From an optimization exercise on the open Yosys and OpenROAD flow, aimed at small area; shortcuts taken in it are not production practice.
The RTL was checked by simulation tests, not by an equivalence proof against the original design.
Some runs may be left out. An edit can pass the tests and still lose a function that they never use.

[flow/run.sh]
#!/bin/bash
# synth_recipe.tcl (not shown) runs the flow's synth.tcl, then flattens the netlist and writes it again
# the make line also repeats each setting of config.mk as NAME=value (left out here)
make -C /OpenROAD-flow-scripts/flow DESIGN_CONFIG=/design/flow/config.mk WORK_HOME=/design/flow/orfs CLKGATE_MAP_FILE= SYNTH_SCRIPT=/design/flow/synth_recipe.tcl finish
[flow/config.mk]
export PLATFORM = sky130hd
export DESIGN_NAME = eth_crc32_gen
export DESIGN_NICKNAME = eth_crc32_gen
export VERILOG_FILES = /design/flow/design.v
export SDC_FILE = /design/flow/constraint.sdc
export NUM_CORES = 4
export LEC_CHECK = 0
export CAP_MARGIN = 20
export CORE_MARGIN = 2
export CORE_UTILIZATION = 40
export SETUP_SLACK_MARGIN = 0.4
export SLEW_MARGIN = 20
[flow/constraint.sdc]
create_clock -name core_clock -period 9.0 [get_ports {clk}]
set_input_delay 1.8000 -clock core_clock [delete_from_list [all_inputs] [get_ports {clk}]]
set_output_delay 1.8000 -clock core_clock [all_outputs]
set_load 0.01 [all_outputs]
[flow/design.v]
`timescale 1ns/1ps
module bsh32_dn_88 (
	shft,	 
	din,	 
	dout	 
);
   input  [1:0]                  shft; 
   input  [87:0]                 din; 
   output [87:0]                 dout; 
   wire [87:0]                   shft_data_s0;
   wire [87:0]                   shft_data_s1;
 assign shft_data_s0[88-1:0] = shft[0] ? (din >> 32) : din[88-1:0];
 assign shft_data_s1[88-1:0] = shft[1] ? (shft_data_s0 >> 64) : shft_data_s0;
 assign dout[88-1:0] = shft_data_s1; 
endmodule
`timescale 1ns/1ps
module bsh8_dn_64 (
	shft,		 
	din,		 
	dout		 
);
   input  [2:0]                  shft; 
   input  [63:0]                 din; 
   output [63:0]                 dout; 
   wire [63:0]                   shft_data_s0;
 assign shft_data_s0 = (din >> {shft,3'd0});
 assign dout = shft_data_s0; 
endmodule
`timescale 1ns/1ps
module crc32_d64(
 input      [63:0] data,
 output     [31:0] crc
);
 reg [31:0] data_p0; 
 assign crc = data_p0;
 always @(*) begin
  data_p0[0] = data[0] ^ data[6] ^ data[9] ^ data[10] ^ data[12] ^ data[16] ^ data[24] ^ data[25] ^ data[26] ^ data[28] ^ data[29] ^ data[30] ^ data[31] ^ data[32] ^ data[34] ^ data[37] ^ data[44] ^ data[45] ^ data[47] ^ data[48] ^ data[50] ^ data[53] ^ data[54] ^ data[55] ^ data[58] ^ data[60] ^ data[61] ^ data[63];
 end 
 always @(*) begin
  data_p0[1] = data[0] ^ data[1] ^ data[6] ^ data[7] ^ data[9] ^ data[11] ^ data[12] ^ data[13] ^ data[16] ^ data[17] ^ data[24] ^ data[27] ^ data[28] ^ data[33] ^ data[34] ^ data[35] ^ data[37] ^ data[38] ^ data[44] ^ data[46] ^ data[47] ^ data[49] ^ data[50] ^ data[51] ^ data[53] ^ data[56] ^ data[58] ^ data[59] ^ data[60] ^ data[62] ^ data[63];
 end 
 always @(*) begin
  data_p0[2] = data[0] ^ data[1] ^ data[2] ^ data[6] ^ data[7] ^ data[8] ^ data[9] ^ data[13] ^ data[14] ^ data[16] ^ data[17] ^ data[18] ^ data[24] ^ data[26] ^ data[30] ^ data[31] ^ data[32] ^ data[35] ^ data[36] ^ data[37] ^ data[38] ^ data[39] ^ data[44] ^ data[51] ^ data[52] ^ data[53] ^ data[55] ^ data[57] ^ data[58] ^ data[59];
 end 
 always @(*) begin
  data_p0[3] = data[1] ^ data[2] ^ data[3] ^ data[7] ^ data[8] ^ data[9] ^ data[10] ^ data[14] ^ data[15] ^ data[17] ^ data[18] ^ data[19] ^ data[25] ^ data[27] ^ data[31] ^ data[32] ^ data[33] ^ data[36] ^ data[37] ^ data[38] ^ data[39] ^ data[40] ^ data[45] ^ data[52] ^ data[53] ^ data[54] ^ data[56] ^ data[58] ^ data[59] ^ data[60];
 end 
 always @(*) begin
  data_p0[4] = data[0] ^ data[2] ^ data[3] ^ data[4] ^ data[6] ^ data[8] ^ data[11] ^ data[12] ^ data[15] ^ data[18] ^ data[19] ^ data[20] ^ data[24] ^ data[25] ^ data[29] ^ data[30] ^ data[31] ^ data[33] ^ data[38] ^ data[39] ^ data[40] ^ data[41] ^ data[44] ^ data[45] ^ data[46] ^ data[47] ^ data[48] ^ data[50] ^ data[57] ^ data[58] ^ data[59] ^ data[63];
 end 
 always @(*) begin
  data_p0[5] = data[0] ^ data[1] ^ data[3] ^ data[4] ^ data[5] ^ data[6] ^ data[7] ^ data[10] ^ data[13] ^ data[19] ^ data[20] ^ data[21] ^ data[24] ^ data[28] ^ data[29] ^ data[37] ^ data[39] ^ data[40] ^ data[41] ^ data[42] ^ data[44] ^ data[46] ^ data[49] ^ data[50] ^ data[51] ^ data[53] ^ data[54] ^ data[55] ^ data[59] ^ data[61] ^ data[63];
 end 
 always @(*) begin
  data_p0[6] = data[1] ^ data[2] ^ data[4] ^ data[5] ^ data[6] ^ data[7] ^ data[8] ^ data[11] ^ data[14] ^ data[20] ^ data[21] ^ data[22] ^ data[25] ^ data[29] ^ data[30] ^ data[38] ^ data[40] ^ data[41] ^ data[42] ^ data[43] ^ data[45] ^ data[47] ^ data[50] ^ data[51] ^ data[52] ^ data[54] ^ data[55] ^ data[56] ^ data[60] ^ data[62];
 end 
 always @(*) begin
  data_p0[7] = data[0] ^ data[2] ^ data[3] ^ data[5] ^ data[7] ^ data[8] ^ data[10] ^ data[15] ^ data[16] ^ data[21] ^ data[22] ^ data[23] ^ data[24] ^ data[25] ^ data[28] ^ data[29] ^ data[32] ^ data[34] ^ data[37] ^ data[39] ^ data[41] ^ data[42] ^ data[43] ^ data[45] ^ data[46] ^ data[47] ^ data[50] ^ data[51] ^ data[52] ^ data[54] ^ data[56] ^ data[57] ^ data[58] ^ data[60];
 end 
 always @(*) begin
  data_p0[8] = data[0] ^ data[1] ^ data[3] ^ data[4] ^ data[8] ^ data[10] ^ data[11] ^ data[12] ^ data[17] ^ data[22] ^ data[23] ^ data[28] ^ data[31] ^ data[32] ^ data[33] ^ data[34] ^ data[35] ^ data[37] ^ data[38] ^ data[40] ^ data[42] ^ data[43] ^ data[45] ^ data[46] ^ data[50] ^ data[51] ^ data[52] ^ data[54] ^ data[57] ^ data[59] ^ data[60] ^ data[63];
 end 
 always @(*) begin
  data_p0[9] = data[1] ^ data[2] ^ data[4] ^ data[5] ^ data[9] ^ data[11] ^ data[12] ^ data[13] ^ data[18] ^ data[23] ^ data[24] ^ data[29] ^ data[32] ^ data[33] ^ data[34] ^ data[35] ^ data[36] ^ data[38] ^ data[39] ^ data[41] ^ data[43] ^ data[44] ^ data[46] ^ data[47] ^ data[51] ^ data[52] ^ data[53] ^ data[55] ^ data[58] ^ data[60] ^ data[61];
 end 
 always @(*) begin
  data_p0[10] = data[0] ^ data[2] ^ data[3] ^ data[5] ^ data[9] ^ data[13] ^ data[14] ^ data[16] ^ data[19] ^ data[26] ^ data[28] ^ data[29] ^ data[31] ^ data[32] ^ data[33] ^ data[35] ^ data[36] ^ data[39] ^ data[40] ^ data[42] ^ data[50] ^ data[52] ^ data[55] ^ data[56] ^ data[58] ^ data[59] ^ data[60] ^ data[62] ^ data[63];
 end 
 always @(*) begin
  data_p0[11] = data[0] ^ data[1] ^ data[3] ^ data[4] ^ data[9] ^ data[12] ^ data[14] ^ data[15] ^ data[16] ^ data[17] ^ data[20] ^ data[24] ^ data[25] ^ data[26] ^ data[27] ^ data[28] ^ data[31] ^ data[33] ^ data[36] ^ data[40] ^ data[41] ^ data[43] ^ data[44] ^ data[45] ^ data[47] ^ data[48] ^ data[50] ^ data[51] ^ data[54] ^ data[55] ^ data[56] ^ data[57] ^ data[58] ^ data[59];
 end 
 always @(*) begin
  data_p0[12] = data[0] ^ data[1] ^ data[2] ^ data[4] ^ data[5] ^ data[6] ^ data[9] ^ data[12] ^ data[13] ^ data[15] ^ data[17] ^ data[18] ^ data[21] ^ data[24] ^ data[27] ^ data[30] ^ data[31] ^ data[41] ^ data[42] ^ data[46] ^ data[47] ^ data[49] ^ data[50] ^ data[51] ^ data[52] ^ data[53] ^ data[54] ^ data[56] ^ data[57] ^ data[59] ^ data[61] ^ data[63];
 end 
 always @(*) begin
  data_p0[13] = data[1] ^ data[2] ^ data[3] ^ data[5] ^ data[6] ^ data[7] ^ data[10] ^ data[13] ^ data[14] ^ data[16] ^ data[18] ^ data[19] ^ data[22] ^ data[25] ^ data[28] ^ data[31] ^ data[32] ^ data[42] ^ data[43] ^ data[47] ^ data[48] ^ data[50] ^ data[51] ^ data[52] ^ data[53] ^ data[54] ^ data[55] ^ data[57] ^ data[58] ^ data[60] ^ data[62];
 end 
 always @(*) begin
  data_p0[14] = data[2] ^ data[3] ^ data[4] ^ data[6] ^ data[7] ^ data[8] ^ data[11] ^ data[14] ^ data[15] ^ data[17] ^ data[19] ^ data[20] ^ data[23] ^ data[26] ^ data[29] ^ data[32] ^ data[33] ^ data[43] ^ data[44] ^ data[48] ^ data[49] ^ data[51] ^ data[52] ^ data[53] ^ data[54] ^ data[55] ^ data[56] ^ data[58] ^ data[59] ^ data[61] ^ data[63];
 end 
 always @(*) begin
  data_p0[15] = data[3] ^ data[4] ^ data[5] ^ data[7] ^ data[8] ^ data[9] ^ data[12] ^ data[15] ^ data[16] ^ data[18] ^ data[20] ^ data[21] ^ data[24] ^ data[27] ^ data[30] ^ data[33] ^ data[34] ^ data[44] ^ data[45] ^ data[49] ^ data[50] ^ data[52] ^ data[53] ^ data[54] ^ data[55] ^ data[56] ^ data[57] ^ data[59] ^ data[60] ^ data[62];
 end 
 always @(*) begin
  data_p0[16] = data[0] ^ data[4] ^ data[5] ^ data[8] ^ data[12] ^ data[13] ^ data[17] ^ data[19] ^ data[21] ^ data[22] ^ data[24] ^ data[26] ^ data[29] ^ data[30] ^ data[32] ^ data[35] ^ data[37] ^ data[44] ^ data[46] ^ data[47] ^ data[48] ^ data[51] ^ data[56] ^ data[57];
 end 
 always @(*) begin
  data_p0[17] = data[1] ^ data[5] ^ data[6] ^ data[9] ^ data[13] ^ data[14] ^ data[18] ^ data[20] ^ data[22] ^ data[23] ^ data[25] ^ data[27] ^ data[30] ^ data[31] ^ data[33] ^ data[36] ^ data[38] ^ data[45] ^ data[47] ^ data[48] ^ data[49] ^ data[52] ^ data[57] ^ data[58];
 end 
 always @(*) begin
  data_p0[18] = data[2] ^ data[6] ^ data[7] ^ data[10] ^ data[14] ^ data[15] ^ data[19] ^ data[21] ^ data[23] ^ data[24] ^ data[26] ^ data[28] ^ data[31] ^ data[32] ^ data[34] ^ data[37] ^ data[39] ^ data[46] ^ data[48] ^ data[49] ^ data[50] ^ data[53] ^ data[58] ^ data[59];
 end 
 always @(*) begin
  data_p0[19] = data[3] ^ data[7] ^ data[8] ^ data[11] ^ data[15] ^ data[16] ^ data[20] ^ data[22] ^ data[24] ^ data[25] ^ data[27] ^ data[29] ^ data[32] ^ data[33] ^ data[35] ^ data[38] ^ data[40] ^ data[47] ^ data[49] ^ data[50] ^ data[51] ^ data[54] ^ data[59] ^ data[60];
 end 
 always @(*) begin
  data_p0[20] = data[4] ^ data[8] ^ data[9] ^ data[12] ^ data[16] ^ data[17] ^ data[21] ^ data[23] ^ data[25] ^ data[26] ^ data[28] ^ data[30] ^ data[33] ^ data[34] ^ data[36] ^ data[39] ^ data[41] ^ data[48] ^ data[50] ^ data[51] ^ data[52] ^ data[55] ^ data[60] ^ data[61];
 end 
 always @(*) begin
  data_p0[21] = data[5] ^ data[9] ^ data[10] ^ data[13] ^ data[17] ^ data[18] ^ data[22] ^ data[24] ^ data[26] ^ data[27] ^ data[29] ^ data[31] ^ data[34] ^ data[35] ^ data[37] ^ data[40] ^ data[42] ^ data[49] ^ data[51] ^ data[52] ^ data[53] ^ data[56] ^ data[61] ^ data[62];
 end 
 always @(*) begin
  data_p0[22] = data[0] ^ data[9] ^ data[11] ^ data[12] ^ data[14] ^ data[16] ^ data[18] ^ data[19] ^ data[23] ^ data[24] ^ data[26] ^ data[27] ^ data[29] ^ data[31] ^ data[34] ^ data[35] ^ data[36] ^ data[37] ^ data[38] ^ data[41] ^ data[43] ^ data[44] ^ data[45] ^ data[47] ^ data[48] ^ data[52] ^ data[55] ^ data[57] ^ data[58] ^ data[60] ^ data[61] ^ data[62];
 end 
 always @(*) begin
  data_p0[23] = data[0] ^ data[1] ^ data[6] ^ data[9] ^ data[13] ^ data[15] ^ data[16] ^ data[17] ^ data[19] ^ data[20] ^ data[26] ^ data[27] ^ data[29] ^ data[31] ^ data[34] ^ data[35] ^ data[36] ^ data[38] ^ data[39] ^ data[42] ^ data[46] ^ data[47] ^ data[49] ^ data[50] ^ data[54] ^ data[55] ^ data[56] ^ data[59] ^ data[60] ^ data[62];
 end 
 always @(*) begin
  data_p0[24] = data[1] ^ data[2] ^ data[7] ^ data[10] ^ data[14] ^ data[16] ^ data[17] ^ data[18] ^ data[20] ^ data[21] ^ data[27] ^ data[28] ^ data[30] ^ data[32] ^ data[35] ^ data[36] ^ data[37] ^ data[39] ^ data[40] ^ data[43] ^ data[47] ^ data[48] ^ data[50] ^ data[51] ^ data[55] ^ data[56] ^ data[57] ^ data[60] ^ data[61] ^ data[63];
 end 
 always @(*) begin
  data_p0[25] = data[2] ^ data[3] ^ data[8] ^ data[11] ^ data[15] ^ data[17] ^ data[18] ^ data[19] ^ data[21] ^ data[22] ^ data[28] ^ data[29] ^ data[31] ^ data[33] ^ data[36] ^ data[37] ^ data[38] ^ data[40] ^ data[41] ^ data[44] ^ data[48] ^ data[49] ^ data[51] ^ data[52] ^ data[56] ^ data[57] ^ data[58] ^ data[61] ^ data[62];
 end 
 always @(*) begin
  data_p0[26] = data[0] ^ data[3] ^ data[4] ^ data[6] ^ data[10] ^ data[18] ^ data[19] ^ data[20] ^ data[22] ^ data[23] ^ data[24] ^ data[25] ^ data[26] ^ data[28] ^ data[31] ^ data[38] ^ data[39] ^ data[41] ^ data[42] ^ data[44] ^ data[47] ^ data[48] ^ data[49] ^ data[52] ^ data[54] ^ data[55] ^ data[57] ^ data[59] ^ data[60] ^ data[61] ^ data[62];
 end 
 always @(*) begin
  data_p0[27] = data[1] ^ data[4] ^ data[5] ^ data[7] ^ data[11] ^ data[19] ^ data[20] ^ data[21] ^ data[23] ^ data[24] ^ data[25] ^ data[26] ^ data[27] ^ data[29] ^ data[32] ^ data[39] ^ data[40] ^ data[42] ^ data[43] ^ data[45] ^ data[48] ^ data[49] ^ data[50] ^ data[53] ^ data[55] ^ data[56] ^ data[58] ^ data[60] ^ data[61] ^ data[62] ^ data[63];
 end 
 always @(*) begin
  data_p0[28] = data[2] ^ data[5] ^ data[6] ^ data[8] ^ data[12] ^ data[20] ^ data[21] ^ data[22] ^ data[24] ^ data[25] ^ data[26] ^ data[27] ^ data[28] ^ data[30] ^ data[33] ^ data[40] ^ data[41] ^ data[43] ^ data[44] ^ data[46] ^ data[49] ^ data[50] ^ data[51] ^ data[54] ^ data[56] ^ data[57] ^ data[59] ^ data[61] ^ data[62] ^ data[63];
 end 
 always @(*) begin
  data_p0[29] = data[3] ^ data[6] ^ data[7] ^ data[9] ^ data[13] ^ data[21] ^ data[22] ^ data[23] ^ data[25] ^ data[26] ^ data[27] ^ data[28] ^ data[29] ^ data[31] ^ data[34] ^ data[41] ^ data[42] ^ data[44] ^ data[45] ^ data[47] ^ data[50] ^ data[51] ^ data[52] ^ data[55] ^ data[57] ^ data[58] ^ data[60] ^ data[62] ^ data[63];
 end 
 always @(*) begin
  data_p0[30] = data[4] ^ data[7] ^ data[8] ^ data[10] ^ data[14] ^ data[22] ^ data[23] ^ data[24] ^ data[26] ^ data[27] ^ data[28] ^ data[29] ^ data[30] ^ data[32] ^ data[35] ^ data[42] ^ data[43] ^ data[45] ^ data[46] ^ data[48] ^ data[51] ^ data[52] ^ data[53] ^ data[56] ^ data[58] ^ data[59] ^ data[61] ^ data[63];
 end 
 always @(*) begin
  data_p0[31] = data[5] ^ data[8] ^ data[9] ^ data[11] ^ data[15] ^ data[23] ^ data[24] ^ data[25] ^ data[27] ^ data[28] ^ data[29] ^ data[30] ^ data[31] ^ data[33] ^ data[36] ^ data[43] ^ data[44] ^ data[46] ^ data[47] ^ data[49] ^ data[52] ^ data[53] ^ data[54] ^ data[57] ^ data[59] ^ data[60] ^ data[62];
 end 
endmodule 
`timescale 1ns/1ps
module crc32_d8s(
 input      [7:0] data,
 input      [31:0] seed,
 output     [31:0] crc
);
 reg [31:0] data_p0; 
 reg [31:0] seed_p0; 
 assign crc = data_p0 ^ seed_p0;
 always @(*) begin
  data_p0[0] = data[0] ^ data[6];
 end 
 always @(*) begin
  data_p0[1] = data[0] ^ data[1] ^ data[6] ^ data[7];
 end 
 always @(*) begin
  data_p0[2] = data[0] ^ data[1] ^ data[2] ^ data[6] ^ data[7];
 end 
 always @(*) begin
  data_p0[3] = data[1] ^ data[2] ^ data[3] ^ data[7];
 end 
 always @(*) begin
  data_p0[4] = data[0] ^ data[2] ^ data[3] ^ data[4] ^ data[6];
 end 
 always @(*) begin
  data_p0[5] = data[0] ^ data[1] ^ data[3] ^ data[4] ^ data[5] ^ data[6] ^ data[7];
 end 
 always @(*) begin
  data_p0[6] = data[1] ^ data[2] ^ data[4] ^ data[5] ^ data[6] ^ data[7];
 end 
 always @(*) begin
  data_p0[7] = data[0] ^ data[2] ^ data[3] ^ data[5] ^ data[7];
 end 
 always @(*) begin
  data_p0[8] = data[0] ^ data[1] ^ data[3] ^ data[4];
 end 
 always @(*) begin
  data_p0[9] = data[1] ^ data[2] ^ data[4] ^ data[5];
 end 
 always @(*) begin
  data_p0[10] = data[0] ^ data[2] ^ data[3] ^ data[5];
 end 
 always @(*) begin
  data_p0[11] = data[0] ^ data[1] ^ data[3] ^ data[4];
 end 
 always @(*) begin
  data_p0[12] = data[0] ^ data[1] ^ data[2] ^ data[4] ^ data[5] ^ data[6];
 end 
 always @(*) begin
  data_p0[13] = data[1] ^ data[2] ^ data[3] ^ data[5] ^ data[6] ^ data[7];
 end 
 always @(*) begin
  data_p0[14] = data[2] ^ data[3] ^ data[4] ^ data[6] ^ data[7];
 end 
 always @(*) begin
  data_p0[15] = data[3] ^ data[4] ^ data[5] ^ data[7];
 end 
 always @(*) begin
  data_p0[16] = data[0] ^ data[4] ^ data[5];
 end 
 always @(*) begin
  data_p0[17] = data[1] ^ data[5] ^ data[6];
 end 
 always @(*) begin
  data_p0[18] = data[2] ^ data[6] ^ data[7];
 end 
 always @(*) begin
  data_p0[19] = data[3] ^ data[7];
 end 
 always @(*) begin
  data_p0[20] = data[4];
 end 
 always @(*) begin
  data_p0[21] = data[5];
 end 
 always @(*) begin
  data_p0[22] = data[0];
 end 
 always @(*) begin
  data_p0[23] = data[0] ^ data[1] ^ data[6];
 end 
 always @(*) begin
  data_p0[24] = data[1] ^ data[2] ^ data[7];
 end 
 always @(*) begin
  data_p0[25] = data[2] ^ data[3];
 end 
 always @(*) begin
  data_p0[26] = data[0] ^ data[3] ^ data[4] ^ data[6];
 end 
 always @(*) begin
  data_p0[27] = data[1] ^ data[4] ^ data[5] ^ data[7];
 end 
 always @(*) begin
  data_p0[28] = data[2] ^ data[5] ^ data[6];
 end 
 always @(*) begin
  data_p0[29] = data[3] ^ data[6] ^ data[7];
 end 
 always @(*) begin
  data_p0[30] = data[4] ^ data[7];
 end 
 always @(*) begin
  data_p0[31] = data[5];
 end 
 always @(*) begin
 seed_p0[0] = seed[24] ^ seed[30];
 end 
 always @(*) begin
 seed_p0[1] = seed[24] ^ seed[25] ^ seed[30] ^ seed[31];
 end 
 always @(*) begin
 seed_p0[2] = seed[24] ^ seed[25] ^ seed[26] ^ seed[30] ^ seed[31];
 end 
 always @(*) begin
 seed_p0[3] = seed[25] ^ seed[26] ^ seed[27] ^ seed[31];
 end 
 always @(*) begin
 seed_p0[4] = seed[24] ^ seed[26] ^ seed[27] ^ seed[28] ^ seed[30];
 end 
 always @(*) begin
 seed_p0[5] = seed[24] ^ seed[25] ^ seed[27] ^ seed[28] ^ seed[29] ^ seed[30] ^ seed[31];
 end 
 always @(*) begin
 seed_p0[6] = seed[25] ^ seed[26] ^ seed[28] ^ seed[29] ^ seed[30] ^ seed[31];
 end 
 always @(*) begin
 seed_p0[7] = seed[24] ^ seed[26] ^ seed[27] ^ seed[29] ^ seed[31];
 end 
 always @(*) begin
 seed_p0[8] = seed[0] ^ seed[24] ^ seed[25] ^ seed[27] ^ seed[28];
 end 
 always @(*) begin
 seed_p0[9] = seed[1] ^ seed[25] ^ seed[26] ^ seed[28] ^ seed[29];
 end 
 always @(*) begin
 seed_p0[10] = seed[2] ^ seed[24] ^ seed[26] ^ seed[27] ^ seed[29];
 end 
 always @(*) begin
 seed_p0[11] = seed[3] ^ seed[24] ^ seed[25] ^ seed[27] ^ seed[28];
 end 
 always @(*) begin
 seed_p0[12] = seed[4] ^ seed[24] ^ seed[25] ^ seed[26] ^ seed[28] ^ seed[29] ^ seed[30];
 end 
 always @(*) begin
 seed_p0[13] = seed[5] ^ seed[25] ^ seed[26] ^ seed[27] ^ seed[29] ^ seed[30] ^ seed[31];
 end 
 always @(*) begin
 seed_p0[14] = seed[6] ^ seed[26] ^ seed[27] ^ seed[28] ^ seed[30] ^ seed[31];
 end 
 always @(*) begin
 seed_p0[15] = seed[7] ^ seed[27] ^ seed[28] ^ seed[29] ^ seed[31];
 end 
 always @(*) begin
 seed_p0[16] = seed[8] ^ seed[24] ^ seed[28] ^ seed[29];
 end 
 always @(*) begin
 seed_p0[17] = seed[9] ^ seed[25] ^ seed[29] ^ seed[30];
 end 
 always @(*) begin
 seed_p0[18] = seed[10] ^ seed[26] ^ seed[30] ^ seed[31];
 end 
 always @(*) begin
 seed_p0[19] = seed[11] ^ seed[27] ^ seed[31];
 end 
 always @(*) begin
 seed_p0[20] = seed[12] ^ seed[28];
 end 
 always @(*) begin
 seed_p0[21] = seed[13] ^ seed[29];
 end 
 always @(*) begin
 seed_p0[22] = seed[14] ^ seed[24];
 end 
 always @(*) begin
 seed_p0[23] = seed[15] ^ seed[24] ^ seed[25] ^ seed[30];
 end 
 always @(*) begin
 seed_p0[24] = seed[16] ^ seed[25] ^ seed[26] ^ seed[31];
 end 
 always @(*) begin
 seed_p0[25] = seed[17] ^ seed[26] ^ seed[27];
 end 
 always @(*) begin
 seed_p0[26] = seed[18] ^ seed[24] ^ seed[27] ^ seed[28] ^ seed[30];
 end 
 always @(*) begin
 seed_p0[27] = seed[19] ^ seed[25] ^ seed[28] ^ seed[29] ^ seed[31];
 end 
 always @(*) begin
 seed_p0[28] = seed[20] ^ seed[26] ^ seed[29] ^ seed[30];
 end 
 always @(*) begin
 seed_p0[29] = seed[21] ^ seed[27] ^ seed[30] ^ seed[31];
 end 
 always @(*) begin
 seed_p0[30] = seed[22] ^ seed[28] ^ seed[31];
 end 
 always @(*) begin
 seed_p0[31] = seed[23] ^ seed[29];
 end 
endmodule 
`timescale 1ns/1ps
module crc32_d16s(
 input      [15:0] data,
 input      [31:0] seed,
 output     [31:0] crc
);
 reg [31:0] data_p0; 
 reg [31:0] seed_p0; 
 assign crc = data_p0 ^ seed_p0;
 always @(*) begin
  data_p0[0] = data[0] ^ data[6] ^ data[9] ^ data[10] ^ data[12];
 end 
 always @(*) begin
  data_p0[1] = data[0] ^ data[1] ^ data[6] ^ data[7] ^ data[9] ^ data[11] ^ data[12] ^ data[13];
 end 
 always @(*) begin
  data_p0[2] = data[0] ^ data[1] ^ data[2] ^ data[6] ^ data[7] ^ data[8] ^ data[9] ^ data[13] ^ data[14];
 end 
 always @(*) begin
  data_p0[3] = data[1] ^ data[2] ^ data[3] ^ data[7] ^ data[8] ^ data[9] ^ data[10] ^ data[14] ^ data[15];
 end 
 always @(*) begin
  data_p0[4] = data[0] ^ data[2] ^ data[3] ^ data[4] ^ data[6] ^ data[8] ^ data[11] ^ data[12] ^ data[15];
 end 
 always @(*) begin
  data_p0[5] = data[0] ^ data[1] ^ data[3] ^ data[4] ^ data[5] ^ data[6] ^ data[7] ^ data[10] ^ data[13];
 end 
 always @(*) begin
  data_p0[6] = data[1] ^ data[2] ^ data[4] ^ data[5] ^ data[6] ^ data[7] ^ data[8] ^ data[11] ^ data[14];
 end 
 always @(*) begin
  data_p0[7] = data[0] ^ data[2] ^ data[3] ^ data[5] ^ data[7] ^ data[8] ^ data[10] ^ data[15];
 end 
 always @(*) begin
  data_p0[8] = data[0] ^ data[1] ^ data[3] ^ data[4] ^ data[8] ^ data[10] ^ data[11] ^ data[12];
 end 
 always @(*) begin
  data_p0[9] = data[1] ^ data[2] ^ data[4] ^ data[5] ^ data[9] ^ data[11] ^ data[12] ^ data[13];
 end 
 always @(*) begin
  data_p0[10] = data[0] ^ data[2] ^ data[3] ^ data[5] ^ data[9] ^ data[13] ^ data[14];
 end 
 always @(*) begin
  data_p0[11] = data[0] ^ data[1] ^ data[3] ^ data[4] ^ data[9] ^ data[12] ^ data[14] ^ data[15];
 end 
 always @(*) begin
  data_p0[12] = data[0] ^ data[1] ^ data[2] ^ data[4] ^ data[5] ^ data[6] ^ data[9] ^ data[12] ^ data[13] ^ data[15];
 end 
 always @(*) begin
  data_p0[13] = data[1] ^ data[2] ^ data[3] ^ data[5] ^ data[6] ^ data[7] ^ data[10] ^ data[13] ^ data[14];
 end 
 always @(*) begin
  data_p0[14] = data[2] ^ data[3] ^ data[4] ^ data[6] ^ data[7] ^ data[8] ^ data[11] ^ data[14] ^ data[15];
 end 
 always @(*) begin
  data_p0[15] = data[3] ^ data[4] ^ data[5] ^ data[7] ^ data[8] ^ data[9] ^ data[12] ^ data[15];
 end 
 always @(*) begin
  data_p0[16] = data[0] ^ data[4] ^ data[5] ^ data[8] ^ data[12] ^ data[13];
 end 
 always @(*) begin
  data_p0[17] = data[1] ^ data[5] ^ data[6] ^ data[9] ^ data[13] ^ data[14];
 end 
 always @(*) begin
  data_p0[18] = data[2] ^ data[6] ^ data[7] ^ data[10] ^ data[14] ^ data[15];
 end 
 always @(*) begin
  data_p0[19] = data[3] ^ data[7] ^ data[8] ^ data[11] ^ data[15];
 end 
 always @(*) begin
  data_p0[20] = data[4] ^ data[8] ^ data[9] ^ data[12];
 end 
 always @(*) begin
  data_p0[21] = data[5] ^ data[9] ^ data[10] ^ data[13];
 end 
 always @(*) begin
  data_p0[22] = data[0] ^ data[9] ^ data[11] ^ data[12] ^ data[14];
 end 
 always @(*) begin
  data_p0[23] = data[0] ^ data[1] ^ data[6] ^ data[9] ^ data[13] ^ data[15];
 end 
 always @(*) begin
  data_p0[24] = data[1] ^ data[2] ^ data[7] ^ data[10] ^ data[14];
 end 
 always @(*) begin
  data_p0[25] = data[2] ^ data[3] ^ data[8] ^ data[11] ^ data[15];
 end 
 always @(*) begin
  data_p0[26] = data[0] ^ data[3] ^ data[4] ^ data[6] ^ data[10];
 end 
 always @(*) begin
  data_p0[27] = data[1] ^ data[4] ^ data[5] ^ data[7] ^ data[11];
 end 
 always @(*) begin
  data_p0[28] = data[2] ^ data[5] ^ data[6] ^ data[8] ^ data[12];
 end 
 always @(*) begin
  data_p0[29] = data[3] ^ data[6] ^ data[7] ^ data[9] ^ data[13];
 end 
 always @(*) begin
  data_p0[30] = data[4] ^ data[7] ^ data[8] ^ data[10] ^ data[14];
 end 
 always @(*) begin
  data_p0[31] = data[5] ^ data[8] ^ data[9] ^ data[11] ^ data[15];
 end 
 always @(*) begin
 seed_p0[0] = seed[16] ^ seed[22] ^ seed[25] ^ seed[26] ^ seed[28];
 end 
 always @(*) begin
 seed_p0[1] = seed[16] ^ seed[17] ^ seed[22] ^ seed[23] ^ seed[25] ^ seed[27] ^ seed[28] ^ seed[29];
 end 
 always @(*) begin
 seed_p0[2] = seed[16] ^ seed[17] ^ seed[18] ^ seed[22] ^ seed[23] ^ seed[24] ^ seed[25] ^ seed[29] ^ seed[30];
 end 
 always @(*) begin
 seed_p0[3] = seed[17] ^ seed[18] ^ seed[19] ^ seed[23] ^ seed[24] ^ seed[25] ^ seed[26] ^ seed[30] ^ seed[31];
 end 
 always @(*) begin
 seed_p0[4] = seed[16] ^ seed[18] ^ seed[19] ^ seed[20] ^ seed[22] ^ seed[24] ^ seed[27] ^ seed[28] ^ seed[31];
 end 
 always @(*) begin
 seed_p0[5] = seed[16] ^ seed[17] ^ seed[19] ^ seed[20] ^ seed[21] ^ seed[22] ^ seed[23] ^ seed[26] ^ seed[29];
 end 
 always @(*) begin
 seed_p0[6] = seed[17] ^ seed[18] ^ seed[20] ^ seed[21] ^ seed[22] ^ seed[23] ^ seed[24] ^ seed[27] ^ seed[30];
 end 
 always @(*) begin
 seed_p0[7] = seed[16] ^ seed[18] ^ seed[19] ^ seed[21] ^ seed[23] ^ seed[24] ^ seed[26] ^ seed[31];
 end 
 always @(*) begin
 seed_p0[8] = seed[16] ^ seed[17] ^ seed[19] ^ seed[20] ^ seed[24] ^ seed[26] ^ seed[27] ^ seed[28];
 end 
 always @(*) begin
 seed_p0[9] = seed[17] ^ seed[18] ^ seed[20] ^ seed[21] ^ seed[25] ^ seed[27] ^ seed[28] ^ seed[29];
 end 
 always @(*) begin
 seed_p0[10] = seed[16] ^ seed[18] ^ seed[19] ^ seed[21] ^ seed[25] ^ seed[29] ^ seed[30];
 end 
 always @(*) begin
 seed_p0[11] = seed[16] ^ seed[17] ^ seed[19] ^ seed[20] ^ seed[25] ^ seed[28] ^ seed[30] ^ seed[31];
 end 
 always @(*) begin
 seed_p0[12] = seed[16] ^ seed[17] ^ seed[18] ^ seed[20] ^ seed[21] ^ seed[22] ^ seed[25] ^ seed[28] ^ seed[29] ^ seed[31];
 end 
 always @(*) begin
 seed_p0[13] = seed[17] ^ seed[18] ^ seed[19] ^ seed[21] ^ seed[22] ^ seed[23] ^ seed[26] ^ seed[29] ^ seed[30];
 end 
 always @(*) begin
 seed_p0[14] = seed[18] ^ seed[19] ^ seed[20] ^ seed[22] ^ seed[23] ^ seed[24] ^ seed[27] ^ seed[30] ^ seed[31];
 end 
 always @(*) begin
 seed_p0[15] = seed[19] ^ seed[20] ^ seed[21] ^ seed[23] ^ seed[24] ^ seed[25] ^ seed[28] ^ seed[31];
 end 
 always @(*) begin
 seed_p0[16] = seed[0] ^ seed[16] ^ seed[20] ^ seed[21] ^ seed[24] ^ seed[28] ^ seed[29];
 end 
 always @(*) begin
 seed_p0[17] = seed[1] ^ seed[17] ^ seed[21] ^ seed[22] ^ seed[25] ^ seed[29] ^ seed[30];
 end 
 always @(*) begin
 seed_p0[18] = seed[2] ^ seed[18] ^ seed[22] ^ seed[23] ^ seed[26] ^ seed[30] ^ seed[31];
 end 
 always @(*) begin
 seed_p0[19] = seed[3] ^ seed[19] ^ seed[23] ^ seed[24] ^ seed[27] ^ seed[31];
 end 
 always @(*) begin
 seed_p0[20] = seed[4] ^ seed[20] ^ seed[24] ^ seed[25] ^ seed[28];
 end 
 always @(*) begin
 seed_p0[21] = seed[5] ^ seed[21] ^ seed[25] ^ seed[26] ^ seed[29];
 end 
 always @(*) begin
 seed_p0[22] = seed[6] ^ seed[16] ^ seed[25] ^ seed[27] ^ seed[28] ^ seed[30];
 end 
 always @(*) begin
 seed_p0[23] = seed[7] ^ seed[16] ^ seed[17] ^ seed[22] ^ seed[25] ^ seed[29] ^ seed[31];
 end 
 always @(*) begin
 seed_p0[24] = seed[8] ^ seed[17] ^ seed[18] ^ seed[23] ^ seed[26] ^ seed[30];
 end 
 always @(*) begin
 seed_p0[25] = seed[9] ^ seed[18] ^ seed[19] ^ seed[24] ^ seed[27] ^ seed[31];
 end 
 always @(*) begin
 seed_p0[26] = seed[10] ^ seed[16] ^ seed[19] ^ seed[20] ^ seed[22] ^ seed[26];
 end 
 always @(*) begin
 seed_p0[27] = seed[11] ^ seed[17] ^ seed[20] ^ seed[21] ^ seed[23] ^ seed[27];
 end 
 always @(*) begin
 seed_p0[28] = seed[12] ^ seed[18] ^ seed[21] ^ seed[22] ^ seed[24] ^ seed[28];
 end 
 always @(*) begin
 seed_p0[29] = seed[13] ^ seed[19] ^ seed[22] ^ seed[23] ^ seed[25] ^ seed[29];
 end 
 always @(*) begin
 seed_p0[30] = seed[14] ^ seed[20] ^ seed[23] ^ seed[24] ^ seed[26] ^ seed[30];
 end 
 always @(*) begin
 seed_p0[31] = seed[15] ^ seed[21] ^ seed[24] ^ seed[25] ^ seed[27] ^ seed[31];
 end 
endmodule 
`timescale 1ns/1ps
module crc32_d24s(
 input      [23:0] data,
 input      [31:0] seed,
 output     [31:0] crc
);
 reg [31:0] data_p0; 
 reg [31:0] seed_p0; 
 assign crc = data_p0 ^ seed_p0;
 always @(*) begin
  data_p0[0] = data[0] ^ data[6] ^ data[9] ^ data[10] ^ data[12] ^ data[16];
 end 
 always @(*) begin
  data_p0[1] = data[0] ^ data[1] ^ data[6] ^ data[7] ^ data[9] ^ data[11] ^ data[12] ^ data[13] ^ data[16] ^ data[17];
 end 
 always @(*) begin
  data_p0[2] = data[0] ^ data[1] ^ data[2] ^ data[6] ^ data[7] ^ data[8] ^ data[9] ^ data[13] ^ data[14] ^ data[16] ^ data[17] ^ data[18];
 end 
 always @(*) begin
  data_p0[3] = data[1] ^ data[2] ^ data[3] ^ data[7] ^ data[8] ^ data[9] ^ data[10] ^ data[14] ^ data[15] ^ data[17] ^ data[18] ^ data[19];
 end 
 always @(*) begin
  data_p0[4] = data[0] ^ data[2] ^ data[3] ^ data[4] ^ data[6] ^ data[8] ^ data[11] ^ data[12] ^ data[15] ^ data[18] ^ data[19] ^ data[20];
 end 
 always @(*) begin
  data_p0[5] = data[0] ^ data[1] ^ data[3] ^ data[4] ^ data[5] ^ data[6] ^ data[7] ^ data[10] ^ data[13] ^ data[19] ^ data[20] ^ data[21];
 end 
 always @(*) begin
  data_p0[6] = data[1] ^ data[2] ^ data[4] ^ data[5] ^ data[6] ^ data[7] ^ data[8] ^ data[11] ^ data[14] ^ data[20] ^ data[21] ^ data[22];
 end 
 always @(*) begin
  data_p0[7] = data[0] ^ data[2] ^ data[3] ^ data[5] ^ data[7] ^ data[8] ^ data[10] ^ data[15] ^ data[16] ^ data[21] ^ data[22] ^ data[23];
 end 
 always @(*) begin
  data_p0[8] = data[0] ^ data[1] ^ data[3] ^ data[4] ^ data[8] ^ data[10] ^ data[11] ^ data[12] ^ data[17] ^ data[22] ^ data[23];
 end 
 always @(*) begin
  data_p0[9] = data[1] ^ data[2] ^ data[4] ^ data[5] ^ data[9] ^ data[11] ^ data[12] ^ data[13] ^ data[18] ^ data[23];
 end 
 always @(*) begin
  data_p0[10] = data[0] ^ data[2] ^ data[3] ^ data[5] ^ data[9] ^ data[13] ^ data[14] ^ data[16] ^ data[19];
 end 
 always @(*) begin
  data_p0[11] = data[0] ^ data[1] ^ data[3] ^ data[4] ^ data[9] ^ data[12] ^ data[14] ^ data[15] ^ data[16] ^ data[17] ^ data[20];
 end 
 always @(*) begin
  data_p0[12] = data[0] ^ data[1] ^ data[2] ^ data[4] ^ data[5] ^ data[6] ^ data[9] ^ data[12] ^ data[13] ^ data[15] ^ data[17] ^ data[18] ^ data[21];
 end 
 always @(*) begin
  data_p0[13] = data[1] ^ data[2] ^ data[3] ^ data[5] ^ data[6] ^ data[7] ^ data[10] ^ data[13] ^ data[14] ^ data[16] ^ data[18] ^ data[19] ^ data[22];
 end 
 always @(*) begin
  data_p0[14] = data[2] ^ data[3] ^ data[4] ^ data[6] ^ data[7] ^ data[8] ^ data[11] ^ data[14] ^ data[15] ^ data[17] ^ data[19] ^ data[20] ^ data[23];
 end 
 always @(*) begin
  data_p0[15] = data[3] ^ data[4] ^ data[5] ^ data[7] ^ data[8] ^ data[9] ^ data[12] ^ data[15] ^ data[16] ^ data[18] ^ data[20] ^ data[21];
 end 
 always @(*) begin
  data_p0[16] = data[0] ^ data[4] ^ data[5] ^ data[8] ^ data[12] ^ data[13] ^ data[17] ^ data[19] ^ data[21] ^ data[22];
 end 
 always @(*) begin
  data_p0[17] = data[1] ^ data[5] ^ data[6] ^ data[9] ^ data[13] ^ data[14] ^ data[18] ^ data[20] ^ data[22] ^ data[23];
 end 
 always @(*) begin
  data_p0[18] = data[2] ^ data[6] ^ data[7] ^ data[10] ^ data[14] ^ data[15] ^ data[19] ^ data[21] ^ data[23];
 end 
 always @(*) begin
  data_p0[19] = data[3] ^ data[7] ^ data[8] ^ data[11] ^ data[15] ^ data[16] ^ data[20] ^ data[22];
 end 
 always @(*) begin
  data_p0[20] = data[4] ^ data[8] ^ data[9] ^ data[12] ^ data[16] ^ data[17] ^ data[21] ^ data[23];
 end 
 always @(*) begin
  data_p0[21] = data[5] ^ data[9] ^ data[10] ^ data[13] ^ data[17] ^ data[18] ^ data[22];
 end 
 always @(*) begin
  data_p0[22] = data[0] ^ data[9] ^ data[11] ^ data[12] ^ data[14] ^ data[16] ^ data[18] ^ data[19] ^ data[23];
 end 
 always @(*) begin
  data_p0[23] = data[0] ^ data[1] ^ data[6] ^ data[9] ^ data[13] ^ data[15] ^ data[16] ^ data[17] ^ data[19] ^ data[20];
 end 
 always @(*) begin
  data_p0[24] = data[1] ^ data[2] ^ data[7] ^ data[10] ^ data[14] ^ data[16] ^ data[17] ^ data[18] ^ data[20] ^ data[21];
 end 
 always @(*) begin
  data_p0[25] = data[2] ^ data[3] ^ data[8] ^ data[11] ^ data[15] ^ data[17] ^ data[18] ^ data[19] ^ data[21] ^ data[22];
 end 
 always @(*) begin
  data_p0[26] = data[0] ^ data[3] ^ data[4] ^ data[6] ^ data[10] ^ data[18] ^ data[19] ^ data[20] ^ data[22] ^ data[23];
 end 
 always @(*) begin
  data_p0[27] = data[1] ^ data[4] ^ data[5] ^ data[7] ^ data[11] ^ data[19] ^ data[20] ^ data[21] ^ data[23];
 end 
 always @(*) begin
  data_p0[28] = data[2] ^ data[5] ^ data[6] ^ data[8] ^ data[12] ^ data[20] ^ data[21] ^ data[22];
 end 
 always @(*) begin
  data_p0[29] = data[3] ^ data[6] ^ data[7] ^ data[9] ^ data[13] ^ data[21] ^ data[22] ^ data[23];
 end 
 always @(*) begin
  data_p0[30] = data[4] ^ data[7] ^ data[8] ^ data[10] ^ data[14] ^ data[22] ^ data[23];
 end 
 always @(*) begin
  data_p0[31] = data[5] ^ data[8] ^ data[9] ^ data[11] ^ data[15] ^ data[23];
 end 
 always @(*) begin
 seed_p0[0] = seed[8] ^ seed[14] ^ seed[17] ^ seed[18] ^ seed[20] ^ seed[24];
 end 
 always @(*) begin
 seed_p0[1] = seed[8] ^ seed[9] ^ seed[14] ^ seed[15] ^ seed[17] ^ seed[19] ^ seed[20] ^ seed[21] ^ seed[24] ^ seed[25];
 end 
 always @(*) begin
 seed_p0[2] = seed[8] ^ seed[9] ^ seed[10] ^ seed[14] ^ seed[15] ^ seed[16] ^ seed[17] ^ seed[21] ^ seed[22] ^ seed[24] ^ seed[25] ^ seed[26];
 end 
 always @(*) begin
 seed_p0[3] = seed[9] ^ seed[10] ^ seed[11] ^ seed[15] ^ seed[16] ^ seed[17] ^ seed[18] ^ seed[22] ^ seed[23] ^ seed[25] ^ seed[26] ^ seed[27];
 end 
 always @(*) begin
 seed_p0[4] = seed[8] ^ seed[10] ^ seed[11] ^ seed[12] ^ seed[14] ^ seed[16] ^ seed[19] ^ seed[20] ^ seed[23] ^ seed[26] ^ seed[27] ^ seed[28];
 end 
 always @(*) begin
 seed_p0[5] = seed[8] ^ seed[9] ^ seed[11] ^ seed[12] ^ seed[13] ^ seed[14] ^ seed[15] ^ seed[18] ^ seed[21] ^ seed[27] ^ seed[28] ^ seed[29];
 end 
 always @(*) begin
 seed_p0[6] = seed[9] ^ seed[10] ^ seed[12] ^ seed[13] ^ seed[14] ^ seed[15] ^ seed[16] ^ seed[19] ^ seed[22] ^ seed[28] ^ seed[29] ^ seed[30];
 end 
 always @(*) begin
 seed_p0[7] = seed[8] ^ seed[10] ^ seed[11] ^ seed[13] ^ seed[15] ^ seed[16] ^ seed[18] ^ seed[23] ^ seed[24] ^ seed[29] ^ seed[30] ^ seed[31];
 end 
 always @(*) begin
 seed_p0[8] = seed[8] ^ seed[9] ^ seed[11] ^ seed[12] ^ seed[16] ^ seed[18] ^ seed[19] ^ seed[20] ^ seed[25] ^ seed[30] ^ seed[31];
 end 
 always @(*) begin
 seed_p0[9] = seed[9] ^ seed[10] ^ seed[12] ^ seed[13] ^ seed[17] ^ seed[19] ^ seed[20] ^ seed[21] ^ seed[26] ^ seed[31];
 end 
 always @(*) begin
 seed_p0[10] = seed[8] ^ seed[10] ^ seed[11] ^ seed[13] ^ seed[17] ^ seed[21] ^ seed[22] ^ seed[24] ^ seed[27];
 end 
 always @(*) begin
 seed_p0[11] = seed[8] ^ seed[9] ^ seed[11] ^ seed[12] ^ seed[17] ^ seed[20] ^ seed[22] ^ seed[23] ^ seed[24] ^ seed[25] ^ seed[28];
 end 
 always @(*) begin
 seed_p0[12] = seed[8] ^ seed[9] ^ seed[10] ^ seed[12] ^ seed[13] ^ seed[14] ^ seed[17] ^ seed[20] ^ seed[21] ^ seed[23] ^ seed[25] ^ seed[26] ^ seed[29];
 end 
 always @(*) begin
 seed_p0[13] = seed[9] ^ seed[10] ^ seed[11] ^ seed[13] ^ seed[14] ^ seed[15] ^ seed[18] ^ seed[21] ^ seed[22] ^ seed[24] ^ seed[26] ^ seed[27] ^ seed[30];
 end 
 always @(*) begin
 seed_p0[14] = seed[10] ^ seed[11] ^ seed[12] ^ seed[14] ^ seed[15] ^ seed[16] ^ seed[19] ^ seed[22] ^ seed[23] ^ seed[25] ^ seed[27] ^ seed[28] ^ seed[31];
 end 
 always @(*) begin
 seed_p0[15] = seed[11] ^ seed[12] ^ seed[13] ^ seed[15] ^ seed[16] ^ seed[17] ^ seed[20] ^ seed[23] ^ seed[24] ^ seed[26] ^ seed[28] ^ seed[29];
 end 
 always @(*) begin
 seed_p0[16] = seed[8] ^ seed[12] ^ seed[13] ^ seed[16] ^ seed[20] ^ seed[21] ^ seed[25] ^ seed[27] ^ seed[29] ^ seed[30];
 end 
 always @(*) begin
 seed_p0[17] = seed[9] ^ seed[13] ^ seed[14] ^ seed[17] ^ seed[21] ^ seed[22] ^ seed[26] ^ seed[28] ^ seed[30] ^ seed[31];
 end 
 always @(*) begin
 seed_p0[18] = seed[10] ^ seed[14] ^ seed[15] ^ seed[18] ^ seed[22] ^ seed[23] ^ seed[27] ^ seed[29] ^ seed[31];
 end 
 always @(*) begin
 seed_p0[19] = seed[11] ^ seed[15] ^ seed[16] ^ seed[19] ^ seed[23] ^ seed[24] ^ seed[28] ^ seed[30];
 end 
 always @(*) begin
 seed_p0[20] = seed[12] ^ seed[16] ^ seed[17] ^ seed[20] ^ seed[24] ^ seed[25] ^ seed[29] ^ seed[31];
 end 
 always @(*) begin
 seed_p0[21] = seed[13] ^ seed[17] ^ seed[18] ^ seed[21] ^ seed[25] ^ seed[26] ^ seed[30];
 end 
 always @(*) begin
 seed_p0[22] = seed[8] ^ seed[17] ^ seed[19] ^ seed[20] ^ seed[22] ^ seed[24] ^ seed[26] ^ seed[27] ^ seed[31];
 end 
 always @(*) begin
 seed_p0[23] = seed[8] ^ seed[9] ^ seed[14] ^ seed[17] ^ seed[21] ^ seed[23] ^ seed[24] ^ seed[25] ^ seed[27] ^ seed[28];
 end 
 always @(*) begin
 seed_p0[24] = seed[0] ^ seed[9] ^ seed[10] ^ seed[15] ^ seed[18] ^ seed[22] ^ seed[24] ^ seed[25] ^ seed[26] ^ seed[28] ^ seed[29];
 end 
 always @(*) begin
 seed_p0[25] = seed[1] ^ seed[10] ^ seed[11] ^ seed[16] ^ seed[19] ^ seed[23] ^ seed[25] ^ seed[26] ^ seed[27] ^ seed[29] ^ seed[30];
 end 
 always @(*) begin
 seed_p0[26] = seed[2] ^ seed[8] ^ seed[11] ^ seed[12] ^ seed[14] ^ seed[18] ^ seed[26] ^ seed[27] ^ seed[28] ^ seed[30] ^ seed[31];
 end 
 always @(*) begin
 seed_p0[27] = seed[3] ^ seed[9] ^ seed[12] ^ seed[13] ^ seed[15] ^ seed[19] ^ seed[27] ^ seed[28] ^ seed[29] ^ seed[31];
 end 
 always @(*) begin
 seed_p0[28] = seed[4] ^ seed[10] ^ seed[13] ^ seed[14] ^ seed[16] ^ seed[20] ^ seed[28] ^ seed[29] ^ seed[30];
 end 
 always @(*) begin
 seed_p0[29] = seed[5] ^ seed[11] ^ seed[14] ^ seed[15] ^ seed[17] ^ seed[21] ^ seed[29] ^ seed[30] ^ seed[31];
 end 
 always @(*) begin
 seed_p0[30] = seed[6] ^ seed[12] ^ seed[15] ^ seed[16] ^ seed[18] ^ seed[22] ^ seed[30] ^ seed[31];
 end 
 always @(*) begin
 seed_p0[31] = seed[7] ^ seed[13] ^ seed[16] ^ seed[17] ^ seed[19] ^ seed[23] ^ seed[31];
 end 
endmodule 
`timescale 1ns/10ps
module eth_crc32_gen(
	clk,         	    
	rst_n,       	    
	data_vld,    	    
	data_eop,    	    
	data_sop,    	    
	data_in,     	    
	data_be,     	    
	crc_out,     	    
	crc_vld      	    
 );
 parameter CRC_DWIDTH  = 32;
 input            clk;         	    
 input            rst_n;       	     
 input            data_vld;    		 
 input            data_eop;    	    
 input            data_sop;    	    
 input  [64-1:0]  data_in;     	    
 input  [3-1:0]   data_be;     	   
 wire   [3-1:0]   data_offset = 3'd0;  
 output [31:0]    crc_out;     	   
 output reg       crc_vld;     	    
 reg              data_vld_s2;
 reg    [64-1:0]  shft_dout_s2;
 reg              data_eop_s2;
 reg              be_lt4_s2;
 reg    [32-1:0]  crc_dout_s3;
 reg    [32-1:0]  crc_dout_mux_s2;
 reg    [24-1:0]  shft_odd_dout_s2;
 reg    [64-1:0]  data_mask; 
 reg              info_mux_s2_crc_eop;
 reg    [2-1:0]   info_s2_crc_sel;  
 reg    [32-1:0]  crc_mux_s2;
 wire   [32-1:0]  crc_dout_d32_s2;
 wire   [4-1:0]   data_shft;  
 wire   [4-1:0]   seed_shft;
 wire   [3-1:0]   sum_data_be_offset;  
 wire   [64-1:0]  data_in_mask_s1;
 wire   [88-1:0]  adj_data_in_mask_s1;
 wire   [64-1:0]  adj_seed_crc_s1;
 wire   [88-1:0]  shft_dout_s1;
 wire   [64-1:0]  shft_crc_mux_s1;
 wire             be_lt4_s1;
 assign sum_data_be_offset = data_offset  + data_be;
 assign data_shft          = ~(|sum_data_be_offset) ? 3'd0 : {1'b0, ~sum_data_be_offset} + 4'd1;
 assign seed_shft = ~(|data_be) ? 4'd0 : {1'b0, ~data_be} + 4'd1;
 always@(*)
  begin
   case(data_offset)
    3'd1:    data_mask = data_sop ? {8'h0, {56{1'b1}}} : {64{1'b1}};
    3'd2:    data_mask = data_sop ? {16'h0,{48{1'b1}}} : {64{1'b1}};
    3'd3:    data_mask = data_sop ? {24'h0,{40{1'b1}}} : {64{1'b1}};
    3'd4:    data_mask = data_sop ? {32'h0,{32{1'b1}}} : {64{1'b1}};
    3'd5:    data_mask = data_sop ? {40'h0,{24{1'b1}}} : {64{1'b1}};
    3'd6:    data_mask = data_sop ? {48'h0,{16{1'b1}}} : {64{1'b1}};
    3'd7:    data_mask = data_sop ? {56'h0,{8{1'b1}}}  : {64{1'b1}};
    default: data_mask = {64{1'b1}}; 
   endcase
  end
 assign be_lt4_s1 = (data_be < 3'd4);
 always@(*)
  begin
   data_vld_s2     = data_vld;
   data_eop_s2     = data_eop;
   info_s2_crc_sel = sum_data_be_offset[1:0];
   be_lt4_s2       = be_lt4_s1;
  end
 assign data_in_mask_s1 = data_mask & SWAP_LEWIZ_DATA64(data_in);
 wire [4-1:0] adj_data_shft_s1 = (|sum_data_be_offset[2-1:0]) ? {data_shft[4-1:2], 2'd0} + 4'd4 : {data_shft[4-1:2], 2'd0};
 wire [4-1:0] adj_seed_shft_s1 = (|data_offset)      ? seed_shft :
                                 (|seed_shft[2-1:0]) ? {seed_shft[4-1:2], 2'd0} + 4'd4 : {seed_shft[4-1:2], 2'd0};
 assign adj_data_in_mask_s1 = {data_in_mask_s1, 24'd0};
 bsh32_dn_88 u_bsh32_dn_88_data(
  .shft(adj_data_shft_s1[4-1:2]),
  .din (adj_data_in_mask_s1),
  .dout(shft_dout_s1)
 );
 assign adj_seed_crc_s1 = {SWAP_CRC(crc_mux_s2), 32'd0};
 bsh8_dn_64 u_bsh8_dn_64_crc(
  .shft(adj_seed_shft_s1[2:0]),
  .din (adj_seed_crc_s1),
  .dout(shft_crc_mux_s1)
 );
 always@(*) begin
  shft_dout_s2     = shft_dout_s1[88-1:24] ^ shft_crc_mux_s1;  
  shft_odd_dout_s2 = shft_dout_s1[24-1:0];
 end
 wire [64-1:0] swap_shft_dout_s2 = SWAP_DATA64(shft_dout_s2);
 wire [24-1:0] swap_shft_odd_dout_s2 = SWAP_DATA24(shft_odd_dout_s2);
 crc32_d64 u_crc32_d64(
  .data(swap_shft_dout_s2),
  .crc (crc_dout_d32_s2)
 );
 wire [32-1:0] crc_gen_d32_s2 = ~SWAP_NO_CRC(crc_dout_d32_s2);
 always@(*) begin
  crc_mux_s2 = crc_dout_s3 | {32{data_sop}};
 end 
 wire [32-1:0] crc_dout_d8_s2;
 wire [32-1:0] crc_seed_d8_s2 = be_lt4_s2 ? crc_mux_s2 : crc_dout_d32_s2;
 wire [32-1:0] crc_gen_d8_s2  = ~SWAP_NO_CRC(crc_dout_d8_s2); 
 crc32_d8s u_crc32_d8s(
  .seed(crc_seed_d8_s2),
  .data(swap_shft_odd_dout_s2[23:16]),
  .crc (crc_dout_d8_s2)
 );
 wire [32-1:0] crc_dout_d16_s2;
 wire [32-1:0] crc_seed_d16_s2 = be_lt4_s2 ? crc_mux_s2 : crc_dout_d32_s2;
 wire [32-1:0] crc_gen_d16_s2  = ~SWAP_NO_CRC(crc_dout_d16_s2); 
 crc32_d16s u_crc32_d16s(
  .seed(crc_seed_d16_s2),
  .data(swap_shft_odd_dout_s2[23:8]),
  .crc (crc_dout_d16_s2)
 );
 wire [32-1:0] crc_dout_d24_s2;
 wire [32-1:0] crc_seed_d24_s2 = be_lt4_s2 ? crc_mux_s2 : crc_dout_d32_s2;
 wire [32-1:0] crc_gen_d24_s2  = ~SWAP_NO_CRC(crc_dout_d24_s2);  
 crc32_d24s u_crc32_d24s(
  .seed(crc_seed_d24_s2),
  .data(swap_shft_odd_dout_s2[23:0]),
  .crc (crc_dout_d24_s2)
 );
 always@(*) begin
   case(info_s2_crc_sel)
    2'd1:    crc_dout_mux_s2 = crc_dout_d8_s2;
    2'd2:    crc_dout_mux_s2 = crc_dout_d16_s2;
    2'd3:    crc_dout_mux_s2 = crc_dout_d24_s2;
    default: crc_dout_mux_s2 = crc_dout_d32_s2;
   endcase
 end
 always@(*) begin
   info_mux_s2_crc_eop = (data_eop && ~(|data_be));
  end
 always@(posedge clk) 
  if(!rst_n) begin
   crc_dout_s3 <= {CRC_DWIDTH{1'b1}};
  end else begin 
   crc_dout_s3 <= crc_dout_mux_s2;
  end
 assign crc_out = ~SWAP_NO_CRC(crc_dout_s3);
 always@(posedge clk) 
  if(!rst_n)
   crc_vld <= 1'b0;
  else
   crc_vld <= data_vld_s2 && data_eop_s2;
 function [32-1:0] SWAP_CRC;
 input [32-1:0] crc;
 reg   [32-1:0] temp;
 begin
  temp[31] = crc[24];
  temp[30] = crc[25];
  temp[29] = crc[26];
  temp[28] = crc[27];
  temp[27] = crc[28];
  temp[26] = crc[29];
  temp[25] = crc[30];
  temp[24] = crc[31];
  temp[23] = crc[16];
  temp[22] = crc[17];
  temp[21] = crc[18];
  temp[20] = crc[19];
  temp[19] = crc[20];
  temp[18] = crc[21];
  temp[17] = crc[22];
  temp[16] = crc[23];
  temp[15] = crc[8];
  temp[14] = crc[9];
  temp[13] = crc[10];
  temp[12] = crc[11];
  temp[11] = crc[12];
  temp[10] = crc[13];
  temp[9] = crc[14];
  temp[8] = crc[15];
  temp[7] = crc[0];
  temp[6] = crc[1];
  temp[5] = crc[2];
  temp[4] = crc[3];
  temp[3] = crc[4];
  temp[2] = crc[5];
  temp[1] = crc[6];
  temp[0] = crc[7];
  SWAP_CRC = temp;
 end
 endfunction                
 function [32-1:0] SWAP_NO_CRC;
 input [32-1:0] crc;
 reg   [32-1:0] temp;
 begin
  temp[31] = crc[0];
  temp[30] = crc[1];
  temp[29] = crc[2];
  temp[28] = crc[3];
  temp[27] = crc[4];
  temp[26] = crc[5];
  temp[25] = crc[6];
  temp[24] = crc[7];
  temp[23] = crc[8]; 
  temp[22] = crc[9]; 
  temp[21] = crc[10];
  temp[20] = crc[11];
  temp[19] = crc[12];
  temp[18] = crc[13];
  temp[17] = crc[14];
  temp[16] = crc[15];
  temp[15] = crc[16];
  temp[14] = crc[17];
  temp[13] = crc[18];
  temp[12] = crc[19];
  temp[11] = crc[20];
  temp[10] = crc[21];
  temp[9]  = crc[22];
  temp[8]  = crc[23];
  temp[7]  = crc[24];
  temp[6]  = crc[25];
  temp[5]  = crc[26];
  temp[4]  = crc[27];
  temp[3]  = crc[28];
  temp[2]  = crc[29];
  temp[1]  = crc[30];
  temp[0]  = crc[31];
  SWAP_NO_CRC = temp;
 end
 endfunction                                
 function [64-1:0] SWAP_DATA64;
 input [64-1:0] DIN;
 reg   [64-1:0] DOUT;
 begin
   DOUT[63] = DIN[56];
   DOUT[62] = DIN[57];
   DOUT[61] = DIN[58];
   DOUT[60] = DIN[59];
   DOUT[59] = DIN[60];
   DOUT[58] = DIN[61];
   DOUT[57] = DIN[62];
   DOUT[56] = DIN[63];
   DOUT[55] = DIN[48];
   DOUT[54] = DIN[49];
   DOUT[53] = DIN[50];
   DOUT[52] = DIN[51];
   DOUT[51] = DIN[52];
   DOUT[50] = DIN[53];
   DOUT[49] = DIN[54];
   DOUT[48] = DIN[55];
   DOUT[47] = DIN[40];
   DOUT[46] = DIN[41];
   DOUT[45] = DIN[42];
   DOUT[44] = DIN[43];
   DOUT[43] = DIN[44];
   DOUT[42] = DIN[45];
   DOUT[41] = DIN[46];
   DOUT[40] = DIN[47];
   DOUT[39] = DIN[32];
   DOUT[38] = DIN[33];
   DOUT[37] = DIN[34];
   DOUT[36] = DIN[35];
   DOUT[35] = DIN[36];
   DOUT[34] = DIN[37];
   DOUT[33] = DIN[38];
   DOUT[32] = DIN[39];
   DOUT[31] = DIN[24];
   DOUT[30] = DIN[25];
   DOUT[29] = DIN[26];
   DOUT[28] = DIN[27];
   DOUT[27] = DIN[28];
   DOUT[26] = DIN[29];
   DOUT[25] = DIN[30];
   DOUT[24] = DIN[31];
   DOUT[23] = DIN[16];
   DOUT[22] = DIN[17];
   DOUT[21] = DIN[18];
   DOUT[20] = DIN[19];
   DOUT[19] = DIN[20];
   DOUT[18] = DIN[21];
   DOUT[17] = DIN[22];
   DOUT[16] = DIN[23];
   DOUT[15] = DIN[8];
   DOUT[14] = DIN[9];
   DOUT[13] = DIN[10];
   DOUT[12] = DIN[11];
   DOUT[11] = DIN[12];
   DOUT[10] = DIN[13];
   DOUT[9] = DIN[14];
   DOUT[8] = DIN[15];
   DOUT[7] = DIN[0];
   DOUT[6] = DIN[1];
   DOUT[5] = DIN[2];
   DOUT[4] = DIN[3];
   DOUT[3] = DIN[4];
   DOUT[2] = DIN[5];
   DOUT[1] = DIN[6];
   DOUT[0] = DIN[7];
   SWAP_DATA64 = DOUT; 
 end
 endfunction
 function [24-1:0] SWAP_DATA24;
 input [24-1:0] DIN;
 reg   [24-1:0] DOUT;
 begin
   DOUT[23] = DIN[16];
   DOUT[22] = DIN[17];
   DOUT[21] = DIN[18];
   DOUT[20] = DIN[19];
   DOUT[19] = DIN[20];
   DOUT[18] = DIN[21];
   DOUT[17] = DIN[22];
   DOUT[16] = DIN[23];
   DOUT[15] = DIN[8];
   DOUT[14] = DIN[9];
   DOUT[13] = DIN[10];
   DOUT[12] = DIN[11];
   DOUT[11] = DIN[12];
   DOUT[10] = DIN[13];
   DOUT[9] = DIN[14];
   DOUT[8] = DIN[15];
   DOUT[7] = DIN[0];
   DOUT[6] = DIN[1];
   DOUT[5] = DIN[2];
   DOUT[4] = DIN[3];
   DOUT[3] = DIN[4];
   DOUT[2] = DIN[5];
   DOUT[1] = DIN[6];
   DOUT[0] = DIN[7];
   SWAP_DATA24 = DOUT; 
 end
 endfunction
 function [64-1:0] SWAP_LEWIZ_DATA64;
 input [64-1:0] DIN;
 reg   [64-1:0] DOUT;
 begin
   DOUT[63] = DIN[7];
   DOUT[62] = DIN[6];
   DOUT[61] = DIN[5];
   DOUT[60] = DIN[4];
   DOUT[59] = DIN[3];
   DOUT[58] = DIN[2];
   DOUT[57] = DIN[1];
   DOUT[56] = DIN[0];
   DOUT[55] = DIN[15];
   DOUT[54] = DIN[14];
   DOUT[53] = DIN[13];
   DOUT[52] = DIN[12];
   DOUT[51] = DIN[11];
   DOUT[50] = DIN[10];
   DOUT[49] = DIN[9];
   DOUT[48] = DIN[8];
   DOUT[47] = DIN[23];
   DOUT[46] = DIN[22];
   DOUT[45] = DIN[21];
   DOUT[44] = DIN[20];
   DOUT[43] = DIN[19];
   DOUT[42] = DIN[18];
   DOUT[41] = DIN[17];
   DOUT[40] = DIN[16];
   DOUT[39] = DIN[31];
   DOUT[38] = DIN[30];
   DOUT[37] = DIN[29];
   DOUT[36] = DIN[28];
   DOUT[35] = DIN[27];
   DOUT[34] = DIN[26];
   DOUT[33] = DIN[25];
   DOUT[32] = DIN[24];
   DOUT[31] = DIN[39];
   DOUT[30] = DIN[38];
   DOUT[29] = DIN[37];
   DOUT[28] = DIN[36];
   DOUT[27] = DIN[35];
   DOUT[26] = DIN[34];
   DOUT[25] = DIN[33];
   DOUT[24] = DIN[32];
   DOUT[23] = DIN[47];
   DOUT[22] = DIN[46];
   DOUT[21] = DIN[45];
   DOUT[20] = DIN[44];
   DOUT[19] = DIN[43];
   DOUT[18] = DIN[42];
   DOUT[17] = DIN[41];
   DOUT[16] = DIN[40];
   DOUT[15] = DIN[55];
   DOUT[14] = DIN[54];
   DOUT[13] = DIN[53];
   DOUT[12] = DIN[52];
   DOUT[11] = DIN[51];
   DOUT[10] = DIN[50];
   DOUT[9]  = DIN[49];
   DOUT[8]  = DIN[48];
   DOUT[7]  = DIN[63];
   DOUT[6]  = DIN[62];
   DOUT[5]  = DIN[61];
   DOUT[4]  = DIN[60];
   DOUT[3]  = DIN[59];
   DOUT[2]  = DIN[58];
   DOUT[1]  = DIN[57];
   DOUT[0]  = DIN[56];
   SWAP_LEWIZ_DATA64 = DOUT; 
 end
 endfunction
endmodule
Figure 1. Local utilization (run 1).
Scale: 1.5 px per um. The die is cut into 22 by 22 equal tiles; black is low, pale yellow is high, 0 to 100% covered.
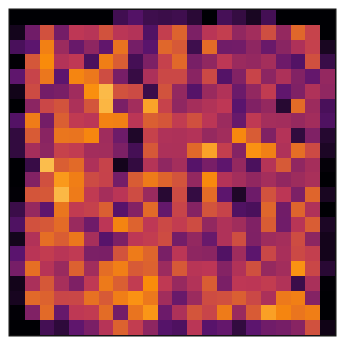
The emptiest ninth of the die: north-east. 5.6% of the tiles are nearly empty. 2.7% of the tiles are over 75% full. The mean over all tiles is 42%. The fullest tile reaches 86%.

Figure 2. Cell sizes after repair (run 1).
Scale: 1.5 px per um.
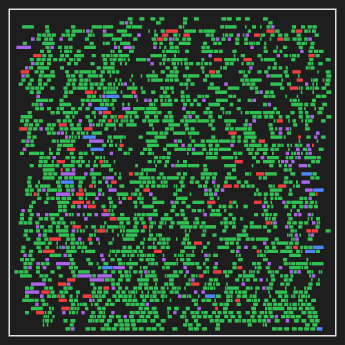
Key: _6 and larger = blue [cells 12]; _2 cells = red [cells 86]; _0 and _1 cells = green [cells 1876]; _3 and _4 cells = purple [cells 188]
slack of the critical path: 0.3416 ns
Syn-to-layout area delta: 13.78%
buffer count excluding the clock tree in the final layout: 277
final instance area: 20590 um2

Figure 3. Wiring heat map (run 1).
Scale: 1.5 px per um. The die is cut into 22 by 22 equal tiles; black is low, pale yellow is high, scaled to the fullest tile. Values are wire area over tile area, all layers added.
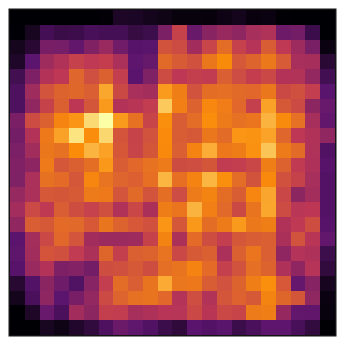
The mean over all tiles is 0.42. 57% of the tiles are over half the peak. The fullest tile reaches 0.87. 3.9% of the tiles are nearly empty.
final routed wirelength across all metal layers: 111.5 mm
overall track demand over capacity in global routing: 0.4683
vias post-DR: 17.39k
average routed wire per standard cell: 40.46 um

Figure 4. Wires at chosen ports, followed through buffers (run 1).
Scale: 2 px per um.
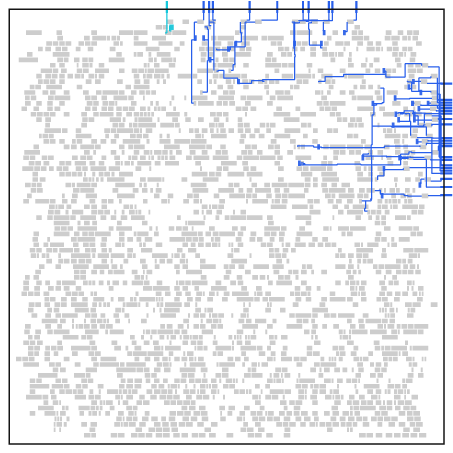
Key: `data_eop` = cyan [bits 1, direction input, end cells 1, wire 15.5 um]; `crc_out` = blue [bits 32, direction output, end cells 32, wire 1250 um]
I/O pin cnt: 105
count of buffers inserted at the top-level ports: 104

==> results.txt, run 1 <==
Status
• **outcome** finished clean

Clock tree
• **clk sink count** 33
• **root buffer cell** clkbuf_16
• **maximum root-to-sink buffer count** 2

GRT
• **fraction of met2 tracks used by global routing** 0.7403
• **GRT Residual Overflow** 0
• **global-route wire length before repair** 149.6 mm
• **global-route met3 utilization** 0.08940
• **met1 track demand over resource** 0.5411
• **maximum number of pins on one net before global-route repair** 69

Setup path
• **R2R Path End** crc_dout_s3[9]
• **classification of the worst setup path** in -> reg
• **flop2flop setup slack** 2.69 ns
• **Slowest-stage cell, CP** mux2i_1
• **Startpoint Class** primary input
• **type of element capturing the critical path** flop
• **Crit path required time** 9.14 ns
• **Most common cell on crit path** xnor2_1
• **delay of the slowest critical-path stage** 0.76 ns

Logic synthesis
• **number of warnings printed during yosys synthesis** 5
• **netlist area before placement** 18090 um2
• **cell count after synthesis** 2068
• **most frequent cells after synthesis** 644 x xnor2_1, 264 x xor2_1, 141 x nor2_1, 122 x xnor3_1, 89 x clkbuf_1
• **Synth Net Count** 2141
• **largest family of logic cells by synthesized area** XOR/XNOR gates
• **largest area contributor in the synthesized netlist** xnor2_1
• **count leader, synth** xnor2_1
• **Synth Area in Compound Gates** 0.1024
• **Synth Area in Simple Gates** 0.09591

Min path
• **Hold Crit Depth** 5
• **worst min-delay path startpoint** crc_dout_s3[7]
• **hold path endpoint** crc_dout_s3[15]

Placed design
• **Setup WS pre-CTS** -0.2702 ns
• **post-detailed-placement half-perimeter wirelength** 89.47 mm
• **RePlAce Congestion** 1.165

Route
• **remaining number of nets flagged by the antenna check after routing** 0
• **detailed-route vias per instance** 6.310
• **uppermost layer routed** met5
• **1st-pass router iterations** 6
• **detailed-routed wire length on met2** 49.13 mm

STA
• **minimum period implied by the final worst setup slack** 8.658 ns

Final layout
• **Final nets** 2234
• **number of diodes** 1

[run 1: through the flow]
| step | hold WS, ns | instance area, um2 |
|---|---|---|
| 2_1_floorplan | 0.9385 | 18090 |
| 3_3_place_gp | 1.159 | 20330 |
| 3_5_place_dp | 1.110 | 20340 |
| 4_1_cts | 1.132 | 20520 |
| 5_1_grt | 1.243 | 20580 |
| 6_report | 1.182 | 20590 |
[run 1: logic make-up (layout without fill, tap and decap cells)]
logic type	after synthesis	count (layout)
other	0	1
DFF	33	33
AOI/OAI and AO/OA	267	267
muxes	85	85
adders and majority gates	1	1
xor gates and xnor gates	1085	1085
buffers and inverters	232	326
and+or+nand+nor	365	365
[run 1: what timing repair did]
| item | in CTS | in global routing |
|---|---|---|
| endpoints found under the setup margin | 3 | 9 |
| buffers inserted | 3 | 0 |
| pin swaps | 1 | 0 |
| gates resized for setup | 1 | 9 |
| hold buffers | 0 | 0 |
[run 1: sequential cells by signal, indices dropped and copies added, names as in the netlist]
| register | flops |
|---|---|
| crc_vld | 1 |
| crc_dout_s3 | 32 |
--- run 2 (changed files replaced; the others as in run 1) ---
==> flow/design.v <==
module eth_crc32_gen (
  input         clk,
  input         rst_n,
  input         data_vld,
  input         data_eop,
  input         data_sop,
  input  [63:0] data_in,
  input  [2:0]  data_be,
  output [31:0] crc_out,
  output reg    crc_vld
);
  reg  [31:0] crc_n;      
  wire [31:0] seed = ~(crc_n & {32{~data_sop}});
  wire [63:0] y = data_in ^ {32'd0, seed};
  reg  [63:0] x;
  always @(*) begin
    case (data_be)
      3'd0: x = y;
      3'd1: x = {y[7:0], 56'd0};
      3'd2: x = {y[15:0], 48'd0};
      3'd3: x = {y[23:0], 40'd0};
      3'd4: x = {y[31:0], 32'd0};
      3'd5: x = {y[39:0], 24'd0};
      3'd6: x = {y[47:0], 16'd0};
      3'd7: x = {y[55:0], 8'd0};
    endcase
  end
  reg  [31:0] tail;
  always @(*) begin
    case (data_be)
      3'd1: tail = {8'd0, seed[31:8]};
      3'd2: tail = {16'd0, seed[31:16]};
      3'd3: tail = {24'd0, seed[31:24]};
      default: tail = 32'd0;
    endcase
  end
  wire [31:0] crc_d;
  wire t64 = x[3] ^ x[13];
  wire t65 = x[4] ^ x[39];
  wire t66 = x[11] ^ x[32];
  wire t67 = x[6] ^ x[16];
  wire t68 = x[7] ^ x[12];
  wire t69 = x[36] ^ x[54];
  wire t70 = x[5] ^ x[15];
  wire t71 = x[8] ^ x[37];
  wire t72 = x[9] ^ x[38];
  wire t73 = x[19] ^ x[34];
  wire t74 = x[30] ^ x[55];
  wire t75 = x[10] ^ x[56];
  wire t76 = x[47] ^ t64;
  wire t77 = x[1] ^ x[14];
  wire t78 = x[0] ^ x[35];
  wire t79 = x[45] ^ t66;
  wire t80 = x[31] ^ x[61];
  wire t81 = x[17] ^ t65;
  wire t82 = x[20] ^ x[40];
  wire t83 = x[2] ^ x[59];
  wire t84 = x[21] ^ x[41];
  wire t85 = x[22] ^ x[42];
  wire t86 = x[50] ^ x[57];
  wire t87 = x[23] ^ x[43];
  wire t88 = x[24] ^ x[44];
  wire t89 = x[25] ^ x[52];
  wire t90 = x[26] ^ x[46];
  wire t91 = x[48] ^ x[60];
  wire t92 = x[51] ^ x[63];
  wire t93 = x[33] ^ x[58];
  wire t94 = x[18] ^ t70;
  wire t95 = x[27] ^ x[49];
  wire t96 = x[62] ^ t86;
  wire t97 = t67 ^ t69;
  wire t98 = x[53] ^ t84;
  wire t99 = t74 ^ t91;
  wire t100 = x[28] ^ t90;
  wire t101 = x[29] ^ t76;
  wire t102 = x[35] ^ t72;
  wire t103 = x[13] ^ t81;
  wire t104 = t68 ^ t85;
  wire t105 = t75 ^ t80;
  wire t106 = t73 ^ t82;
  wire t107 = x[11] ^ t83;
  wire t108 = x[28] ^ x[34];
  wire t109 = x[12] ^ x[60];
  wire t110 = x[19] ^ t77;
  wire t111 = x[20] ^ t87;
  wire t112 = x[61] ^ t104;
  wire t113 = x[7] ^ t88;
  wire t114 = x[39] ^ x[58];
  wire t115 = t71 ^ t94;
  wire t116 = x[25] ^ t79;
  wire t117 = x[63] ^ t71;
  wire t118 = t68 ^ t100;
  wire t119 = t89 ^ t92;
  wire t120 = x[3] ^ t106;
  wire t121 = x[27] ^ t77;
  wire t122 = t93 ^ t97;
  wire t123 = x[31] ^ x[36];
  wire t124 = x[33] ^ t78;
  wire t125 = t82 ^ t98;
  wire t126 = x[5] ^ x[18];
  wire t127 = x[38] ^ x[40];
  wire t128 = t66 ^ t78;
  wire t129 = x[57] ^ t72;
  wire t130 = x[21] ^ t83;
  wire t131 = x[34] ^ t114;
  wire t132 = x[62] ^ t64;
  wire t133 = x[15] ^ t67;
  wire t134 = x[57] ^ t88;
  wire t135 = x[2] ^ t79;
  wire t136 = x[44] ^ t70;
  wire t137 = x[8] ^ x[45];
  wire t138 = x[24] ^ t80;
  wire t139 = x[62] ^ t95;
  wire t140 = x[4] ^ x[9];
  wire t141 = x[16] ^ t101;
  wire t142 = x[12] ^ x[54];
  wire t143 = x[16] ^ t89;
  wire t144 = x[14] ^ t103;
  wire t145 = x[26] ^ x[53];
  wire t146 = x[49] ^ t105;
  wire t147 = x[59] ^ t93;
  wire t148 = x[5] ^ x[30];
  wire t149 = x[10] ^ x[48];
  wire t150 = t122 ^ t149;
  wire t151 = x[37] ^ x[55];
  wire t152 = t68 ^ t107;
  wire t153 = t75 ^ t81;
  wire t154 = t108 ^ t123;
  wire t155 = x[1] ^ x[29];
  wire t156 = x[56] ^ t84;
  wire t157 = t71 ^ t85;
  wire t158 = t73 ^ t109;
  wire t159 = t97 ^ t155;
  wire t160 = t127 ^ t157;
  wire t161 = x[2] ^ x[36];
  wire t162 = x[6] ^ x[41];
  wire t163 = x[51] ^ t74;
  wire t164 = t78 ^ t110;
  wire t165 = t111 ^ t112;
  wire t166 = t129 ^ t165;
  wire t167 = x[0] ^ x[38];
  wire t168 = x[42] ^ t75;
  wire t169 = t77 ^ t131;
  wire t170 = t87 ^ t130;
  wire t171 = x[3] ^ t116;
  wire t172 = x[22] ^ t65;
  wire t173 = x[40] ^ t134;
  wire t174 = x[43] ^ t110;
  wire t175 = x[60] ^ t117;
  wire t176 = t98 ^ t102;
  wire t177 = x[23] ^ t90;
  wire t178 = t73 ^ t99;
  wire t179 = x[42] ^ t118;
  wire t180 = x[53] ^ t139;
  wire t181 = x[56] ^ t76;
  wire t182 = t133 ^ t179;
  wire t183 = t137 ^ t138;
  wire t184 = x[17] ^ t140;
  wire t185 = x[21] ^ t108;
  wire t186 = x[32] ^ x[46];
  wire t187 = x[43] ^ t96;
  wire t188 = t69 ^ t113;
  wire t189 = x[22] ^ x[28];
  wire t190 = x[39] ^ x[44];
  wire t191 = x[47] ^ t95;
  wire t192 = t120 ^ t189;
  wire t193 = x[10] ^ x[29];
  wire t194 = x[23] ^ x[50];
  wire t195 = t69 ^ t118;
  wire t196 = x[24] ^ x[33];
  wire t197 = x[27] ^ t107;
  wire t198 = t142 ^ t196;
  wire t199 = x[14] ^ x[41];
  wire t200 = t65 ^ t99;
  wire t201 = x[32] ^ t145;
  wire t202 = x[17] ^ x[50];
  wire t203 = x[31] ^ t73;
  wire t204 = t92 ^ t203;
  wire t205 = x[6] ^ x[18];
  wire t206 = x[11] ^ t101;
  wire t207 = x[0] ^ x[46];
  wire t208 = t136 ^ t146;
  wire t209 = x[1] ^ x[8];
  wire t210 = x[58] ^ t76;
  wire t211 = t79 ^ t96;
  wire t212 = x[9] ^ t144;
  wire t213 = t91 ^ t102;
  wire t214 = x[59] ^ t119;
  assign crc_d[0] = x[52] ^ t66 ^ t74 ^ t81 ^ t102 ^ t120 ^ t121 ^ t150 ^ tail[0];
  assign crc_d[1] = x[49] ^ t94 ^ t124 ^ t125 ^ t151 ^ t152 ^ t153 ^ t154 ^ tail[1];
  assign crc_d[2] = t64 ^ t86 ^ t126 ^ t128 ^ t156 ^ t158 ^ t159 ^ t160 ^ tail[2];
  assign crc_d[3] = x[37] ^ t93 ^ t103 ^ t161 ^ t162 ^ t163 ^ t164 ^ t166 ^ tail[3];
  assign crc_d[4] = x[52] ^ t82 ^ t113 ^ t115 ^ t123 ^ t132 ^ t167 ^ t168 ^ t169 ^ t170 ^ tail[4];
  assign crc_d[5] = t83 ^ t133 ^ t171 ^ t172 ^ t173 ^ t174 ^ t175 ^ t176 ^ tail[5];
  assign crc_d[6] = x[35] ^ t89 ^ t112 ^ t121 ^ t135 ^ t136 ^ t162 ^ t177 ^ t178 ^ tail[6];
  assign crc_d[7] = t111 ^ t124 ^ t161 ^ t180 ^ t181 ^ t182 ^ t183 ^ tail[7];
  assign crc_d[8] = x[25] ^ x[48] ^ t117 ^ t121 ^ t141 ^ t184 ^ t185 ^ t186 ^ t187 ^ t188 ^ tail[8];
  assign crc_d[9] = x[26] ^ t115 ^ t119 ^ t135 ^ t159 ^ t190 ^ t191 ^ t192 ^ tail[9];
  assign crc_d[10] = x[37] ^ t98 ^ t135 ^ t169 ^ t193 ^ t194 ^ t195 ^ tail[10];
  assign crc_d[11] = x[15] ^ x[35] ^ x[46] ^ t101 ^ t160 ^ t163 ^ t197 ^ t198 ^ tail[11];
  assign crc_d[12] = x[12] ^ t72 ^ t87 ^ t143 ^ t154 ^ t181 ^ t199 ^ t200 ^ tail[12];
  assign crc_d[13] = x[29] ^ x[35] ^ x[37] ^ x[42] ^ x[48] ^ t70 ^ t144 ^ t146 ^ t173 ^ t201 ^ tail[13];
  assign crc_d[14] = x[30] ^ t94 ^ t95 ^ t116 ^ t122 ^ t127 ^ t187 ^ t199 ^ tail[14];
  assign crc_d[15] = x[41] ^ t147 ^ t151 ^ t182 ^ t190 ^ t202 ^ t204 ^ tail[15];
  assign crc_d[16] = x[7] ^ x[9] ^ x[51] ^ t69 ^ t137 ^ t147 ^ t168 ^ t174 ^ t200 ^ t205 ^ t206 ^ tail[16];
  assign crc_d[17] = x[14] ^ x[43] ^ x[52] ^ x[57] ^ t71 ^ t99 ^ t106 ^ t140 ^ t152 ^ t207 ^ t208 ^ tail[17];
  assign crc_d[18] = x[20] ^ t67 ^ t109 ^ t176 ^ t208 ^ t209 ^ t210 ^ t211 ^ tail[18];
  assign crc_d[19] = t92 ^ t112 ^ t130 ^ t150 ^ t207 ^ t211 ^ t212 ^ tail[19];
  assign crc_d[20] = x[13] ^ x[19] ^ x[30] ^ x[47] ^ x[59] ^ t68 ^ t92 ^ t97 ^ t111 ^ t115 ^ t139 ^ t172 ^ t186 ^ t213 ^ tail[20];
  assign crc_d[21] = x[1] ^ x[4] ^ x[54] ^ t80 ^ t95 ^ t113 ^ t128 ^ t148 ^ t175 ^ t185 ^ t194 ^ t210 ^ tail[21];
  assign crc_d[22] = x[51] ^ x[62] ^ t114 ^ t142 ^ t143 ^ t148 ^ t183 ^ t192 ^ t193 ^ t197 ^ t202 ^ tail[22];
  assign crc_d[23] = x[23] ^ x[29] ^ x[31] ^ t74 ^ t100 ^ t109 ^ t125 ^ t128 ^ t132 ^ t184 ^ t205 ^ t214 ^ tail[23];
  assign crc_d[24] = x[17] ^ x[26] ^ x[55] ^ x[56] ^ x[63] ^ t67 ^ t104 ^ t125 ^ t126 ^ t131 ^ t138 ^ t206 ^ t213 ^ tail[24];
  assign crc_d[25] = x[11] ^ x[18] ^ x[34] ^ x[49] ^ x[55] ^ t132 ^ t143 ^ t147 ^ t156 ^ t166 ^ t209 ^ tail[25];
  assign crc_d[26] = x[8] ^ x[58] ^ x[63] ^ t75 ^ t78 ^ t85 ^ t88 ^ t96 ^ t145 ^ t158 ^ t170 ^ t212 ^ tail[26];
  assign crc_d[27] = x[22] ^ x[32] ^ x[33] ^ x[45] ^ x[61] ^ t67 ^ t87 ^ t94 ^ t103 ^ t134 ^ t167 ^ t178 ^ t214 ^ tail[27];
  assign crc_d[28] = x[4] ^ t72 ^ t99 ^ t105 ^ t126 ^ t171 ^ t177 ^ t180 ^ t188 ^ tail[28];
  assign crc_d[29] = x[5] ^ x[6] ^ x[19] ^ x[55] ^ t65 ^ t96 ^ t100 ^ t105 ^ t116 ^ t117 ^ t191 ^ t198 ^ tail[29];
  assign crc_d[30] = t96 ^ t119 ^ t141 ^ t148 ^ t153 ^ t164 ^ t195 ^ tail[30];
  assign crc_d[31] = x[2] ^ x[10] ^ x[39] ^ x[54] ^ t115 ^ t124 ^ t129 ^ t141 ^ t201 ^ t204 ^ tail[31];
  always @(posedge clk) begin
    crc_n   <= ~crc_d;
    crc_vld <= rst_n & data_vld & data_eop;
  end
  assign crc_out = crc_n;
endmodule
Figure 5. Local utilization (run 2).
Scale: 2 px per um. The die is cut into 15 by 15 equal tiles; black is low, pale yellow is high, 0 to 100% covered.
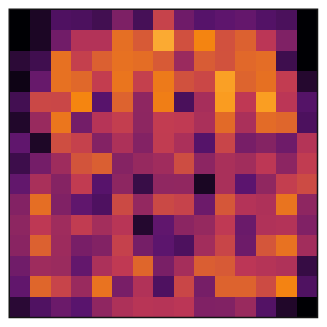
1.8% of the tiles are over 75% full. 2.7% of the tiles are nearly empty. The densest ninth of the die: north. The mean over all tiles is 42%. The fullest tile reaches 82%.
end-of-flow core utilization: 0.4684
Starting Density: 0.4087
floorplan core area: 21820 um2

==> results.txt, run 2 <==
Final layout
• **Final nets** 1185, -47%
• **leading cell type in the layout, fill and taps excluded** xnor2_1
• **most frequent cells in the layout** 304 x xnor2_1, 101 x clkdlybuf4s50_1, 80 x xor2_1
• **flip-flop count of the largest register, all copies and words added** 32, unchanged
• **register with the highest flop count** crc_n
• **non-filler instance count after layout** 1394
• **top flop regs** crc_n: 32 flops, crc_vld: 1 flops
• **final instance area** 10220 um2, -50%
• **number of diodes** 0, -1
• **Syn-to-layout area delta** 14.59%

Min path
• **Hold Crit Depth** 3, -2
• **worst hold path class** reg -> reg
• **hold path endpoint** crc_n[22]
• **worst min-delay path startpoint** crc_n[30]

Route
• **1st-pass router iterations** 6, unchanged
• **post-route DRC violation count** 0
• **detailed-route vias per instance** 6.175, -2.1%
• **violation count after the first detailed-routing iteration** 1057
• **remaining number of nets flagged by the antenna check after routing** 0, unchanged

Placed design
• **Setup WS pre-CTS** 2.426 ns, +2.696 ns
• **Post-Place Cells** 1386
• **count of buffers inserted at the top-level ports** 104, unchanged
• **total cell area at the placement stage** 10080 um2, -50%
• **post-detailed-placement half-perimeter wirelength** 35.32 mm, -61%
• **RePlAce Congestion** 1.035, -11%

Setup path
• **path depth of the worst reg2reg path** 10
• **top cell family by delay on the critical path** XOR/XNOR gates
• **R2R Path End** crc_n[20]
• **number of logic stages on the critical path including buffering** 11
• **classification of the worst setup path** in -> reg
• **type of element capturing the critical path** flop
• **flop2flop setup slack** 4.81 ns, +2.12 ns
• **Startpoint Class** primary input
• **Crit path required time** 9.16 ns, +0.02 ns
• **Slowest-stage cell, CP** clkdlybuf4s50_1
• **critical path data arrival time** 6.73 ns
• **Most common cell on crit path** xnor2_1
• **start of the worst register-to-register path** crc_n[15]
• **crit-path max FO** 20
• **delay of the slowest critical-path stage** 0.88 ns, +0.12 ns

Clock tree
• **number of hold buffers added after cts** 0, unchanged
• **source-to-sink clock delay at the later pin of the worst-skew pair** 0.29 ns
• **clk sink count** 33, unchanged
• **# Post-CTS Setup Buffers** 0, -3
• **number of gates given a new drive strength after cts** 0, -1
• **root buffer cell** clkbuf_16
• **number of buffers added by the clock tree synthesis step** 5
• **maximum root-to-sink buffer count** 2, unchanged

Logic synthesis
• **cell count after synthesis** 1045, -49%
• **adder-cell area share of the yosys netlist** 0
• **most frequent cells after synthesis** 304 x xnor2_1, 80 x xor2_1, 59 x a21oi_1, 57 x nor2_1, 42 x o21ai_0
• **Synth Area in Compound Gates** 0.2204, +0.1180
• **Avg Cell Area, Syn** 8.536 um2
• **sequential cell area fraction in the yosys report** 0.07406
• **top cells by area in the synthesized netlist** xnor2_1 30%, xor2_1 7.9%, dfxtp_1 7.4%
• **Synth Net Count** 1117, -48%
• **parity-gate share of the synthesized area counting xor and xnor cells** 0.4881
• **most common flop cell mapped by yosys** dfxtp_1
• **netlist area before placement** 8920 um2, -51%
• **count leader, synth** xnor2_1
• **largest area contributor in the synthesized netlist** xnor2_1
• **largest family of logic cells by synthesized area** XOR/XNOR gates
• **number of synthesized flops with an enable pin** 0
• **Synth Area in Simple Gates** 0.1080, +0.01210
• **number of warnings printed during yosys synthesis** 1, -4

STA
• **minimum period implied by the final worst setup slack** 6.566 ns, -2.092 ns
• **worst slew pin tran** 1.174 ns
• **maximum frequency from static timing analysis** 0.1523 GHz
• **total setup violations reported at the end of the flow** 0
• **setup TNS** 0 ns
• **slack of the critical path** 2.434 ns, +2.092 ns
• **tightest hold margin** 0.8467 ns, -0.3356 ns
• **final worst clock skew** 0.008633 ns

Status
• **outcome** finished clean

Die
• **I/O pin cnt** 105, unchanged
• **height of the chip** 153.3 um
• **Die ar.** 23510 um2

GRT
• **global-route wire length before repair** 61.13 mm, -59%
• **GRT Residual Overflow** 0, unchanged
• **maximum number of pins on one net before global-route repair** 60, -13%

Figure 6. Wiring heat map (run 2).
Scale: 2 px per um. The die is cut into 31 by 31 equal tiles; black is low, pale yellow is high, scaled to the fullest tile. Values are wire area over tile area, all layers added.
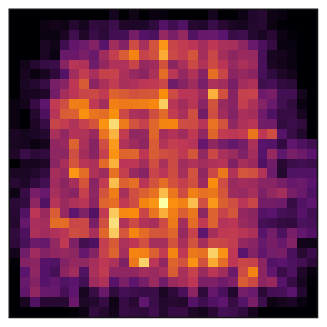
The densest ninth of the die: centre. The fullest tile reaches 0.91. 26% of the tiles are over half the peak. The mean over all tiles is 0.31. 8.6% of the tiles are nearly empty.
average routed wire per standard cell: 30.88 um
overall track demand over capacity in global routing: 0.3572
final routed wirelength across all metal layers: 43.04 mm
vias post-DR: 8608

==> run 2: cell count changes after synthesis, moves of 34 or more <==
| cell | before | now |
|---|---|---|
| xnor2_1 | 644 | 304 |
| inv_1 | 41 | 7 |
| mux2i_1 | 77 | 28 |
| nor2_1 | 141 | 57 |
| xnor3_1 | 122 | 18 |
| nand2_1 | 88 | 41 |
| xor2_1 | 264 | 80 |
| nor3_1 | 60 | 4 |
| clkbuf_1 | 89 | 18 |
==> run 2: routing by layer <==
metal	share of wire	vias up	routed length [um]	global-route usage
li1	-	3775	-	-
met1	0.42	4160	18100	0.4933
met2	0.43	576	18710	0.5506
met3	0.098	95	4203	0.06748
met4	0.047	2	2021	0.1385
met5	0.00021	-	9	0
==> run 2: area by class of cell <==
class,instances,area (um2)
fill,2197,11600
multi-input combinational,948,7911
timing repair buffer,118,1134
sequential,33,660.6
tap,280,350.3
clock buffer,6,128.9
inverter,7,26.28
clock inverter,2,10.01
==> run 2: kinds of logic (layout without fill, tap and decap cells) <==
logic type,after synthesis,after routing
xor+xnor,435,435
compound gates,266,266
simple gates,189,189
buf+inv,64,133
mux,58,58
flops,33,33
Figure 7. Cell sizes after repair (run 2).
Scale: 2 px per um.
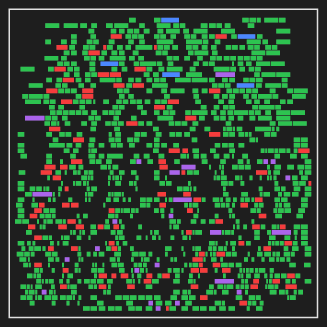

--- run 3 (changed files replaced; the others as in run 2) ---
==> flow/design.v <==
module eth_crc32_gen (
  input         clk,
  input         rst_n,
  input         data_vld,
  input         data_eop,
  input         data_sop,
  input  [63:0] data_in,
  input  [2:0]  data_be,
  output [31:0] crc_out,
  output reg    crc_vld
);
  reg  [31:0] crc_n;      
  wire [31:0] seed = ~(crc_n & {32{~data_sop}});
  wire [63:0] y = data_in ^ {32'd0, seed};
  reg [63:0] x;
  integer i, jj;
  wire [2:0] sh = 3'd0 - data_be;
  always @(*) begin
    x = 64'd0;
    for (i = 0; i < 8; i = i + 1)
      for (jj = 0; jj <= i; jj = jj + 1)
        if (sh == jj) x[8*i +: 8] = y[8*(i-jj) +: 8];
  end
  reg  [31:0] tail;
  always @(*) begin
    case (data_be)
      3'd1: tail = {8'd0, seed[31:8]};
      3'd2: tail = {16'd0, seed[31:16]};
      3'd3: tail = {24'd0, seed[31:24]};
      default: tail = 32'd0;
    endcase
  end
  wire [31:0] crc_d;
  wire t64 = x[3] ^ x[13];
  wire t65 = x[11] ^ x[12];
  wire t66 = x[19] ^ x[39];
  wire t67 = x[5] ^ x[32];
  wire t68 = x[6] ^ x[16];
  wire t69 = x[4] ^ x[9];
  wire t70 = x[7] ^ x[36];
  wire t71 = x[8] ^ x[37];
  wire t72 = x[10] ^ x[56];
  wire t73 = x[27] ^ x[54];
  wire t74 = x[30] ^ x[55];
  wire t75 = x[47] ^ t64;
  wire t76 = x[31] ^ x[61];
  wire t77 = x[35] ^ x[38];
  wire t78 = x[34] ^ x[58];
  wire t79 = x[1] ^ x[14];
  wire t80 = x[51] ^ t66;
  wire t81 = x[2] ^ x[15];
  wire t82 = x[17] ^ x[63];
  wire t83 = x[41] ^ t65;
  wire t84 = x[50] ^ x[62];
  wire t85 = x[25] ^ x[45];
  wire t86 = x[60] ^ t69;
  wire t87 = x[23] ^ x[43];
  wire t88 = x[20] ^ x[40];
  wire t89 = x[22] ^ x[59];
  wire t90 = x[26] ^ x[53];
  wire t91 = x[24] ^ x[44];
  wire t92 = x[0] ^ x[57];
  wire t93 = x[49] ^ t67;
  wire t94 = x[46] ^ t70;
  wire t95 = x[48] ^ t74;
  wire t96 = x[33] ^ x[42];
  wire t97 = x[21] ^ t83;
  wire t98 = x[52] ^ t88;
  wire t99 = t68 ^ t77;
  wire t100 = t73 ^ t93;
  wire t101 = x[18] ^ x[29];
  wire t102 = x[63] ^ t71;
  wire t103 = x[12] ^ t87;
  wire t104 = x[34] ^ t81;
  wire t105 = t72 ^ t76;
  wire t106 = x[21] ^ t91;
  wire t107 = x[28] ^ x[35];
  wire t108 = x[18] ^ x[38];
  wire t109 = t82 ^ t84;
  wire t110 = t86 ^ t95;
  wire t111 = x[32] ^ t79;
  wire t112 = x[11] ^ t85;
  wire t113 = x[13] ^ t92;
  wire t114 = t100 ^ t102;
  wire t115 = x[0] ^ t107;
  wire t116 = x[16] ^ x[25];
  wire t117 = x[7] ^ t78;
  wire t118 = x[31] ^ x[59];
  wire t119 = x[3] ^ t98;
  wire t120 = t80 ^ t101;
  wire t121 = x[30] ^ t80;
  wire t122 = x[61] ^ t96;
  wire t123 = x[60] ^ t97;
  wire t124 = x[2] ^ t113;
  wire t125 = x[14] ^ x[39];
  wire t126 = t94 ^ t109;
  wire t127 = x[45] ^ x[54];
  wire t128 = x[35] ^ x[42];
  wire t129 = x[44] ^ x[46];
  wire t130 = t90 ^ t94;
  wire t131 = x[62] ^ t64;
  wire t132 = x[5] ^ x[39];
  wire t133 = x[24] ^ t65;
  wire t134 = t86 ^ t89;
  wire t135 = x[43] ^ x[57];
  wire t136 = x[8] ^ t75;
  wire t137 = t72 ^ t79;
  wire t138 = x[26] ^ x[28];
  wire t139 = x[29] ^ t73;
  wire t140 = x[52] ^ t116;
  wire t141 = x[15] ^ t68;
  wire t142 = x[20] ^ t103;
  wire t143 = x[10] ^ t78;
  wire t144 = x[54] ^ t92;
  wire t145 = x[55] ^ t117;
  wire t146 = x[17] ^ x[37];
  wire t147 = t99 ^ t123;
  wire t148 = x[4] ^ x[33];
  wire t149 = t87 ^ t108;
  wire t150 = x[47] ^ t114;
  wire t151 = x[57] ^ t105;
  wire t152 = t70 ^ t146;
  wire t153 = x[40] ^ t71;
  wire t154 = t89 ^ t133;
  wire t155 = t85 ^ t148;
  wire t156 = x[45] ^ t136;
  wire t157 = t80 ^ t141;
  wire t158 = x[37] ^ x[50];
  wire t159 = t111 ^ t135;
  wire t160 = t115 ^ t118;
  wire t161 = x[56] ^ t145;
  wire t162 = t75 ^ t140;
  wire t163 = x[28] ^ x[34];
  wire t164 = x[23] ^ t130;
  wire t165 = t93 ^ t151;
  wire t166 = t82 ^ t101;
  wire t167 = t105 ^ t110;
  wire t168 = x[1] ^ x[36];
  wire t169 = t100 ^ t108;
  wire t170 = x[52] ^ x[60];
  wire t171 = t88 ^ t132;
  wire t172 = x[36] ^ x[41];
  wire t173 = x[6] ^ x[23];
  wire t174 = t81 ^ t106;
  wire t175 = t111 ^ t143;
  wire t176 = x[7] ^ t129;
  wire t177 = t98 ^ t131;
  wire t178 = x[58] ^ t127;
  wire t179 = t90 ^ t128;
  wire t180 = x[42] ^ t147;
  wire t181 = x[19] ^ t176;
  wire t182 = x[9] ^ t161;
  wire t183 = x[15] ^ x[48];
  wire t184 = x[61] ^ t170;
  wire t185 = t112 ^ t169;
  wire t186 = x[48] ^ t69;
  wire t187 = t75 ^ t77;
  wire t188 = x[46] ^ t74;
  wire t189 = t126 ^ t186;
  wire t190 = t66 ^ t134;
  wire t191 = x[43] ^ x[59];
  wire t192 = x[58] ^ t84;
  wire t193 = t95 ^ t184;
  wire t194 = t70 ^ t137;
  wire t195 = t104 ^ t181;
  wire t196 = x[2] ^ x[28];
  wire t197 = x[22] ^ t79;
  wire t198 = t75 ^ t106;
  wire t199 = t67 ^ t193;
  wire t200 = t104 ^ t120;
  wire t201 = t138 ^ t150;
  wire t202 = x[32] ^ x[51];
  wire t203 = t97 ^ t160;
  wire t204 = t67 ^ t144;
  wire t205 = x[13] ^ t183;
  wire t206 = x[24] ^ t76;
  wire t207 = t139 ^ t154;
  wire t208 = t81 ^ t96;
  wire t209 = t89 ^ t149;
  wire t210 = x[17] ^ t119;
  wire t211 = x[5] ^ t121;
  wire t212 = x[4] ^ x[29];
  wire t213 = t82 ^ t157;
  wire t214 = x[22] ^ t180;
  wire t215 = t122 ^ t124;
  wire t216 = x[1] ^ x[20];
  wire t217 = t90 ^ t166;
  wire t218 = x[62] ^ t142;
  assign crc_d[0] = x[11] ^ x[33] ^ x[36] ^ t66 ^ t69 ^ t73 ^ t95 ^ t99 ^ t175 ^ t210 ^ tail[0];
  assign crc_d[1] = x[18] ^ x[49] ^ x[53] ^ x[55] ^ t72 ^ t104 ^ t148 ^ t152 ^ t171 ^ t203 ^ tail[1];
  assign crc_d[2] = x[19] ^ x[34] ^ x[50] ^ x[56] ^ t64 ^ t101 ^ t153 ^ t168 ^ t204 ^ t214 ^ tail[2];
  assign crc_d[3] = x[6] ^ x[41] ^ x[58] ^ t69 ^ t74 ^ t77 ^ t80 ^ t142 ^ t152 ^ t197 ^ t215 ^ tail[3];
  assign crc_d[4] = x[0] ^ x[42] ^ t71 ^ t78 ^ t118 ^ t132 ^ t149 ^ t174 ^ t177 ^ t194 ^ tail[4];
  assign crc_d[5] = x[3] ^ x[40] ^ x[41] ^ x[53] ^ t99 ^ t102 ^ t112 ^ t159 ^ t174 ^ t190 ^ tail[5];
  assign crc_d[6] = x[26] ^ x[27] ^ t83 ^ t85 ^ t128 ^ t173 ^ t195 ^ t197 ^ t199 ^ tail[6];
  assign crc_d[7] = x[27] ^ x[49] ^ x[56] ^ t68 ^ t115 ^ t130 ^ t156 ^ t206 ^ t208 ^ t218 ^ tail[7];
  assign crc_d[8] = t71 ^ t116 ^ t139 ^ t159 ^ t163 ^ t189 ^ t198 ^ tail[8];
  assign crc_d[9] = x[22] ^ x[44] ^ t68 ^ t112 ^ t119 ^ t168 ^ t200 ^ t201 ^ tail[9];
  assign crc_d[10] = x[29] ^ x[39] ^ t97 ^ t127 ^ t158 ^ t164 ^ t175 ^ t196 ^ tail[10];
  assign crc_d[11] = x[51] ^ t153 ^ t187 ^ t188 ^ t207 ^ t208 ^ tail[11];
  assign crc_d[12] = x[31] ^ x[38] ^ x[56] ^ t103 ^ t110 ^ t125 ^ t162 ^ t163 ^ t172 ^ tail[12];
  assign crc_d[13] = x[40] ^ t91 ^ t125 ^ t146 ^ t165 ^ t179 ^ t205 ^ t212 ^ tail[13];
  assign crc_d[14] = x[14] ^ x[30] ^ x[33] ^ x[40] ^ t135 ^ t141 ^ t172 ^ t185 ^ t192 ^ tail[14];
  assign crc_d[15] = x[12] ^ x[41] ^ t96 ^ t118 ^ t129 ^ t138 ^ t145 ^ t158 ^ t213 ^ tail[15];
  assign crc_d[16] = x[6] ^ x[11] ^ t96 ^ t110 ^ t120 ^ t136 ^ t178 ^ t191 ^ t194 ^ tail[16];
  assign crc_d[17] = x[5] ^ x[14] ^ x[49] ^ t65 ^ t71 ^ t92 ^ t98 ^ t167 ^ t191 ^ t195 ^ tail[17];
  assign crc_d[18] = x[9] ^ x[15] ^ x[44] ^ x[53] ^ t147 ^ t156 ^ t165 ^ t192 ^ t216 ^ tail[18];
  assign crc_d[19] = x[10] ^ x[21] ^ t65 ^ t68 ^ t89 ^ t125 ^ t178 ^ t189 ^ t202 ^ t215 ^ tail[19];
  assign crc_d[20] = x[18] ^ t94 ^ t99 ^ t121 ^ t134 ^ t150 ^ t205 ^ t218 ^ tail[20];
  assign crc_d[21] = x[1] ^ x[4] ^ x[11] ^ x[23] ^ x[30] ^ x[50] ^ x[60] ^ t76 ^ t114 ^ t115 ^ t117 ^ t198 ^ tail[21];
  assign crc_d[22] = x[8] ^ x[16] ^ t76 ^ t84 ^ t85 ^ t143 ^ t196 ^ t207 ^ t210 ^ t211 ^ tail[22];
  assign crc_d[23] = x[25] ^ t86 ^ t173 ^ t177 ^ t188 ^ t202 ^ t203 ^ t217 ^ tail[23];
  assign crc_d[24] = x[48] ^ t75 ^ t171 ^ t182 ^ t206 ^ t214 ^ t217 ^ tail[24];
  assign crc_d[25] = x[8] ^ x[49] ^ x[57] ^ t97 ^ t122 ^ t131 ^ t140 ^ t182 ^ t209 ^ t216 ^ tail[25];
  assign crc_d[26] = x[8] ^ x[14] ^ t72 ^ t78 ^ t103 ^ t106 ^ t109 ^ t124 ^ t179 ^ t190 ^ tail[26];
  assign crc_d[27] = x[34] ^ t91 ^ t113 ^ t155 ^ t199 ^ t209 ^ t213 ^ tail[27];
  assign crc_d[28] = x[3] ^ x[62] ^ t91 ^ t164 ^ t167 ^ t185 ^ tail[28];
  assign crc_d[29] = x[6] ^ x[46] ^ x[55] ^ t66 ^ t84 ^ t133 ^ t151 ^ t155 ^ t201 ^ tail[29];
  assign crc_d[30] = x[12] ^ x[26] ^ t107 ^ t126 ^ t137 ^ t144 ^ t162 ^ t211 ^ t212 ^ tail[30];
  assign crc_d[31] = x[9] ^ x[10] ^ x[16] ^ x[31] ^ x[33] ^ t90 ^ t102 ^ t187 ^ t200 ^ t204 ^ tail[31];
  always @(posedge clk) begin
    crc_n   <= ~crc_d;
    crc_vld <= rst_n & data_vld & data_eop;
  end
  assign crc_out = crc_n;
endmodule
Figure 8. Cell sizes after repair (run 3).
Scale: 2 px per um.
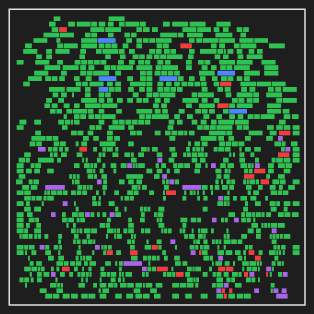
Key: _6 and larger = blue [cells 6]; _3 and _4 cells = purple [cells 37]; _2 cells = red [cells 27]; _0 and _1 cells = green [cells 977]

Figure 9. Wires at chosen ports, followed through buffers (run 3).
Scale: 3 px per um.
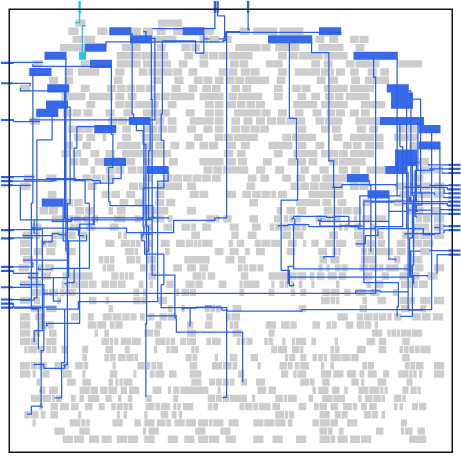
Key: `data_eop` = cyan [bits 1, direction input, end cells 1, wire 15.5 um]; `crc_out` = blue [bits 32, direction output, end cells 32, wire 3730 um]

==> results.txt, run 3 <==
Clock tree
• **maximum root-to-sink buffer count** 2, unchanged
• **number of gates given a new drive strength after cts** 0, unchanged
• **# Post-CTS Setup Buffers** 0, unchanged
• **number of buffers added by the clock tree synthesis step** 5, unchanged
• **number of hold buffers added after cts** 0, unchanged
• **clk sink count** 33, unchanged
• **root buffer cell** clkbuf_16

Placed design
• **Setup WS pre-CTS** 2.141 ns, -0.2849 ns
• **total cell area at the placement stage** 9548 um2, -5.3%
• **Post-Place Cells** 1310, -5.5%
• **RePlAce Congestion** 1.055, +1.8%
• **post-detailed-placement half-perimeter wirelength** 32.39 mm, -8.3%
• **count of buffers inserted at the top-level ports** 104, unchanged

Min path
• **worst hold path class** reg -> reg

STA
• **maximum frequency from static timing analysis** 0.1481 GHz, -2.7%
• **minimum period implied by the final worst setup slack** 6.752 ns, +0.1854 ns
• **total setup violations reported at the end of the flow** 0, unchanged
• **setup TNS** 0 ns, unchanged
• **slack of the critical path** 2.248 ns, -0.1854 ns
• **worst slew pin tran** 1.229 ns, +0.05590 ns
• **final worst clock skew** 0.009632 ns, +0.0009991 ns
• **tightest hold margin** 1.043 ns, +0.1963 ns

Setup path
• **Startpoint Class** primary input
• **Slowest-stage cell, CP** a2bb2oi_1
• **delay of the slowest critical-path stage** 0.67 ns, -0.21 ns
• **crit-path max FO** 48, +140%
• **critical path data arrival time** 6.92 ns, +0.19 ns
• **classification of the worst setup path** in -> reg
• **type of element capturing the critical path** flop
• **top cell family by delay on the critical path** XOR/XNOR gates
• **Crit path required time** 9.17 ns, about the same

Final layout
• **Syn-to-layout area delta** 18.21%
• **flip-flop count of the largest register, all copies and words added** 32, unchanged
• **register with the highest flop count** crc_n
• **leading cell type in the layout, fill and taps excluded** xnor2_1
• **Final nets** 1119, -5.6%
• **number of diodes** 0, unchanged
• **final instance area** 9691 um2, -5.2%
• **non-filler instance count after layout** 1317, -5.5%
• **most frequent cells in the layout** 256 x xnor2_1, 101 x clkdlybuf4s50_1, 92 x xor2_1
• **top flop regs** crc_n: 32 flops, crc_vld: 1 flops
• **number of fill cells in the layout** 2016, -8.2%

Die
• **floorplan core area** 20170 um2, -7.6%
• **I/O pin cnt** 105, unchanged
• **height of the chip** 147.2 um, -4.0%
• **Die ar.** 21660 um2, -7.9%
• **die extent in x** 147.2 um

Logic synthesis
• **parity-gate share of the synthesized area counting xor and xnor cells** 0.5346, +0.04650
• **Synth Area in Simple Gates** 0.1064, -0.001630
• **Synth Net Count** 1028, -8.0%
• **Synth Area in Compound Gates** 0.2109, -0.009440
• **top cells by area in the synthesized netlist** xnor2_1 27%, xnor3_1 13%, xor2_1 9.8%
• **netlist area before placement** 8198 um2, -8.1%
• **largest area contributor in the synthesized netlist** xnor2_1
• **share of flip-flops with an asynchronous set or reset** 0
• **largest family of logic cells by synthesized area** XOR/XNOR gates
• **most frequent cells after synthesis** 257 x xnor2_1, 92 x xor2_1, 52 x nand2_1, 47 x a21oi_1, 47 x xnor3_1
• **adder-cell area share of the yosys netlist** 0, unchanged
• **sequential cell area fraction in the yosys report** 0.08059, +0.006522
• **Avg Cell Area, Syn** 8.575 um2, +0.46%
• **count leader, synth** xnor2_1
• **multiplexer area fraction after synthesis** 0.03022
• **number of warnings printed during yosys synthesis** 1, unchanged
• **number of synthesized flops with an enable pin** 0, unchanged

GRT
• **initial antenna violation count** 0
• **GRT Residual Overflow** 0, unchanged
• **maximum number of pins on one net before global-route repair** 49, -18%
• **fraction of met2 tracks used by global routing** 0.5614, +0.01085
• **global-route wire length before repair** 58.01 mm, -5.1%
• **global-route met3 utilization** 0.06739, -0.00008814
• **overall track demand over capacity in global routing** 0.3699, +0.01266
• **GR peak layer** met2
• **vias in the first global route** 7907
• **met1 track demand over resource** 0.5255, +0.03214

Route
• **violation count after the first detailed-routing iteration** 1376, +30%
• **post-route DRC violation count** 0, unchanged
• **average routed wire per standard cell** 30.97 um, +0.30%
• **vias post-DR** 8357, -2.9%
• **detailed-routing wirelength on met1** 16.66 mm, -7.9%
• **detailed-route vias per instance** 6.345, +2.8%
• **detailed-routed wire length on met2** 17.39 mm, -7.1%
• **remaining number of nets flagged by the antenna check after routing** 0, unchanged
• **final routed wirelength across all metal layers** 40.79 mm, -5.2%
• **uppermost layer routed** met4
• **Detail Route met3 WL** 4.908 mm, +17%
• **1st-pass router iterations** 6, unchanged

Status
• **outcome** finished clean

[run 3: changes by cell type in the layout (fill, tap and decap cells not counted), sizes merged, moves of 10 or more]
cell	previous run	this run
xnor2	322	260
xnor3	18	47
a22oi	10	35
mux2	30	6
a21oi	66	47
buf	17	35
nor2	58	45
nand2	41	52
mux2i	28	18
[run 3: worst paths after layout]
path                            slack (ns)  startpoint        end  cells after the start
worst max-delay path                  2.25  data_be[0]   crc_n[8]                     12
worst min-delay path                  1.04   crc_n[19]  crc_n[11]                      4
worst max register to register        4.49   crc_n[30]   crc_n[9]                      9
worst min register to register        1.04   crc_n[19]  crc_n[11]                      4
[run 3: logic make-up after synthesis]
logic type,count (synthesis)
compound gates,251
mux,24
simple gates,177
buf+inv,62
flops,33
xor+xnor,409
[run 3: final cells by class]
class	instances	area, um2	area share
clock buffer	7	142.6	0.01472
inverter	10	37.54	0.003873
multi-input combinational	861	7246	0.7477
sequential	33	660.6	0.06817
tap	270	337.8	0.03486
timing repair buffer	136	1266	0.1307
Figure 10. Local utilization (run 3).
Scale: 2 px per um. The die is cut into 15 by 15 equal tiles; black is low, pale yellow is high, 0 to 100% covered.
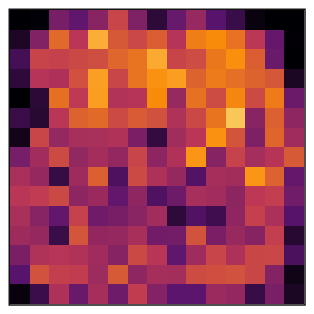

--- run 4 (changed files replaced; the others as in run 3) ---
==> flow/design.v <==
module eth_crc32_gen (
  input         clk,
  input         rst_n,
  input         data_vld,
  input         data_eop,
  input         data_sop,
  input  [63:0] data_in,
  input  [2:0]  data_be,
  output [31:0] crc_out,
  output reg    crc_vld
);
  reg  [31:0] crc_n;
  wire [31:0] crc_d_n;
  wire [7:0]  sel;      
  wire        nsop;
  cg_dec u_dec (.be(data_be), .sop(data_sop), .sel(sel), .nsop(nsop));
  wire [63:0] y;
  wire [31:0] sd;       
  assign y[63:32] = data_in[63:32];
  genvar g;
  generate for (g = 0; g < 32; g = g + 1) begin : sg
    cg_nd2 un (.a(crc_n[g]), .b(nsop), .y(sd[g]));
    cg_x2 ux (.a(data_in[g]), .b(sd[g]), .y(y[g]));
  end endgenerate
  wire [63:0] xs;
  generate for (g = 0; g < 8; g = g + 1) begin : lg
    cg_lane0 u0 (.y({y[0+g]}), .s(sel[0:0]), .x(xs[0+g]));
    cg_lane1 u1 (.y({y[0+g], y[8+g]}), .s(sel[1:0]), .x(xs[8+g]));
    cg_lane2 u2 (.y({y[0+g], y[8+g], y[16+g]}), .s(sel[2:0]), .x(xs[16+g]));
    cg_lane3 u3 (.y({y[0+g], y[8+g], y[16+g], y[24+g]}), .s(sel[3:0]), .x(xs[24+g]));
    cg_lane4 u4 (.y({y[0+g], y[8+g], y[16+g], y[24+g], y[32+g]}), .s(sel[4:0]), .x(xs[32+g]));
    cg_lane5 u5 (.y({y[0+g], y[8+g], y[16+g], y[24+g], y[32+g], y[40+g]}), .s(sel[5:0]), .x(xs[40+g]));
    cg_lane6 u6 (.y({y[0+g], y[8+g], y[16+g], y[24+g], y[32+g], y[40+g], y[48+g]}), .s(sel[6:0]), .x(xs[48+g]));
    cg_lane7 u7 (.y({y[0+g], y[8+g], y[16+g], y[24+g], y[32+g], y[40+g], y[48+g], y[56+g]}), .s(sel[7:0]), .x(xs[56+g]));
  end endgenerate
  wire [23:0] tl;
  generate for (g = 0; g < 8; g = g + 1) begin : tg
    cg_lane2 u0 (.y({sd[8+g], sd[16+g], sd[24+g]}), .s(sel[7:5]), .x(tl[g]));
    cg_lane1 u1 (.y({sd[16+g], sd[24+g]}), .s(sel[7:6]), .x(tl[8+g]));
    cg_lane0 u2 (.y(sd[24+g]), .s(sel[7]), .x(tl[16+g]));
  end endgenerate
  wire t88; cg_x2 ux88 (.a(xs[3]), .b(xs[13]), .y(t88));
  wire t89; cg_x2 ux89 (.a(xs[11]), .b(xs[12]), .y(t89));
  wire t90; cg_x2 ux90 (.a(xs[19]), .b(xs[39]), .y(t90));
  wire t91; cg_x2 ux91 (.a(xs[5]), .b(xs[32]), .y(t91));
  wire t92; cg_x2 ux92 (.a(xs[6]), .b(xs[16]), .y(t92));
  wire t93; cg_x2 ux93 (.a(xs[4]), .b(xs[9]), .y(t93));
  wire t94; cg_x2 ux94 (.a(xs[7]), .b(xs[36]), .y(t94));
  wire t95; cg_x2 ux95 (.a(xs[8]), .b(xs[37]), .y(t95));
  wire t96; cg_x2 ux96 (.a(xs[10]), .b(xs[56]), .y(t96));
  wire t97; cg_x2 ux97 (.a(xs[27]), .b(xs[54]), .y(t97));
  wire t98; cg_x2 ux98 (.a(xs[30]), .b(xs[55]), .y(t98));
  wire t99; cg_x2 ux99 (.a(xs[47]), .b(t88), .y(t99));
  wire t100; cg_x2 ux100 (.a(xs[31]), .b(xs[61]), .y(t100));
  wire t101; cg_x2 ux101 (.a(xs[35]), .b(xs[38]), .y(t101));
  wire t102; cg_x2 ux102 (.a(xs[34]), .b(xs[58]), .y(t102));
  wire t103; cg_x2 ux103 (.a(xs[1]), .b(xs[14]), .y(t103));
  wire t104; cg_x2 ux104 (.a(xs[51]), .b(t90), .y(t104));
  wire t105; cg_x2 ux105 (.a(xs[2]), .b(xs[15]), .y(t105));
  wire t106; cg_x2 ux106 (.a(xs[17]), .b(xs[63]), .y(t106));
  wire t107; cg_x2 ux107 (.a(xs[41]), .b(t89), .y(t107));
  wire t108; cg_x2 ux108 (.a(xs[50]), .b(xs[62]), .y(t108));
  wire t109; cg_x2 ux109 (.a(xs[25]), .b(xs[45]), .y(t109));
  wire t110; cg_x2 ux110 (.a(xs[60]), .b(t93), .y(t110));
  wire t111; cg_x2 ux111 (.a(xs[23]), .b(xs[43]), .y(t111));
  wire t112; cg_x2 ux112 (.a(xs[20]), .b(xs[40]), .y(t112));
  wire t113; cg_x2 ux113 (.a(xs[22]), .b(xs[59]), .y(t113));
  wire t114; cg_x2 ux114 (.a(xs[26]), .b(xs[53]), .y(t114));
  wire t115; cg_x2 ux115 (.a(xs[24]), .b(xs[44]), .y(t115));
  wire t116; cg_x2 ux116 (.a(xs[0]), .b(xs[57]), .y(t116));
  wire t117; cg_x2 ux117 (.a(xs[49]), .b(t91), .y(t117));
  wire t118; cg_x2 ux118 (.a(xs[46]), .b(t94), .y(t118));
  wire t119; cg_x2 ux119 (.a(xs[48]), .b(t98), .y(t119));
  wire t120; cg_x2 ux120 (.a(xs[33]), .b(xs[42]), .y(t120));
  wire t121; cg_x2 ux121 (.a(xs[21]), .b(t107), .y(t121));
  wire t122; cg_x2 ux122 (.a(xs[52]), .b(t112), .y(t122));
  wire t123; cg_x2 ux123 (.a(t92), .b(t101), .y(t123));
  wire t124; cg_x2 ux124 (.a(t97), .b(t117), .y(t124));
  wire t125; cg_x2 ux125 (.a(xs[18]), .b(xs[29]), .y(t125));
  wire t126; cg_x2 ux126 (.a(xs[63]), .b(t95), .y(t126));
  wire t127; cg_x2 ux127 (.a(xs[12]), .b(t111), .y(t127));
  wire t128; cg_x2 ux128 (.a(xs[34]), .b(t105), .y(t128));
  wire t129; cg_x2 ux129 (.a(t96), .b(t100), .y(t129));
  wire t130; cg_x2 ux130 (.a(xs[21]), .b(t115), .y(t130));
  wire t131; cg_x2 ux131 (.a(xs[28]), .b(xs[35]), .y(t131));
  wire t132; cg_x2 ux132 (.a(xs[18]), .b(xs[38]), .y(t132));
  wire t133; cg_x2 ux133 (.a(t106), .b(t108), .y(t133));
  wire t134; cg_x2 ux134 (.a(t110), .b(t119), .y(t134));
  wire t135; cg_x2 ux135 (.a(xs[32]), .b(t103), .y(t135));
  wire t136; cg_x2 ux136 (.a(xs[11]), .b(t109), .y(t136));
  wire t137; cg_x2 ux137 (.a(xs[13]), .b(t116), .y(t137));
  wire t138; cg_x2 ux138 (.a(t124), .b(t126), .y(t138));
  wire t139; cg_x2 ux139 (.a(xs[0]), .b(t131), .y(t139));
  wire t140; cg_x2 ux140 (.a(xs[16]), .b(xs[25]), .y(t140));
  wire t141; cg_x2 ux141 (.a(xs[7]), .b(t102), .y(t141));
  wire t142; cg_x2 ux142 (.a(xs[31]), .b(xs[59]), .y(t142));
  wire t143; cg_x2 ux143 (.a(xs[3]), .b(t122), .y(t143));
  wire t144; cg_x2 ux144 (.a(t104), .b(t125), .y(t144));
  wire t145; cg_x2 ux145 (.a(xs[30]), .b(t104), .y(t145));
  wire t146; cg_x2 ux146 (.a(xs[61]), .b(t120), .y(t146));
  wire t147; cg_x2 ux147 (.a(xs[60]), .b(t121), .y(t147));
  wire t148; cg_x2 ux148 (.a(xs[2]), .b(t137), .y(t148));
  wire t149; cg_x2 ux149 (.a(xs[14]), .b(xs[39]), .y(t149));
  wire t150; cg_x2 ux150 (.a(t118), .b(t133), .y(t150));
  wire t151; cg_x2 ux151 (.a(xs[45]), .b(xs[54]), .y(t151));
  wire t152; cg_x2 ux152 (.a(xs[35]), .b(xs[42]), .y(t152));
  wire t153; cg_x2 ux153 (.a(xs[44]), .b(xs[46]), .y(t153));
  wire t154; cg_x2 ux154 (.a(t114), .b(t118), .y(t154));
  wire t155; cg_x2 ux155 (.a(xs[62]), .b(t88), .y(t155));
  wire t156; cg_x2 ux156 (.a(xs[5]), .b(xs[39]), .y(t156));
  wire t157; cg_x2 ux157 (.a(xs[24]), .b(t89), .y(t157));
  wire t158; cg_x2 ux158 (.a(t110), .b(t113), .y(t158));
  wire t159; cg_x2 ux159 (.a(xs[43]), .b(xs[57]), .y(t159));
  wire t160; cg_x2 ux160 (.a(xs[8]), .b(t99), .y(t160));
  wire t161; cg_x2 ux161 (.a(t96), .b(t103), .y(t161));
  wire t162; cg_x2 ux162 (.a(xs[26]), .b(xs[28]), .y(t162));
  wire t163; cg_x2 ux163 (.a(xs[29]), .b(t97), .y(t163));
  wire t164; cg_x2 ux164 (.a(xs[52]), .b(t140), .y(t164));
  wire t165; cg_x2 ux165 (.a(xs[15]), .b(t92), .y(t165));
  wire t166; cg_x2 ux166 (.a(xs[20]), .b(t127), .y(t166));
  wire t167; cg_x2 ux167 (.a(xs[10]), .b(t102), .y(t167));
  wire t168; cg_x2 ux168 (.a(xs[54]), .b(t116), .y(t168));
  wire t169; cg_x2 ux169 (.a(xs[55]), .b(t141), .y(t169));
  wire t170; cg_x2 ux170 (.a(xs[17]), .b(xs[37]), .y(t170));
  wire t171; cg_x2 ux171 (.a(t123), .b(t147), .y(t171));
  wire t172; cg_x2 ux172 (.a(xs[4]), .b(xs[33]), .y(t172));
  wire t173; cg_x2 ux173 (.a(t111), .b(t132), .y(t173));
  wire t174; cg_x2 ux174 (.a(xs[47]), .b(t138), .y(t174));
  wire t175; cg_x2 ux175 (.a(xs[57]), .b(t129), .y(t175));
  wire t176; cg_x2 ux176 (.a(t94), .b(t170), .y(t176));
  wire t177; cg_x2 ux177 (.a(xs[40]), .b(t95), .y(t177));
  wire t178; cg_x2 ux178 (.a(t113), .b(t157), .y(t178));
  wire t179; cg_x2 ux179 (.a(t109), .b(t172), .y(t179));
  wire t180; cg_x2 ux180 (.a(xs[45]), .b(t160), .y(t180));
  wire t181; cg_x2 ux181 (.a(t104), .b(t165), .y(t181));
  wire t182; cg_x2 ux182 (.a(xs[37]), .b(xs[50]), .y(t182));
  wire t183; cg_x2 ux183 (.a(t135), .b(t159), .y(t183));
  wire t184; cg_x2 ux184 (.a(t139), .b(t142), .y(t184));
  wire t185; cg_x2 ux185 (.a(xs[56]), .b(t169), .y(t185));
  wire t186; cg_x2 ux186 (.a(t99), .b(t164), .y(t186));
  wire t187; cg_x2 ux187 (.a(xs[28]), .b(xs[34]), .y(t187));
  wire t188; cg_x2 ux188 (.a(xs[23]), .b(t154), .y(t188));
  wire t189; cg_x2 ux189 (.a(t117), .b(t175), .y(t189));
  wire t190; cg_x2 ux190 (.a(t106), .b(t125), .y(t190));
  wire t191; cg_x2 ux191 (.a(t129), .b(t134), .y(t191));
  wire t192; cg_x2 ux192 (.a(xs[1]), .b(xs[36]), .y(t192));
  wire t193; cg_x2 ux193 (.a(t124), .b(t132), .y(t193));
  wire t194; cg_x2 ux194 (.a(xs[52]), .b(xs[60]), .y(t194));
  wire t195; cg_x2 ux195 (.a(t112), .b(t156), .y(t195));
  wire t196; cg_x2 ux196 (.a(xs[36]), .b(xs[41]), .y(t196));
  wire t197; cg_x2 ux197 (.a(xs[6]), .b(xs[23]), .y(t197));
  wire t198; cg_x2 ux198 (.a(t105), .b(t130), .y(t198));
  wire t199; cg_x2 ux199 (.a(t135), .b(t167), .y(t199));
  wire t200; cg_x2 ux200 (.a(xs[7]), .b(t153), .y(t200));
  wire t201; cg_x2 ux201 (.a(t122), .b(t155), .y(t201));
  wire t202; cg_x2 ux202 (.a(xs[58]), .b(t151), .y(t202));
  wire t203; cg_x2 ux203 (.a(t114), .b(t152), .y(t203));
  wire t204; cg_x2 ux204 (.a(xs[42]), .b(t171), .y(t204));
  wire t205; cg_x2 ux205 (.a(xs[19]), .b(t200), .y(t205));
  wire t206; cg_x2 ux206 (.a(xs[9]), .b(t185), .y(t206));
  wire t207; cg_x2 ux207 (.a(xs[15]), .b(xs[48]), .y(t207));
  wire t208; cg_x2 ux208 (.a(xs[61]), .b(t194), .y(t208));
  wire t209; cg_x2 ux209 (.a(t136), .b(t193), .y(t209));
  wire t210; cg_x2 ux210 (.a(xs[48]), .b(t93), .y(t210));
  wire t211; cg_x2 ux211 (.a(t99), .b(t101), .y(t211));
  wire t212; cg_x2 ux212 (.a(xs[46]), .b(t98), .y(t212));
  wire t213; cg_x2 ux213 (.a(t150), .b(t210), .y(t213));
  wire t214; cg_x2 ux214 (.a(t90), .b(t158), .y(t214));
  wire t215; cg_x2 ux215 (.a(xs[43]), .b(xs[59]), .y(t215));
  wire t216; cg_x2 ux216 (.a(xs[58]), .b(t108), .y(t216));
  wire t217; cg_x2 ux217 (.a(t119), .b(t208), .y(t217));
  wire t218; cg_x2 ux218 (.a(t94), .b(t161), .y(t218));
  wire t219; cg_x2 ux219 (.a(t128), .b(t205), .y(t219));
  wire t220; cg_x2 ux220 (.a(xs[2]), .b(xs[28]), .y(t220));
  wire t221; cg_x2 ux221 (.a(xs[22]), .b(t103), .y(t221));
  wire t222; cg_x2 ux222 (.a(t99), .b(t130), .y(t222));
  wire t223; cg_x2 ux223 (.a(t91), .b(t217), .y(t223));
  wire t224; cg_x2 ux224 (.a(t128), .b(t144), .y(t224));
  wire t225; cg_x2 ux225 (.a(t162), .b(t174), .y(t225));
  wire t226; cg_x2 ux226 (.a(xs[32]), .b(xs[51]), .y(t226));
  wire t227; cg_x2 ux227 (.a(t121), .b(t184), .y(t227));
  wire t228; cg_x2 ux228 (.a(t91), .b(t168), .y(t228));
  wire t229; cg_x2 ux229 (.a(xs[13]), .b(t207), .y(t229));
  wire t230; cg_x2 ux230 (.a(xs[24]), .b(t100), .y(t230));
  wire t231; cg_x2 ux231 (.a(t163), .b(t178), .y(t231));
  wire t232; cg_x2 ux232 (.a(t105), .b(t120), .y(t232));
  wire t233; cg_x2 ux233 (.a(t113), .b(t173), .y(t233));
  wire t234; cg_x2 ux234 (.a(xs[17]), .b(t143), .y(t234));
  wire t235; cg_x2 ux235 (.a(xs[5]), .b(t145), .y(t235));
  wire t236; cg_x2 ux236 (.a(xs[4]), .b(xs[29]), .y(t236));
  wire t237; cg_x2 ux237 (.a(t106), .b(t181), .y(t237));
  wire t238; cg_x2 ux238 (.a(xs[22]), .b(t204), .y(t238));
  wire t239; cg_x2 ux239 (.a(t146), .b(t148), .y(t239));
  wire t240; cg_x2 ux240 (.a(xs[1]), .b(xs[20]), .y(t240));
  wire t241; cg_x2 ux241 (.a(t114), .b(t190), .y(t241));
  wire t242; cg_x2 ux242 (.a(xs[62]), .b(t166), .y(t242));
  wire t243; cg_x2 ux243 (.a(xs[11]), .b(xs[33]), .y(t243));
  wire t244; cg_x2 ux244 (.a(t243), .b(xs[36]), .y(t244));
  wire t245; cg_x2 ux245 (.a(t244), .b(tl[0]), .y(t245));
  wire t246; cg_x2 ux246 (.a(t245), .b(t90), .y(t246));
  wire t247; cg_x2 ux247 (.a(t246), .b(t93), .y(t247));
  wire t248; cg_x2 ux248 (.a(t247), .b(t97), .y(t248));
  wire t249; cg_x2 ux249 (.a(t248), .b(t119), .y(t249));
  wire t250; cg_x2 ux250 (.a(t249), .b(t123), .y(t250));
  wire t251; cg_x2 ux251 (.a(t250), .b(t199), .y(t251));
  cg_x2 uo0 (.a(t251), .b(t234), .y(crc_d_n[0]));
  wire t252; cg_x2 ux252 (.a(xs[18]), .b(xs[49]), .y(t252));
  wire t253; cg_x2 ux253 (.a(t252), .b(xs[53]), .y(t253));
  wire t254; cg_x2 ux254 (.a(t253), .b(xs[55]), .y(t254));
  wire t255; cg_x2 ux255 (.a(t254), .b(tl[1]), .y(t255));
  wire t256; cg_x2 ux256 (.a(t255), .b(t96), .y(t256));
  wire t257; cg_x2 ux257 (.a(t256), .b(t128), .y(t257));
  wire t258; cg_x2 ux258 (.a(t257), .b(t172), .y(t258));
  wire t259; cg_x2 ux259 (.a(t258), .b(t176), .y(t259));
  wire t260; cg_x2 ux260 (.a(t259), .b(t195), .y(t260));
  cg_xn2 uo1 (.a(t260), .b(t227), .y(crc_d_n[1]));
  wire t261; cg_x2 ux261 (.a(xs[19]), .b(xs[34]), .y(t261));
  wire t262; cg_x2 ux262 (.a(t261), .b(xs[50]), .y(t262));
  wire t263; cg_x2 ux263 (.a(t262), .b(xs[56]), .y(t263));
  wire t264; cg_x2 ux264 (.a(t263), .b(tl[2]), .y(t264));
  wire t265; cg_x2 ux265 (.a(t264), .b(t88), .y(t265));
  wire t266; cg_x2 ux266 (.a(t265), .b(t125), .y(t266));
  wire t267; cg_x2 ux267 (.a(t266), .b(t177), .y(t267));
  wire t268; cg_x2 ux268 (.a(t267), .b(t192), .y(t268));
  wire t269; cg_x2 ux269 (.a(t268), .b(t228), .y(t269));
  cg_x2 uo2 (.a(t269), .b(t238), .y(crc_d_n[2]));
  wire t270; cg_x2 ux270 (.a(xs[6]), .b(xs[41]), .y(t270));
  wire t271; cg_x2 ux271 (.a(t270), .b(xs[58]), .y(t271));
  wire t272; cg_x2 ux272 (.a(t271), .b(tl[3]), .y(t272));
  wire t273; cg_x2 ux273 (.a(t272), .b(t93), .y(t273));
  wire t274; cg_x2 ux274 (.a(t273), .b(t98), .y(t274));
  wire t275; cg_x2 ux275 (.a(t274), .b(t101), .y(t275));
  wire t276; cg_x2 ux276 (.a(t275), .b(t104), .y(t276));
  wire t277; cg_x2 ux277 (.a(t276), .b(t166), .y(t277));
  wire t278; cg_x2 ux278 (.a(t277), .b(t176), .y(t278));
  wire t279; cg_x2 ux279 (.a(t278), .b(t221), .y(t279));
  cg_xn2 uo3 (.a(t279), .b(t239), .y(crc_d_n[3]));
  wire t280; cg_x2 ux280 (.a(xs[0]), .b(xs[42]), .y(t280));
  wire t281; cg_x2 ux281 (.a(t280), .b(tl[4]), .y(t281));
  wire t282; cg_x2 ux282 (.a(t281), .b(t95), .y(t282));
  wire t283; cg_x2 ux283 (.a(t282), .b(t102), .y(t283));
  wire t284; cg_x2 ux284 (.a(t283), .b(t142), .y(t284));
  wire t285; cg_x2 ux285 (.a(t284), .b(t156), .y(t285));
  wire t286; cg_x2 ux286 (.a(t285), .b(t173), .y(t286));
  wire t287; cg_x2 ux287 (.a(t286), .b(t198), .y(t287));
  wire t288; cg_x2 ux288 (.a(t287), .b(t201), .y(t288));
  cg_x2 uo4 (.a(t288), .b(t218), .y(crc_d_n[4]));
  wire t289; cg_x2 ux289 (.a(xs[3]), .b(xs[40]), .y(t289));
  wire t290; cg_x2 ux290 (.a(t289), .b(xs[41]), .y(t290));
  wire t291; cg_x2 ux291 (.a(t290), .b(xs[53]), .y(t291));
  wire t292; cg_x2 ux292 (.a(t291), .b(tl[5]), .y(t292));
  wire t293; cg_x2 ux293 (.a(t292), .b(t123), .y(t293));
  wire t294; cg_x2 ux294 (.a(t293), .b(t126), .y(t294));
  wire t295; cg_x2 ux295 (.a(t294), .b(t136), .y(t295));
  wire t296; cg_x2 ux296 (.a(t295), .b(t183), .y(t296));
  wire t297; cg_x2 ux297 (.a(t296), .b(t198), .y(t297));
  cg_xn2 uo5 (.a(t297), .b(t214), .y(crc_d_n[5]));
  wire t298; cg_x2 ux298 (.a(xs[26]), .b(xs[27]), .y(t298));
  wire t299; cg_x2 ux299 (.a(t298), .b(tl[6]), .y(t299));
  wire t300; cg_x2 ux300 (.a(t299), .b(t107), .y(t300));
  wire t301; cg_x2 ux301 (.a(t300), .b(t109), .y(t301));
  wire t302; cg_x2 ux302 (.a(t301), .b(t152), .y(t302));
  wire t303; cg_x2 ux303 (.a(t302), .b(t197), .y(t303));
  wire t304; cg_x2 ux304 (.a(t303), .b(t219), .y(t304));
  wire t305; cg_x2 ux305 (.a(t304), .b(t221), .y(t305));
  cg_x2 uo6 (.a(t305), .b(t223), .y(crc_d_n[6]));
  wire t306; cg_x2 ux306 (.a(xs[27]), .b(xs[49]), .y(t306));
  wire t307; cg_x2 ux307 (.a(t306), .b(xs[56]), .y(t307));
  wire t308; cg_x2 ux308 (.a(t307), .b(tl[7]), .y(t308));
  wire t309; cg_x2 ux309 (.a(t308), .b(t92), .y(t309));
  wire t310; cg_x2 ux310 (.a(t309), .b(t139), .y(t310));
  wire t311; cg_x2 ux311 (.a(t310), .b(t154), .y(t311));
  wire t312; cg_x2 ux312 (.a(t311), .b(t180), .y(t312));
  wire t313; cg_x2 ux313 (.a(t312), .b(t230), .y(t313));
  wire t314; cg_x2 ux314 (.a(t313), .b(t232), .y(t314));
  cg_x2 uo7 (.a(t314), .b(t242), .y(crc_d_n[7]));
  wire t315; cg_x2 ux315 (.a(tl[8]), .b(t95), .y(t315));
  wire t316; cg_x2 ux316 (.a(t315), .b(t140), .y(t316));
  wire t317; cg_x2 ux317 (.a(t316), .b(t163), .y(t317));
  wire t318; cg_x2 ux318 (.a(t317), .b(t183), .y(t318));
  wire t319; cg_x2 ux319 (.a(t318), .b(t187), .y(t319));
  wire t320; cg_x2 ux320 (.a(t319), .b(t213), .y(t320));
  cg_x2 uo8 (.a(t320), .b(t222), .y(crc_d_n[8]));
  wire t321; cg_x2 ux321 (.a(xs[22]), .b(xs[44]), .y(t321));
  wire t322; cg_x2 ux322 (.a(t321), .b(tl[9]), .y(t322));
  wire t323; cg_x2 ux323 (.a(t322), .b(t92), .y(t323));
  wire t324; cg_x2 ux324 (.a(t323), .b(t136), .y(t324));
  wire t325; cg_x2 ux325 (.a(t324), .b(t143), .y(t325));
  wire t326; cg_x2 ux326 (.a(t325), .b(t192), .y(t326));
  wire t327; cg_x2 ux327 (.a(t326), .b(t224), .y(t327));
  cg_xn2 uo9 (.a(t327), .b(t225), .y(crc_d_n[9]));
  wire t328; cg_x2 ux328 (.a(xs[29]), .b(xs[39]), .y(t328));
  wire t329; cg_x2 ux329 (.a(t328), .b(tl[10]), .y(t329));
  wire t330; cg_x2 ux330 (.a(t329), .b(t121), .y(t330));
  wire t331; cg_x2 ux331 (.a(t330), .b(t151), .y(t331));
  wire t332; cg_x2 ux332 (.a(t331), .b(t182), .y(t332));
  wire t333; cg_x2 ux333 (.a(t332), .b(t188), .y(t333));
  wire t334; cg_x2 ux334 (.a(t333), .b(t199), .y(t334));
  cg_x2 uo10 (.a(t334), .b(t220), .y(crc_d_n[10]));
  wire t335; cg_x2 ux335 (.a(xs[51]), .b(tl[11]), .y(t335));
  wire t336; cg_x2 ux336 (.a(t335), .b(t177), .y(t336));
  wire t337; cg_x2 ux337 (.a(t336), .b(t211), .y(t337));
  wire t338; cg_x2 ux338 (.a(t337), .b(t212), .y(t338));
  wire t339; cg_x2 ux339 (.a(t338), .b(t231), .y(t339));
  cg_x2 uo11 (.a(t339), .b(t232), .y(crc_d_n[11]));
  wire t340; cg_x2 ux340 (.a(xs[31]), .b(xs[38]), .y(t340));
  wire t341; cg_x2 ux341 (.a(t340), .b(xs[56]), .y(t341));
  wire t342; cg_x2 ux342 (.a(t341), .b(tl[12]), .y(t342));
  wire t343; cg_x2 ux343 (.a(t342), .b(t127), .y(t343));
  wire t344; cg_x2 ux344 (.a(t343), .b(t134), .y(t344));
  wire t345; cg_x2 ux345 (.a(t344), .b(t149), .y(t345));
  wire t346; cg_x2 ux346 (.a(t345), .b(t186), .y(t346));
  wire t347; cg_x2 ux347 (.a(t346), .b(t187), .y(t347));
  cg_xn2 uo12 (.a(t347), .b(t196), .y(crc_d_n[12]));
  wire t348; cg_x2 ux348 (.a(xs[40]), .b(tl[13]), .y(t348));
  wire t349; cg_x2 ux349 (.a(t348), .b(t115), .y(t349));
  wire t350; cg_x2 ux350 (.a(t349), .b(t149), .y(t350));
  wire t351; cg_x2 ux351 (.a(t350), .b(t170), .y(t351));
  wire t352; cg_x2 ux352 (.a(t351), .b(t189), .y(t352));
  wire t353; cg_x2 ux353 (.a(t352), .b(t203), .y(t353));
  wire t354; cg_x2 ux354 (.a(t353), .b(t229), .y(t354));
  cg_x2 uo13 (.a(t354), .b(t236), .y(crc_d_n[13]));
  wire t355; cg_x2 ux355 (.a(xs[14]), .b(xs[30]), .y(t355));
  wire t356; cg_x2 ux356 (.a(t355), .b(xs[33]), .y(t356));
  wire t357; cg_x2 ux357 (.a(t356), .b(xs[40]), .y(t357));
  wire t358; cg_x2 ux358 (.a(t357), .b(tl[14]), .y(t358));
  wire t359; cg_x2 ux359 (.a(t358), .b(t159), .y(t359));
  wire t360; cg_x2 ux360 (.a(t359), .b(t165), .y(t360));
  wire t361; cg_x2 ux361 (.a(t360), .b(t196), .y(t361));
  wire t362; cg_x2 ux362 (.a(t361), .b(t209), .y(t362));
  cg_xn2 uo14 (.a(t362), .b(t216), .y(crc_d_n[14]));
  wire t363; cg_x2 ux363 (.a(xs[12]), .b(xs[41]), .y(t363));
  wire t364; cg_x2 ux364 (.a(t363), .b(tl[15]), .y(t364));
  wire t365; cg_x2 ux365 (.a(t364), .b(t120), .y(t365));
  wire t366; cg_x2 ux366 (.a(t365), .b(t142), .y(t366));
  wire t367; cg_x2 ux367 (.a(t366), .b(t153), .y(t367));
  wire t368; cg_x2 ux368 (.a(t367), .b(t162), .y(t368));
  wire t369; cg_x2 ux369 (.a(t368), .b(t169), .y(t369));
  wire t370; cg_x2 ux370 (.a(t369), .b(t182), .y(t370));
  cg_x2 uo15 (.a(t370), .b(t237), .y(crc_d_n[15]));
  wire t371; cg_x2 ux371 (.a(xs[6]), .b(xs[11]), .y(t371));
  wire t372; cg_x2 ux372 (.a(t371), .b(tl[16]), .y(t372));
  wire t373; cg_x2 ux373 (.a(t372), .b(t120), .y(t373));
  wire t374; cg_x2 ux374 (.a(t373), .b(t134), .y(t374));
  wire t375; cg_x2 ux375 (.a(t374), .b(t144), .y(t375));
  wire t376; cg_x2 ux376 (.a(t375), .b(t160), .y(t376));
  wire t377; cg_x2 ux377 (.a(t376), .b(t202), .y(t377));
  wire t378; cg_x2 ux378 (.a(t377), .b(t215), .y(t378));
  cg_xn2 uo16 (.a(t378), .b(t218), .y(crc_d_n[16]));
  wire t379; cg_x2 ux379 (.a(xs[5]), .b(xs[14]), .y(t379));
  wire t380; cg_x2 ux380 (.a(t379), .b(xs[49]), .y(t380));
  wire t381; cg_x2 ux381 (.a(t380), .b(tl[17]), .y(t381));
  wire t382; cg_x2 ux382 (.a(t381), .b(t89), .y(t382));
  wire t383; cg_x2 ux383 (.a(t382), .b(t95), .y(t383));
  wire t384; cg_x2 ux384 (.a(t383), .b(t116), .y(t384));
  wire t385; cg_x2 ux385 (.a(t384), .b(t122), .y(t385));
  wire t386; cg_x2 ux386 (.a(t385), .b(t191), .y(t386));
  wire t387; cg_x2 ux387 (.a(t386), .b(t215), .y(t387));
  cg_xn2 uo17 (.a(t387), .b(t219), .y(crc_d_n[17]));
  wire t388; cg_x2 ux388 (.a(xs[9]), .b(xs[15]), .y(t388));
  wire t389; cg_x2 ux389 (.a(t388), .b(xs[44]), .y(t389));
  wire t390; cg_x2 ux390 (.a(t389), .b(xs[53]), .y(t390));
  wire t391; cg_x2 ux391 (.a(t390), .b(tl[18]), .y(t391));
  wire t392; cg_x2 ux392 (.a(t391), .b(t171), .y(t392));
  wire t393; cg_x2 ux393 (.a(t392), .b(t180), .y(t393));
  wire t394; cg_x2 ux394 (.a(t393), .b(t189), .y(t394));
  wire t395; cg_x2 ux395 (.a(t394), .b(t216), .y(t395));
  cg_xn2 uo18 (.a(t395), .b(t240), .y(crc_d_n[18]));
  wire t396; cg_x2 ux396 (.a(xs[10]), .b(xs[21]), .y(t396));
  wire t397; cg_x2 ux397 (.a(t396), .b(tl[19]), .y(t397));
  wire t398; cg_x2 ux398 (.a(t397), .b(t89), .y(t398));
  wire t399; cg_x2 ux399 (.a(t398), .b(t92), .y(t399));
  wire t400; cg_x2 ux400 (.a(t399), .b(t113), .y(t400));
  wire t401; cg_x2 ux401 (.a(t400), .b(t149), .y(t401));
  wire t402; cg_x2 ux402 (.a(t401), .b(t202), .y(t402));
  wire t403; cg_x2 ux403 (.a(t402), .b(t213), .y(t403));
  wire t404; cg_x2 ux404 (.a(t403), .b(t226), .y(t404));
  cg_xn2 uo19 (.a(t404), .b(t239), .y(crc_d_n[19]));
  wire t405; cg_x2 ux405 (.a(xs[18]), .b(tl[20]), .y(t405));
  wire t406; cg_x2 ux406 (.a(t405), .b(t118), .y(t406));
  wire t407; cg_x2 ux407 (.a(t406), .b(t123), .y(t407));
  wire t408; cg_x2 ux408 (.a(t407), .b(t145), .y(t408));
  wire t409; cg_x2 ux409 (.a(t408), .b(t158), .y(t409));
  wire t410; cg_x2 ux410 (.a(t409), .b(t174), .y(t410));
  wire t411; cg_x2 ux411 (.a(t410), .b(t229), .y(t411));
  cg_x2 uo20 (.a(t411), .b(t242), .y(crc_d_n[20]));
  wire t412; cg_x2 ux412 (.a(xs[1]), .b(xs[4]), .y(t412));
  wire t413; cg_x2 ux413 (.a(t412), .b(xs[11]), .y(t413));
  wire t414; cg_x2 ux414 (.a(t413), .b(xs[23]), .y(t414));
  wire t415; cg_x2 ux415 (.a(t414), .b(xs[30]), .y(t415));
  wire t416; cg_x2 ux416 (.a(t415), .b(xs[50]), .y(t416));
  wire t417; cg_x2 ux417 (.a(t416), .b(xs[60]), .y(t417));
  wire t418; cg_x2 ux418 (.a(t417), .b(tl[21]), .y(t418));
  wire t419; cg_x2 ux419 (.a(t418), .b(t100), .y(t419));
  wire t420; cg_x2 ux420 (.a(t419), .b(t138), .y(t420));
  wire t421; cg_x2 ux421 (.a(t420), .b(t139), .y(t421));
  wire t422; cg_x2 ux422 (.a(t421), .b(t141), .y(t422));
  cg_x2 uo21 (.a(t422), .b(t222), .y(crc_d_n[21]));
  wire t423; cg_x2 ux423 (.a(xs[8]), .b(xs[16]), .y(t423));
  wire t424; cg_x2 ux424 (.a(t423), .b(tl[22]), .y(t424));
  wire t425; cg_x2 ux425 (.a(t424), .b(t100), .y(t425));
  wire t426; cg_x2 ux426 (.a(t425), .b(t108), .y(t426));
  wire t427; cg_x2 ux427 (.a(t426), .b(t109), .y(t427));
  wire t428; cg_x2 ux428 (.a(t427), .b(t167), .y(t428));
  wire t429; cg_x2 ux429 (.a(t428), .b(t220), .y(t429));
  wire t430; cg_x2 ux430 (.a(t429), .b(t231), .y(t430));
  wire t431; cg_x2 ux431 (.a(t430), .b(t234), .y(t431));
  cg_x2 uo22 (.a(t431), .b(t235), .y(crc_d_n[22]));
  wire t432; cg_x2 ux432 (.a(xs[25]), .b(tl[23]), .y(t432));
  wire t433; cg_x2 ux433 (.a(t432), .b(t110), .y(t433));
  wire t434; cg_x2 ux434 (.a(t433), .b(t197), .y(t434));
  wire t435; cg_x2 ux435 (.a(t434), .b(t201), .y(t435));
  wire t436; cg_x2 ux436 (.a(t435), .b(t212), .y(t436));
  wire t437; cg_x2 ux437 (.a(t436), .b(t226), .y(t437));
  wire t438; cg_x2 ux438 (.a(t437), .b(t227), .y(t438));
  cg_xn2 uo23 (.a(t438), .b(t241), .y(crc_d_n[23]));
  wire t439; cg_x2 ux439 (.a(xs[48]), .b(t99), .y(t439));
  wire t440; cg_x2 ux440 (.a(t439), .b(t195), .y(t440));
  wire t441; cg_x2 ux441 (.a(t440), .b(t206), .y(t441));
  wire t442; cg_x2 ux442 (.a(t441), .b(t230), .y(t442));
  wire t443; cg_x2 ux443 (.a(t442), .b(t238), .y(t443));
  cg_xn2 uo24 (.a(t443), .b(t241), .y(crc_d_n[24]));
  wire t444; cg_x2 ux444 (.a(xs[8]), .b(xs[49]), .y(t444));
  wire t445; cg_x2 ux445 (.a(t444), .b(xs[57]), .y(t445));
  wire t446; cg_x2 ux446 (.a(t445), .b(t121), .y(t446));
  wire t447; cg_x2 ux447 (.a(t446), .b(t146), .y(t447));
  wire t448; cg_x2 ux448 (.a(t447), .b(t155), .y(t448));
  wire t449; cg_x2 ux449 (.a(t448), .b(t164), .y(t449));
  wire t450; cg_x2 ux450 (.a(t449), .b(t206), .y(t450));
  wire t451; cg_x2 ux451 (.a(t450), .b(t233), .y(t451));
  cg_x2 uo25 (.a(t451), .b(t240), .y(crc_d_n[25]));
  wire t452; cg_x2 ux452 (.a(xs[8]), .b(xs[14]), .y(t452));
  wire t453; cg_x2 ux453 (.a(t452), .b(t96), .y(t453));
  wire t454; cg_x2 ux454 (.a(t453), .b(t102), .y(t454));
  wire t455; cg_x2 ux455 (.a(t454), .b(t127), .y(t455));
  wire t456; cg_x2 ux456 (.a(t455), .b(t130), .y(t456));
  wire t457; cg_x2 ux457 (.a(t456), .b(t133), .y(t457));
  wire t458; cg_x2 ux458 (.a(t457), .b(t148), .y(t458));
  wire t459; cg_x2 ux459 (.a(t458), .b(t203), .y(t459));
  cg_xn2 uo26 (.a(t459), .b(t214), .y(crc_d_n[26]));
  wire t460; cg_x2 ux460 (.a(xs[34]), .b(t115), .y(t460));
  wire t461; cg_x2 ux461 (.a(t460), .b(t137), .y(t461));
  wire t462; cg_x2 ux462 (.a(t461), .b(t179), .y(t462));
  wire t463; cg_x2 ux463 (.a(t462), .b(t223), .y(t463));
  wire t464; cg_x2 ux464 (.a(t463), .b(t233), .y(t464));
  cg_xn2 uo27 (.a(t464), .b(t237), .y(crc_d_n[27]));
  wire t465; cg_x2 ux465 (.a(xs[3]), .b(xs[62]), .y(t465));
  wire t466; cg_x2 ux466 (.a(t465), .b(t115), .y(t466));
  wire t467; cg_x2 ux467 (.a(t466), .b(t188), .y(t467));
  wire t468; cg_x2 ux468 (.a(t467), .b(t191), .y(t468));
  cg_xn2 uo28 (.a(t468), .b(t209), .y(crc_d_n[28]));
  wire t469; cg_x2 ux469 (.a(xs[6]), .b(xs[46]), .y(t469));
  wire t470; cg_x2 ux470 (.a(t469), .b(xs[55]), .y(t470));
  wire t471; cg_x2 ux471 (.a(t470), .b(t90), .y(t471));
  wire t472; cg_x2 ux472 (.a(t471), .b(t108), .y(t472));
  wire t473; cg_x2 ux473 (.a(t472), .b(t157), .y(t473));
  wire t474; cg_x2 ux474 (.a(t473), .b(t175), .y(t474));
  wire t475; cg_x2 ux475 (.a(t474), .b(t179), .y(t475));
  cg_xn2 uo29 (.a(t475), .b(t225), .y(crc_d_n[29]));
  wire t476; cg_x2 ux476 (.a(xs[12]), .b(xs[26]), .y(t476));
  wire t477; cg_x2 ux477 (.a(t476), .b(t131), .y(t477));
  wire t478; cg_x2 ux478 (.a(t477), .b(t150), .y(t478));
  wire t479; cg_x2 ux479 (.a(t478), .b(t161), .y(t479));
  wire t480; cg_x2 ux480 (.a(t479), .b(t168), .y(t480));
  wire t481; cg_x2 ux481 (.a(t480), .b(t186), .y(t481));
  wire t482; cg_x2 ux482 (.a(t481), .b(t235), .y(t482));
  cg_x2 uo30 (.a(t482), .b(t236), .y(crc_d_n[30]));
  wire t483; cg_x2 ux483 (.a(xs[9]), .b(xs[10]), .y(t483));
  wire t484; cg_x2 ux484 (.a(t483), .b(xs[16]), .y(t484));
  wire t485; cg_x2 ux485 (.a(t484), .b(xs[31]), .y(t485));
  wire t486; cg_x2 ux486 (.a(t485), .b(xs[33]), .y(t486));
  wire t487; cg_x2 ux487 (.a(t486), .b(t114), .y(t487));
  wire t488; cg_x2 ux488 (.a(t487), .b(t126), .y(t488));
  wire t489; cg_x2 ux489 (.a(t488), .b(t211), .y(t489));
  wire t490; cg_x2 ux490 (.a(t489), .b(t224), .y(t490));
  cg_x2 uo31 (.a(t490), .b(t228), .y(crc_d_n[31]));
  always @(posedge clk) begin
    crc_n   <= crc_d_n;
    crc_vld <= rst_n & data_vld & data_eop;
  end
  assign crc_out = crc_n;
endmodule
module cg_dec (input [2:0] be, input sop, output [7:0] sel, output nsop);
  assign sel[0] = (be == 3'd0);
  assign sel[1] = (be == 3'd7);
  assign sel[2] = (be == 3'd6);
  assign sel[3] = (be == 3'd5);
  assign sel[4] = (be == 3'd4);
  assign sel[5] = (be == 3'd3);
  assign sel[6] = (be == 3'd2);
  assign sel[7] = (be == 3'd1);
  assign nsop = ~sop;
endmodule
module cg_nd2 (input a, input b, output y);
  assign y = ~(a & b);
endmodule
module cg_lane0 (input [0:0] y, input [0:0] s, output x);
  assign x = ~((s[0] & y[0]));
endmodule
module cg_lane1 (input [1:0] y, input [1:0] s, output x);
  assign x = ((s[0] & y[0]) | (s[1] & y[1]));
endmodule
module cg_lane2 (input [2:0] y, input [2:0] s, output x);
  assign x = ~((s[0] & y[0]) | (s[1] & y[1]) | (s[2] & y[2]));
endmodule
module cg_lane3 (input [3:0] y, input [3:0] s, output x);
  assign x = ((s[0] & y[0]) | (s[1] & y[1]) | (s[2] & y[2]) | (s[3] & y[3]));
endmodule
module cg_lane4 (input [4:0] y, input [4:0] s, output x);
  assign x = ((s[0] & y[0]) | (s[1] & y[1]) | (s[2] & y[2]) | (s[3] & y[3]) | (s[4] & y[4]));
endmodule
module cg_lane5 (input [5:0] y, input [5:0] s, output x);
  assign x = ((s[0] & y[0]) | (s[1] & y[1]) | (s[2] & y[2]) | (s[3] & y[3]) | (s[4] & y[4]) | (s[5] & y[5]));
endmodule
module cg_lane6 (input [6:0] y, input [6:0] s, output x);
  assign x = ((s[0] & y[0]) | (s[1] & y[1]) | (s[2] & y[2]) | (s[3] & y[3]) | (s[4] & y[4]) | (s[5] & y[5]) | (s[6] & y[6]));
endmodule
module cg_lane7 (input [7:0] y, input [7:0] s, output x);
  assign x = ((s[0] & y[0]) | (s[1] & y[1]) | (s[2] & y[2]) | (s[3] & y[3]) | (s[4] & y[4]) | (s[5] & y[5]) | (s[6] & y[6]) | (s[7] & y[7]));
endmodule
module cg_x2 (input a, input b, output y);
  assign y = a ^ b;
endmodule
module cg_xn2 (input a, input b, output y);
  assign y = ~(a ^ b);
endmodule
==> flow/config.mk <==
export PLATFORM = sky130hd
export DESIGN_NAME = eth_crc32_gen
export DESIGN_NICKNAME = eth_crc32_gen
export VERILOG_FILES = /design/flow/design.v
export SDC_FILE = /design/flow/constraint.sdc
export NUM_CORES = 4
export LEC_CHECK = 0
export CAP_MARGIN = 20
export CORE_MARGIN = 2
export CORE_UTILIZATION = 40
export SETUP_SLACK_MARGIN = 0.4
export SLEW_MARGIN = 20
export SYNTH_HIERARCHICAL = 1
export SYNTH_MINIMUM_KEEP_SIZE = 0
Figure 11. Local utilization (run 4).
Scale: 3 px per um. The die is cut into 13 by 13 equal tiles; black is low, pale yellow is high, 0 to 100% covered.
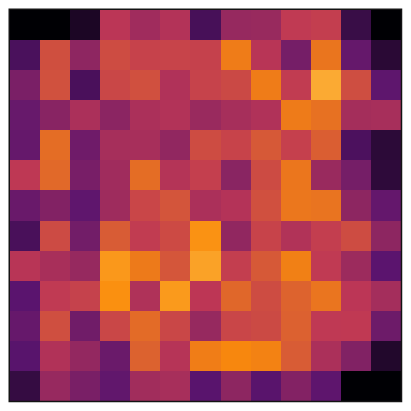
3.6% of the tiles are over 75% full. The mean over all tiles is 45%. 3.0% of the tiles are nearly empty. The emptiest ninth of the die: north-west. The fullest tile reaches 82%.
end-of-flow core utilization: 0.5069
Starting Density: 0.4059
floorplan core area: 15710 um2

Figure 12. Wiring heat map (run 4).
Scale: 3 px per um. The die is cut into 26 by 26 equal tiles; black is low, pale yellow is high, scaled to the fullest tile. Values are wire area over tile area, all layers added.
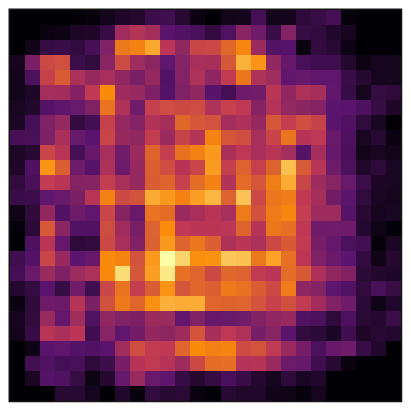
overall track demand over capacity in global routing: 0.3298
vias post-DR: 6366
average routed wire per standard cell: 25.62 um
final routed wirelength across all metal layers: 27.82 mm

==> results.txt, run 4 <==
Route
• **remaining number of nets flagged by the antenna check after routing** 0, unchanged
• **detailed-routed wire length on met2** 11.68 mm, -33%
• **detailed-route vias per instance** 5.862, -7.6%
• **uppermost layer routed** met4
• **violation count after the first detailed-routing iteration** 862, -37%
• **1st-pass router iterations** 6, unchanged
• **Detail Route met3 WL** 3.001 mm, -39%
• **detailed-routing wirelength on met1** 12.04 mm, -28%

Final layout
• **register with the highest flop count** crc_n
• **buffer count excluding the clock tree in the final layout** 120, -12%
• **Storage cell area** 660.6 um2, unchanged
• **area of the multi-input gates** 5733 um2, -21%
• **number of fill cells in the layout** 1568, -22%
• **layout inverter count without the clock tree** 1, -9
• **final instance area** 7965 um2, -18%
• **biggest cell category by area in the final layout** multi-input combinational cells
• **clock distribution area overhead in the final layout** 0.01744, +0.002717
• **top flop regs** crc_n: 32 flops, crc_vld: 1 flops
• **Final nets** 941, -16%
• **leading cell type in the layout, fill and taps excluded** xor2_1
• **flip-flop count of the largest register, all copies and words added** 32, unchanged
• **multi-input combinational area share** 0.7198, -0.02795
• **clock buffer count** 6, -1
• **Syn-to-layout area delta** 24.90%
• **number of diodes** 0, unchanged
• **most frequent cells in the layout** 451 x xor2_1, 104 x clkdlybuf4s50_1, 96 x a22oi_1
• **non-filler instance count after layout** 1086, -18%
• **register share of the cell area** 0.08294, +0.01477

Setup path
• **crit-path max FO** 17, -65%
• **delay of the slowest critical-path stage** 0.65 ns, -0.02 ns
• **critical path data arrival time** 6.98 ns, +0.06 ns
• **R2R Path End** crc_n[18]
• **Crit path required time** 9.16 ns, about the same
• **Most common cell on crit path** xor2_1
• **end point of the critical path** crc_n[18]
• **classification of the worst setup path** in -> reg
• **CP Launch Point** data_sop
• **top cell family by delay on the critical path** XOR/XNOR gates
• **Slowest-stage cell, CP** xor2_1
• **path depth of the worst reg2reg path** 13, +4
• **flop2flop setup slack** 4.60 ns, +0.11 ns
• **start of the worst register-to-register path** crc_n[12]

Min path
• **hold path endpoint** crc_n[10]
• **worst min-delay path startpoint** crc_n[2]
• **Hold Crit Depth** 5, +1

Logic synthesis
• **most frequent cells after synthesis** 451 x xor2_1, 96 x a22oi_1, 64 x nand2_1, 33 x dfxtp_1, 32 x a222oi_1
• **Synth Net Count** 814, -21%
• **largest area contributor in the synthesized netlist** xor2_1
• **count leader, synth** xor2_1
• **sequential cell area fraction in the yosys report** 0.1036, +0.02300
• **share of flip-flops with an asynchronous set or reset** 0, unchanged
• **Avg Cell Area, Syn** 8.595 um2, +0.23%
• **top cells by area in the synthesized netlist** xor2_1 62%, a22oi_1 11%, dfxtp_1 10%
• **number of warnings printed during yosys synthesis** 7, +6
• **number of synthesized flops with an enable pin** 0, unchanged
• **netlist area before placement** 6377 um2, -22%

STA
• **final worst clock skew** 0.01678 ns, +0.007145 ns
• **minimum period implied by the final worst setup slack** 6.822 ns, +0.07021 ns
• **tightest hold margin** 1.132 ns, +0.08865 ns
• **setup TNS** 0 ns, unchanged
• **maximum frequency from static timing analysis** 0.1466 GHz, -1.0%
• **slack of the critical path** 2.178 ns, -0.07021 ns
• **total setup violations reported at the end of the flow** 0, unchanged

GRT
• **met1 track demand over resource** 0.4668, -0.05870
• **vias in the first global route** 6033, -24%
• **initial antenna violation count** 0, unchanged
• **global-route met3 utilization** 0.07872, +0.01133
• **GR peak layer** met2
• **global-route wire length before repair** 40.24 mm, -31%
• **maximum number of pins on one net before global-route repair** 65, +33%
• **fraction of met2 tracks used by global routing** 0.4804, -0.08101

Status
• **outcome** finished clean

Clock tree
• **# Post-CTS Setup Buffers** 0, unchanged
• **root buffer cell** clkbuf_16
• **maximum root-to-sink buffer count** 2, unchanged
• **number of buffers added by the clock tree synthesis step** 5, unchanged
• **number of hold buffers added after cts** 0, unchanged
• **clk sink count** 33, unchanged

Placed design
• **count of buffers inserted at the top-level ports** 104, unchanged
• **Post-Place Cells** 1078, -18%
• **post-detailed-placement half-perimeter wirelength** 22.28 mm, -31%
• **Setup WS pre-CTS** 1.868 ns, -0.2731 ns
• **total cell area at the placement stage** 7826 um2, -18%
• **RePlAce Congestion** 1.047, -0.74%

Die
• **Die ar.** 16970 um2, -22%
• **I/O pin cnt** 105, unchanged
• **die extent in x** 130.3 um, -11%

run 4: cell count changes after synthesis, sizes merged, moves of 24 or more:
cell,previous run,this run
o22ai,36,0
xnor2,260,16
a22oi,35,96
a21oi,47,0
a222oi,7,32
nor2b,29,0
o21ai,51,0
nor2,45,0
buf,24,0
xnor3,47,0
xor2,96,451
clkbuf,28,0
run 4: cells by family (layout without fill, tap and decap cells):
kind of cell | Yosys count | count (layout) | share of synthesized area
XOR/XNOR | 467 | 467 | 0.6414
AO/OA/AOI/OAI | 144 | 144 | 0.1852
AND/OR/NAND/NOR | 97 | 97 | 0.06926
flip-flops | 33 | 33 | 0.1036
buffers and inverters | 1 | 129 | 0.0005880
run 4: per-module statistics from Yosys (local to each module, per instance), a selection:
module    cell area, um2  flops+latches  copies in the design  cells
cg_lane7           36.28              0                     8      5
cg_xn2             8.758              0                    16      1
cg_nd2             3.754              0                    32      1
cg_lane4           21.27              0                     8      3
cg_lane0           3.754              0                    16      1
cg_lane2           10.01              0                    16      1
cg_lane6           30.03              0                     8      4
cg_lane5           27.53              0                     8      4
cg_lane3           18.77              0                     8      3
cg_lane1           8.758              0                    16      1
Figure 13. Wires at chosen ports, followed through buffers (run 4).
Scale: 4 px per um.
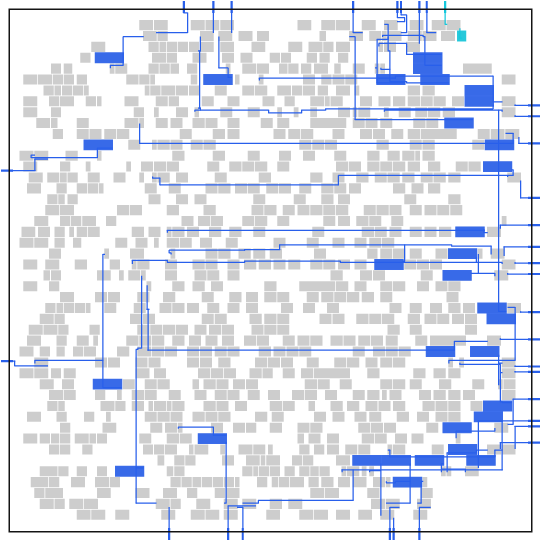

==> run 5: changes to the inputs <==
==> flow/flow/run.sh (new file) <==
#!/bin/bash
# The standard layout, except that the port buffers are plain buf_1 cells
# (buffer_ports otherwise picks clkdlybuf4s50_1, which is 2.7x larger).
# Every port still gets its own buffer. All output goes to standard.log.
set -euo pipefail
export BUFFER_PORTS_ARGS="-buffer_cell sky130_fd_sc_hd__buf_1"
bash standard.sh > standard.log 2>&1
==> flow/standard.sh (new file) <==
#!/bin/bash
# synth_recipe.tcl (not shown) runs the flow's synth.tcl, then flattens the netlist and writes it again
# the make line also repeats each setting of config.mk as NAME=value (left out here)
make -C /OpenROAD-flow-scripts/flow DESIGN_CONFIG=/design/flow/config.mk WORK_HOME=/design/flow/orfs CLKGATE_MAP_FILE= SYNTH_SCRIPT=/design/flow/synth_recipe.tcl "${@:-finish}"
removed: flow/run.sh
Figure 14. Wires at chosen ports, followed through buffers (run 5).
Scale: 4 px per um.
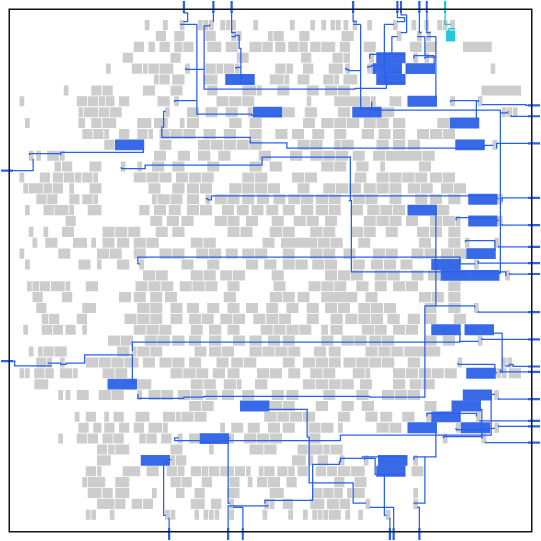

==> results.txt, run 5 <==
Status
• **outcome** finished clean

Setup path
• **classification of the worst setup path** in -> reg
• **top cell family by delay on the critical path** XOR/XNOR gates
• **delay of the slowest critical-path stage** 0.62 ns, -0.03 ns
• **crit-path max FO** 18, +1
• **start of the worst register-to-register path** crc_n[3]
• **end point of the critical path** crc_n[25]
• **R2R Path End** crc_n[25]
• **critical path data arrival time** 6.60 ns, -0.38 ns
• **path depth of the worst reg2reg path** 13, unchanged
• **CP Launch Point** data_sop
• **flop2flop setup slack** 4.57 ns, -0.03 ns
• **ordered cell list for the critical path** buf_1 > inv_1 > buf_16 > nand2_1 > xor2_1 > a22o_1 > xor2_1 > xor2_1 > xor2_1 > xor2_1 > xor2_1 > xor2_1 > xor2_1 > xor2_1 > xor2_1 > xor2_1
• **Most common cell on crit path** xor2_1

GRT
• **maximum number of pins on one net before global-route repair** 65, unchanged
• **overall track demand over capacity in global routing** 0.3100, -0.01988
• **GR peak layer** met2
• **fraction of met2 tracks used by global routing** 0.4573, -0.02310
• **met1 track demand over resource** 0.4380, -0.02880
• **initial antenna violation count** 0, unchanged
• **global-route wire length before repair** 38.45 mm, -4.5%
• **global-route met3 utilization** 0.06683, -0.01189

Placed design
• **count of buffers inserted at the top-level ports** 104, unchanged
• **post-detailed-placement half-perimeter wirelength** 21.47 mm, -3.6%

Final layout
• **Syn-to-layout area delta** 14.58%
• **area of the multi-input gates** 5733 um2, unchanged
• **number of fill cells in the layout** 1607, +2.5%
• **clock distribution area overhead in the final layout** 0.01901, +0.001570
• **multi-input combinational area share** 0.7846, +0.06483
• **buffer count excluding the clock tree in the final layout** 116, -3.3%
• **biggest cell category by area in the final layout** multi-input combinational cells
• **Storage cell area** 660.6 um2, unchanged
• **leading cell type in the layout, fill and taps excluded** xor2_1
• **layout inverter count without the clock tree** 1, unchanged
• **register share of the cell area** 0.09041, +0.007470
• **number of diodes** 0, unchanged
• **register with the highest flop count** crc_n
• **Final nets** 937, -0.43%
• **flip-flop count of the largest register, all copies and words added** 32, unchanged

Logic synthesis
• **number of warnings printed during yosys synthesis** 7, unchanged
• **Synth Net Count** 814, unchanged
• **top cells by area in the synthesized netlist** xor2_1 62%, a22oi_1 11%, dfxtp_1 10%
• **Avg Cell Area, Syn** 8.595 um2, unchanged
• **number of synthesized flops with an enable pin** 0, unchanged
• **most frequent cells after synthesis** 451 x xor2_1, 96 x a22oi_1, 64 x nand2_1, 33 x dfxtp_1, 32 x a222oi_1
• **largest area contributor in the synthesized netlist** xor2_1
• **share of flip-flops with an asynchronous set or reset** 0, unchanged
• **sequential cell area fraction in the yosys report** 0.1036, unchanged
• **count leader, synth** xor2_1

Route
• **1st-pass router iterations** 8, +2
• **Detail Route met3 WL** 2.776 mm, -7.5%
• **final routed wirelength across all metal layers** 26.69 mm, -4.1%
• **detailed-routing wirelength on met1** 11.44 mm, -4.9%
• **uppermost layer routed** met4
• **vias post-DR** 6386, +0.31%
• **violation count after the first detailed-routing iteration** 818, -5.1%
• **remaining number of nets flagged by the antenna check after routing** 0, unchanged
• **average routed wire per standard cell** 24.67 um, -3.7%
• **detailed-route vias per instance** 5.902, +0.69%

Clock tree
• **number of hold buffers added after cts** 0, unchanged
• **# Post-CTS Setup Buffers** 0, unchanged
• **maximum root-to-sink buffer count** 2, unchanged
• **clk sink count** 33, unchanged
• **number of buffers added by the clock tree synthesis step** 5, unchanged
• **root buffer cell** clkbuf_16

Min path
• **Hold Crit Depth** 5, unchanged
• **hold path endpoint** crc_n[10]

STA
• **maximum frequency from static timing analysis** 0.1562 GHz, +6.6%
• **period utilization** 0.7113
• **minimum period implied by the final worst setup slack** 6.402 ns, -0.4203 ns
• **total setup violations reported at the end of the flow** 0, unchanged
• **final worst clock skew** 0.01505 ns, -0.001729 ns

Die
• **Starting Density** 0.4059, unchanged
• **die extent in x** 130.3 um, unchanged
• **I/O pin cnt** 105, unchanged
• **floorplan core area** 15710 um2, unchanged
• **Die ar.** 16970 um2, unchanged

Figure 15. Local utilization (run 5).
Scale: 3 px per um. The die is cut into 13 by 13 equal tiles; black is low, pale yellow is high, 0 to 100% covered.
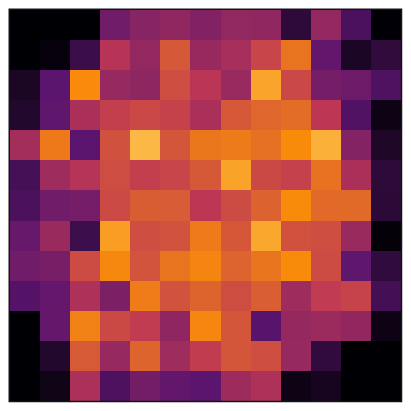
The fullest tile reaches 85%. 3.6% of the tiles are over 75% full. 8.3% of the tiles are nearly empty.

-- run 5: cell counts after synthesis --
No cell type changed its count.
-- run 5: logic make-up (layout without fill, tap and decap cells) --
family	Yosys count	after routing	share of synthesized area
AOI/OAI and AO/OA	144	144	0.1852
and+or+nand+nor	97	97	0.06926
buffers and inverters	1	125	0.0005880
DFF	33	33	0.1036
xor gates and xnor gates	467	467	0.6414
-- run 5: per-stage QoR --
| stage | utilization | hold WS, ns | worst slack [ns] | instances | cell area, um2 |
|---|---|---|---|---|---|
| 3_3_place_gp | 0.4545 | 1.142 | 1.974 | 1073 | 7141 |
| 4_1_cts | 0.4650 | 1.193 | 2.726 | 1082 | 7307 |
| 3_5_place_dp | 0.4562 | 1.186 | 2.433 | 1074 | 7168 |
| 5_1_grt | 0.4650 | 1.245 | 2.382 | 1082 | 7307 |
| 2_1_floorplan | - | 0.9605 | 0.7913 | 742 | 6377 |
| 6_report | 0.4650 | 1.200 | 2.598 | 1082 | 7307 |
-- run 5: worst min-delay path: stages, from the launching register on --
cell     delay, ns
dfxtp_1       0.31
nand2_1       0.07
xor2_1        0.23
nand2_1       0.21
xor2_1        0.17
xor2_1        0.17
Figure 16. Wiring heat map (run 5).
Scale: 3 px per um. The die is cut into 26 by 26 equal tiles; black is low, pale yellow is high, scaled to the fullest tile. Values are wire area over tile area, all layers added.
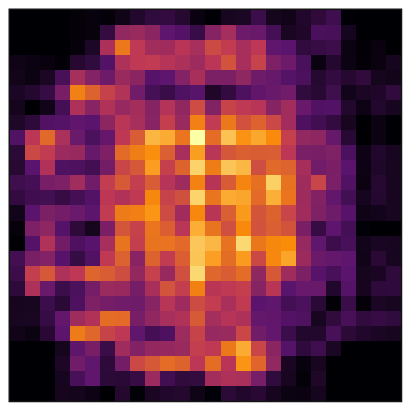

## Run 6: files that changed since run 5, shown whole
==> flow/design.v <==
module eth_crc32_gen (
  input         clk,
  input         rst_n,
  input         data_vld,
  input         data_eop,
  input         data_sop,
  input  [63:0] data_in,
  input  [2:0]  data_be,
  output [31:0] crc_out,
  output reg    crc_vld
);
  reg  [31:0] crc_n;
  wire [31:0] crc_d_n;
  wire [7:0]  sel;      
  wire        nsop;
  cg_dec u_dec (.be(data_be), .sop(data_sop), .sel(sel), .nsop(nsop));
  wire [63:0] y;
  wire [31:0] sd;       
  assign y[63:32] = data_in[63:32];
  genvar g;
  generate for (g = 0; g < 32; g = g + 1) begin : sg
    cg_nd2 un (.a(crc_n[g]), .b(nsop), .y(sd[g]));
    cg_x2 ux (.a(data_in[g]), .b(sd[g]), .y(y[g]));
  end endgenerate
  wire [63:0] xs;
  generate for (g = 0; g < 8; g = g + 1) begin : lg
    cg_nd2 ul0_0 (.a(sel[0]), .b(y[0+g]), .y(xs[0+g]));
    cg_a22o ul1_0 (.a1(sel[0]), .a2(y[8+g]), .b1(sel[1]), .b2(y[0+g]), .y(xs[8+g]));
    cg_a222oi ul2_0 (.a1(sel[0]), .a2(y[16+g]), .b1(sel[1]), .b2(y[8+g]), .c1(sel[2]), .c2(y[0+g]), .y(xs[16+g]));
    wire l3_0;
    cg_a222oi ul3_0 (.a1(sel[0]), .a2(y[24+g]), .b1(sel[1]), .b2(y[16+g]), .c1(sel[2]), .c2(y[8+g]), .y(l3_0));
    wire l3_1;
    cg_nd2 ul3_1 (.a(sel[3]), .b(y[0+g]), .y(l3_1));
    cg_nd2 ul3_n (.a(l3_0), .b(l3_1), .y(xs[24+g]));
    wire l4_0;
    cg_a222oi ul4_0 (.a1(sel[0]), .a2(y[32+g]), .b1(sel[1]), .b2(y[24+g]), .c1(sel[2]), .c2(y[16+g]), .y(l4_0));
    wire l4_1;
    cg_nd2 ul4_1 (.a(sel[3]), .b(y[8+g]), .y(l4_1));
    wire l4_2;
    cg_nd2 ul4_2 (.a(sel[4]), .b(y[0+g]), .y(l4_2));
    cg_nd3 ul4_n (.a(l4_0), .b(l4_1), .c(l4_2), .y(xs[32+g]));
    wire l5_0;
    cg_a222oi ul5_0 (.a1(sel[0]), .a2(y[40+g]), .b1(sel[1]), .b2(y[32+g]), .c1(sel[2]), .c2(y[24+g]), .y(l5_0));
    wire l5_1;
    cg_a222oi ul5_1 (.a1(sel[3]), .a2(y[16+g]), .b1(sel[4]), .b2(y[8+g]), .c1(sel[5]), .c2(y[0+g]), .y(l5_1));
    cg_nd2 ul5_n (.a(l5_0), .b(l5_1), .y(xs[40+g]));
    wire l6_0;
    cg_a222oi ul6_0 (.a1(sel[0]), .a2(y[48+g]), .b1(sel[1]), .b2(y[40+g]), .c1(sel[2]), .c2(y[32+g]), .y(l6_0));
    wire l6_1;
    cg_a222oi ul6_1 (.a1(sel[3]), .a2(y[24+g]), .b1(sel[4]), .b2(y[16+g]), .c1(sel[5]), .c2(y[8+g]), .y(l6_1));
    wire l6_2;
    cg_nd2 ul6_2 (.a(sel[6]), .b(y[0+g]), .y(l6_2));
    cg_nd3 ul6_n (.a(l6_0), .b(l6_1), .c(l6_2), .y(xs[48+g]));
    wire l7_0;
    cg_a222oi ul7_0 (.a1(sel[0]), .a2(y[56+g]), .b1(sel[1]), .b2(y[48+g]), .c1(sel[2]), .c2(y[40+g]), .y(l7_0));
    wire l7_1;
    cg_a222oi ul7_1 (.a1(sel[3]), .a2(y[32+g]), .b1(sel[4]), .b2(y[24+g]), .c1(sel[5]), .c2(y[16+g]), .y(l7_1));
    wire l7_2;
    cg_nd2 ul7_2 (.a(sel[6]), .b(y[8+g]), .y(l7_2));
    wire l7_3;
    cg_nd2 ul7_3 (.a(sel[7]), .b(y[0+g]), .y(l7_3));
    cg_nd4 ul7_n (.a(l7_0), .b(l7_1), .c(l7_2), .d(l7_3), .y(xs[56+g]));
  end endgenerate
  wire [23:0] tl;
  generate for (g = 0; g < 8; g = g + 1) begin : tg
    cg_a222oi ut0_0 (.a1(sel[7]), .a2(sd[8+g]), .b1(sel[6]), .b2(sd[16+g]), .c1(sel[5]), .c2(sd[24+g]), .y(tl[g]));
    cg_a22o ut1_0 (.a1(sel[7]), .a2(sd[16+g]), .b1(sel[6]), .b2(sd[24+g]), .y(tl[8+g]));
    cg_nd2 ut2_0 (.a(sel[7]), .b(sd[24+g]), .y(tl[16+g]));
  end endgenerate
  wire t88; cg_x2 ux88 (.a(xs[3]), .b(xs[13]), .y(t88));
  wire t89; cg_x2 ux89 (.a(xs[19]), .b(xs[39]), .y(t89));
  wire t90; cg_x2 ux90 (.a(xs[11]), .b(xs[12]), .y(t90));
  wire t91; cg_x2 ux91 (.a(xs[6]), .b(xs[16]), .y(t91));
  wire t92; cg_x2 ux92 (.a(xs[5]), .b(xs[32]), .y(t92));
  wire t93; cg_x2 ux93 (.a(xs[4]), .b(xs[9]), .y(t93));
  wire t94; cg_x2 ux94 (.a(xs[36]), .b(xs[54]), .y(t94));
  wire t95; cg_x2 ux95 (.a(xs[8]), .b(xs[37]), .y(t95));
  wire t96; cg_x2 ux96 (.a(xs[7]), .b(xs[46]), .y(t96));
  wire t97; cg_x2 ux97 (.a(xs[30]), .b(xs[55]), .y(t97));
  wire t98; cg_x2 ux98 (.a(xs[10]), .b(xs[56]), .y(t98));
  wire t99; cg_x2 ux99 (.a(xs[47]), .b(t88), .y(t99));
  wire t100; cg_x2 ux100 (.a(xs[18]), .b(xs[38]), .y(t100));
  wire t101; cg_x2 ux101 (.a(xs[2]), .b(xs[15]), .y(t101));
  wire t102; cg_x2 ux102 (.a(xs[14]), .b(t93), .y(t102));
  wire t103; cg_x2 ux103 (.a(xs[34]), .b(xs[52]), .y(t103));
  wire t104; cg_x2 ux104 (.a(xs[63]), .b(t89), .y(t104));
  wire t105; cg_x2 ux105 (.a(xs[35]), .b(xs[60]), .y(t105));
  wire t106; cg_x2 ux106 (.a(xs[31]), .b(xs[61]), .y(t106));
  wire t107; cg_x2 ux107 (.a(xs[23]), .b(xs[43]), .y(t107));
  wire t108; cg_x2 ux108 (.a(xs[21]), .b(xs[41]), .y(t108));
  wire t109; cg_x2 ux109 (.a(xs[51]), .b(xs[59]), .y(t109));
  wire t110; cg_x2 ux110 (.a(xs[25]), .b(xs[45]), .y(t110));
  wire t111; cg_x2 ux111 (.a(xs[50]), .b(xs[57]), .y(t111));
  wire t112; cg_x2 ux112 (.a(xs[42]), .b(xs[58]), .y(t112));
  wire t113; cg_x2 ux113 (.a(xs[24]), .b(xs[44]), .y(t113));
  wire t114; cg_x2 ux114 (.a(xs[49]), .b(t92), .y(t114));
  wire t115; cg_x2 ux115 (.a(xs[26]), .b(xs[53]), .y(t115));
  wire t116; cg_x2 ux116 (.a(xs[20]), .b(xs[40]), .y(t116));
  wire t117; cg_x2 ux117 (.a(xs[0]), .b(xs[17]), .y(t117));
  wire t118; cg_x2 ux118 (.a(xs[22]), .b(t91), .y(t118));
  wire t119; cg_x2 ux119 (.a(xs[62]), .b(t111), .y(t119));
  wire t120; cg_x2 ux120 (.a(t90), .b(t108), .y(t120));
  wire t121; cg_x2 ux121 (.a(xs[1]), .b(t94), .y(t121));
  wire t122; cg_x2 ux122 (.a(xs[48]), .b(t97), .y(t122));
  wire t123; cg_x2 ux123 (.a(xs[27]), .b(t114), .y(t123));
  wire t124; cg_x2 ux124 (.a(xs[33]), .b(xs[35]), .y(t124));
  wire t125; cg_x2 ux125 (.a(xs[29]), .b(t121), .y(t125));
  wire t126; cg_x2 ux126 (.a(t95), .b(t101), .y(t126));
  wire t127; cg_x2 ux127 (.a(xs[28]), .b(xs[34]), .y(t127));
  wire t128; cg_x2 ux128 (.a(xs[60]), .b(t122), .y(t128));
  wire t129; cg_x2 ux129 (.a(t98), .b(t106), .y(t129));
  wire t130; cg_x2 ux130 (.a(xs[5]), .b(t116), .y(t130));
  wire t131; cg_x2 ux131 (.a(xs[12]), .b(t107), .y(t131));
  wire t132; cg_x2 ux132 (.a(xs[7]), .b(t112), .y(t132));
  wire t133; cg_x2 ux133 (.a(xs[3]), .b(xs[11]), .y(t133));
  wire t134; cg_x2 ux134 (.a(t103), .b(t110), .y(t134));
  wire t135; cg_x2 ux135 (.a(t105), .b(t120), .y(t135));
  wire t136; cg_x2 ux136 (.a(xs[43]), .b(t102), .y(t136));
  wire t137; cg_x2 ux137 (.a(xs[16]), .b(xs[25]), .y(t137));
  wire t138; cg_x2 ux138 (.a(xs[33]), .b(t109), .y(t138));
  wire t139; cg_x2 ux139 (.a(xs[26]), .b(t104), .y(t139));
  wire t140; cg_x2 ux140 (.a(xs[29]), .b(t115), .y(t140));
  wire t141; cg_x2 ux141 (.a(xs[62]), .b(t100), .y(t141));
  wire t142; cg_x2 ux142 (.a(xs[21]), .b(t113), .y(t142));
  wire t143; cg_x2 ux143 (.a(xs[13]), .b(t117), .y(t143));
  wire t144; cg_x2 ux144 (.a(xs[2]), .b(xs[22]), .y(t144));
  wire t145; cg_x2 ux145 (.a(xs[45]), .b(t96), .y(t145));
  wire t146; cg_x2 ux146 (.a(xs[61]), .b(t143), .y(t146));
  wire t147; cg_x2 ux147 (.a(xs[48]), .b(xs[63]), .y(t147));
  wire t148; cg_x2 ux148 (.a(xs[38]), .b(t102), .y(t148));
  wire t149; cg_x2 ux149 (.a(xs[58]), .b(t91), .y(t149));
  wire t150; cg_x2 ux150 (.a(xs[1]), .b(t132), .y(t150));
  wire t151; cg_x2 ux151 (.a(t99), .b(t119), .y(t151));
  wire t152; cg_x2 ux152 (.a(xs[30]), .b(t123), .y(t152));
  wire t153; cg_x2 ux153 (.a(xs[27]), .b(t124), .y(t153));
  wire t154; cg_x2 ux154 (.a(xs[36]), .b(t131), .y(t154));
  wire t155; cg_x2 ux155 (.a(xs[28]), .b(xs[62]), .y(t155));
  wire t156; cg_x2 ux156 (.a(xs[24]), .b(t99), .y(t156));
  wire t157; cg_x2 ux157 (.a(xs[50]), .b(xs[58]), .y(t157));
  wire t158; cg_x2 ux158 (.a(xs[37]), .b(t127), .y(t158));
  wire t159; cg_x2 ux159 (.a(xs[57]), .b(xs[59]), .y(t159));
  wire t160; cg_x2 ux160 (.a(xs[59]), .b(t98), .y(t160));
  wire t161; cg_x2 ux161 (.a(xs[10]), .b(xs[32]), .y(t161));
  wire t162; cg_x2 ux162 (.a(xs[0]), .b(t126), .y(t162));
  wire t163; cg_x2 ux163 (.a(xs[1]), .b(t105), .y(t163));
  wire t164; cg_x2 ux164 (.a(xs[31]), .b(xs[39]), .y(t164));
  wire t165; cg_x2 ux165 (.a(xs[28]), .b(t139), .y(t165));
  wire t166; cg_x2 ux166 (.a(xs[54]), .b(t90), .y(t166));
  wire t167; cg_x2 ux167 (.a(xs[44]), .b(t96), .y(t167));
  wire t168; cg_x2 ux168 (.a(xs[34]), .b(t100), .y(t168));
  wire t169; cg_x2 ux169 (.a(xs[8]), .b(xs[20]), .y(t169));
  wire t170; cg_x2 ux170 (.a(t104), .b(t118), .y(t170));
  wire t171; cg_x2 ux171 (.a(xs[40]), .b(xs[42]), .y(t171));
  wire t172; cg_x2 ux172 (.a(xs[41]), .b(t167), .y(t172));
  wire t173; cg_x2 ux173 (.a(xs[17]), .b(t140), .y(t173));
  wire t174; cg_x2 ux174 (.a(t103), .b(t137), .y(t174));
  wire t175; cg_x2 ux175 (.a(t113), .b(t133), .y(t175));
  wire t176; cg_x2 ux176 (.a(xs[4]), .b(t165), .y(t176));
  wire t177; cg_x2 ux177 (.a(xs[6]), .b(t89), .y(t177));
  wire t178; cg_x2 ux178 (.a(t110), .b(t119), .y(t178));
  wire t179; cg_x2 ux179 (.a(xs[33]), .b(xs[55]), .y(t179));
  wire t180; cg_x2 ux180 (.a(t138), .b(t146), .y(t180));
  wire t181; cg_x2 ux181 (.a(xs[55]), .b(t158), .y(t181));
  wire t182; cg_x2 ux182 (.a(t110), .b(t175), .y(t182));
  wire t183; cg_x2 ux183 (.a(xs[47]), .b(t95), .y(t183));
  wire t184; cg_x2 ux184 (.a(xs[22]), .b(xs[61]), .y(t184));
  wire t185; cg_x2 ux185 (.a(xs[41]), .b(t154), .y(t185));
  wire t186; cg_x2 ux186 (.a(xs[15]), .b(t113), .y(t186));
  wire t187; cg_x2 ux187 (.a(xs[4]), .b(xs[7]), .y(t187));
  wire t188; cg_x2 ux188 (.a(t137), .b(t151), .y(t188));
  wire t189; cg_x2 ux189 (.a(xs[9]), .b(t169), .y(t189));
  wire t190; cg_x2 ux190 (.a(xs[49]), .b(t101), .y(t190));
  wire t191; cg_x2 ux191 (.a(xs[51]), .b(xs[57]), .y(t191));
  wire t192; cg_x2 ux192 (.a(xs[14]), .b(xs[23]), .y(t192));
  wire t193; cg_x2 ux193 (.a(t96), .b(t125), .y(t193));
  wire t194; cg_x2 ux194 (.a(xs[39]), .b(t173), .y(t194));
  wire t195; cg_x2 ux195 (.a(xs[6]), .b(xs[46]), .y(t195));
  wire t196; cg_x2 ux196 (.a(xs[14]), .b(xs[35]), .y(t196));
  wire t197; cg_x2 ux197 (.a(t88), .b(t107), .y(t197));
  wire t198; cg_x2 ux198 (.a(t93), .b(t94), .y(t198));
  wire t199; cg_x2 ux199 (.a(t145), .b(t161), .y(t199));
  wire t200; cg_x2 ux200 (.a(t118), .b(t168), .y(t200));
  wire t201; cg_x2 ux201 (.a(t135), .b(t200), .y(t201));
  wire t202; cg_x2 ux202 (.a(xs[24]), .b(t166), .y(t202));
  wire t203; cg_x2 ux203 (.a(t141), .b(t197), .y(t203));
  wire t204; cg_x2 ux204 (.a(t109), .b(t155), .y(t204));
  wire t205; cg_x2 ux205 (.a(xs[49]), .b(t159), .y(t205));
  wire t206; cg_x2 ux206 (.a(xs[0]), .b(t95), .y(t206));
  wire t207; cg_x2 ux207 (.a(xs[4]), .b(xs[57]), .y(t207));
  wire t208; cg_x2 ux208 (.a(xs[2]), .b(xs[39]), .y(t208));
  wire t209; cg_x2 ux209 (.a(t96), .b(t141), .y(t209));
  wire t210; cg_x2 ux210 (.a(t127), .b(t142), .y(t210));
  wire t211; cg_x2 ux211 (.a(t106), .b(t156), .y(t211));
  wire t212; cg_x2 ux212 (.a(t114), .b(t129), .y(t212));
  wire t213; cg_x2 ux213 (.a(t142), .b(t160), .y(t213));
  wire t214; cg_x2 ux214 (.a(t112), .b(t119), .y(t214));
  wire t215; cg_x2 ux215 (.a(t186), .b(t207), .y(t215));
  wire t216; cg_x2 ux216 (.a(t128), .b(t129), .y(t216));
  wire t217; cg_x2 ux217 (.a(xs[56]), .b(t174), .y(t217));
  wire t218; cg_x2 ux218 (.a(t102), .b(t214), .y(t218));
  wire t219; cg_x2 ux219 (.a(xs[10]), .b(xs[16]), .y(t219));
  wire t220; cg_x2 ux220 (.a(xs[31]), .b(t140), .y(t220));
  wire t221; cg_x2 ux221 (.a(xs[15]), .b(t152), .y(t221));
  wire t222; cg_x2 ux222 (.a(xs[19]), .b(t92), .y(t222));
  wire t223; cg_x2 ux223 (.a(xs[52]), .b(t117), .y(t223));
  wire t224; cg_x2 ux224 (.a(xs[32]), .b(t136), .y(t224));
  wire t225; cg_x2 ux225 (.a(t99), .b(t128), .y(t225));
  wire t226; cg_x2 ux226 (.a(t105), .b(t131), .y(t226));
  wire t227; cg_x2 ux227 (.a(xs[17]), .b(t89), .y(t227));
  wire t228; cg_x2 ux228 (.a(xs[36]), .b(t130), .y(t228));
  wire t229; cg_x2 ux229 (.a(t198), .b(t209), .y(t229));
  wire t230; cg_x2 ux230 (.a(xs[13]), .b(xs[48]), .y(t230));
  wire t231; cg_x2 ux231 (.a(t150), .b(t203), .y(t231));
  wire t232; cg_x2 ux232 (.a(xs[8]), .b(t144), .y(t232));
  wire t233; cg_x2 ux233 (.a(t116), .b(t133), .y(t233));
  wire t234; cg_x2 ux234 (.a(xs[56]), .b(t201), .y(t234));
  wire t235; cg_x2 ux235 (.a(t148), .b(t185), .y(t235));
  wire t236; cg_x2 ux236 (.a(xs[38]), .b(t126), .y(t236));
  wire t237; cg_x2 ux237 (.a(t124), .b(t191), .y(t237));
  wire t238; cg_x2 ux238 (.a(t164), .b(t228), .y(t238));
  wire t239; cg_x2 ux239 (.a(xs[54]), .b(t99), .y(t239));
  wire t240; cg_x2 ux240 (.a(t106), .b(t157), .y(t240));
  wire t241; cg_x2 ux241 (.a(t199), .b(t208), .y(t241));
  wire t242; cg_x2 ux242 (.a(xs[23]), .b(xs[63]), .y(t242));
  wire t243; cg_x2 ux243 (.a(xs[18]), .b(t125), .y(t243));
  wire t244; cg_x2 ux244 (.a(xs[27]), .b(t134), .y(t244));
  wire t245; cg_x2 ux245 (.a(t103), .b(t162), .y(t245));
  wire t246; cg_x2 ux246 (.a(t188), .b(t193), .y(t246));
  wire t247; cg_x2 ux247 (.a(tl[0]), .b(t103), .y(t247));
  wire t248; cg_x2 ux248 (.a(t247), .b(t121), .y(t248));
  wire t249; cg_x2 ux249 (.a(t248), .b(t122), .y(t249));
  wire t250; cg_x2 ux250 (.a(t249), .b(t148), .y(t250));
  wire t251; cg_x2 ux251 (.a(t250), .b(t149), .y(t251));
  wire t252; cg_x2 ux252 (.a(t251), .b(t153), .y(t252));
  wire t253; cg_x2 ux253 (.a(t252), .b(t161), .y(t253));
  wire t254; cg_x2 ux254 (.a(t253), .b(t227), .y(t254));
  cg_x2 uo0 (.a(t254), .b(t233), .y(crc_d_n[0]));
  wire t255; cg_x2 ux255 (.a(xs[18]), .b(xs[53]), .y(t255));
  wire t256; cg_x2 ux256 (.a(t255), .b(tl[1]), .y(t256));
  wire t257; cg_x2 ux257 (.a(t256), .b(t117), .y(t257));
  wire t258; cg_x2 ux258 (.a(t257), .b(t120), .y(t258));
  wire t259; cg_x2 ux259 (.a(t258), .b(t124), .y(t259));
  wire t260; cg_x2 ux260 (.a(t259), .b(t160), .y(t260));
  wire t261; cg_x2 ux261 (.a(t260), .b(t181), .y(t261));
  wire t262; cg_x2 ux262 (.a(t261), .b(t187), .y(t262));
  wire t263; cg_x2 ux263 (.a(t262), .b(t190), .y(t263));
  cg_xn2 uo1 (.a(t263), .b(t238), .y(crc_d_n[1]));
  wire t264; cg_x2 ux264 (.a(tl[2]), .b(t88), .y(t264));
  wire t265; cg_x2 ux265 (.a(t264), .b(t111), .y(t265));
  wire t266; cg_x2 ux266 (.a(t265), .b(t125), .y(t266));
  wire t267; cg_x2 ux267 (.a(t266), .b(t171), .y(t267));
  wire t268; cg_x2 ux268 (.a(t267), .b(t206), .y(t268));
  wire t269; cg_x2 ux269 (.a(t268), .b(t222), .y(t269));
  cg_x2 uo2 (.a(t269), .b(t234), .y(crc_d_n[2]));
  wire t270; cg_x2 ux270 (.a(xs[20]), .b(xs[37]), .y(t270));
  wire t271; cg_x2 ux271 (.a(t270), .b(tl[3]), .y(t271));
  wire t272; cg_x2 ux272 (.a(t271), .b(t97), .y(t272));
  wire t273; cg_x2 ux273 (.a(t272), .b(t144), .y(t273));
  wire t274; cg_x2 ux274 (.a(t273), .b(t146), .y(t274));
  wire t275; cg_x2 ux275 (.a(t274), .b(t150), .y(t275));
  wire t276; cg_x2 ux276 (.a(t275), .b(t177), .y(t276));
  wire t277; cg_x2 ux277 (.a(t276), .b(t235), .y(t277));
  cg_xn2 uo3 (.a(t277), .b(t237), .y(crc_d_n[3]));
  wire t278; cg_x2 ux278 (.a(xs[14]), .b(tl[4]), .y(t278));
  wire t279; cg_x2 ux279 (.a(t278), .b(t213), .y(t279));
  wire t280; cg_x2 ux280 (.a(t279), .b(t231), .y(t280));
  wire t281; cg_x2 ux281 (.a(t280), .b(t238), .y(t281));
  cg_x2 uo4 (.a(t281), .b(t245), .y(crc_d_n[4]));
  wire t282; cg_x2 ux282 (.a(xs[40]), .b(xs[53]), .y(t282));
  wire t283; cg_x2 ux283 (.a(t282), .b(tl[5]), .y(t283));
  wire t284; cg_x2 ux284 (.a(t283), .b(t108), .y(t284));
  wire t285; cg_x2 ux285 (.a(t284), .b(t159), .y(t285));
  wire t286; cg_x2 ux286 (.a(t285), .b(t163), .y(t286));
  wire t287; cg_x2 ux287 (.a(t286), .b(t170), .y(t287));
  wire t288; cg_x2 ux288 (.a(t287), .b(t182), .y(t288));
  wire t289; cg_x2 ux289 (.a(t288), .b(t224), .y(t289));
  cg_xn2 uo5 (.a(t289), .b(t236), .y(crc_d_n[5]));
  wire t290; cg_x2 ux290 (.a(xs[6]), .b(xs[26]), .y(t290));
  wire t291; cg_x2 ux291 (.a(t290), .b(xs[42]), .y(t291));
  wire t292; cg_x2 ux292 (.a(t291), .b(tl[6]), .y(t292));
  wire t293; cg_x2 ux293 (.a(t292), .b(t90), .y(t293));
  wire t294; cg_x2 ux294 (.a(t293), .b(t101), .y(t294));
  wire t295; cg_x2 ux295 (.a(t294), .b(t122), .y(t295));
  wire t296; cg_x2 ux296 (.a(t295), .b(t163), .y(t296));
  wire t297; cg_x2 ux297 (.a(t296), .b(t172), .y(t297));
  wire t298; cg_x2 ux298 (.a(t297), .b(t184), .y(t298));
  wire t299; cg_x2 ux299 (.a(t298), .b(t192), .y(t299));
  wire t300; cg_x2 ux300 (.a(t299), .b(t222), .y(t300));
  cg_x2 uo6 (.a(t300), .b(t244), .y(crc_d_n[6]));
  wire t301; cg_x2 ux301 (.a(xs[0]), .b(xs[42]), .y(t301));
  wire t302; cg_x2 ux302 (.a(t301), .b(xs[56]), .y(t302));
  wire t303; cg_x2 ux303 (.a(t302), .b(tl[7]), .y(t303));
  wire t304; cg_x2 ux304 (.a(t303), .b(t91), .y(t304));
  wire t305; cg_x2 ux305 (.a(t304), .b(t115), .y(t305));
  wire t306; cg_x2 ux306 (.a(t305), .b(t145), .y(t306));
  wire t307; cg_x2 ux307 (.a(t306), .b(t153), .y(t307));
  wire t308; cg_x2 ux308 (.a(t307), .b(t154), .y(t308));
  wire t309; cg_x2 ux309 (.a(t308), .b(t155), .y(t309));
  wire t310; cg_x2 ux310 (.a(t309), .b(t169), .y(t310));
  wire t311; cg_x2 ux311 (.a(t310), .b(t190), .y(t311));
  cg_x2 uo7 (.a(t311), .b(t211), .y(crc_d_n[7]));
  wire t312; cg_x2 ux312 (.a(xs[17]), .b(xs[27]), .y(t312));
  wire t313; cg_x2 ux313 (.a(t312), .b(tl[8]), .y(t313));
  wire t314; cg_x2 ux314 (.a(t313), .b(t95), .y(t314));
  wire t315; cg_x2 ux315 (.a(t314), .b(t147), .y(t315));
  wire t316; cg_x2 ux316 (.a(t315), .b(t210), .y(t316));
  wire t317; cg_x2 ux317 (.a(t316), .b(t224), .y(t317));
  cg_x2 uo8 (.a(t317), .b(t246), .y(crc_d_n[8]));
  wire t318; cg_x2 ux318 (.a(xs[44]), .b(xs[47]), .y(t318));
  wire t319; cg_x2 ux319 (.a(t318), .b(xs[51]), .y(t319));
  wire t320; cg_x2 ux320 (.a(t319), .b(tl[9]), .y(t320));
  wire t321; cg_x2 ux321 (.a(t320), .b(t118), .y(t321));
  wire t322; cg_x2 ux322 (.a(t321), .b(t123), .y(t322));
  wire t323; cg_x2 ux323 (.a(t322), .b(t126), .y(t323));
  wire t324; cg_x2 ux324 (.a(t323), .b(t134), .y(t324));
  wire t325; cg_x2 ux325 (.a(t324), .b(t165), .y(t325));
  wire t326; cg_x2 ux326 (.a(t325), .b(t233), .y(t326));
  cg_xn2 uo9 (.a(t326), .b(t243), .y(crc_d_n[9]));
  wire t327; cg_x2 ux327 (.a(tl[10]), .b(t115), .y(t327));
  wire t328; cg_x2 ux328 (.a(t327), .b(t120), .y(t328));
  wire t329; cg_x2 ux329 (.a(t328), .b(t125), .y(t329));
  wire t330; cg_x2 ux330 (.a(t329), .b(t157), .y(t330));
  wire t331; cg_x2 ux331 (.a(t330), .b(t158), .y(t331));
  wire t332; cg_x2 ux332 (.a(t331), .b(t192), .y(t332));
  cg_x2 uo10 (.a(t332), .b(t241), .y(crc_d_n[10]));
  wire t333; cg_x2 ux333 (.a(xs[22]), .b(xs[29]), .y(t333));
  wire t334; cg_x2 ux334 (.a(t333), .b(xs[46]), .y(t334));
  wire t335; cg_x2 ux335 (.a(t334), .b(tl[11]), .y(t335));
  wire t336; cg_x2 ux336 (.a(t335), .b(t97), .y(t336));
  wire t337; cg_x2 ux337 (.a(t336), .b(t109), .y(t337));
  wire t338; cg_x2 ux338 (.a(t337), .b(t153), .y(t338));
  wire t339; cg_x2 ux339 (.a(t338), .b(t156), .y(t339));
  wire t340; cg_x2 ux340 (.a(t339), .b(t166), .y(t340));
  wire t341; cg_x2 ux341 (.a(t340), .b(t171), .y(t341));
  cg_x2 uo11 (.a(t341), .b(t236), .y(crc_d_n[11]));
  wire t342; cg_x2 ux342 (.a(xs[28]), .b(tl[12]), .y(t342));
  wire t343; cg_x2 ux343 (.a(t342), .b(t164), .y(t343));
  wire t344; cg_x2 ux344 (.a(t343), .b(t217), .y(t344));
  wire t345; cg_x2 ux345 (.a(t344), .b(t225), .y(t345));
  cg_xn2 uo12 (.a(t345), .b(t235), .y(crc_d_n[12]));
  wire t346; cg_x2 ux346 (.a(xs[37]), .b(tl[13]), .y(t346));
  wire t347; cg_x2 ux347 (.a(t346), .b(t171), .y(t347));
  wire t348; cg_x2 ux348 (.a(t347), .b(t194), .y(t348));
  wire t349; cg_x2 ux349 (.a(t348), .b(t196), .y(t349));
  wire t350; cg_x2 ux350 (.a(t349), .b(t212), .y(t350));
  wire t351; cg_x2 ux351 (.a(t350), .b(t215), .y(t351));
  cg_x2 uo13 (.a(t351), .b(t230), .y(crc_d_n[13]));
  wire t352; cg_x2 ux352 (.a(xs[11]), .b(xs[14]), .y(t352));
  wire t353; cg_x2 ux353 (.a(t352), .b(xs[33]), .y(t353));
  wire t354; cg_x2 ux354 (.a(t353), .b(xs[40]), .y(t354));
  wire t355; cg_x2 ux355 (.a(t354), .b(xs[41]), .y(t355));
  wire t356; cg_x2 ux356 (.a(t355), .b(xs[43]), .y(t356));
  wire t357; cg_x2 ux357 (.a(t356), .b(tl[14]), .y(t357));
  wire t358; cg_x2 ux358 (.a(t357), .b(t94), .y(t358));
  wire t359; cg_x2 ux359 (.a(t358), .b(t100), .y(t359));
  wire t360; cg_x2 ux360 (.a(t359), .b(t149), .y(t360));
  wire t361; cg_x2 ux361 (.a(t360), .b(t178), .y(t361));
  cg_xn2 uo14 (.a(t361), .b(t221), .y(crc_d_n[14]));
  wire t362; cg_x2 ux362 (.a(xs[12]), .b(xs[15]), .y(t362));
  wire t363; cg_x2 ux363 (.a(t362), .b(xs[17]), .y(t363));
  wire t364; cg_x2 ux364 (.a(t363), .b(xs[31]), .y(t364));
  wire t365; cg_x2 ux365 (.a(t364), .b(xs[50]), .y(t365));
  wire t366; cg_x2 ux366 (.a(t365), .b(tl[15]), .y(t366));
  wire t367; cg_x2 ux367 (.a(t366), .b(t91), .y(t367));
  wire t368; cg_x2 ux368 (.a(t367), .b(t112), .y(t368));
  wire t369; cg_x2 ux369 (.a(t368), .b(t138), .y(t369));
  wire t370; cg_x2 ux370 (.a(t369), .b(t139), .y(t370));
  wire t371; cg_x2 ux371 (.a(t370), .b(t172), .y(t371));
  cg_x2 uo15 (.a(t371), .b(t181), .y(crc_d_n[15]));
  wire t372; cg_x2 ux372 (.a(xs[8]), .b(xs[11]), .y(t372));
  wire t373; cg_x2 ux373 (.a(t372), .b(xs[45]), .y(t373));
  wire t374; cg_x2 ux374 (.a(t373), .b(tl[16]), .y(t374));
  wire t375; cg_x2 ux375 (.a(t374), .b(t98), .y(t375));
  wire t376; cg_x2 ux376 (.a(t375), .b(t132), .y(t376));
  wire t377; cg_x2 ux377 (.a(t376), .b(t136), .y(t377));
  wire t378; cg_x2 ux378 (.a(t377), .b(t138), .y(t378));
  wire t379; cg_x2 ux379 (.a(t378), .b(t177), .y(t379));
  wire t380; cg_x2 ux380 (.a(t379), .b(t225), .y(t380));
  cg_xn2 uo16 (.a(t380), .b(t243), .y(crc_d_n[16]));
  wire t381; cg_x2 ux381 (.a(xs[19]), .b(tl[17]), .y(t381));
  wire t382; cg_x2 ux382 (.a(t381), .b(t90), .y(t382));
  wire t383; cg_x2 ux383 (.a(t382), .b(t130), .y(t383));
  wire t384; cg_x2 ux384 (.a(t383), .b(t136), .y(t384));
  wire t385; cg_x2 ux385 (.a(t384), .b(t167), .y(t385));
  wire t386; cg_x2 ux386 (.a(t385), .b(t205), .y(t386));
  wire t387; cg_x2 ux387 (.a(t386), .b(t216), .y(t387));
  cg_xn2 uo17 (.a(t387), .b(t245), .y(crc_d_n[17]));
  wire t388; cg_x2 ux388 (.a(xs[1]), .b(xs[15]), .y(t388));
  wire t389; cg_x2 ux389 (.a(t388), .b(xs[38]), .y(t389));
  wire t390; cg_x2 ux390 (.a(t389), .b(xs[44]), .y(t390));
  wire t391; cg_x2 ux391 (.a(t390), .b(xs[45]), .y(t391));
  wire t392; cg_x2 ux392 (.a(t391), .b(xs[53]), .y(t392));
  wire t393; cg_x2 ux393 (.a(t392), .b(tl[18]), .y(t393));
  wire t394; cg_x2 ux394 (.a(t393), .b(t135), .y(t394));
  wire t395; cg_x2 ux395 (.a(t394), .b(t149), .y(t395));
  wire t396; cg_x2 ux396 (.a(t395), .b(t151), .y(t396));
  wire t397; cg_x2 ux397 (.a(t396), .b(t189), .y(t397));
  cg_xn2 uo18 (.a(t397), .b(t212), .y(crc_d_n[18]));
  wire t398; cg_x2 ux398 (.a(xs[21]), .b(tl[19]), .y(t398));
  wire t399; cg_x2 ux399 (.a(t398), .b(t90), .y(t399));
  wire t400; cg_x2 ux400 (.a(t399), .b(t94), .y(t400));
  wire t401; cg_x2 ux401 (.a(t400), .b(t118), .y(t401));
  wire t402; cg_x2 ux402 (.a(t401), .b(t147), .y(t402));
  wire t403; cg_x2 ux403 (.a(t402), .b(t180), .y(t403));
  wire t404; cg_x2 ux404 (.a(t403), .b(t218), .y(t404));
  cg_xn2 uo19 (.a(t404), .b(t241), .y(crc_d_n[19]));
  wire t405; cg_x2 ux405 (.a(xs[20]), .b(tl[20]), .y(t405));
  wire t406; cg_x2 ux406 (.a(t405), .b(t109), .y(t406));
  wire t407; cg_x2 ux407 (.a(t406), .b(t170), .y(t407));
  wire t408; cg_x2 ux408 (.a(t407), .b(t183), .y(t408));
  wire t409; cg_x2 ux409 (.a(t408), .b(t221), .y(t409));
  wire t410; cg_x2 ux410 (.a(t409), .b(t226), .y(t410));
  wire t411; cg_x2 ux411 (.a(t410), .b(t229), .y(t411));
  cg_x2 uo20 (.a(t411), .b(t230), .y(crc_d_n[20]));
  wire t412; cg_x2 ux412 (.a(xs[11]), .b(tl[21]), .y(t412));
  wire t413; cg_x2 ux413 (.a(t412), .b(t152), .y(t413));
  wire t414; cg_x2 ux414 (.a(t413), .b(t163), .y(t414));
  wire t415; cg_x2 ux415 (.a(t414), .b(t187), .y(t415));
  wire t416; cg_x2 ux416 (.a(t415), .b(t206), .y(t416));
  wire t417; cg_x2 ux417 (.a(t416), .b(t210), .y(t417));
  wire t418; cg_x2 ux418 (.a(t417), .b(t239), .y(t418));
  wire t419; cg_x2 ux419 (.a(t418), .b(t240), .y(t419));
  cg_x2 uo21 (.a(t419), .b(t242), .y(crc_d_n[21]));
  wire t420; cg_x2 ux420 (.a(xs[3]), .b(xs[29]), .y(t420));
  wire t421; cg_x2 ux421 (.a(t420), .b(xs[30]), .y(t421));
  wire t422; cg_x2 ux422 (.a(t421), .b(tl[22]), .y(t422));
  wire t423; cg_x2 ux423 (.a(t422), .b(t130), .y(t423));
  wire t424; cg_x2 ux424 (.a(t423), .b(t202), .y(t424));
  wire t425; cg_x2 ux425 (.a(t424), .b(t204), .y(t425));
  wire t426; cg_x2 ux426 (.a(t425), .b(t219), .y(t426));
  wire t427; cg_x2 ux427 (.a(t426), .b(t227), .y(t427));
  wire t428; cg_x2 ux428 (.a(t427), .b(t232), .y(t428));
  wire t429; cg_x2 ux429 (.a(t428), .b(t240), .y(t429));
  cg_x2 uo22 (.a(t429), .b(t244), .y(crc_d_n[22]));
  wire t430; cg_x2 ux430 (.a(xs[18]), .b(xs[25]), .y(t430));
  wire t431; cg_x2 ux431 (.a(t430), .b(xs[32]), .y(t431));
  wire t432; cg_x2 ux432 (.a(t431), .b(tl[23]), .y(t432));
  wire t433; cg_x2 ux433 (.a(t432), .b(t88), .y(t433));
  wire t434; cg_x2 ux434 (.a(t433), .b(t93), .y(t434));
  wire t435; cg_x2 ux435 (.a(t434), .b(t97), .y(t435));
  wire t436; cg_x2 ux436 (.a(t435), .b(t116), .y(t436));
  wire t437; cg_x2 ux437 (.a(t436), .b(t135), .y(t437));
  wire t438; cg_x2 ux438 (.a(t437), .b(t195), .y(t438));
  wire t439; cg_x2 ux439 (.a(t438), .b(t204), .y(t439));
  wire t440; cg_x2 ux440 (.a(t439), .b(t220), .y(t440));
  wire t441; cg_x2 ux441 (.a(t440), .b(t223), .y(t441));
  cg_xn2 uo23 (.a(t441), .b(t242), .y(crc_d_n[23]));
  wire t442; cg_x2 ux442 (.a(xs[9]), .b(xs[55]), .y(t442));
  wire t443; cg_x2 ux443 (.a(t442), .b(t130), .y(t443));
  wire t444; cg_x2 ux444 (.a(t443), .b(t132), .y(t444));
  wire t445; cg_x2 ux445 (.a(t444), .b(t147), .y(t445));
  wire t446; cg_x2 ux446 (.a(t445), .b(t194), .y(t446));
  wire t447; cg_x2 ux447 (.a(t446), .b(t211), .y(t447));
  cg_xn2 uo24 (.a(t447), .b(t234), .y(crc_d_n[24]));
  wire t448; cg_x2 ux448 (.a(t120), .b(t179), .y(t448));
  wire t449; cg_x2 ux449 (.a(t448), .b(t184), .y(t449));
  wire t450; cg_x2 ux450 (.a(t449), .b(t189), .y(t450));
  wire t451; cg_x2 ux451 (.a(t450), .b(t205), .y(t451));
  wire t452; cg_x2 ux452 (.a(t451), .b(t217), .y(t452));
  cg_x2 uo25 (.a(t452), .b(t231), .y(crc_d_n[25]));
  wire t453; cg_x2 ux453 (.a(xs[34]), .b(t104), .y(t453));
  wire t454; cg_x2 ux454 (.a(t453), .b(t115), .y(t454));
  wire t455; cg_x2 ux455 (.a(t454), .b(t143), .y(t455));
  wire t456; cg_x2 ux456 (.a(t455), .b(t213), .y(t456));
  wire t457; cg_x2 ux457 (.a(t456), .b(t218), .y(t457));
  wire t458; cg_x2 ux458 (.a(t457), .b(t226), .y(t458));
  cg_xn2 uo26 (.a(t458), .b(t232), .y(crc_d_n[26]));
  wire t459; cg_x2 ux459 (.a(t92), .b(t100), .y(t459));
  wire t460; cg_x2 ux460 (.a(t459), .b(t107), .y(t460));
  wire t461; cg_x2 ux461 (.a(t460), .b(t128), .y(t461));
  wire t462; cg_x2 ux462 (.a(t461), .b(t134), .y(t462));
  wire t463; cg_x2 ux463 (.a(t462), .b(t170), .y(t463));
  wire t464; cg_x2 ux464 (.a(t463), .b(t180), .y(t464));
  cg_xn2 uo27 (.a(t464), .b(t215), .y(crc_d_n[27]));
  wire t465; cg_x2 ux465 (.a(xs[23]), .b(t115), .y(t465));
  wire t466; cg_x2 ux466 (.a(t465), .b(t123), .y(t466));
  wire t467; cg_x2 ux467 (.a(t466), .b(t182), .y(t467));
  wire t468; cg_x2 ux468 (.a(t467), .b(t216), .y(t468));
  cg_xn2 uo28 (.a(t468), .b(t229), .y(crc_d_n[28]));
  wire t469; cg_x2 ux469 (.a(t123), .b(t129), .y(t469));
  wire t470; cg_x2 ux470 (.a(t469), .b(t176), .y(t470));
  wire t471; cg_x2 ux471 (.a(t470), .b(t178), .y(t471));
  wire t472; cg_x2 ux472 (.a(t471), .b(t179), .y(t472));
  wire t473; cg_x2 ux473 (.a(t472), .b(t183), .y(t473));
  wire t474; cg_x2 ux474 (.a(t473), .b(t195), .y(t474));
  cg_xn2 uo29 (.a(t474), .b(t202), .y(crc_d_n[29]));
  wire t475; cg_x2 ux475 (.a(xs[5]), .b(xs[12]), .y(t475));
  wire t476; cg_x2 ux476 (.a(t475), .b(xs[30]), .y(t476));
  wire t477; cg_x2 ux477 (.a(t476), .b(xs[51]), .y(t477));
  wire t478; cg_x2 ux478 (.a(t477), .b(t98), .y(t478));
  wire t479; cg_x2 ux479 (.a(t478), .b(t176), .y(t479));
  wire t480; cg_x2 ux480 (.a(t479), .b(t196), .y(t480));
  wire t481; cg_x2 ux481 (.a(t480), .b(t223), .y(t481));
  cg_x2 uo30 (.a(t481), .b(t246), .y(crc_d_n[30]));
  wire t482; cg_x2 ux482 (.a(xs[9]), .b(t92), .y(t482));
  wire t483; cg_x2 ux483 (.a(t482), .b(t104), .y(t483));
  wire t484; cg_x2 ux484 (.a(t483), .b(t162), .y(t484));
  wire t485; cg_x2 ux485 (.a(t484), .b(t168), .y(t485));
  wire t486; cg_x2 ux486 (.a(t485), .b(t219), .y(t486));
  wire t487; cg_x2 ux487 (.a(t486), .b(t220), .y(t487));
  wire t488; cg_x2 ux488 (.a(t487), .b(t237), .y(t488));
  cg_x2 uo31 (.a(t488), .b(t239), .y(crc_d_n[31]));
  always @(posedge clk) begin
    crc_n   <= crc_d_n;
    crc_vld <= rst_n & data_vld & data_eop;
  end
  assign crc_out = crc_n;
endmodule
module cg_dec (input [2:0] be, input sop, output [7:0] sel, output nsop);
  assign sel[0] = (be == 3'd0);
  assign sel[1] = (be == 3'd7);
  assign sel[2] = (be == 3'd6);
  assign sel[3] = (be == 3'd5);
  assign sel[4] = (be == 3'd4);
  assign sel[5] = (be == 3'd3);
  assign sel[6] = (be == 3'd2);
  assign sel[7] = (be == 3'd1);
  assign nsop = ~sop;
endmodule
module cg_nd2 (input a, input b, output y);
  assign y = ~(a & b);
endmodule
module cg_a22o (input a1, input a2, input b1, input b2, output y);
  assign y = (a1 & a2) | (b1 & b2);
endmodule
module cg_a222oi (input a1, input a2, input b1, input b2, input c1, input c2, output y);
  assign y = ~((a1 & a2) | (b1 & b2) | (c1 & c2));
endmodule
module cg_nd4 (input a, input b, input c, input d, output y);
  assign y = ~(a & b & c & d);
endmodule
module cg_nd3 (input a, input b, input c, output y);
  assign y = ~(a & b & c);
endmodule
module cg_x2 (input a, input b, output y);
  assign y = a ^ b;
endmodule
module cg_xn2 (input a, input b, output y);
  assign y = ~(a ^ b);
endmodule
==> flow/config.mk <==
export PLATFORM = sky130hd
export DESIGN_NAME = eth_crc32_gen
export DESIGN_NICKNAME = eth_crc32_gen
export VERILOG_FILES = /design/flow/design.v
export SDC_FILE = /design/flow/constraint.sdc
export NUM_CORES = 4
export LEC_CHECK = 0
export CAP_MARGIN = 0
export CORE_MARGIN = 2
export CORE_UTILIZATION = 40
export SETUP_SLACK_MARGIN = 0.4
export SLEW_MARGIN = 0
export SYNTH_HIERARCHICAL = 1
export SYNTH_MINIMUM_KEEP_SIZE = 0
Figure 17. Wiring heat map (run 6).
Scale: 3 px per um. The die is cut into 26 by 26 equal tiles; black is low, pale yellow is high, scaled to the fullest tile. Values are wire area over tile area, all layers added.
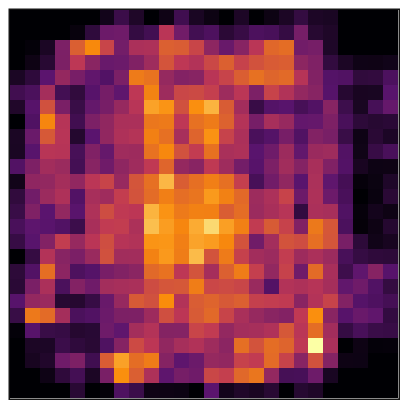
The fullest tile reaches 0.75. The emptiest ninth of the die: north-east. The mean over all tiles is 0.26. 27% of the tiles are over half the peak. 9.0% of the tiles are nearly empty.
average routed wire per standard cell: 24.92 um
overall track demand over capacity in global routing: 0.3164
vias post-DR: 6268
final routed wirelength across all metal layers: 26.81 mm

Figure 18. Wires at chosen ports, followed through buffers (run 6).
Scale: 4 px per um.
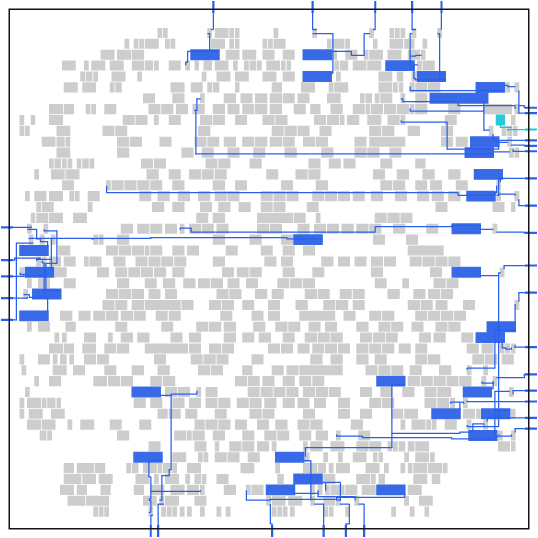
Key: `crc_out` = blue [bits 32, direction output, end cells 32, wire 1240 um]; `data_eop` = cyan [bits 1, direction input, end cells 1, wire 8.90 um]

==> results.txt, run 6 <==
Setup path
• **classification of the worst setup path** in -> reg
• **R2R Path End** crc_n[21]
• **start of the worst register-to-register path** crc_n[16]
• **critical path data arrival time** 6.88 ns, +0.28 ns
• **flop2flop setup slack** 4.21 ns, -0.36 ns

GRT
• **GR peak layer** met2
• **met1 track demand over resource** 0.4579, +0.01989
• **fraction of met2 tracks used by global routing** 0.4836, +0.02625
• **initial antenna violation count** 0, unchanged
• **global-route wire length before repair** 38.38 mm, -0.18%
• **global-route met3 utilization** 0.05285, -0.01398

Final layout
• **register with the highest flop count** crc_n
• **area of the multi-input gates** 5662 um2, -1.2%
• **leading cell type in the layout, fill and taps excluded** xor2_1
• **flip-flop count of the largest register, all copies and words added** 32, unchanged
• **clock distribution area overhead in the final layout** 0.02617, +0.007159
• **Syn-to-layout area delta** 15.37%
• **non-filler instance count after layout** 1076, -0.55%
• **layout inverter count without the clock tree** 1, unchanged
• **Final nets** 936, -0.11%
• **buffer count excluding the clock tree in the final layout** 117, +0.86%
• **register share of the cell area** 0.09089, +0.0004825
• **end-of-flow core utilization** 0.4746, +0.009550
• **number of diodes** 0, unchanged
• **multi-input combinational area share** 0.7790, -0.005625
• **Storage cell area** 660.6 um2, unchanged
• **final instance area** 7268 um2, -0.53%

Logic synthesis
• **largest area contributor in the synthesized netlist** xor2_1
• **top cells by area in the synthesized netlist** xor2_1 62%, a222oi_1 13%, dfxtp_1 10%
• **most frequent cells after synthesis** 449 x xor2_1, 112 x nand2_1, 80 x a222oi_1, 33 x dfxtp_1
• **count leader, synth** xor2_1
• **Avg Cell Area, Syn** 8.513 um2, -0.95%
• **share of flip-flops with an asynchronous set or reset** 0, unchanged
• **sequential cell area fraction in the yosys report** 0.1049, +0.001276
• **number of synthesized flops with an enable pin** 0, unchanged
• **Synth Net Count** 812, -0.25%

Clock tree
• **clk sink count** 33, unchanged
• **number of hold buffers added after cts** 0, unchanged
• **maximum root-to-sink buffer count** 2, unchanged

STA
• **maximum frequency from static timing analysis** 0.1502 GHz, -3.8%
• **final worst clock skew** 0.006881 ns, -0.008168 ns
• **worst slew pin tran** 1.157 ns
• **period utilization** 0.7395, +0.02823
• **tightest hold margin** 1.224 ns, +0.02358 ns
• **slack of the critical path** 2.344 ns, -0.2541 ns
• **total setup violations reported at the end of the flow** 0, unchanged

Placed design
• **Setup WS pre-CTS** 2.104 ns, -0.3285 ns
• **Post-Place Cells** 1068, -0.56%
• **total cell area at the placement stage** 7078 um2, -1.3%
• **post-detailed-placement half-perimeter wirelength** 21.69 mm, +1.0%
• **count of buffers inserted at the top-level ports** 104, unchanged

Status
• **outcome** finished clean

Die
• **Die ar.** 16770 um2, -1.2%
• **I/O pin cnt** 105, unchanged
• **floorplan core area** 15310 um2, -2.5%
• **die extent in x** 129.5 um, -0.59%

Route
• **Detail Route met3 WL** 2.243 mm, -19%
• **remaining number of nets flagged by the antenna check after routing** 0, unchanged
• **uppermost layer routed** met4
• **detailed-routing wirelength on met1** 12.07 mm, +5.4%
• **detailed-route vias per instance** 5.825, -1.3%

Min path
• **hold path endpoint** crc_n[12]
• **Hold Crit Depth** 7, +2

[run 6: worst max-delay path by stage]
| stage | startpoint | end | depth (start not counted) |
|---|---|---|---|
| after floorplan | data_be[2] | crc_n[21] | 15 |
| final | data_sop | crc_n[29] | 17 |
| after CTS | data_sop | crc_n[21] | 18 |
| after global routing | data_sop | crc_n[21] | 18 |
| after global placement | data_sop | crc_n[21] | 18 |
| after detailed placement | data_sop | crc_n[21] | 18 |
[run 6: worst max-delay path: stages]
cell and delay, ns:
buf_1 0.07, inv_1 0.45, buf_4 0.35, nand2_1 0.14
xor2_1 0.25, a222oi_1 0.78, xor2_1 0.47, xor2_1 0.50
xor2_1 0.32, xor2_1 0.29, xor2_1 0.32, xor2_1 0.22
xor2_1 0.20, xor2_1 0.19, xor2_1 0.18, xor2_1 0.22
xnor2_1 0.13
[run 6: cells by family after synthesis]
logic type,after synthesis,share of synthesized area
AOI/OAI and AO/OA,96,0.1494
and+or+nand+nor,145,0.09871
DFF,33,0.1049
xor gates and xnor gates,465,0.6465
buffers and inverters,1,0.0005953
Figure 19. Local utilization (run 6).
Scale: 3 px per um. The die is cut into 13 by 13 equal tiles; black is low, pale yellow is high, 0 to 100% covered.
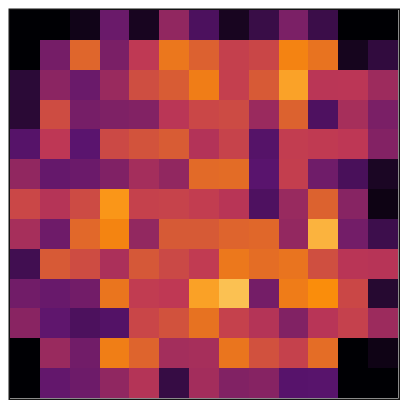

==> run 7: changes to the inputs <==
--- a/flow/config.mk
+++ b/flow/config.mk
@@ -6,9 +6,9 @@
 export NUM_CORES = 4
 export LEC_CHECK = 0
-export CAP_MARGIN = 0
+export CAP_MARGIN = 20
 export CORE_MARGIN = 2
 export CORE_UTILIZATION = 40
 export SETUP_SLACK_MARGIN = 0.4
-export SLEW_MARGIN = 0
+export SLEW_MARGIN = 20
 export SYNTH_HIERARCHICAL = 1
 export SYNTH_MINIMUM_KEEP_SIZE = 0
Figure 20. Local utilization (run 7).
Scale: 3 px per um. The die is cut into 13 by 13 equal tiles; black is low, pale yellow is high, 0 to 100% covered.
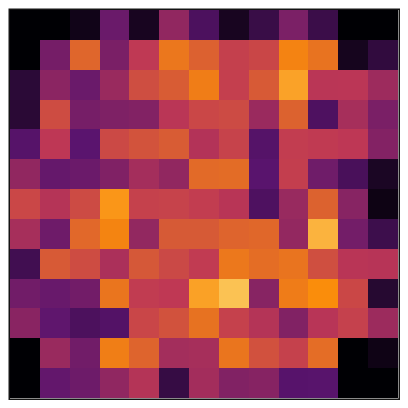
The emptiest ninth of the die: north-west. The fullest tile reaches 87%. 5.9% of the tiles are nearly empty. The mean over all tiles is 42%.

==> results.txt, run 7 <==
Status
• **outcome** finished clean

Route
• **final routed wirelength across all metal layers** 26.92 mm, +0.41%
• **remaining number of nets flagged by the antenna check after routing** 0, unchanged
• **post-route DRC violation count** 0
• **average routed wire per standard cell** 25.00 um, +0.31%
• **1st-pass router iterations** 12
• **detailed-route vias per instance** 5.826, about the same
• **vias post-DR** 6275, +0.11%

Setup path
• **Most common cell on crit path** xor2_1
• **classification of the worst setup path** in -> reg
• **ordered cell list for the critical path** buf_1 > inv_1 > buf_4 > nand2_1 > xor2_1 > a222oi_1 > xor2_1 > xor2_1 > xor2_1 > xor2_1 > xor2_1 > xor2_1 > xor2_1 > xor2_1 > xor2_1 > xor2_1 > xnor2_1
• **Crit path buffers/inverters** 3, unchanged
• **number of logic stages on the critical path including buffering** 17, unchanged
• **end point of the critical path** crc_n[29]
• **critical path data arrival time** 6.91 ns, +0.03 ns
• **top cell family by delay on the critical path** XOR/XNOR gates
• **delay of the slowest critical-path stage** 0.78 ns, about the same
• **R2R Path End** crc_n[21]
• **CP Launch Point** data_sop
• **Slowest-stage cell, CP** a222oi_1
• **flop2flop setup slack** 4.19 ns, -0.02 ns

Final layout
• **final instance area** 7273 um2, about the same
• **Storage cell area** 660.6 um2, unchanged
• **clock distribution area overhead in the final layout** 0.02615, about the same
• **Final nets** 937, +0.11%
• **buffer count excluding the clock tree in the final layout** 118, +0.85%
• **multi-input combinational area share** 0.7784, about the same
• **non-filler instance count after layout** 1077, +0.093%
• **proportion of layout cells with a drive suffix above 1** 0.03464
• **leading cell type in the layout, fill and taps excluded** xor2_1
• **number of diodes** 0, unchanged
• **register share of the cell area** 0.09083, about the same
• **end-of-flow core utilization** 0.4749, about the same
• **register with the highest flop count** crc_n
• **flip-flop count of the largest register, all copies and words added** 32, unchanged
• **layout inverter count without the clock tree** 1, unchanged
• **area of the multi-input gates** 5662 um2, unchanged

Logic synthesis
• **Synth Net Count** 812, unchanged
• **number of synthesized flops with an enable pin** 0, unchanged
• **sequential cell area fraction in the yosys report** 0.1049, unchanged
• **share of flip-flops with an asynchronous set or reset** 0, unchanged
• **Avg Cell Area, Syn** 8.513 um2, unchanged
• **count leader, synth** xor2_1
• **largest area contributor in the synthesized netlist** xor2_1
• **most frequent cells after synthesis** 449 x xor2_1, 112 x nand2_1, 80 x a222oi_1, 33 x dfxtp_1
• **top cells by area in the synthesized netlist** xor2_1 62%, a222oi_1 13%, dfxtp_1 10%

Placed design
• **total cell area at the placement stage** 7078 um2, unchanged
• **post-detailed-placement half-perimeter wirelength** 21.69 mm, unchanged
• **count of buffers inserted at the top-level ports** 104, unchanged
• **Setup WS pre-CTS** 2.104 ns, unchanged
• **Post-Place Cells** 1068, unchanged

Clock tree
• **maximum root-to-sink buffer count** 2, unchanged
• **clk sink count** 33, unchanged
• **number of hold buffers added after cts** 0, unchanged
• **# Post-CTS Setup Buffers** 0

STA
• **minimum period implied by the final worst setup slack** 6.678 ns
• **total setup violations reported at the end of the flow** 0, unchanged
• **final worst clock skew** 0.007209 ns, +0.0003277 ns
• **tightest hold margin** 1.225 ns, +0.0009600 ns
• **maximum frequency from static timing analysis** 0.1497 GHz, -0.33%
• **worst slew pin tran** 0.9507 ns, -0.2061 ns
• **slack of the critical path** 2.322 ns, -0.02231 ns
• **period utilization** 0.7420, +0.002479
• **setup repair after global routing missed its margin** false

GRT
• **global-route wire length before repair** 38.38 mm, unchanged
• **overall track demand over capacity in global routing** 0.3164, unchanged
• **initial antenna violation count** 0, unchanged
• **vias in the first global route** 5740

Die
• **Die ar.** 16770 um2, unchanged
• **floorplan core area** 15310 um2, unchanged
• **die extent in x** 129.5 um, unchanged
• **height of the chip** 129.5 um
• **I/O pin cnt** 105, unchanged

Figure 21. Wiring heat map (run 7).
Scale: 3 px per um. The die is cut into 26 by 26 equal tiles; black is low, pale yellow is high, scaled to the fullest tile. Values are wire area over tile area, all layers added.
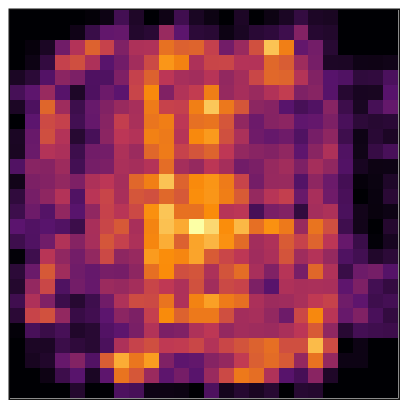
26% of the tiles are over half the peak. The fullest tile reaches 0.75. The emptiest ninth of the die: north-east. The mean over all tiles is 0.26.

[run 7: cell counts after synthesis]
Identical to the previous run, type by type.
[run 7: tightest hold or removal path: cells and delay by family (launching register included)]
family                    cells  cell delay [ns]
xor gates and xnor gates      5             0.55
AOI/OAI and AO/OA             1             0.17
DFF                           1             0.31
and+or+nand+nor               1             0.14
[run 7: worst min-delay path by stage]
stage | start | endpoint | depth (start not counted)
after global routing | crc_n[20] | crc_n[12] | 7
after global placement | crc_n[20] | crc_n[12] | 7
final | crc_n[20] | crc_n[12] | 7
after floorplan | crc_n[0] | crc_n[29] | 6
after CTS | crc_n[12] | crc_n[4] | 7
after detailed placement | crc_n[12] | crc_n[4] | 7
[run 7: cells by family (layout without fill, tap and decap cells)]
logic type	after synthesis	in the layout	share of synthesized area
flops	33	33	0.1049
buf+inv	1	127	0.0005953
simple gates	145	145	0.09871
xor+xnor	465	465	0.6465
compound gates	96	96	0.1494
[run 7: metal layers]
metal | part of all wire | track usage | up-vias
met5 | 0 | 0 | -
met4 | 0.029 | 0.08792 | 0
met3 | 0.087 | 0.05285 | 44
met2 | 0.43 | 0.4836 | 352
met1 | 0.45 | 0.4579 | 3003
li1 | - | - | 2876
Figure 22. Cell sizes after repair (run 7).
Scale: 3 px per um.
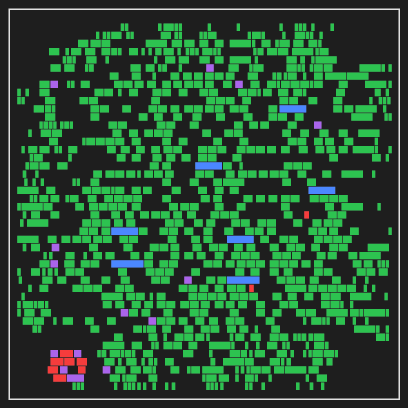

==> run 8: changes to the inputs <==
--- a/flow/config.mk
+++ b/flow/config.mk
@@ -9,4 +9,5 @@
 export CORE_MARGIN = 2
 export CORE_UTILIZATION = 40
+export CTS_BUF_LIST = sky130_fd_sc_hd__clkbuf_8
 export SETUP_SLACK_MARGIN = 0.4
 export SLEW_MARGIN = 20
Figure 23. Cell sizes after repair (run 8).
Scale: 3 px per um.
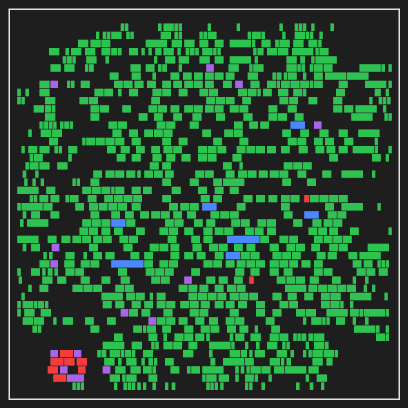
slack of the critical path: 2.403 ns
buffer count excluding the clock tree in the final layout: 118
Syn-to-layout area delta: 14.56%
final instance area: 7217 um2

==> results.txt, run 8 <==
Final layout
• **Storage cell area** 660.6 um2, unchanged
• **register share of the cell area** 0.09154, +0.0007087
• **proportion of layout cells with a drive suffix above 1** 0.03464, unchanged
• **register with the highest flop count** crc_n
• **non-filler instance count after layout** 1077, unchanged
• **leading cell type in the layout, fill and taps excluded** xor2_1
• **clock distribution area overhead in the final layout** 0.01855, -0.007598
• **number of diodes** 0, unchanged
• **number of sequential storage elements** 33
• **multi-input combinational area share** 0.7845, +0.006074
• **end-of-flow core utilization** 0.4712, -0.003676
• **Final nets** 937, unchanged
• **number of fill cells in the layout** 1597
• **area of the multi-input gates** 5662 um2, unchanged
• **flip-flop count of the largest register, all copies and words added** 32, unchanged
• **layout inverter count without the clock tree** 1, unchanged

Setup path
• **ordered cell list for the critical path** buf_1 > inv_1 > buf_4 > nand2_1 > xor2_1 > a222oi_1 > xor2_1 > xor2_1 > xor2_1 > xor2_1 > xor2_1 > xor2_1 > xor2_1 > xor2_1 > xor2_1 > xor2_1 > xnor2_1
• **end point of the critical path** crc_n[29]
• **top cell family by delay on the critical path** XOR/XNOR gates
• **Slowest-stage cell, CP** a222oi_1
• **critical path data arrival time** 6.86 ns, -0.05 ns
• **flop2flop setup slack** 4.20 ns, about the same
• **delay of the slowest critical-path stage** 0.77 ns, about the same
• **R2R Path End** crc_n[21]
• **number of logic stages on the critical path including buffering** 17, unchanged
• **Most common cell on crit path** xor2_1
• **classification of the worst setup path** in -> reg
• **Startpoint Class** primary input
• **Crit path buffers/inverters** 3, unchanged
• **CP Launch Point** data_sop

Logic synthesis
• **Avg Cell Area, Syn** 8.513 um2, unchanged
• **largest area contributor in the synthesized netlist** xor2_1
• **Synth Area in Simple Gates** 0.09871, unchanged
• **parity-gate share of the synthesized area counting xor and xnor cells** 0.6465, unchanged
• **Synth Net Count** 812, unchanged
• **most frequent cells after synthesis** 449 x xor2_1, 112 x nand2_1, 80 x a222oi_1, 33 x dfxtp_1
• **Synth Area in Compound Gates** 0.1494, unchanged
• **sequential cell area fraction in the yosys report** 0.1049, unchanged
• **adder-cell area share of the yosys netlist** 0, unchanged
• **top cells by area in the synthesized netlist** xor2_1 62%, a222oi_1 13%, dfxtp_1 10%
• **largest family of logic cells by synthesized area** XOR/XNOR gates
• **count leader, synth** xor2_1
• **multiplexer area fraction after synthesis** 0, unchanged
• **number of synthesized flops with an enable pin** 0, unchanged
• **share of flip-flops with an asynchronous set or reset** 0, unchanged
• **cell count after synthesis** 740

STA
• **final worst clock skew** 0.01348 ns, +0.006268 ns
• **tightest hold margin** 1.230 ns, +0.005370 ns
• **minimum period implied by the final worst setup slack** 6.597 ns, -0.08046 ns
• **setup TNS** 0 ns
• **Slew Limit Fails** 0
• **period utilization** 0.7331, -0.008940
• **worst slew pin tran** 0.9290 ns, -0.02174 ns
• **setup repair after global routing missed its margin** false
• **total setup violations reported at the end of the flow** 0, unchanged
• **maximum frequency from static timing analysis** 0.1516 GHz, +1.2%

Min path
• **Hold Crit Depth** 7, unchanged
• **worst hold path class** reg -> reg
• **hold path endpoint** crc_n[12]
• **worst min-delay path startpoint** crc_n[20]

Clock tree
• **clk sink count** 33, unchanged
• **root buffer cell** clkbuf_8
• **number of hold buffers added after cts** 0, unchanged
• **number of buffers added by the clock tree synthesis step** 5
• **# Post-CTS Setup Buffers** 0, unchanged
• **maximum root-to-sink buffer count** 2, unchanged

Status
• **outcome** finished clean

GRT
• **met1 track demand over resource** 0.4601, +0.002244
• **fraction of met2 tracks used by global routing** 0.4824, -0.001238
• **overall track demand over capacity in global routing** 0.3178, +0.001381
• **GRT Residual Overflow** 0
• **global-route met3 utilization** 0.05202, -0.0008258
• **initial antenna violation count** 0, unchanged
• **GR peak layer** met2
• **global-route wire length before repair** 38.45 mm, +0.18%
• **vias in the first global route** 5755, +0.26%

Placed design
• **RePlAce Congestion** 1.056
• **Post-Place Cells** 1068, unchanged
• **post-detailed-placement half-perimeter wirelength** 21.69 mm, unchanged
• **count of buffers inserted at the top-level ports** 104, unchanged

Die
• **Die ar.** 16770 um2, unchanged
• **height of the chip** 129.5 um, unchanged
• **die extent in x** 129.5 um, unchanged
• **floorplan core area** 15310 um2, unchanged
• **I/O pin cnt** 105, unchanged

Route
• **1st-pass router iterations** 10, -2
• **uppermost layer routed** met4
• **final routed wirelength across all metal layers** 26.90 mm, about the same
• **Detail Route met3 WL** 2.412 mm, +2.7%
• **violation count after the first detailed-routing iteration** 1060
• **vias post-DR** 6282, +0.11%
• **remaining number of nets flagged by the antenna check after routing** 0, unchanged
• **detailed-route vias per instance** 5.833, +0.11%
• **average routed wire per standard cell** 24.98 um, about the same
• **post-route DRC violation count** 0, unchanged
• **detailed-routing wirelength on met1** 11.94 mm, -1.3%
• **detailed-routed wire length on met2** 11.66 mm, -0.16%

Figure 24. Local utilization (run 8).
Scale: 3 px per um. The die is cut into 13 by 13 equal tiles; black is low, pale yellow is high, 0 to 100% covered.
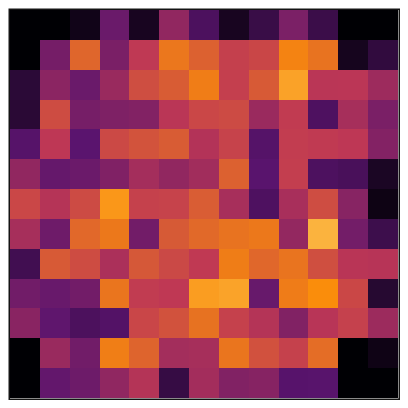
The mean over all tiles is 42%. 5.9% of the tiles are nearly empty. The fullest tile reaches 83%.

==> run 8: kinds of logic (layout without fill, tap and decap cells) <==
| logic type | count (synthesis) | in the layout |
|---|---|---|
| AND/OR/NAND/NOR | 145 | 145 |
| XOR/XNOR | 465 | 465 |
| flip-flops | 33 | 33 |
| buffers and inverters | 1 | 127 |
| AO/OA/AOI/OAI | 96 | 96 |
==> run 8: Yosys stat by module, one instance, submodules excluded, excerpt <==
module,flops+latches,cells,times used
cg_a22o,0,1,16
cg_nd2,0,1,112
cg_nd4,0,1,8
cg_x2,0,1,449
cg_xn2,0,1,16
eth_crc32_gen,33,34,1
==> run 8: stage by stage <==
stage	setup slack, ns	cell area, um2
3_5_place_dp	2.104	7078
6_report	2.403	7217
3_3_place_gp	2.080	7078
4_1_cts	2.430	7212
2_1_floorplan	1.982	6305
5_1_grt	2.071	7217
Figure 25. Wiring heat map (run 8).
Scale: 3 px per um. The die is cut into 26 by 26 equal tiles; black is low, pale yellow is high, scaled to the fullest tile. Values are wire area over tile area, all layers added.
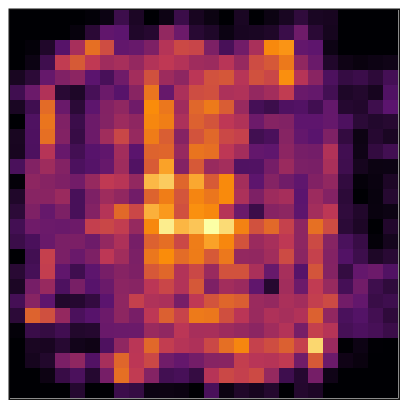

==> run 9: too many edits to list; what changed since run 8 <==
flow/design.v: 540 -> 528 lines; modules unchanged: 8
  eth_crc32_gen: edited, 508 -> 490 lines
  cg_a22oi_nd2: new, 3 lines
  cg_a22oi_nd3: new, 3 lines
==> module cg_a22oi_nd3 as of run 9 <==
module cg_a22oi_nd3 (input a1, input a2, input b1, input b2, input g1, input g2, output y);
  assign y = ~(g1 & g2 & ~((a1 & a2) | (b1 & b2)));
endmodule
==> module cg_a22oi_nd2 as of run 9 <==
module cg_a22oi_nd2 (input a1, input a2, input b1, input b2, input g1, output y);
  assign y = ~(g1 & ~((a1 & a2) | (b1 & b2)));
endmodule
==> flow/flow/run.sh (replaced) <==
#!/bin/bash
# The standard layout, except:
#  - the port buffers are plain buf_1 cells (buffer_ports otherwise picks
#    clkdlybuf4s50_1, 2.7x larger); every port still gets its own buffer;
#  - clock tree: clkbuf_8 buffers and no dummy loads.
# All output goes to standard.log (ORFS's own logs are under orfs/logs).
set -euo pipefail
export BUFFER_PORTS_ARGS="-buffer_cell sky130_fd_sc_hd__buf_1"
export CTS_ARGS="-sink_clustering_enable -repair_clock_nets -dont_use_dummy_load -buf_list sky130_fd_sc_hd__clkbuf_8 -sink_clustering_size 50 -sink_clustering_max_diameter 400"
bash standard.sh > standard.log 2>&1
--- a/flow/config.mk
+++ b/flow/config.mk
@@ -9,5 +9,4 @@
 export CORE_MARGIN = 2
 export CORE_UTILIZATION = 40
-export CTS_BUF_LIST = sky130_fd_sc_hd__clkbuf_8
 export SETUP_SLACK_MARGIN = 0.4
 export SLEW_MARGIN = 20
Figure 26. Wiring heat map (run 9).
Scale: 3 px per um. The die is cut into 26 by 26 equal tiles; black is low, pale yellow is high, scaled to the fullest tile. Values are wire area over tile area, all layers added.
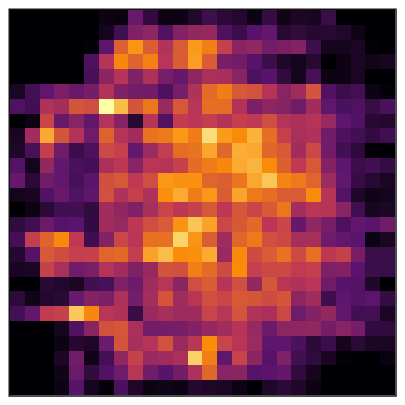
11% of the tiles are nearly empty. The fullest tile reaches 0.77. The mean over all tiles is 0.26. 28% of the tiles are over half the peak. The emptiest ninth of the die: north-east. The densest ninth of the die: centre.
average routed wire per standard cell: 25.44 um
vias post-DR: 6167
final routed wirelength across all metal layers: 26.00 mm

==> results.txt, run 9 <==
Status
• **outcome** finished clean

Setup path
• **Startpoint Class** primary input
• **R2R Path End** crc_n[30]
• **classification of the worst setup path** in -> reg
• **flop2flop setup slack** 3.71 ns, -0.49 ns
• **Most common cell on crit path** xor2_1
• **ordered cell list for the critical path** buf_1 > inv_1 > nand2_1 > xor2_1 > nand2_1 > xor2_1 > xor2_1 > xor2_1 > xor2_1 > xor2_1 > xor2_1 > xor2_1 > xor2_1 > xor2_1 > xor2_1
• **Slowest-stage cell, CP** xor2_1
• **critical path data arrival time** 7.12 ns, +0.26 ns
• **CP Launch Point** data_sop
• **end point of the critical path** crc_n[30]

Clock tree
• **# Post-CTS Setup Buffers** 0, unchanged
• **root buffer cell** clkbuf_8
• **number of buffers added by the clock tree synthesis step** 5, unchanged
• **maximum root-to-sink buffer count** 2, unchanged
• **clk sink count** 33, unchanged

Route
• **detailed-route vias per instance** 6.034, +3.5%
• **post-route DRC violation count** 0, unchanged
• **1st-pass router iterations** 11, +1

Logic synthesis
• **share of flip-flops with an asynchronous set or reset** 0, unchanged
• **cell count after synthesis** 714, -3.5%
• **count leader, synth** xor2_1
• **top cells by area in the synthesized netlist** xor2_1 62%, a222oi_1 13%, dfxtp_1 11%
• **Avg Cell Area, Syn** 8.673 um2, +1.9%

Placed design
• **RePlAce Congestion** 1.075, +1.9%
• **Post-Place Cells** 1017, -4.8%
• **count of buffers inserted at the top-level ports** 104, unchanged
• **post-detailed-placement half-perimeter wirelength** 21.17 mm, -2.4%
• **Setup WS pre-CTS** 1.909 ns, -0.1954 ns

Final layout
• **number of fill cells in the layout** 1555, -2.6%
• **leading cell type in the layout, fill and taps excluded** xor2_1
• **flip-flop count of the largest register, all copies and words added** 32, unchanged
• **number of diodes** 0, unchanged
• **register with the highest flop count** crc_n
• **end-of-flow core utilization** 0.4615, -0.009780
• **proportion of layout cells with a drive suffix above 1** 0.02878, -0.005865
• **Final nets** 908, -3.1%
• **Syn-to-layout area delta** 12.87%

Die
• **Die ar.** 16490 um2, -1.7%
• **I/O pin cnt** 105, unchanged
• **height of the chip** 128.4 um, -0.83%

STA
• **minimum period implied by the final worst setup slack** 6.903 ns, +0.3053 ns
• **final worst clock skew** 0.01158 ns, -0.001892 ns
• **slack of the critical path** 2.097 ns, -0.3053 ns
• **setup TNS** 0 ns, unchanged
• **total setup violations reported at the end of the flow** 0, unchanged
• **period utilization** 0.7670, +0.03392
• **maximum frequency from static timing analysis** 0.1449 GHz, -4.4%
• **worst slew pin tran** 1.153 ns, +0.2240 ns
• **setup repair after global routing missed its margin** false
• **tightest hold margin** 1.194 ns, -0.03607 ns

Min path
• **Hold Crit Depth** 5, -2
• **hold path endpoint** crc_n[21]

GRT
• **vias in the first global route** 5647, -1.9%
• **initial antenna violation count** 0, unchanged
• **GRT Residual Overflow** 0, unchanged
• **overall track demand over capacity in global routing** 0.3071, -0.01073

Figure 27. Cell sizes after repair (run 9).
Scale: 3 px per um.
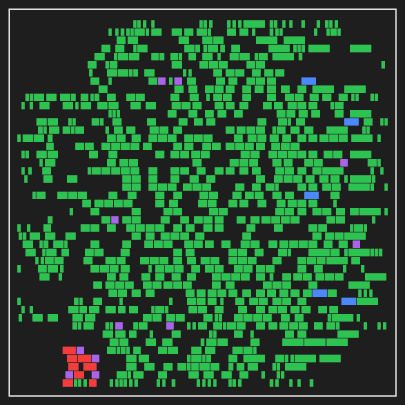
Key: _3 and _4 cells = purple [cells 11]; _2 cells = red [cells 8]; _0 and _1 cells = green [cells 810]; _6 and larger = blue [cells 5]

run 9: final cells by class:
class,instances,area [um2],share of cell area
Sequential cell,33,660.6,0.09452
Multi-Input combinational cell,680,5548,0.7938
Timing Repair Buffer,115,473.0,0.06767
Tap cell,188,235.2,0.03366
Inverter,1,3.754,0.0005371
Clock buffer,5,68.82,0.009846
run 9: per-layer routing:
| metal | routed length, um | vias up | part of all wire | global-route usage |
|---|---|---|---|---|
| li1 | - | 2801 | - | - |
| met1 | 11290 | 2896 | 0.43 | 0.4422 |
| met2 | 11470 | 421 | 0.44 | 0.4722 |
| met3 | 2476 | 49 | 0.095 | 0.04033 |
| met4 | 767 | 0 | 0.029 | 0.1002 |
| met5 | 0 | - | 0 | 0 |
run 9: logic make-up (layout without fill, tap and decap cells):
family                    after synthesis  in the layout  synth area share
and+or+nand+nor                       113            113           0.07779
AOI/OAI and AO/OA                     112            112            0.1713
buffers and inverters                   1            121         0.0006056
DFF                                    33             33            0.1067
xor gates and xnor gates              455            455            0.6436
run 9: critical path: cells and delay by family:
kind	cells	cell delay (ns)
xor gates and xnor gates	11	4.34
and+or+nand+nor	2	0.57
buffers and inverters	2	0.39
==> run 10: changes to the inputs <==
--- a/flow/flow/run.sh
+++ b/flow/flow/run.sh
@@ -7,4 +7,4 @@
 set -euo pipefail
 export BUFFER_PORTS_ARGS="-buffer_cell sky130_fd_sc_hd__buf_1"
-export CTS_ARGS="-sink_clustering_enable -repair_clock_nets -dont_use_dummy_load -buf_list sky130_fd_sc_hd__clkbuf_8 -sink_clustering_size 50 -sink_clustering_max_diameter 400"
+export CTS_ARGS="-sink_clustering_enable -repair_clock_nets -dont_use_dummy_load -buf_list sky130_fd_sc_hd__clkbuf_8"
 bash standard.sh > standard.log 2>&1
Figure 28. Wires at chosen ports, followed through buffers (run 10).
Scale: 4 px per um.
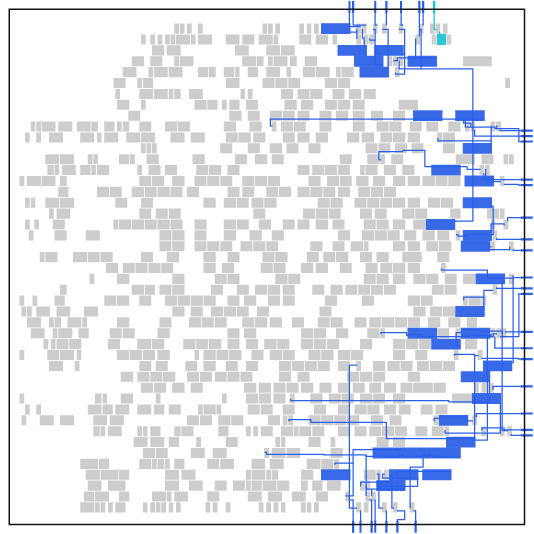
Key: `data_eop` = cyan [bits 1, direction input, end cells 1, wire 6.60 um]; `crc_out` = blue [bits 32, direction output, end cells 32, wire 1070 um]

==> results.txt, run 10 <==
Status
• **outcome** finished clean

STA
• **setup TNS** 0 ns, unchanged
• **maximum frequency from static timing analysis** 0.1449 GHz, unchanged
• **setup repair after global routing missed its margin** false
• **worst slew pin tran** 1.153 ns, unchanged
• **slack of the critical path** 2.097 ns, unchanged
• **minimum period implied by the final worst setup slack** 6.903 ns, unchanged
• **total setup violations reported at the end of the flow** 0, unchanged
• **tightest hold margin** 1.194 ns, unchanged
• **final worst clock skew** 0.01158 ns, unchanged
• **period utilization** 0.7670, unchanged

Route
• **post-route DRC violation count** 0, unchanged
• **vias post-DR** 6167, unchanged
• **detailed-route vias per instance** 6.034, unchanged
• **final routed wirelength across all metal layers** 26.00 mm, unchanged
• **average routed wire per standard cell** 25.44 um, unchanged
• **1st-pass router iterations** 11, unchanged

Placed design
• **RePlAce Congestion** 1.075, unchanged
• **post-detailed-placement half-perimeter wirelength** 21.17 mm, unchanged
• **Setup WS pre-CTS** 1.909 ns, unchanged
• **Post-Place Cells** 1017, unchanged
• **count of buffers inserted at the top-level ports** 104, unchanged

Final layout
• **end-of-flow core utilization** 0.4615, unchanged
• **Syn-to-layout area delta** 12.87%, unchanged
• **top flop regs** crc_n: 32 flops, crc_vld: 1 flops
• **final instance area** 6989 um2
• **Final nets** 908, unchanged
• **number of diodes** 0, unchanged
• **proportion of layout cells with a drive suffix above 1** 0.02878, unchanged
• **register with the highest flop count** crc_n
• **flip-flop count of the largest register, all copies and words added** 32, unchanged
• **leading cell type in the layout, fill and taps excluded** xor2_1

Setup path
• **Slowest-stage cell, CP** xor2_1
• **type of element capturing the critical path** flop
• **classification of the worst setup path** in -> reg
• **Most common cell on crit path** xor2_1
• **Startpoint Class** primary input
• **ordered cell list for the critical path** buf_1 > inv_1 > nand2_1 > xor2_1 > nand2_1 > xor2_1 > xor2_1 > xor2_1 > xor2_1 > xor2_1 > xor2_1 > xor2_1 > xor2_1 > xor2_1 > xor2_1
• **critical path data arrival time** 7.12 ns, about the same
• **flop2flop setup slack** 3.71 ns, about the same
• **top cell family by delay on the critical path** XOR/XNOR gates

Clock tree
• **root buffer cell** clkbuf_8
• **number of buffers added by the clock tree synthesis step** 5, unchanged
• **# Post-CTS Setup Buffers** 0, unchanged
• **clk sink count** 33, unchanged
• **CTS clk-pin slew, worst paths** 0.07 ns
• **maximum root-to-sink buffer count** 2, unchanged

Die
• **height of the chip** 128.4 um, unchanged
• **I/O pin cnt** 105, unchanged
• **Die ar.** 16490 um2, unchanged

Min path
• **Hold Crit Depth** 5, unchanged
• **hold path endpoint** crc_n[21]

Logic synthesis
• **Avg Cell Area, Syn** 8.673 um2, unchanged
• **top cells by area in the synthesized netlist** xor2_1 62%, a222oi_1 13%, dfxtp_1 11%
• **number of synthesized flops with an enable pin** 0
• **cell count after synthesis** 714, unchanged
• **count leader, synth** xor2_1
• **share of flip-flops with an asynchronous set or reset** 0, unchanged

GRT
• **initial antenna violation count** 0, unchanged
• **overall track demand over capacity in global routing** 0.3071, unchanged
• **vias in the first global route** 5647, unchanged
• **GRT Residual Overflow** 0, unchanged

Figure 29. Local utilization (run 10).
Scale: 3 px per um. The die is cut into 13 by 13 equal tiles; black is low, pale yellow is high, 0 to 100% covered.
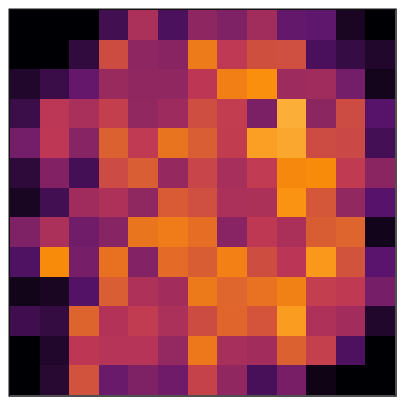
The mean over all tiles is 41%. The fullest tile reaches 82%. The emptiest ninth of the die: north-west. 4.1% of the tiles are over 75% full. 6.5% of the tiles are nearly empty.
floorplan core area: 15150 um2
Starting Density: 0.4088

run 10: worst max-delay path by stage:
stage	from	to	slack [ns]	cells after the start
after floorplan	data_be[2]	crc_n[30]	0.57	12
after global placement	data_sop	crc_n[30]	1.92	16
after detailed placement	data_sop	crc_n[30]	1.91	15
after CTS	data_sop	crc_n[30]	2.22	15
after global routing	data_sop	crc_n[30]	1.84	15
final	data_sop	crc_n[30]	2.10	15
run 10: cell type report:
type	instances	area (um2)
Sequential cell	33	660.6
Clock buffer	5	68.82
Inverter	1	3.754
Timing Repair Buffer	115	473.0
Tap cell	188	235.2
Fill cell	1555	8157
Multi-Input combinational cell	680	5548
run 10: metal layers:
| metal | track usage | part of all wire |
|---|---|---|
| met1 | 0.4422 | 0.43 |
| met2 | 0.4722 | 0.44 |
| met3 | 0.04033 | 0.095 |
| met4 | 0.1002 | 0.029 |
| met5 | 0 | 0 |
run 10: cells by family after synthesis:
| group | synth area share |
|---|---|
| xor gates and xnor gates | 0.6436 |
| and+or+nand+nor | 0.07779 |
| AOI/OAI and AO/OA | 0.1713 |
| DFF | 0.1067 |
| buffers and inverters | 0.0006056 |
--- run 11: outline of the changes from run 10 ---
flow/design.v: 528 -> 526 lines; modules unchanged: 10
  eth_crc32_gen: edited, 490 -> 488 lines
--- a/flow/config.mk
+++ b/flow/config.mk
@@ -8,5 +8,5 @@
 export CAP_MARGIN = 20
 export CORE_MARGIN = 2
-export CORE_UTILIZATION = 40
+export CORE_UTILIZATION = 80
 export SETUP_SLACK_MARGIN = 0.4
 export SLEW_MARGIN = 20
Figure 30. Wires at chosen ports, followed through buffers (run 11).
Scale: 4 px per um.
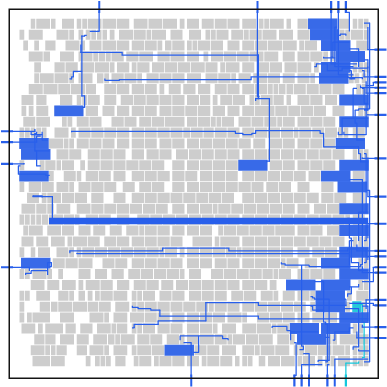
Key: `crc_out` = blue [bits 32, direction output, end cells 32, wire 1350 um]; `data_eop` = cyan [bits 1, direction input, end cells 1, wire 22.2 um]

==> results.txt, run 11 <==
Setup path
• **Startpoint Class** primary input
• **delay of the slowest critical-path stage** 0.84 ns
• **Most common cell on crit path** xor2_1
• **Crit path buffers/inverters** 2
• **crit-path max FO** 32
• **top cell family by delay on the critical path** XOR/XNOR gates
• **classification of the worst setup path** in -> reg
• **Slowest-stage cell, CP** inv_1
• **CP Launch Point** data_sop
• **ordered cell list for the critical path** buf_1 > inv_1 > nand2_1 > xor2_1 > nand2_1 > xor2_1 > xor2_1 > xor2_1 > xor2_1 > xor2_1 > xor2_1 > xor2_1 > xor2_1 > xor2_1 > xor2_1
• **critical path data arrival time** 7.83 ns, +0.71 ns
• **type of element capturing the critical path** flop

Logic synthesis
• **number of synthesized flops with an enable pin** 0, unchanged
• **share of flip-flops with an asynchronous set or reset** 0, unchanged
• **Avg Cell Area, Syn** 8.672 um2, about the same
• **synth unique cells** 14
• **count leader, synth** xor2_1
• **top cells by area in the synthesized netlist** xor2_1 62%, a222oi_1 13%, dfxtp_1 11%
• **cell count after synthesis** 712, -0.28%

Die
• **floorplan core area** 7607 um2, -50%
• **die extent in x** 91.86 um
• **height of the chip** 91.86 um, -28%
• **Die ar.** 8437 um2, -49%
• **I/O pin cnt** 105, unchanged
• **Row Count** 32

GRT
• **overall track demand over capacity in global routing** 0.6193, +0.3122
• **initial antenna violation count** 0, unchanged
• **GRT Residual Overflow** 0, unchanged
• **GR peak layer** met2
• **fraction of met2 tracks used by global routing** 0.8824, +0.4102
• **global-route met3 utilization** 0.3525, +0.3122
• **met1 track demand over resource** 0.6549, +0.2127
• **vias in the first global route** 6877, +22%
• **global-route wire length before repair** 39.34 mm

Placed design
• **post-detailed-placement half-perimeter wirelength** 19.18 mm, -9.4%
• **count of buffers inserted at the top-level ports** 104, unchanged
• **Setup WS pre-CTS** 1.907 ns, -0.001970 ns
• **RePlAce Congestion** 1.307, +21%
• **Post-Place Cells** 925, -9.0%

Final layout
• **Final nets** 902, -0.66%
• **Syn-to-layout area delta** 10.68%
• **top flop regs** crc_n: 32 flops, crc_vld: 1 flops
• **number of diodes** 0, unchanged
• **number of fill cells in the layout** 356, -77%
• **proportion of layout cells with a drive suffix above 1** 0.02415, -0.004622
• **register with the highest flop count** crc_n
• **leading cell type in the layout, fill and taps excluded** xor2_1
• **final instance area** 6834 um2, -2.2%
• **flip-flop count of the largest register, all copies and words added** 32, unchanged
• **non-filler instance count after layout** 930

STA
• **worst slew pin tran** 1.186 ns, +0.03344 ns
• **tightest hold margin** 1.306 ns, +0.1124 ns
• **final worst clock skew** 0.01970 ns, +0.008114 ns
• **setup TNS** 0 ns, unchanged
• **setup repair after global routing missed its margin** false
• **total setup violations reported at the end of the flow** 0, unchanged
• **maximum frequency from static timing analysis** 0.1315 GHz, -9.2%
• **minimum period implied by the final worst setup slack** 7.604 ns, +0.7012 ns
• **period utilization** 0.8449, +0.07791
• **slack of the critical path** 1.396 ns, -0.7012 ns

Route
• **final routed wirelength across all metal layers** 27.11 mm, +4.3%
• **1st-pass router iterations** 23, +12
• **vias post-DR** 7309, +19%
• **remaining number of nets flagged by the antenna check after routing** 0
• **average routed wire per standard cell** 29.15 um, +15%
• **post-route DRC violation count** 0, unchanged
• **detailed-routing wirelength on met1** 8.197 mm, -27%
• **detailed-route vias per instance** 7.859, +30%
• **detailed-routed wire length on met2** 10.40 mm, -9.3%
• **Detail Route met3 WL** 5.071 mm, +100%
• **uppermost layer routed** met5

Clock tree
• **clk sink count** 33, unchanged
• **number of buffers added by the clock tree synthesis step** 5, unchanged
• **root buffer cell** clkbuf_8
• **CTS tree** done
• **CTS clk-pin slew, worst paths** 0.09 ns, +0.02 ns
• **maximum root-to-sink buffer count** 2, unchanged
• **number of hold buffers added after cts** 0
• **# Post-CTS Setup Buffers** 0, unchanged

Status
• **outcome** finished clean

Figure 31. Local utilization (run 11).
Scale: 4 px per um. The die is cut into 9 by 9 equal tiles; black is low, pale yellow is high, 0 to 100% covered.
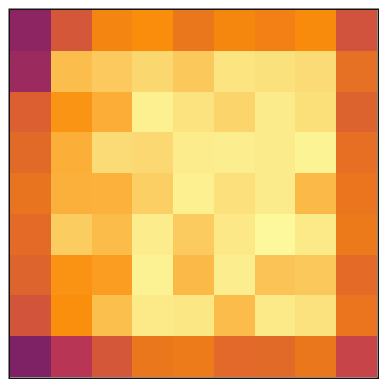
Starting Density: 0.8117
end-of-flow core utilization: 0.8984

run 11: final timing paths:
path         depth (start not counted)  slack [ns]         to
min reg2reg                          5        1.31   crc_n[0]
max                                 15        1.40  crc_n[30]
max reg2reg                         13        3.58  crc_n[30]
min                                  5        1.31   crc_n[0]
run 11: final cells by class:
cell class | count | area (um2) | area share
flip-flops and latches | 33 | 660.6 | 0.09667
repair buffers | 111 | 442.9 | 0.06481
clock buffers | 5 | 68.82 | 0.01007
multi-input cells | 678 | 5530 | 0.8092
inverters | 1 | 3.754 | 0.0005492
well taps | 102 | 127.6 | 0.01867
run 11: worst min-delay path, cell delays in order, from the launching register on:
cell and delay, ns:
dfxtp_1 0.31, nand2_1 0.07, xor2_1 0.23, nand2_1 0.28, xor2_1 0.19, xor2_1 0.17
run 11: kinds of logic after synthesis:
logic type                Yosys count  share of synthesized area
AOI/OAI and AO/OA                 112                     0.1718
and+or+nand+nor                   113                    0.07802
DFF                                33                     0.1070
buffers and inverters               1                  0.0006073
xor gates and xnor gates          453                     0.6426
Figure 32. Cell sizes after repair (run 11).
Scale: 4 px per um.
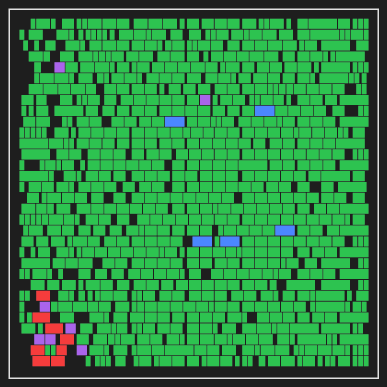

==> run 12: changes to the inputs <==
--- a/flow/config.mk
+++ b/flow/config.mk
@@ -8,5 +8,5 @@
 export CAP_MARGIN = 20
 export CORE_MARGIN = 2
-export CORE_UTILIZATION = 80
+export CORE_UTILIZATION = 65
 export SETUP_SLACK_MARGIN = 0.4
 export SLEW_MARGIN = 20
Figure 33. Cell sizes after repair (run 12).
Scale: 4 px per um.
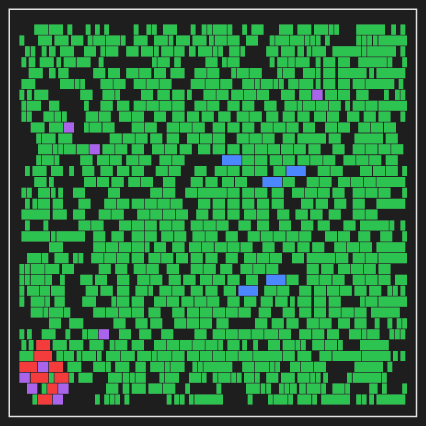
Key: _2 cells = red [cells 8]; _3 and _4 cells = purple [cells 9]; _0 and _1 cells = green [cells 808]; _6 and larger = blue [cells 5]
Syn-to-layout area delta: 11.47%
final instance area: 6883 um2

==> results.txt, run 12 <==
Status
• **outcome** finished clean

Placed design
• **count of buffers inserted at the top-level ports** 104, unchanged
• **RePlAce Congestion** 1.192, -8.8%
• **post-detailed-placement half-perimeter wirelength** 19.41 mm, +1.2%
• **Setup WS pre-CTS** 1.869 ns, -0.03754 ns
• **Post-Place Cells** 954, +3.1%

Final layout
• **leading cell type in the layout, fill and taps excluded** xor2_1
• **number of diodes** 0, unchanged
• **flip-flop count of the largest register, all copies and words added** 32, unchanged
• **non-filler instance count after layout** 959, +3.1%
• **register with the highest flop count** crc_n
• **top flop regs** crc_n: 32 flops, crc_vld: 1 flops
• **Final nets** 904, +0.22%
• **proportion of layout cells with a drive suffix above 1** 0.02651, +0.002351
• **end-of-flow core utilization** 0.7449, -0.1535

Setup path
• **delay of the slowest critical-path stage** 0.86 ns, +0.02 ns
• **ordered cell list for the critical path** buf_1 > clkinv_1 > nand2_1 > xor2_1 > nand2_1 > xor2_1 > xor2_1 > xor2_1 > xor2_1 > xor2_1 > xor2_1 > xor2_1 > xor2_1 > xnor2_1
• **crit-path max FO** 32, unchanged
• **critical path data arrival time** 7.43 ns, -0.40 ns
• **type of element capturing the critical path** flop
• **Slowest-stage cell, CP** clkinv_1
• **classification of the worst setup path** in -> reg
• **Startpoint Class** primary input
• **Most common cell on crit path** xor2_1
• **path depth of the worst reg2reg path** 12, -1

Clock tree
• **CTS tree** done
• **maximum root-to-sink buffer count** 2, unchanged
• **number of buffers added by the clock tree synthesis step** 5, unchanged
• **root buffer cell** clkbuf_8
• **CTS clk-pin slew, worst paths** 0.09 ns, about the same
• **# Post-CTS Setup Buffers** 0, unchanged
• **clk sink count** 33, unchanged
• **number of hold buffers added after cts** 0, unchanged

Route
• **post-route DRC violation count** 0, unchanged
• **detailed-route vias per instance** 6.959, -11%
• **detailed-routed wire length on met2** 10.48 mm, +0.72%
• **detailed-routing wirelength on met1** 9.187 mm, +12%
• **remaining number of nets flagged by the antenna check after routing** 0, unchanged
• **1st-pass router iterations** 12, -48%
• **Detail Route met3 WL** 3.695 mm, -27%
• **uppermost layer routed** met4

Logic synthesis
• **Synth Net Count** 784
• **synthesized flop and latch total** 33
• **top cells by area in the synthesized netlist** xor2_1 62%, a222oi_1 13%, dfxtp_1 11%
• **number of warnings printed during yosys synthesis** 7
• **cell count after synthesis** 712, unchanged
• **share of flip-flops with an asynchronous set or reset** 0, unchanged
• **number of synthesized flops with an enable pin** 0, unchanged
• **Avg Cell Area, Syn** 8.672 um2, unchanged
• **most frequent cells after synthesis** 437 x xor2_1, 88 x nand2_1, 80 x a222oi_1, 33 x dfxtp_1
• **most common flop cell mapped by yosys** dfxtp_1
• **synth unique cells** 14, unchanged
• **count leader, synth** xor2_1

STA
• **period utilization** 0.8052, -0.03966
• **minimum period implied by the final worst setup slack** 7.247 ns, -0.3569 ns
• **worst slew pin tran** 1.136 ns, -0.05054 ns
• **final worst clock skew** 0.02149 ns, +0.001794 ns
• **setup TNS** 0 ns, unchanged
• **maximum frequency from static timing analysis** 0.1380 GHz, +4.9%
• **setup repair after global routing missed its margin** false
• **total setup violations reported at the end of the flow** 0, unchanged
• **Slew Limit Fails** 0
• **final number of hold-violating endpoints** 0
• **tightest hold margin** 1.244 ns, -0.06208 ns
• **slack of the critical path** 1.753 ns, +0.3569 ns

Die
• **Die ar.** 10300 um2, +22%
• **height of the chip** 101.5 um, +10%
• **Row Count** 35, +9.4%
• **I/O pin cnt** 105, unchanged
• **die extent in x** 101.5 um, +10%
• **floorplan core area** 9240 um2, +21%
• **Starting Density** 0.6682, -0.1434

GRT
• **GRT Residual Overflow** 0, unchanged
• **maximum number of pins on one net before global-route repair** 65
• **vias in the first global route** 5955, -13%
• **initial antenna violation count** 0, unchanged
• **global-route wire length before repair** 35.69 mm, -9.3%

Min path
• **Hold Crit Depth** 5, unchanged

Figure 34. Wiring heat map (run 12).
Scale: 4 px per um. The die is cut into 20 by 20 equal tiles; black is low, pale yellow is high, scaled to the fullest tile. Values are wire area over tile area, all layers added.
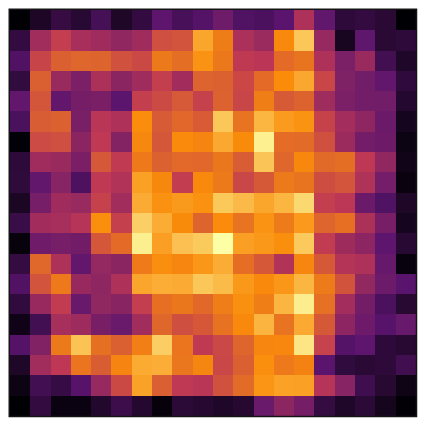
overall track demand over capacity in global routing: 0.4701
vias post-DR: 6674
average routed wire per standard cell: 25.94 um
final routed wirelength across all metal layers: 24.88 mm

-- run 12: cell counts after synthesis --
Identical to the previous run, type by type.
-- run 12: cell type report --
class	count	area, um2
Tap cell	129	161.4
Clock buffer	5	68.82
Multi-Input combinational cell	678	5530
Fill cell	742	2357
Timing Repair Buffer	113	457.9
Inverter	1	3.754
Sequential cell	33	660.6
-- run 12: path summary, 6_finish.rpt --
path	from	end	slack, ns
worst max-delay path	data_sop	crc_n[24]	1.75
worst min register to register	crc_n[1]	crc_n[0]	1.24
worst min-delay path	crc_n[1]	crc_n[0]	1.24
worst max register to register	crc_n[3]	crc_n[24]	4.13
-- run 12: worst max-delay path: cells and delay by family --
family                    cells  cell delay (ns)
xor gates and xnor gates     10             3.98
buffers and inverters         2             0.93
and+or+nand+nor               2             0.71
-- run 12: cell families (layout without fill, tap and decap cells) --
kind of cell	Yosys count	in the layout	synth area share
DFF	33	33	0.1070
xor gates and xnor gates	453	453	0.6426
and+or+nand+nor	113	113	0.07802
AOI/OAI and AO/OA	112	112	0.1718
buffers and inverters	1	119	0.0006073
-- run 12: per-layer routing --
layer	vias to the layer above	GRT usage
met4	0	0.2505
met2	680	0.7010
li1	2801	-
met1	3069	0.6188
met3	124	0.1235
met5	-	0
Figure 35. Local utilization (run 12).
Scale: 4 px per um. The die is cut into 10 by 10 equal tiles; black is low, pale yellow is high, 0 to 100% covered.
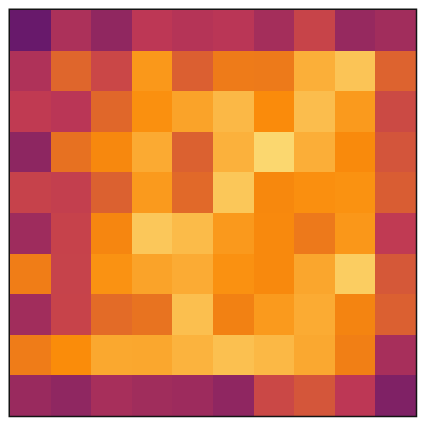

==> run 13: changes to the inputs <==
--- a/flow/config.mk
+++ b/flow/config.mk
@@ -8,5 +8,5 @@
 export CAP_MARGIN = 20
 export CORE_MARGIN = 2
-export CORE_UTILIZATION = 65
+export CORE_UTILIZATION = 72
 export SETUP_SLACK_MARGIN = 0.4
 export SLEW_MARGIN = 20
Figure 36. Local utilization (run 13).
Scale: 4 px per um. The die is cut into 10 by 10 equal tiles; black is low, pale yellow is high, 0 to 100% covered.
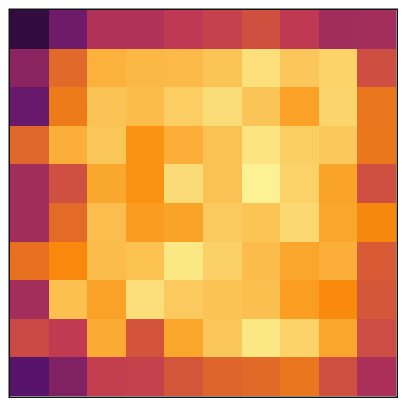
The densest ninth of the die: centre. 56% of the tiles are over 75% full. The fullest tile reaches 97%. The mean over all tiles is 72%.
end-of-flow core utilization: 0.8271
floorplan core area: 8258 um2
Starting Density: 0.7477

==> results.txt, run 13 <==
Setup path
• **delay of the slowest critical-path stage** 0.81 ns, -0.05 ns
• **type of element capturing the critical path** flop
• **CP Launch Point** data_sop
• **R2R Path End** crc_n[30]
• **critical path data arrival time** 6.83 ns, -0.60 ns
• **end point of the critical path** crc_n[30]
• **path depth of the worst reg2reg path** 13, +1
• **flop2flop setup slack** 4.05 ns, -0.08 ns
• **Startpoint Class** primary input

Logic synthesis
• **top cells by area in the synthesized netlist** xor2_1 62%, a222oi_1 13%, dfxtp_1 11%
• **most common flop cell mapped by yosys** dfxtp_1
• **cell count after synthesis** 712, unchanged
• **count leader, synth** xor2_1
• **most frequent cells after synthesis** 437 x xor2_1, 88 x nand2_1, 80 x a222oi_1, 33 x dfxtp_1
• **Synth Net Count** 784, unchanged
• **synth unique cells** 14, unchanged
• **number of synthesized flops with an enable pin** 0, unchanged

Die
• **tap cell instance count** 105, -19%
• **Row Count** 33, -5.7%
• **die extent in x** 96.61 um, -4.8%
• **Die ar.** 9333 um2, -9.3%

Route
• **remaining number of nets flagged by the antenna check after routing** 0, unchanged
• **Detail Route met3 WL** 4.198 mm, +14%
• **detailed-routed wire length on met2** 9.983 mm, -4.7%
• **uppermost layer routed** met4
• **detailed-route vias per instance** 7.436, +6.8%

Final layout
• **buffer count excluding the clock tree in the final layout** 110, -2.7%
• **proportion of layout cells with a drive suffix above 1** 0.02297, -0.003531
• **top flop regs** crc_n: 32 flops, crc_vld: 1 flops
• **number of sequential storage elements** 33, unchanged
• **Storage cell area** 660.6 um2, unchanged
• **count of multi-input combinational gates** 678, unchanged
• **biggest cell category by area in the final layout** multi-input combinational cells
• **number of fill cells in the layout** 534, -28%
• **register with the highest flop count** crc_n
• **Final nets** 901, -0.33%
• **multi-input combinational area share** 0.8097, +0.006182
• **clock distribution area overhead in the final layout** 0.01008, +0.00007692
• **non-filler instance count after layout** 932, -2.8%
• **Syn-to-layout area delta** 10.62%
• **number of diodes** 0, unchanged
• **final instance area** 6830 um2, -0.76%
• **flip-flop count of the largest register, all copies and words added** 32, unchanged
• **area of the multi-input gates** 5530 um2, unchanged

STA
• **final worst clock skew** 0.02935 ns, +0.007852 ns
• **maximum frequency from static timing analysis** 0.1509 GHz, +9.4%
• **total setup violations reported at the end of the flow** 0, unchanged
• **slack of the critical path** 2.375 ns, +0.6221 ns
• **final number of hold-violating endpoints** 0, unchanged
• **worst slew pin tran** 1.167 ns, +0.03148 ns
• **setup TNS** 0 ns, unchanged
• **Slew Limit Fails** 0, unchanged

Clock tree
• **number of hold buffers added after cts** 0, unchanged
• **CTS tree** done
• **maximum root-to-sink buffer count** 2, unchanged
• **# Post-CTS Setup Buffers** 0, unchanged
• **clk sink count** 33, unchanged
• **root buffer cell** clkbuf_8

Min path
• **worst min-delay path startpoint** crc_n[4]
• **hold path endpoint** crc_n[21]

GRT
• **GRT Residual Overflow** 0, unchanged
• **maximum number of pins on one net before global-route repair** 65, unchanged
• **global-route wire length before repair** 36.28 mm, +1.7%

Status
• **outcome** finished clean

Placed design
• **post-detailed-placement half-perimeter wirelength** 18.78 mm, -3.2%
• **count of buffers inserted at the top-level ports** 104, unchanged
• **RePlAce Congestion** 1.335, +12%
• **Post-Place Cells** 927, -2.8%

Figure 37. Wiring heat map (run 13).
Scale: 4 px per um. The die is cut into 19 by 19 equal tiles; black is low, pale yellow is high, scaled to the fullest tile. Values are wire area over tile area, all layers added.
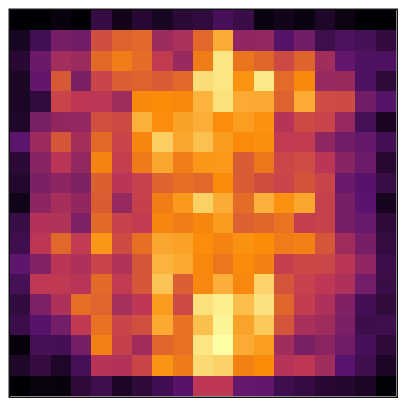
The fullest tile reaches 1.1. 51% of the tiles are over half the peak. The mean over all tiles is 0.51. 2.5% of the tiles are nearly empty.
final routed wirelength across all metal layers: 24.86 mm
overall track demand over capacity in global routing: 0.4993
vias post-DR: 6930
average routed wire per standard cell: 26.68 um

## run 13: cell counts after synthesis
No cell type changed its count.
## run 13: metal layers
metal | global-route usage | vias up
li1 | - | 2784
met1 | 0.6148 | 3072
met2 | 0.7334 | 842
met3 | 0.1684 | 232
met4 | 0.3359 | 0
met5 | 0 | -
## run 13: cells by family after synthesis
kind of cell,synth area share
buf+inv,0.0006073
compound gates,0.1718
xor+xnor,0.6426
flops,0.1070
simple gates,0.07802
## run 13: worst max-delay path, delay by kind of cell
kind | cells | cell delay (ns)
compound gates | 1 | 0.20
xor+xnor | 11 | 3.76
buf+inv | 3 | 0.50
simple gates | 2 | 0.56

==> port drivers added, routing unchanged <==
The flow's constraints put no driver on any port. The routed layouts listed below were extracted and timed again, unchanged, in two steps.
Step 1: set_driving_cell puts a clkbuf_16 on clk and a buf_2 on each other input, an assumption about the parent block.
Step 2 adds t to the input delays and takes it off the output delays; t is the mean of the earliest and latest rising clock arrival at the registers after step 1. Input paths then give back, and output paths get back, about the clock's delay inside the block.
Slacks: ideal ports / drivers / drivers and shift; pairs: ideal ports / drivers.
run	shift t [ns]	setup slack, ns	hold WS [ns]	latest minus earliest clock arrival (ns)	worst slew at a driven data input, ns
run 1	0.336	0.342 / 0.360 / 0.025	1.182 / 1.182 / 1.182	0.009 / 0.009	0.08
run 2	0.326	2.434 / 2.433 / 2.107	0.847 / 0.847 / 0.847	0.009 / 0.008	0.05
run 3	0.326	2.248 / 2.263 / 1.938	1.043 / 1.043 / 1.043	0.009 / 0.009	0.04
run 4	0.335	2.178 / 2.191 / 1.856	1.132 / 1.132 / 1.132	0.017 / 0.016	0.04
run 5	0.329	2.598 / 2.618 / 2.290	1.200 / 1.200 / 1.200	0.015 / 0.015	0.04
run 6	0.333	2.344 / 2.359 / 2.027	1.224 / 1.224 / 1.224	0.007 / 0.007	0.04
run 7	0.333	2.322 / 2.337 / 2.004	1.225 / 1.225 / 1.225	0.008 / 0.007	0.04
run 8	0.352	2.403 / 2.417 / 2.064	1.230 / 1.230 / 1.230	0.014 / 0.013	0.04
run 9	0.319	2.097 / 2.110 / 1.791	1.194 / 1.194 / 1.194	0.011 / 0.011	0.06
run 10	0.319	2.097 / 2.110 / 1.791	1.194 / 1.194 / 1.194	0.011 / 0.011	0.06
run 11	0.329	1.396 / 1.410 / 1.081	1.306 / 1.306 / 1.306	0.020 / 0.020	0.06
run 12	0.322	1.753 / 1.766 / 1.444	1.244 / 1.244 / 1.244	0.021 / 0.022	0.04
run 13	0.324	2.375 / 2.383 / 2.060	1.251 / 1.251 / 1.251	0.029 / 0.029	0.05
After both steps setup and hold are still met in every run listed. For run 8, which loses most, drivers alone change the setup slack by +0.014 ns; drivers and shift together by -0.339 ns.
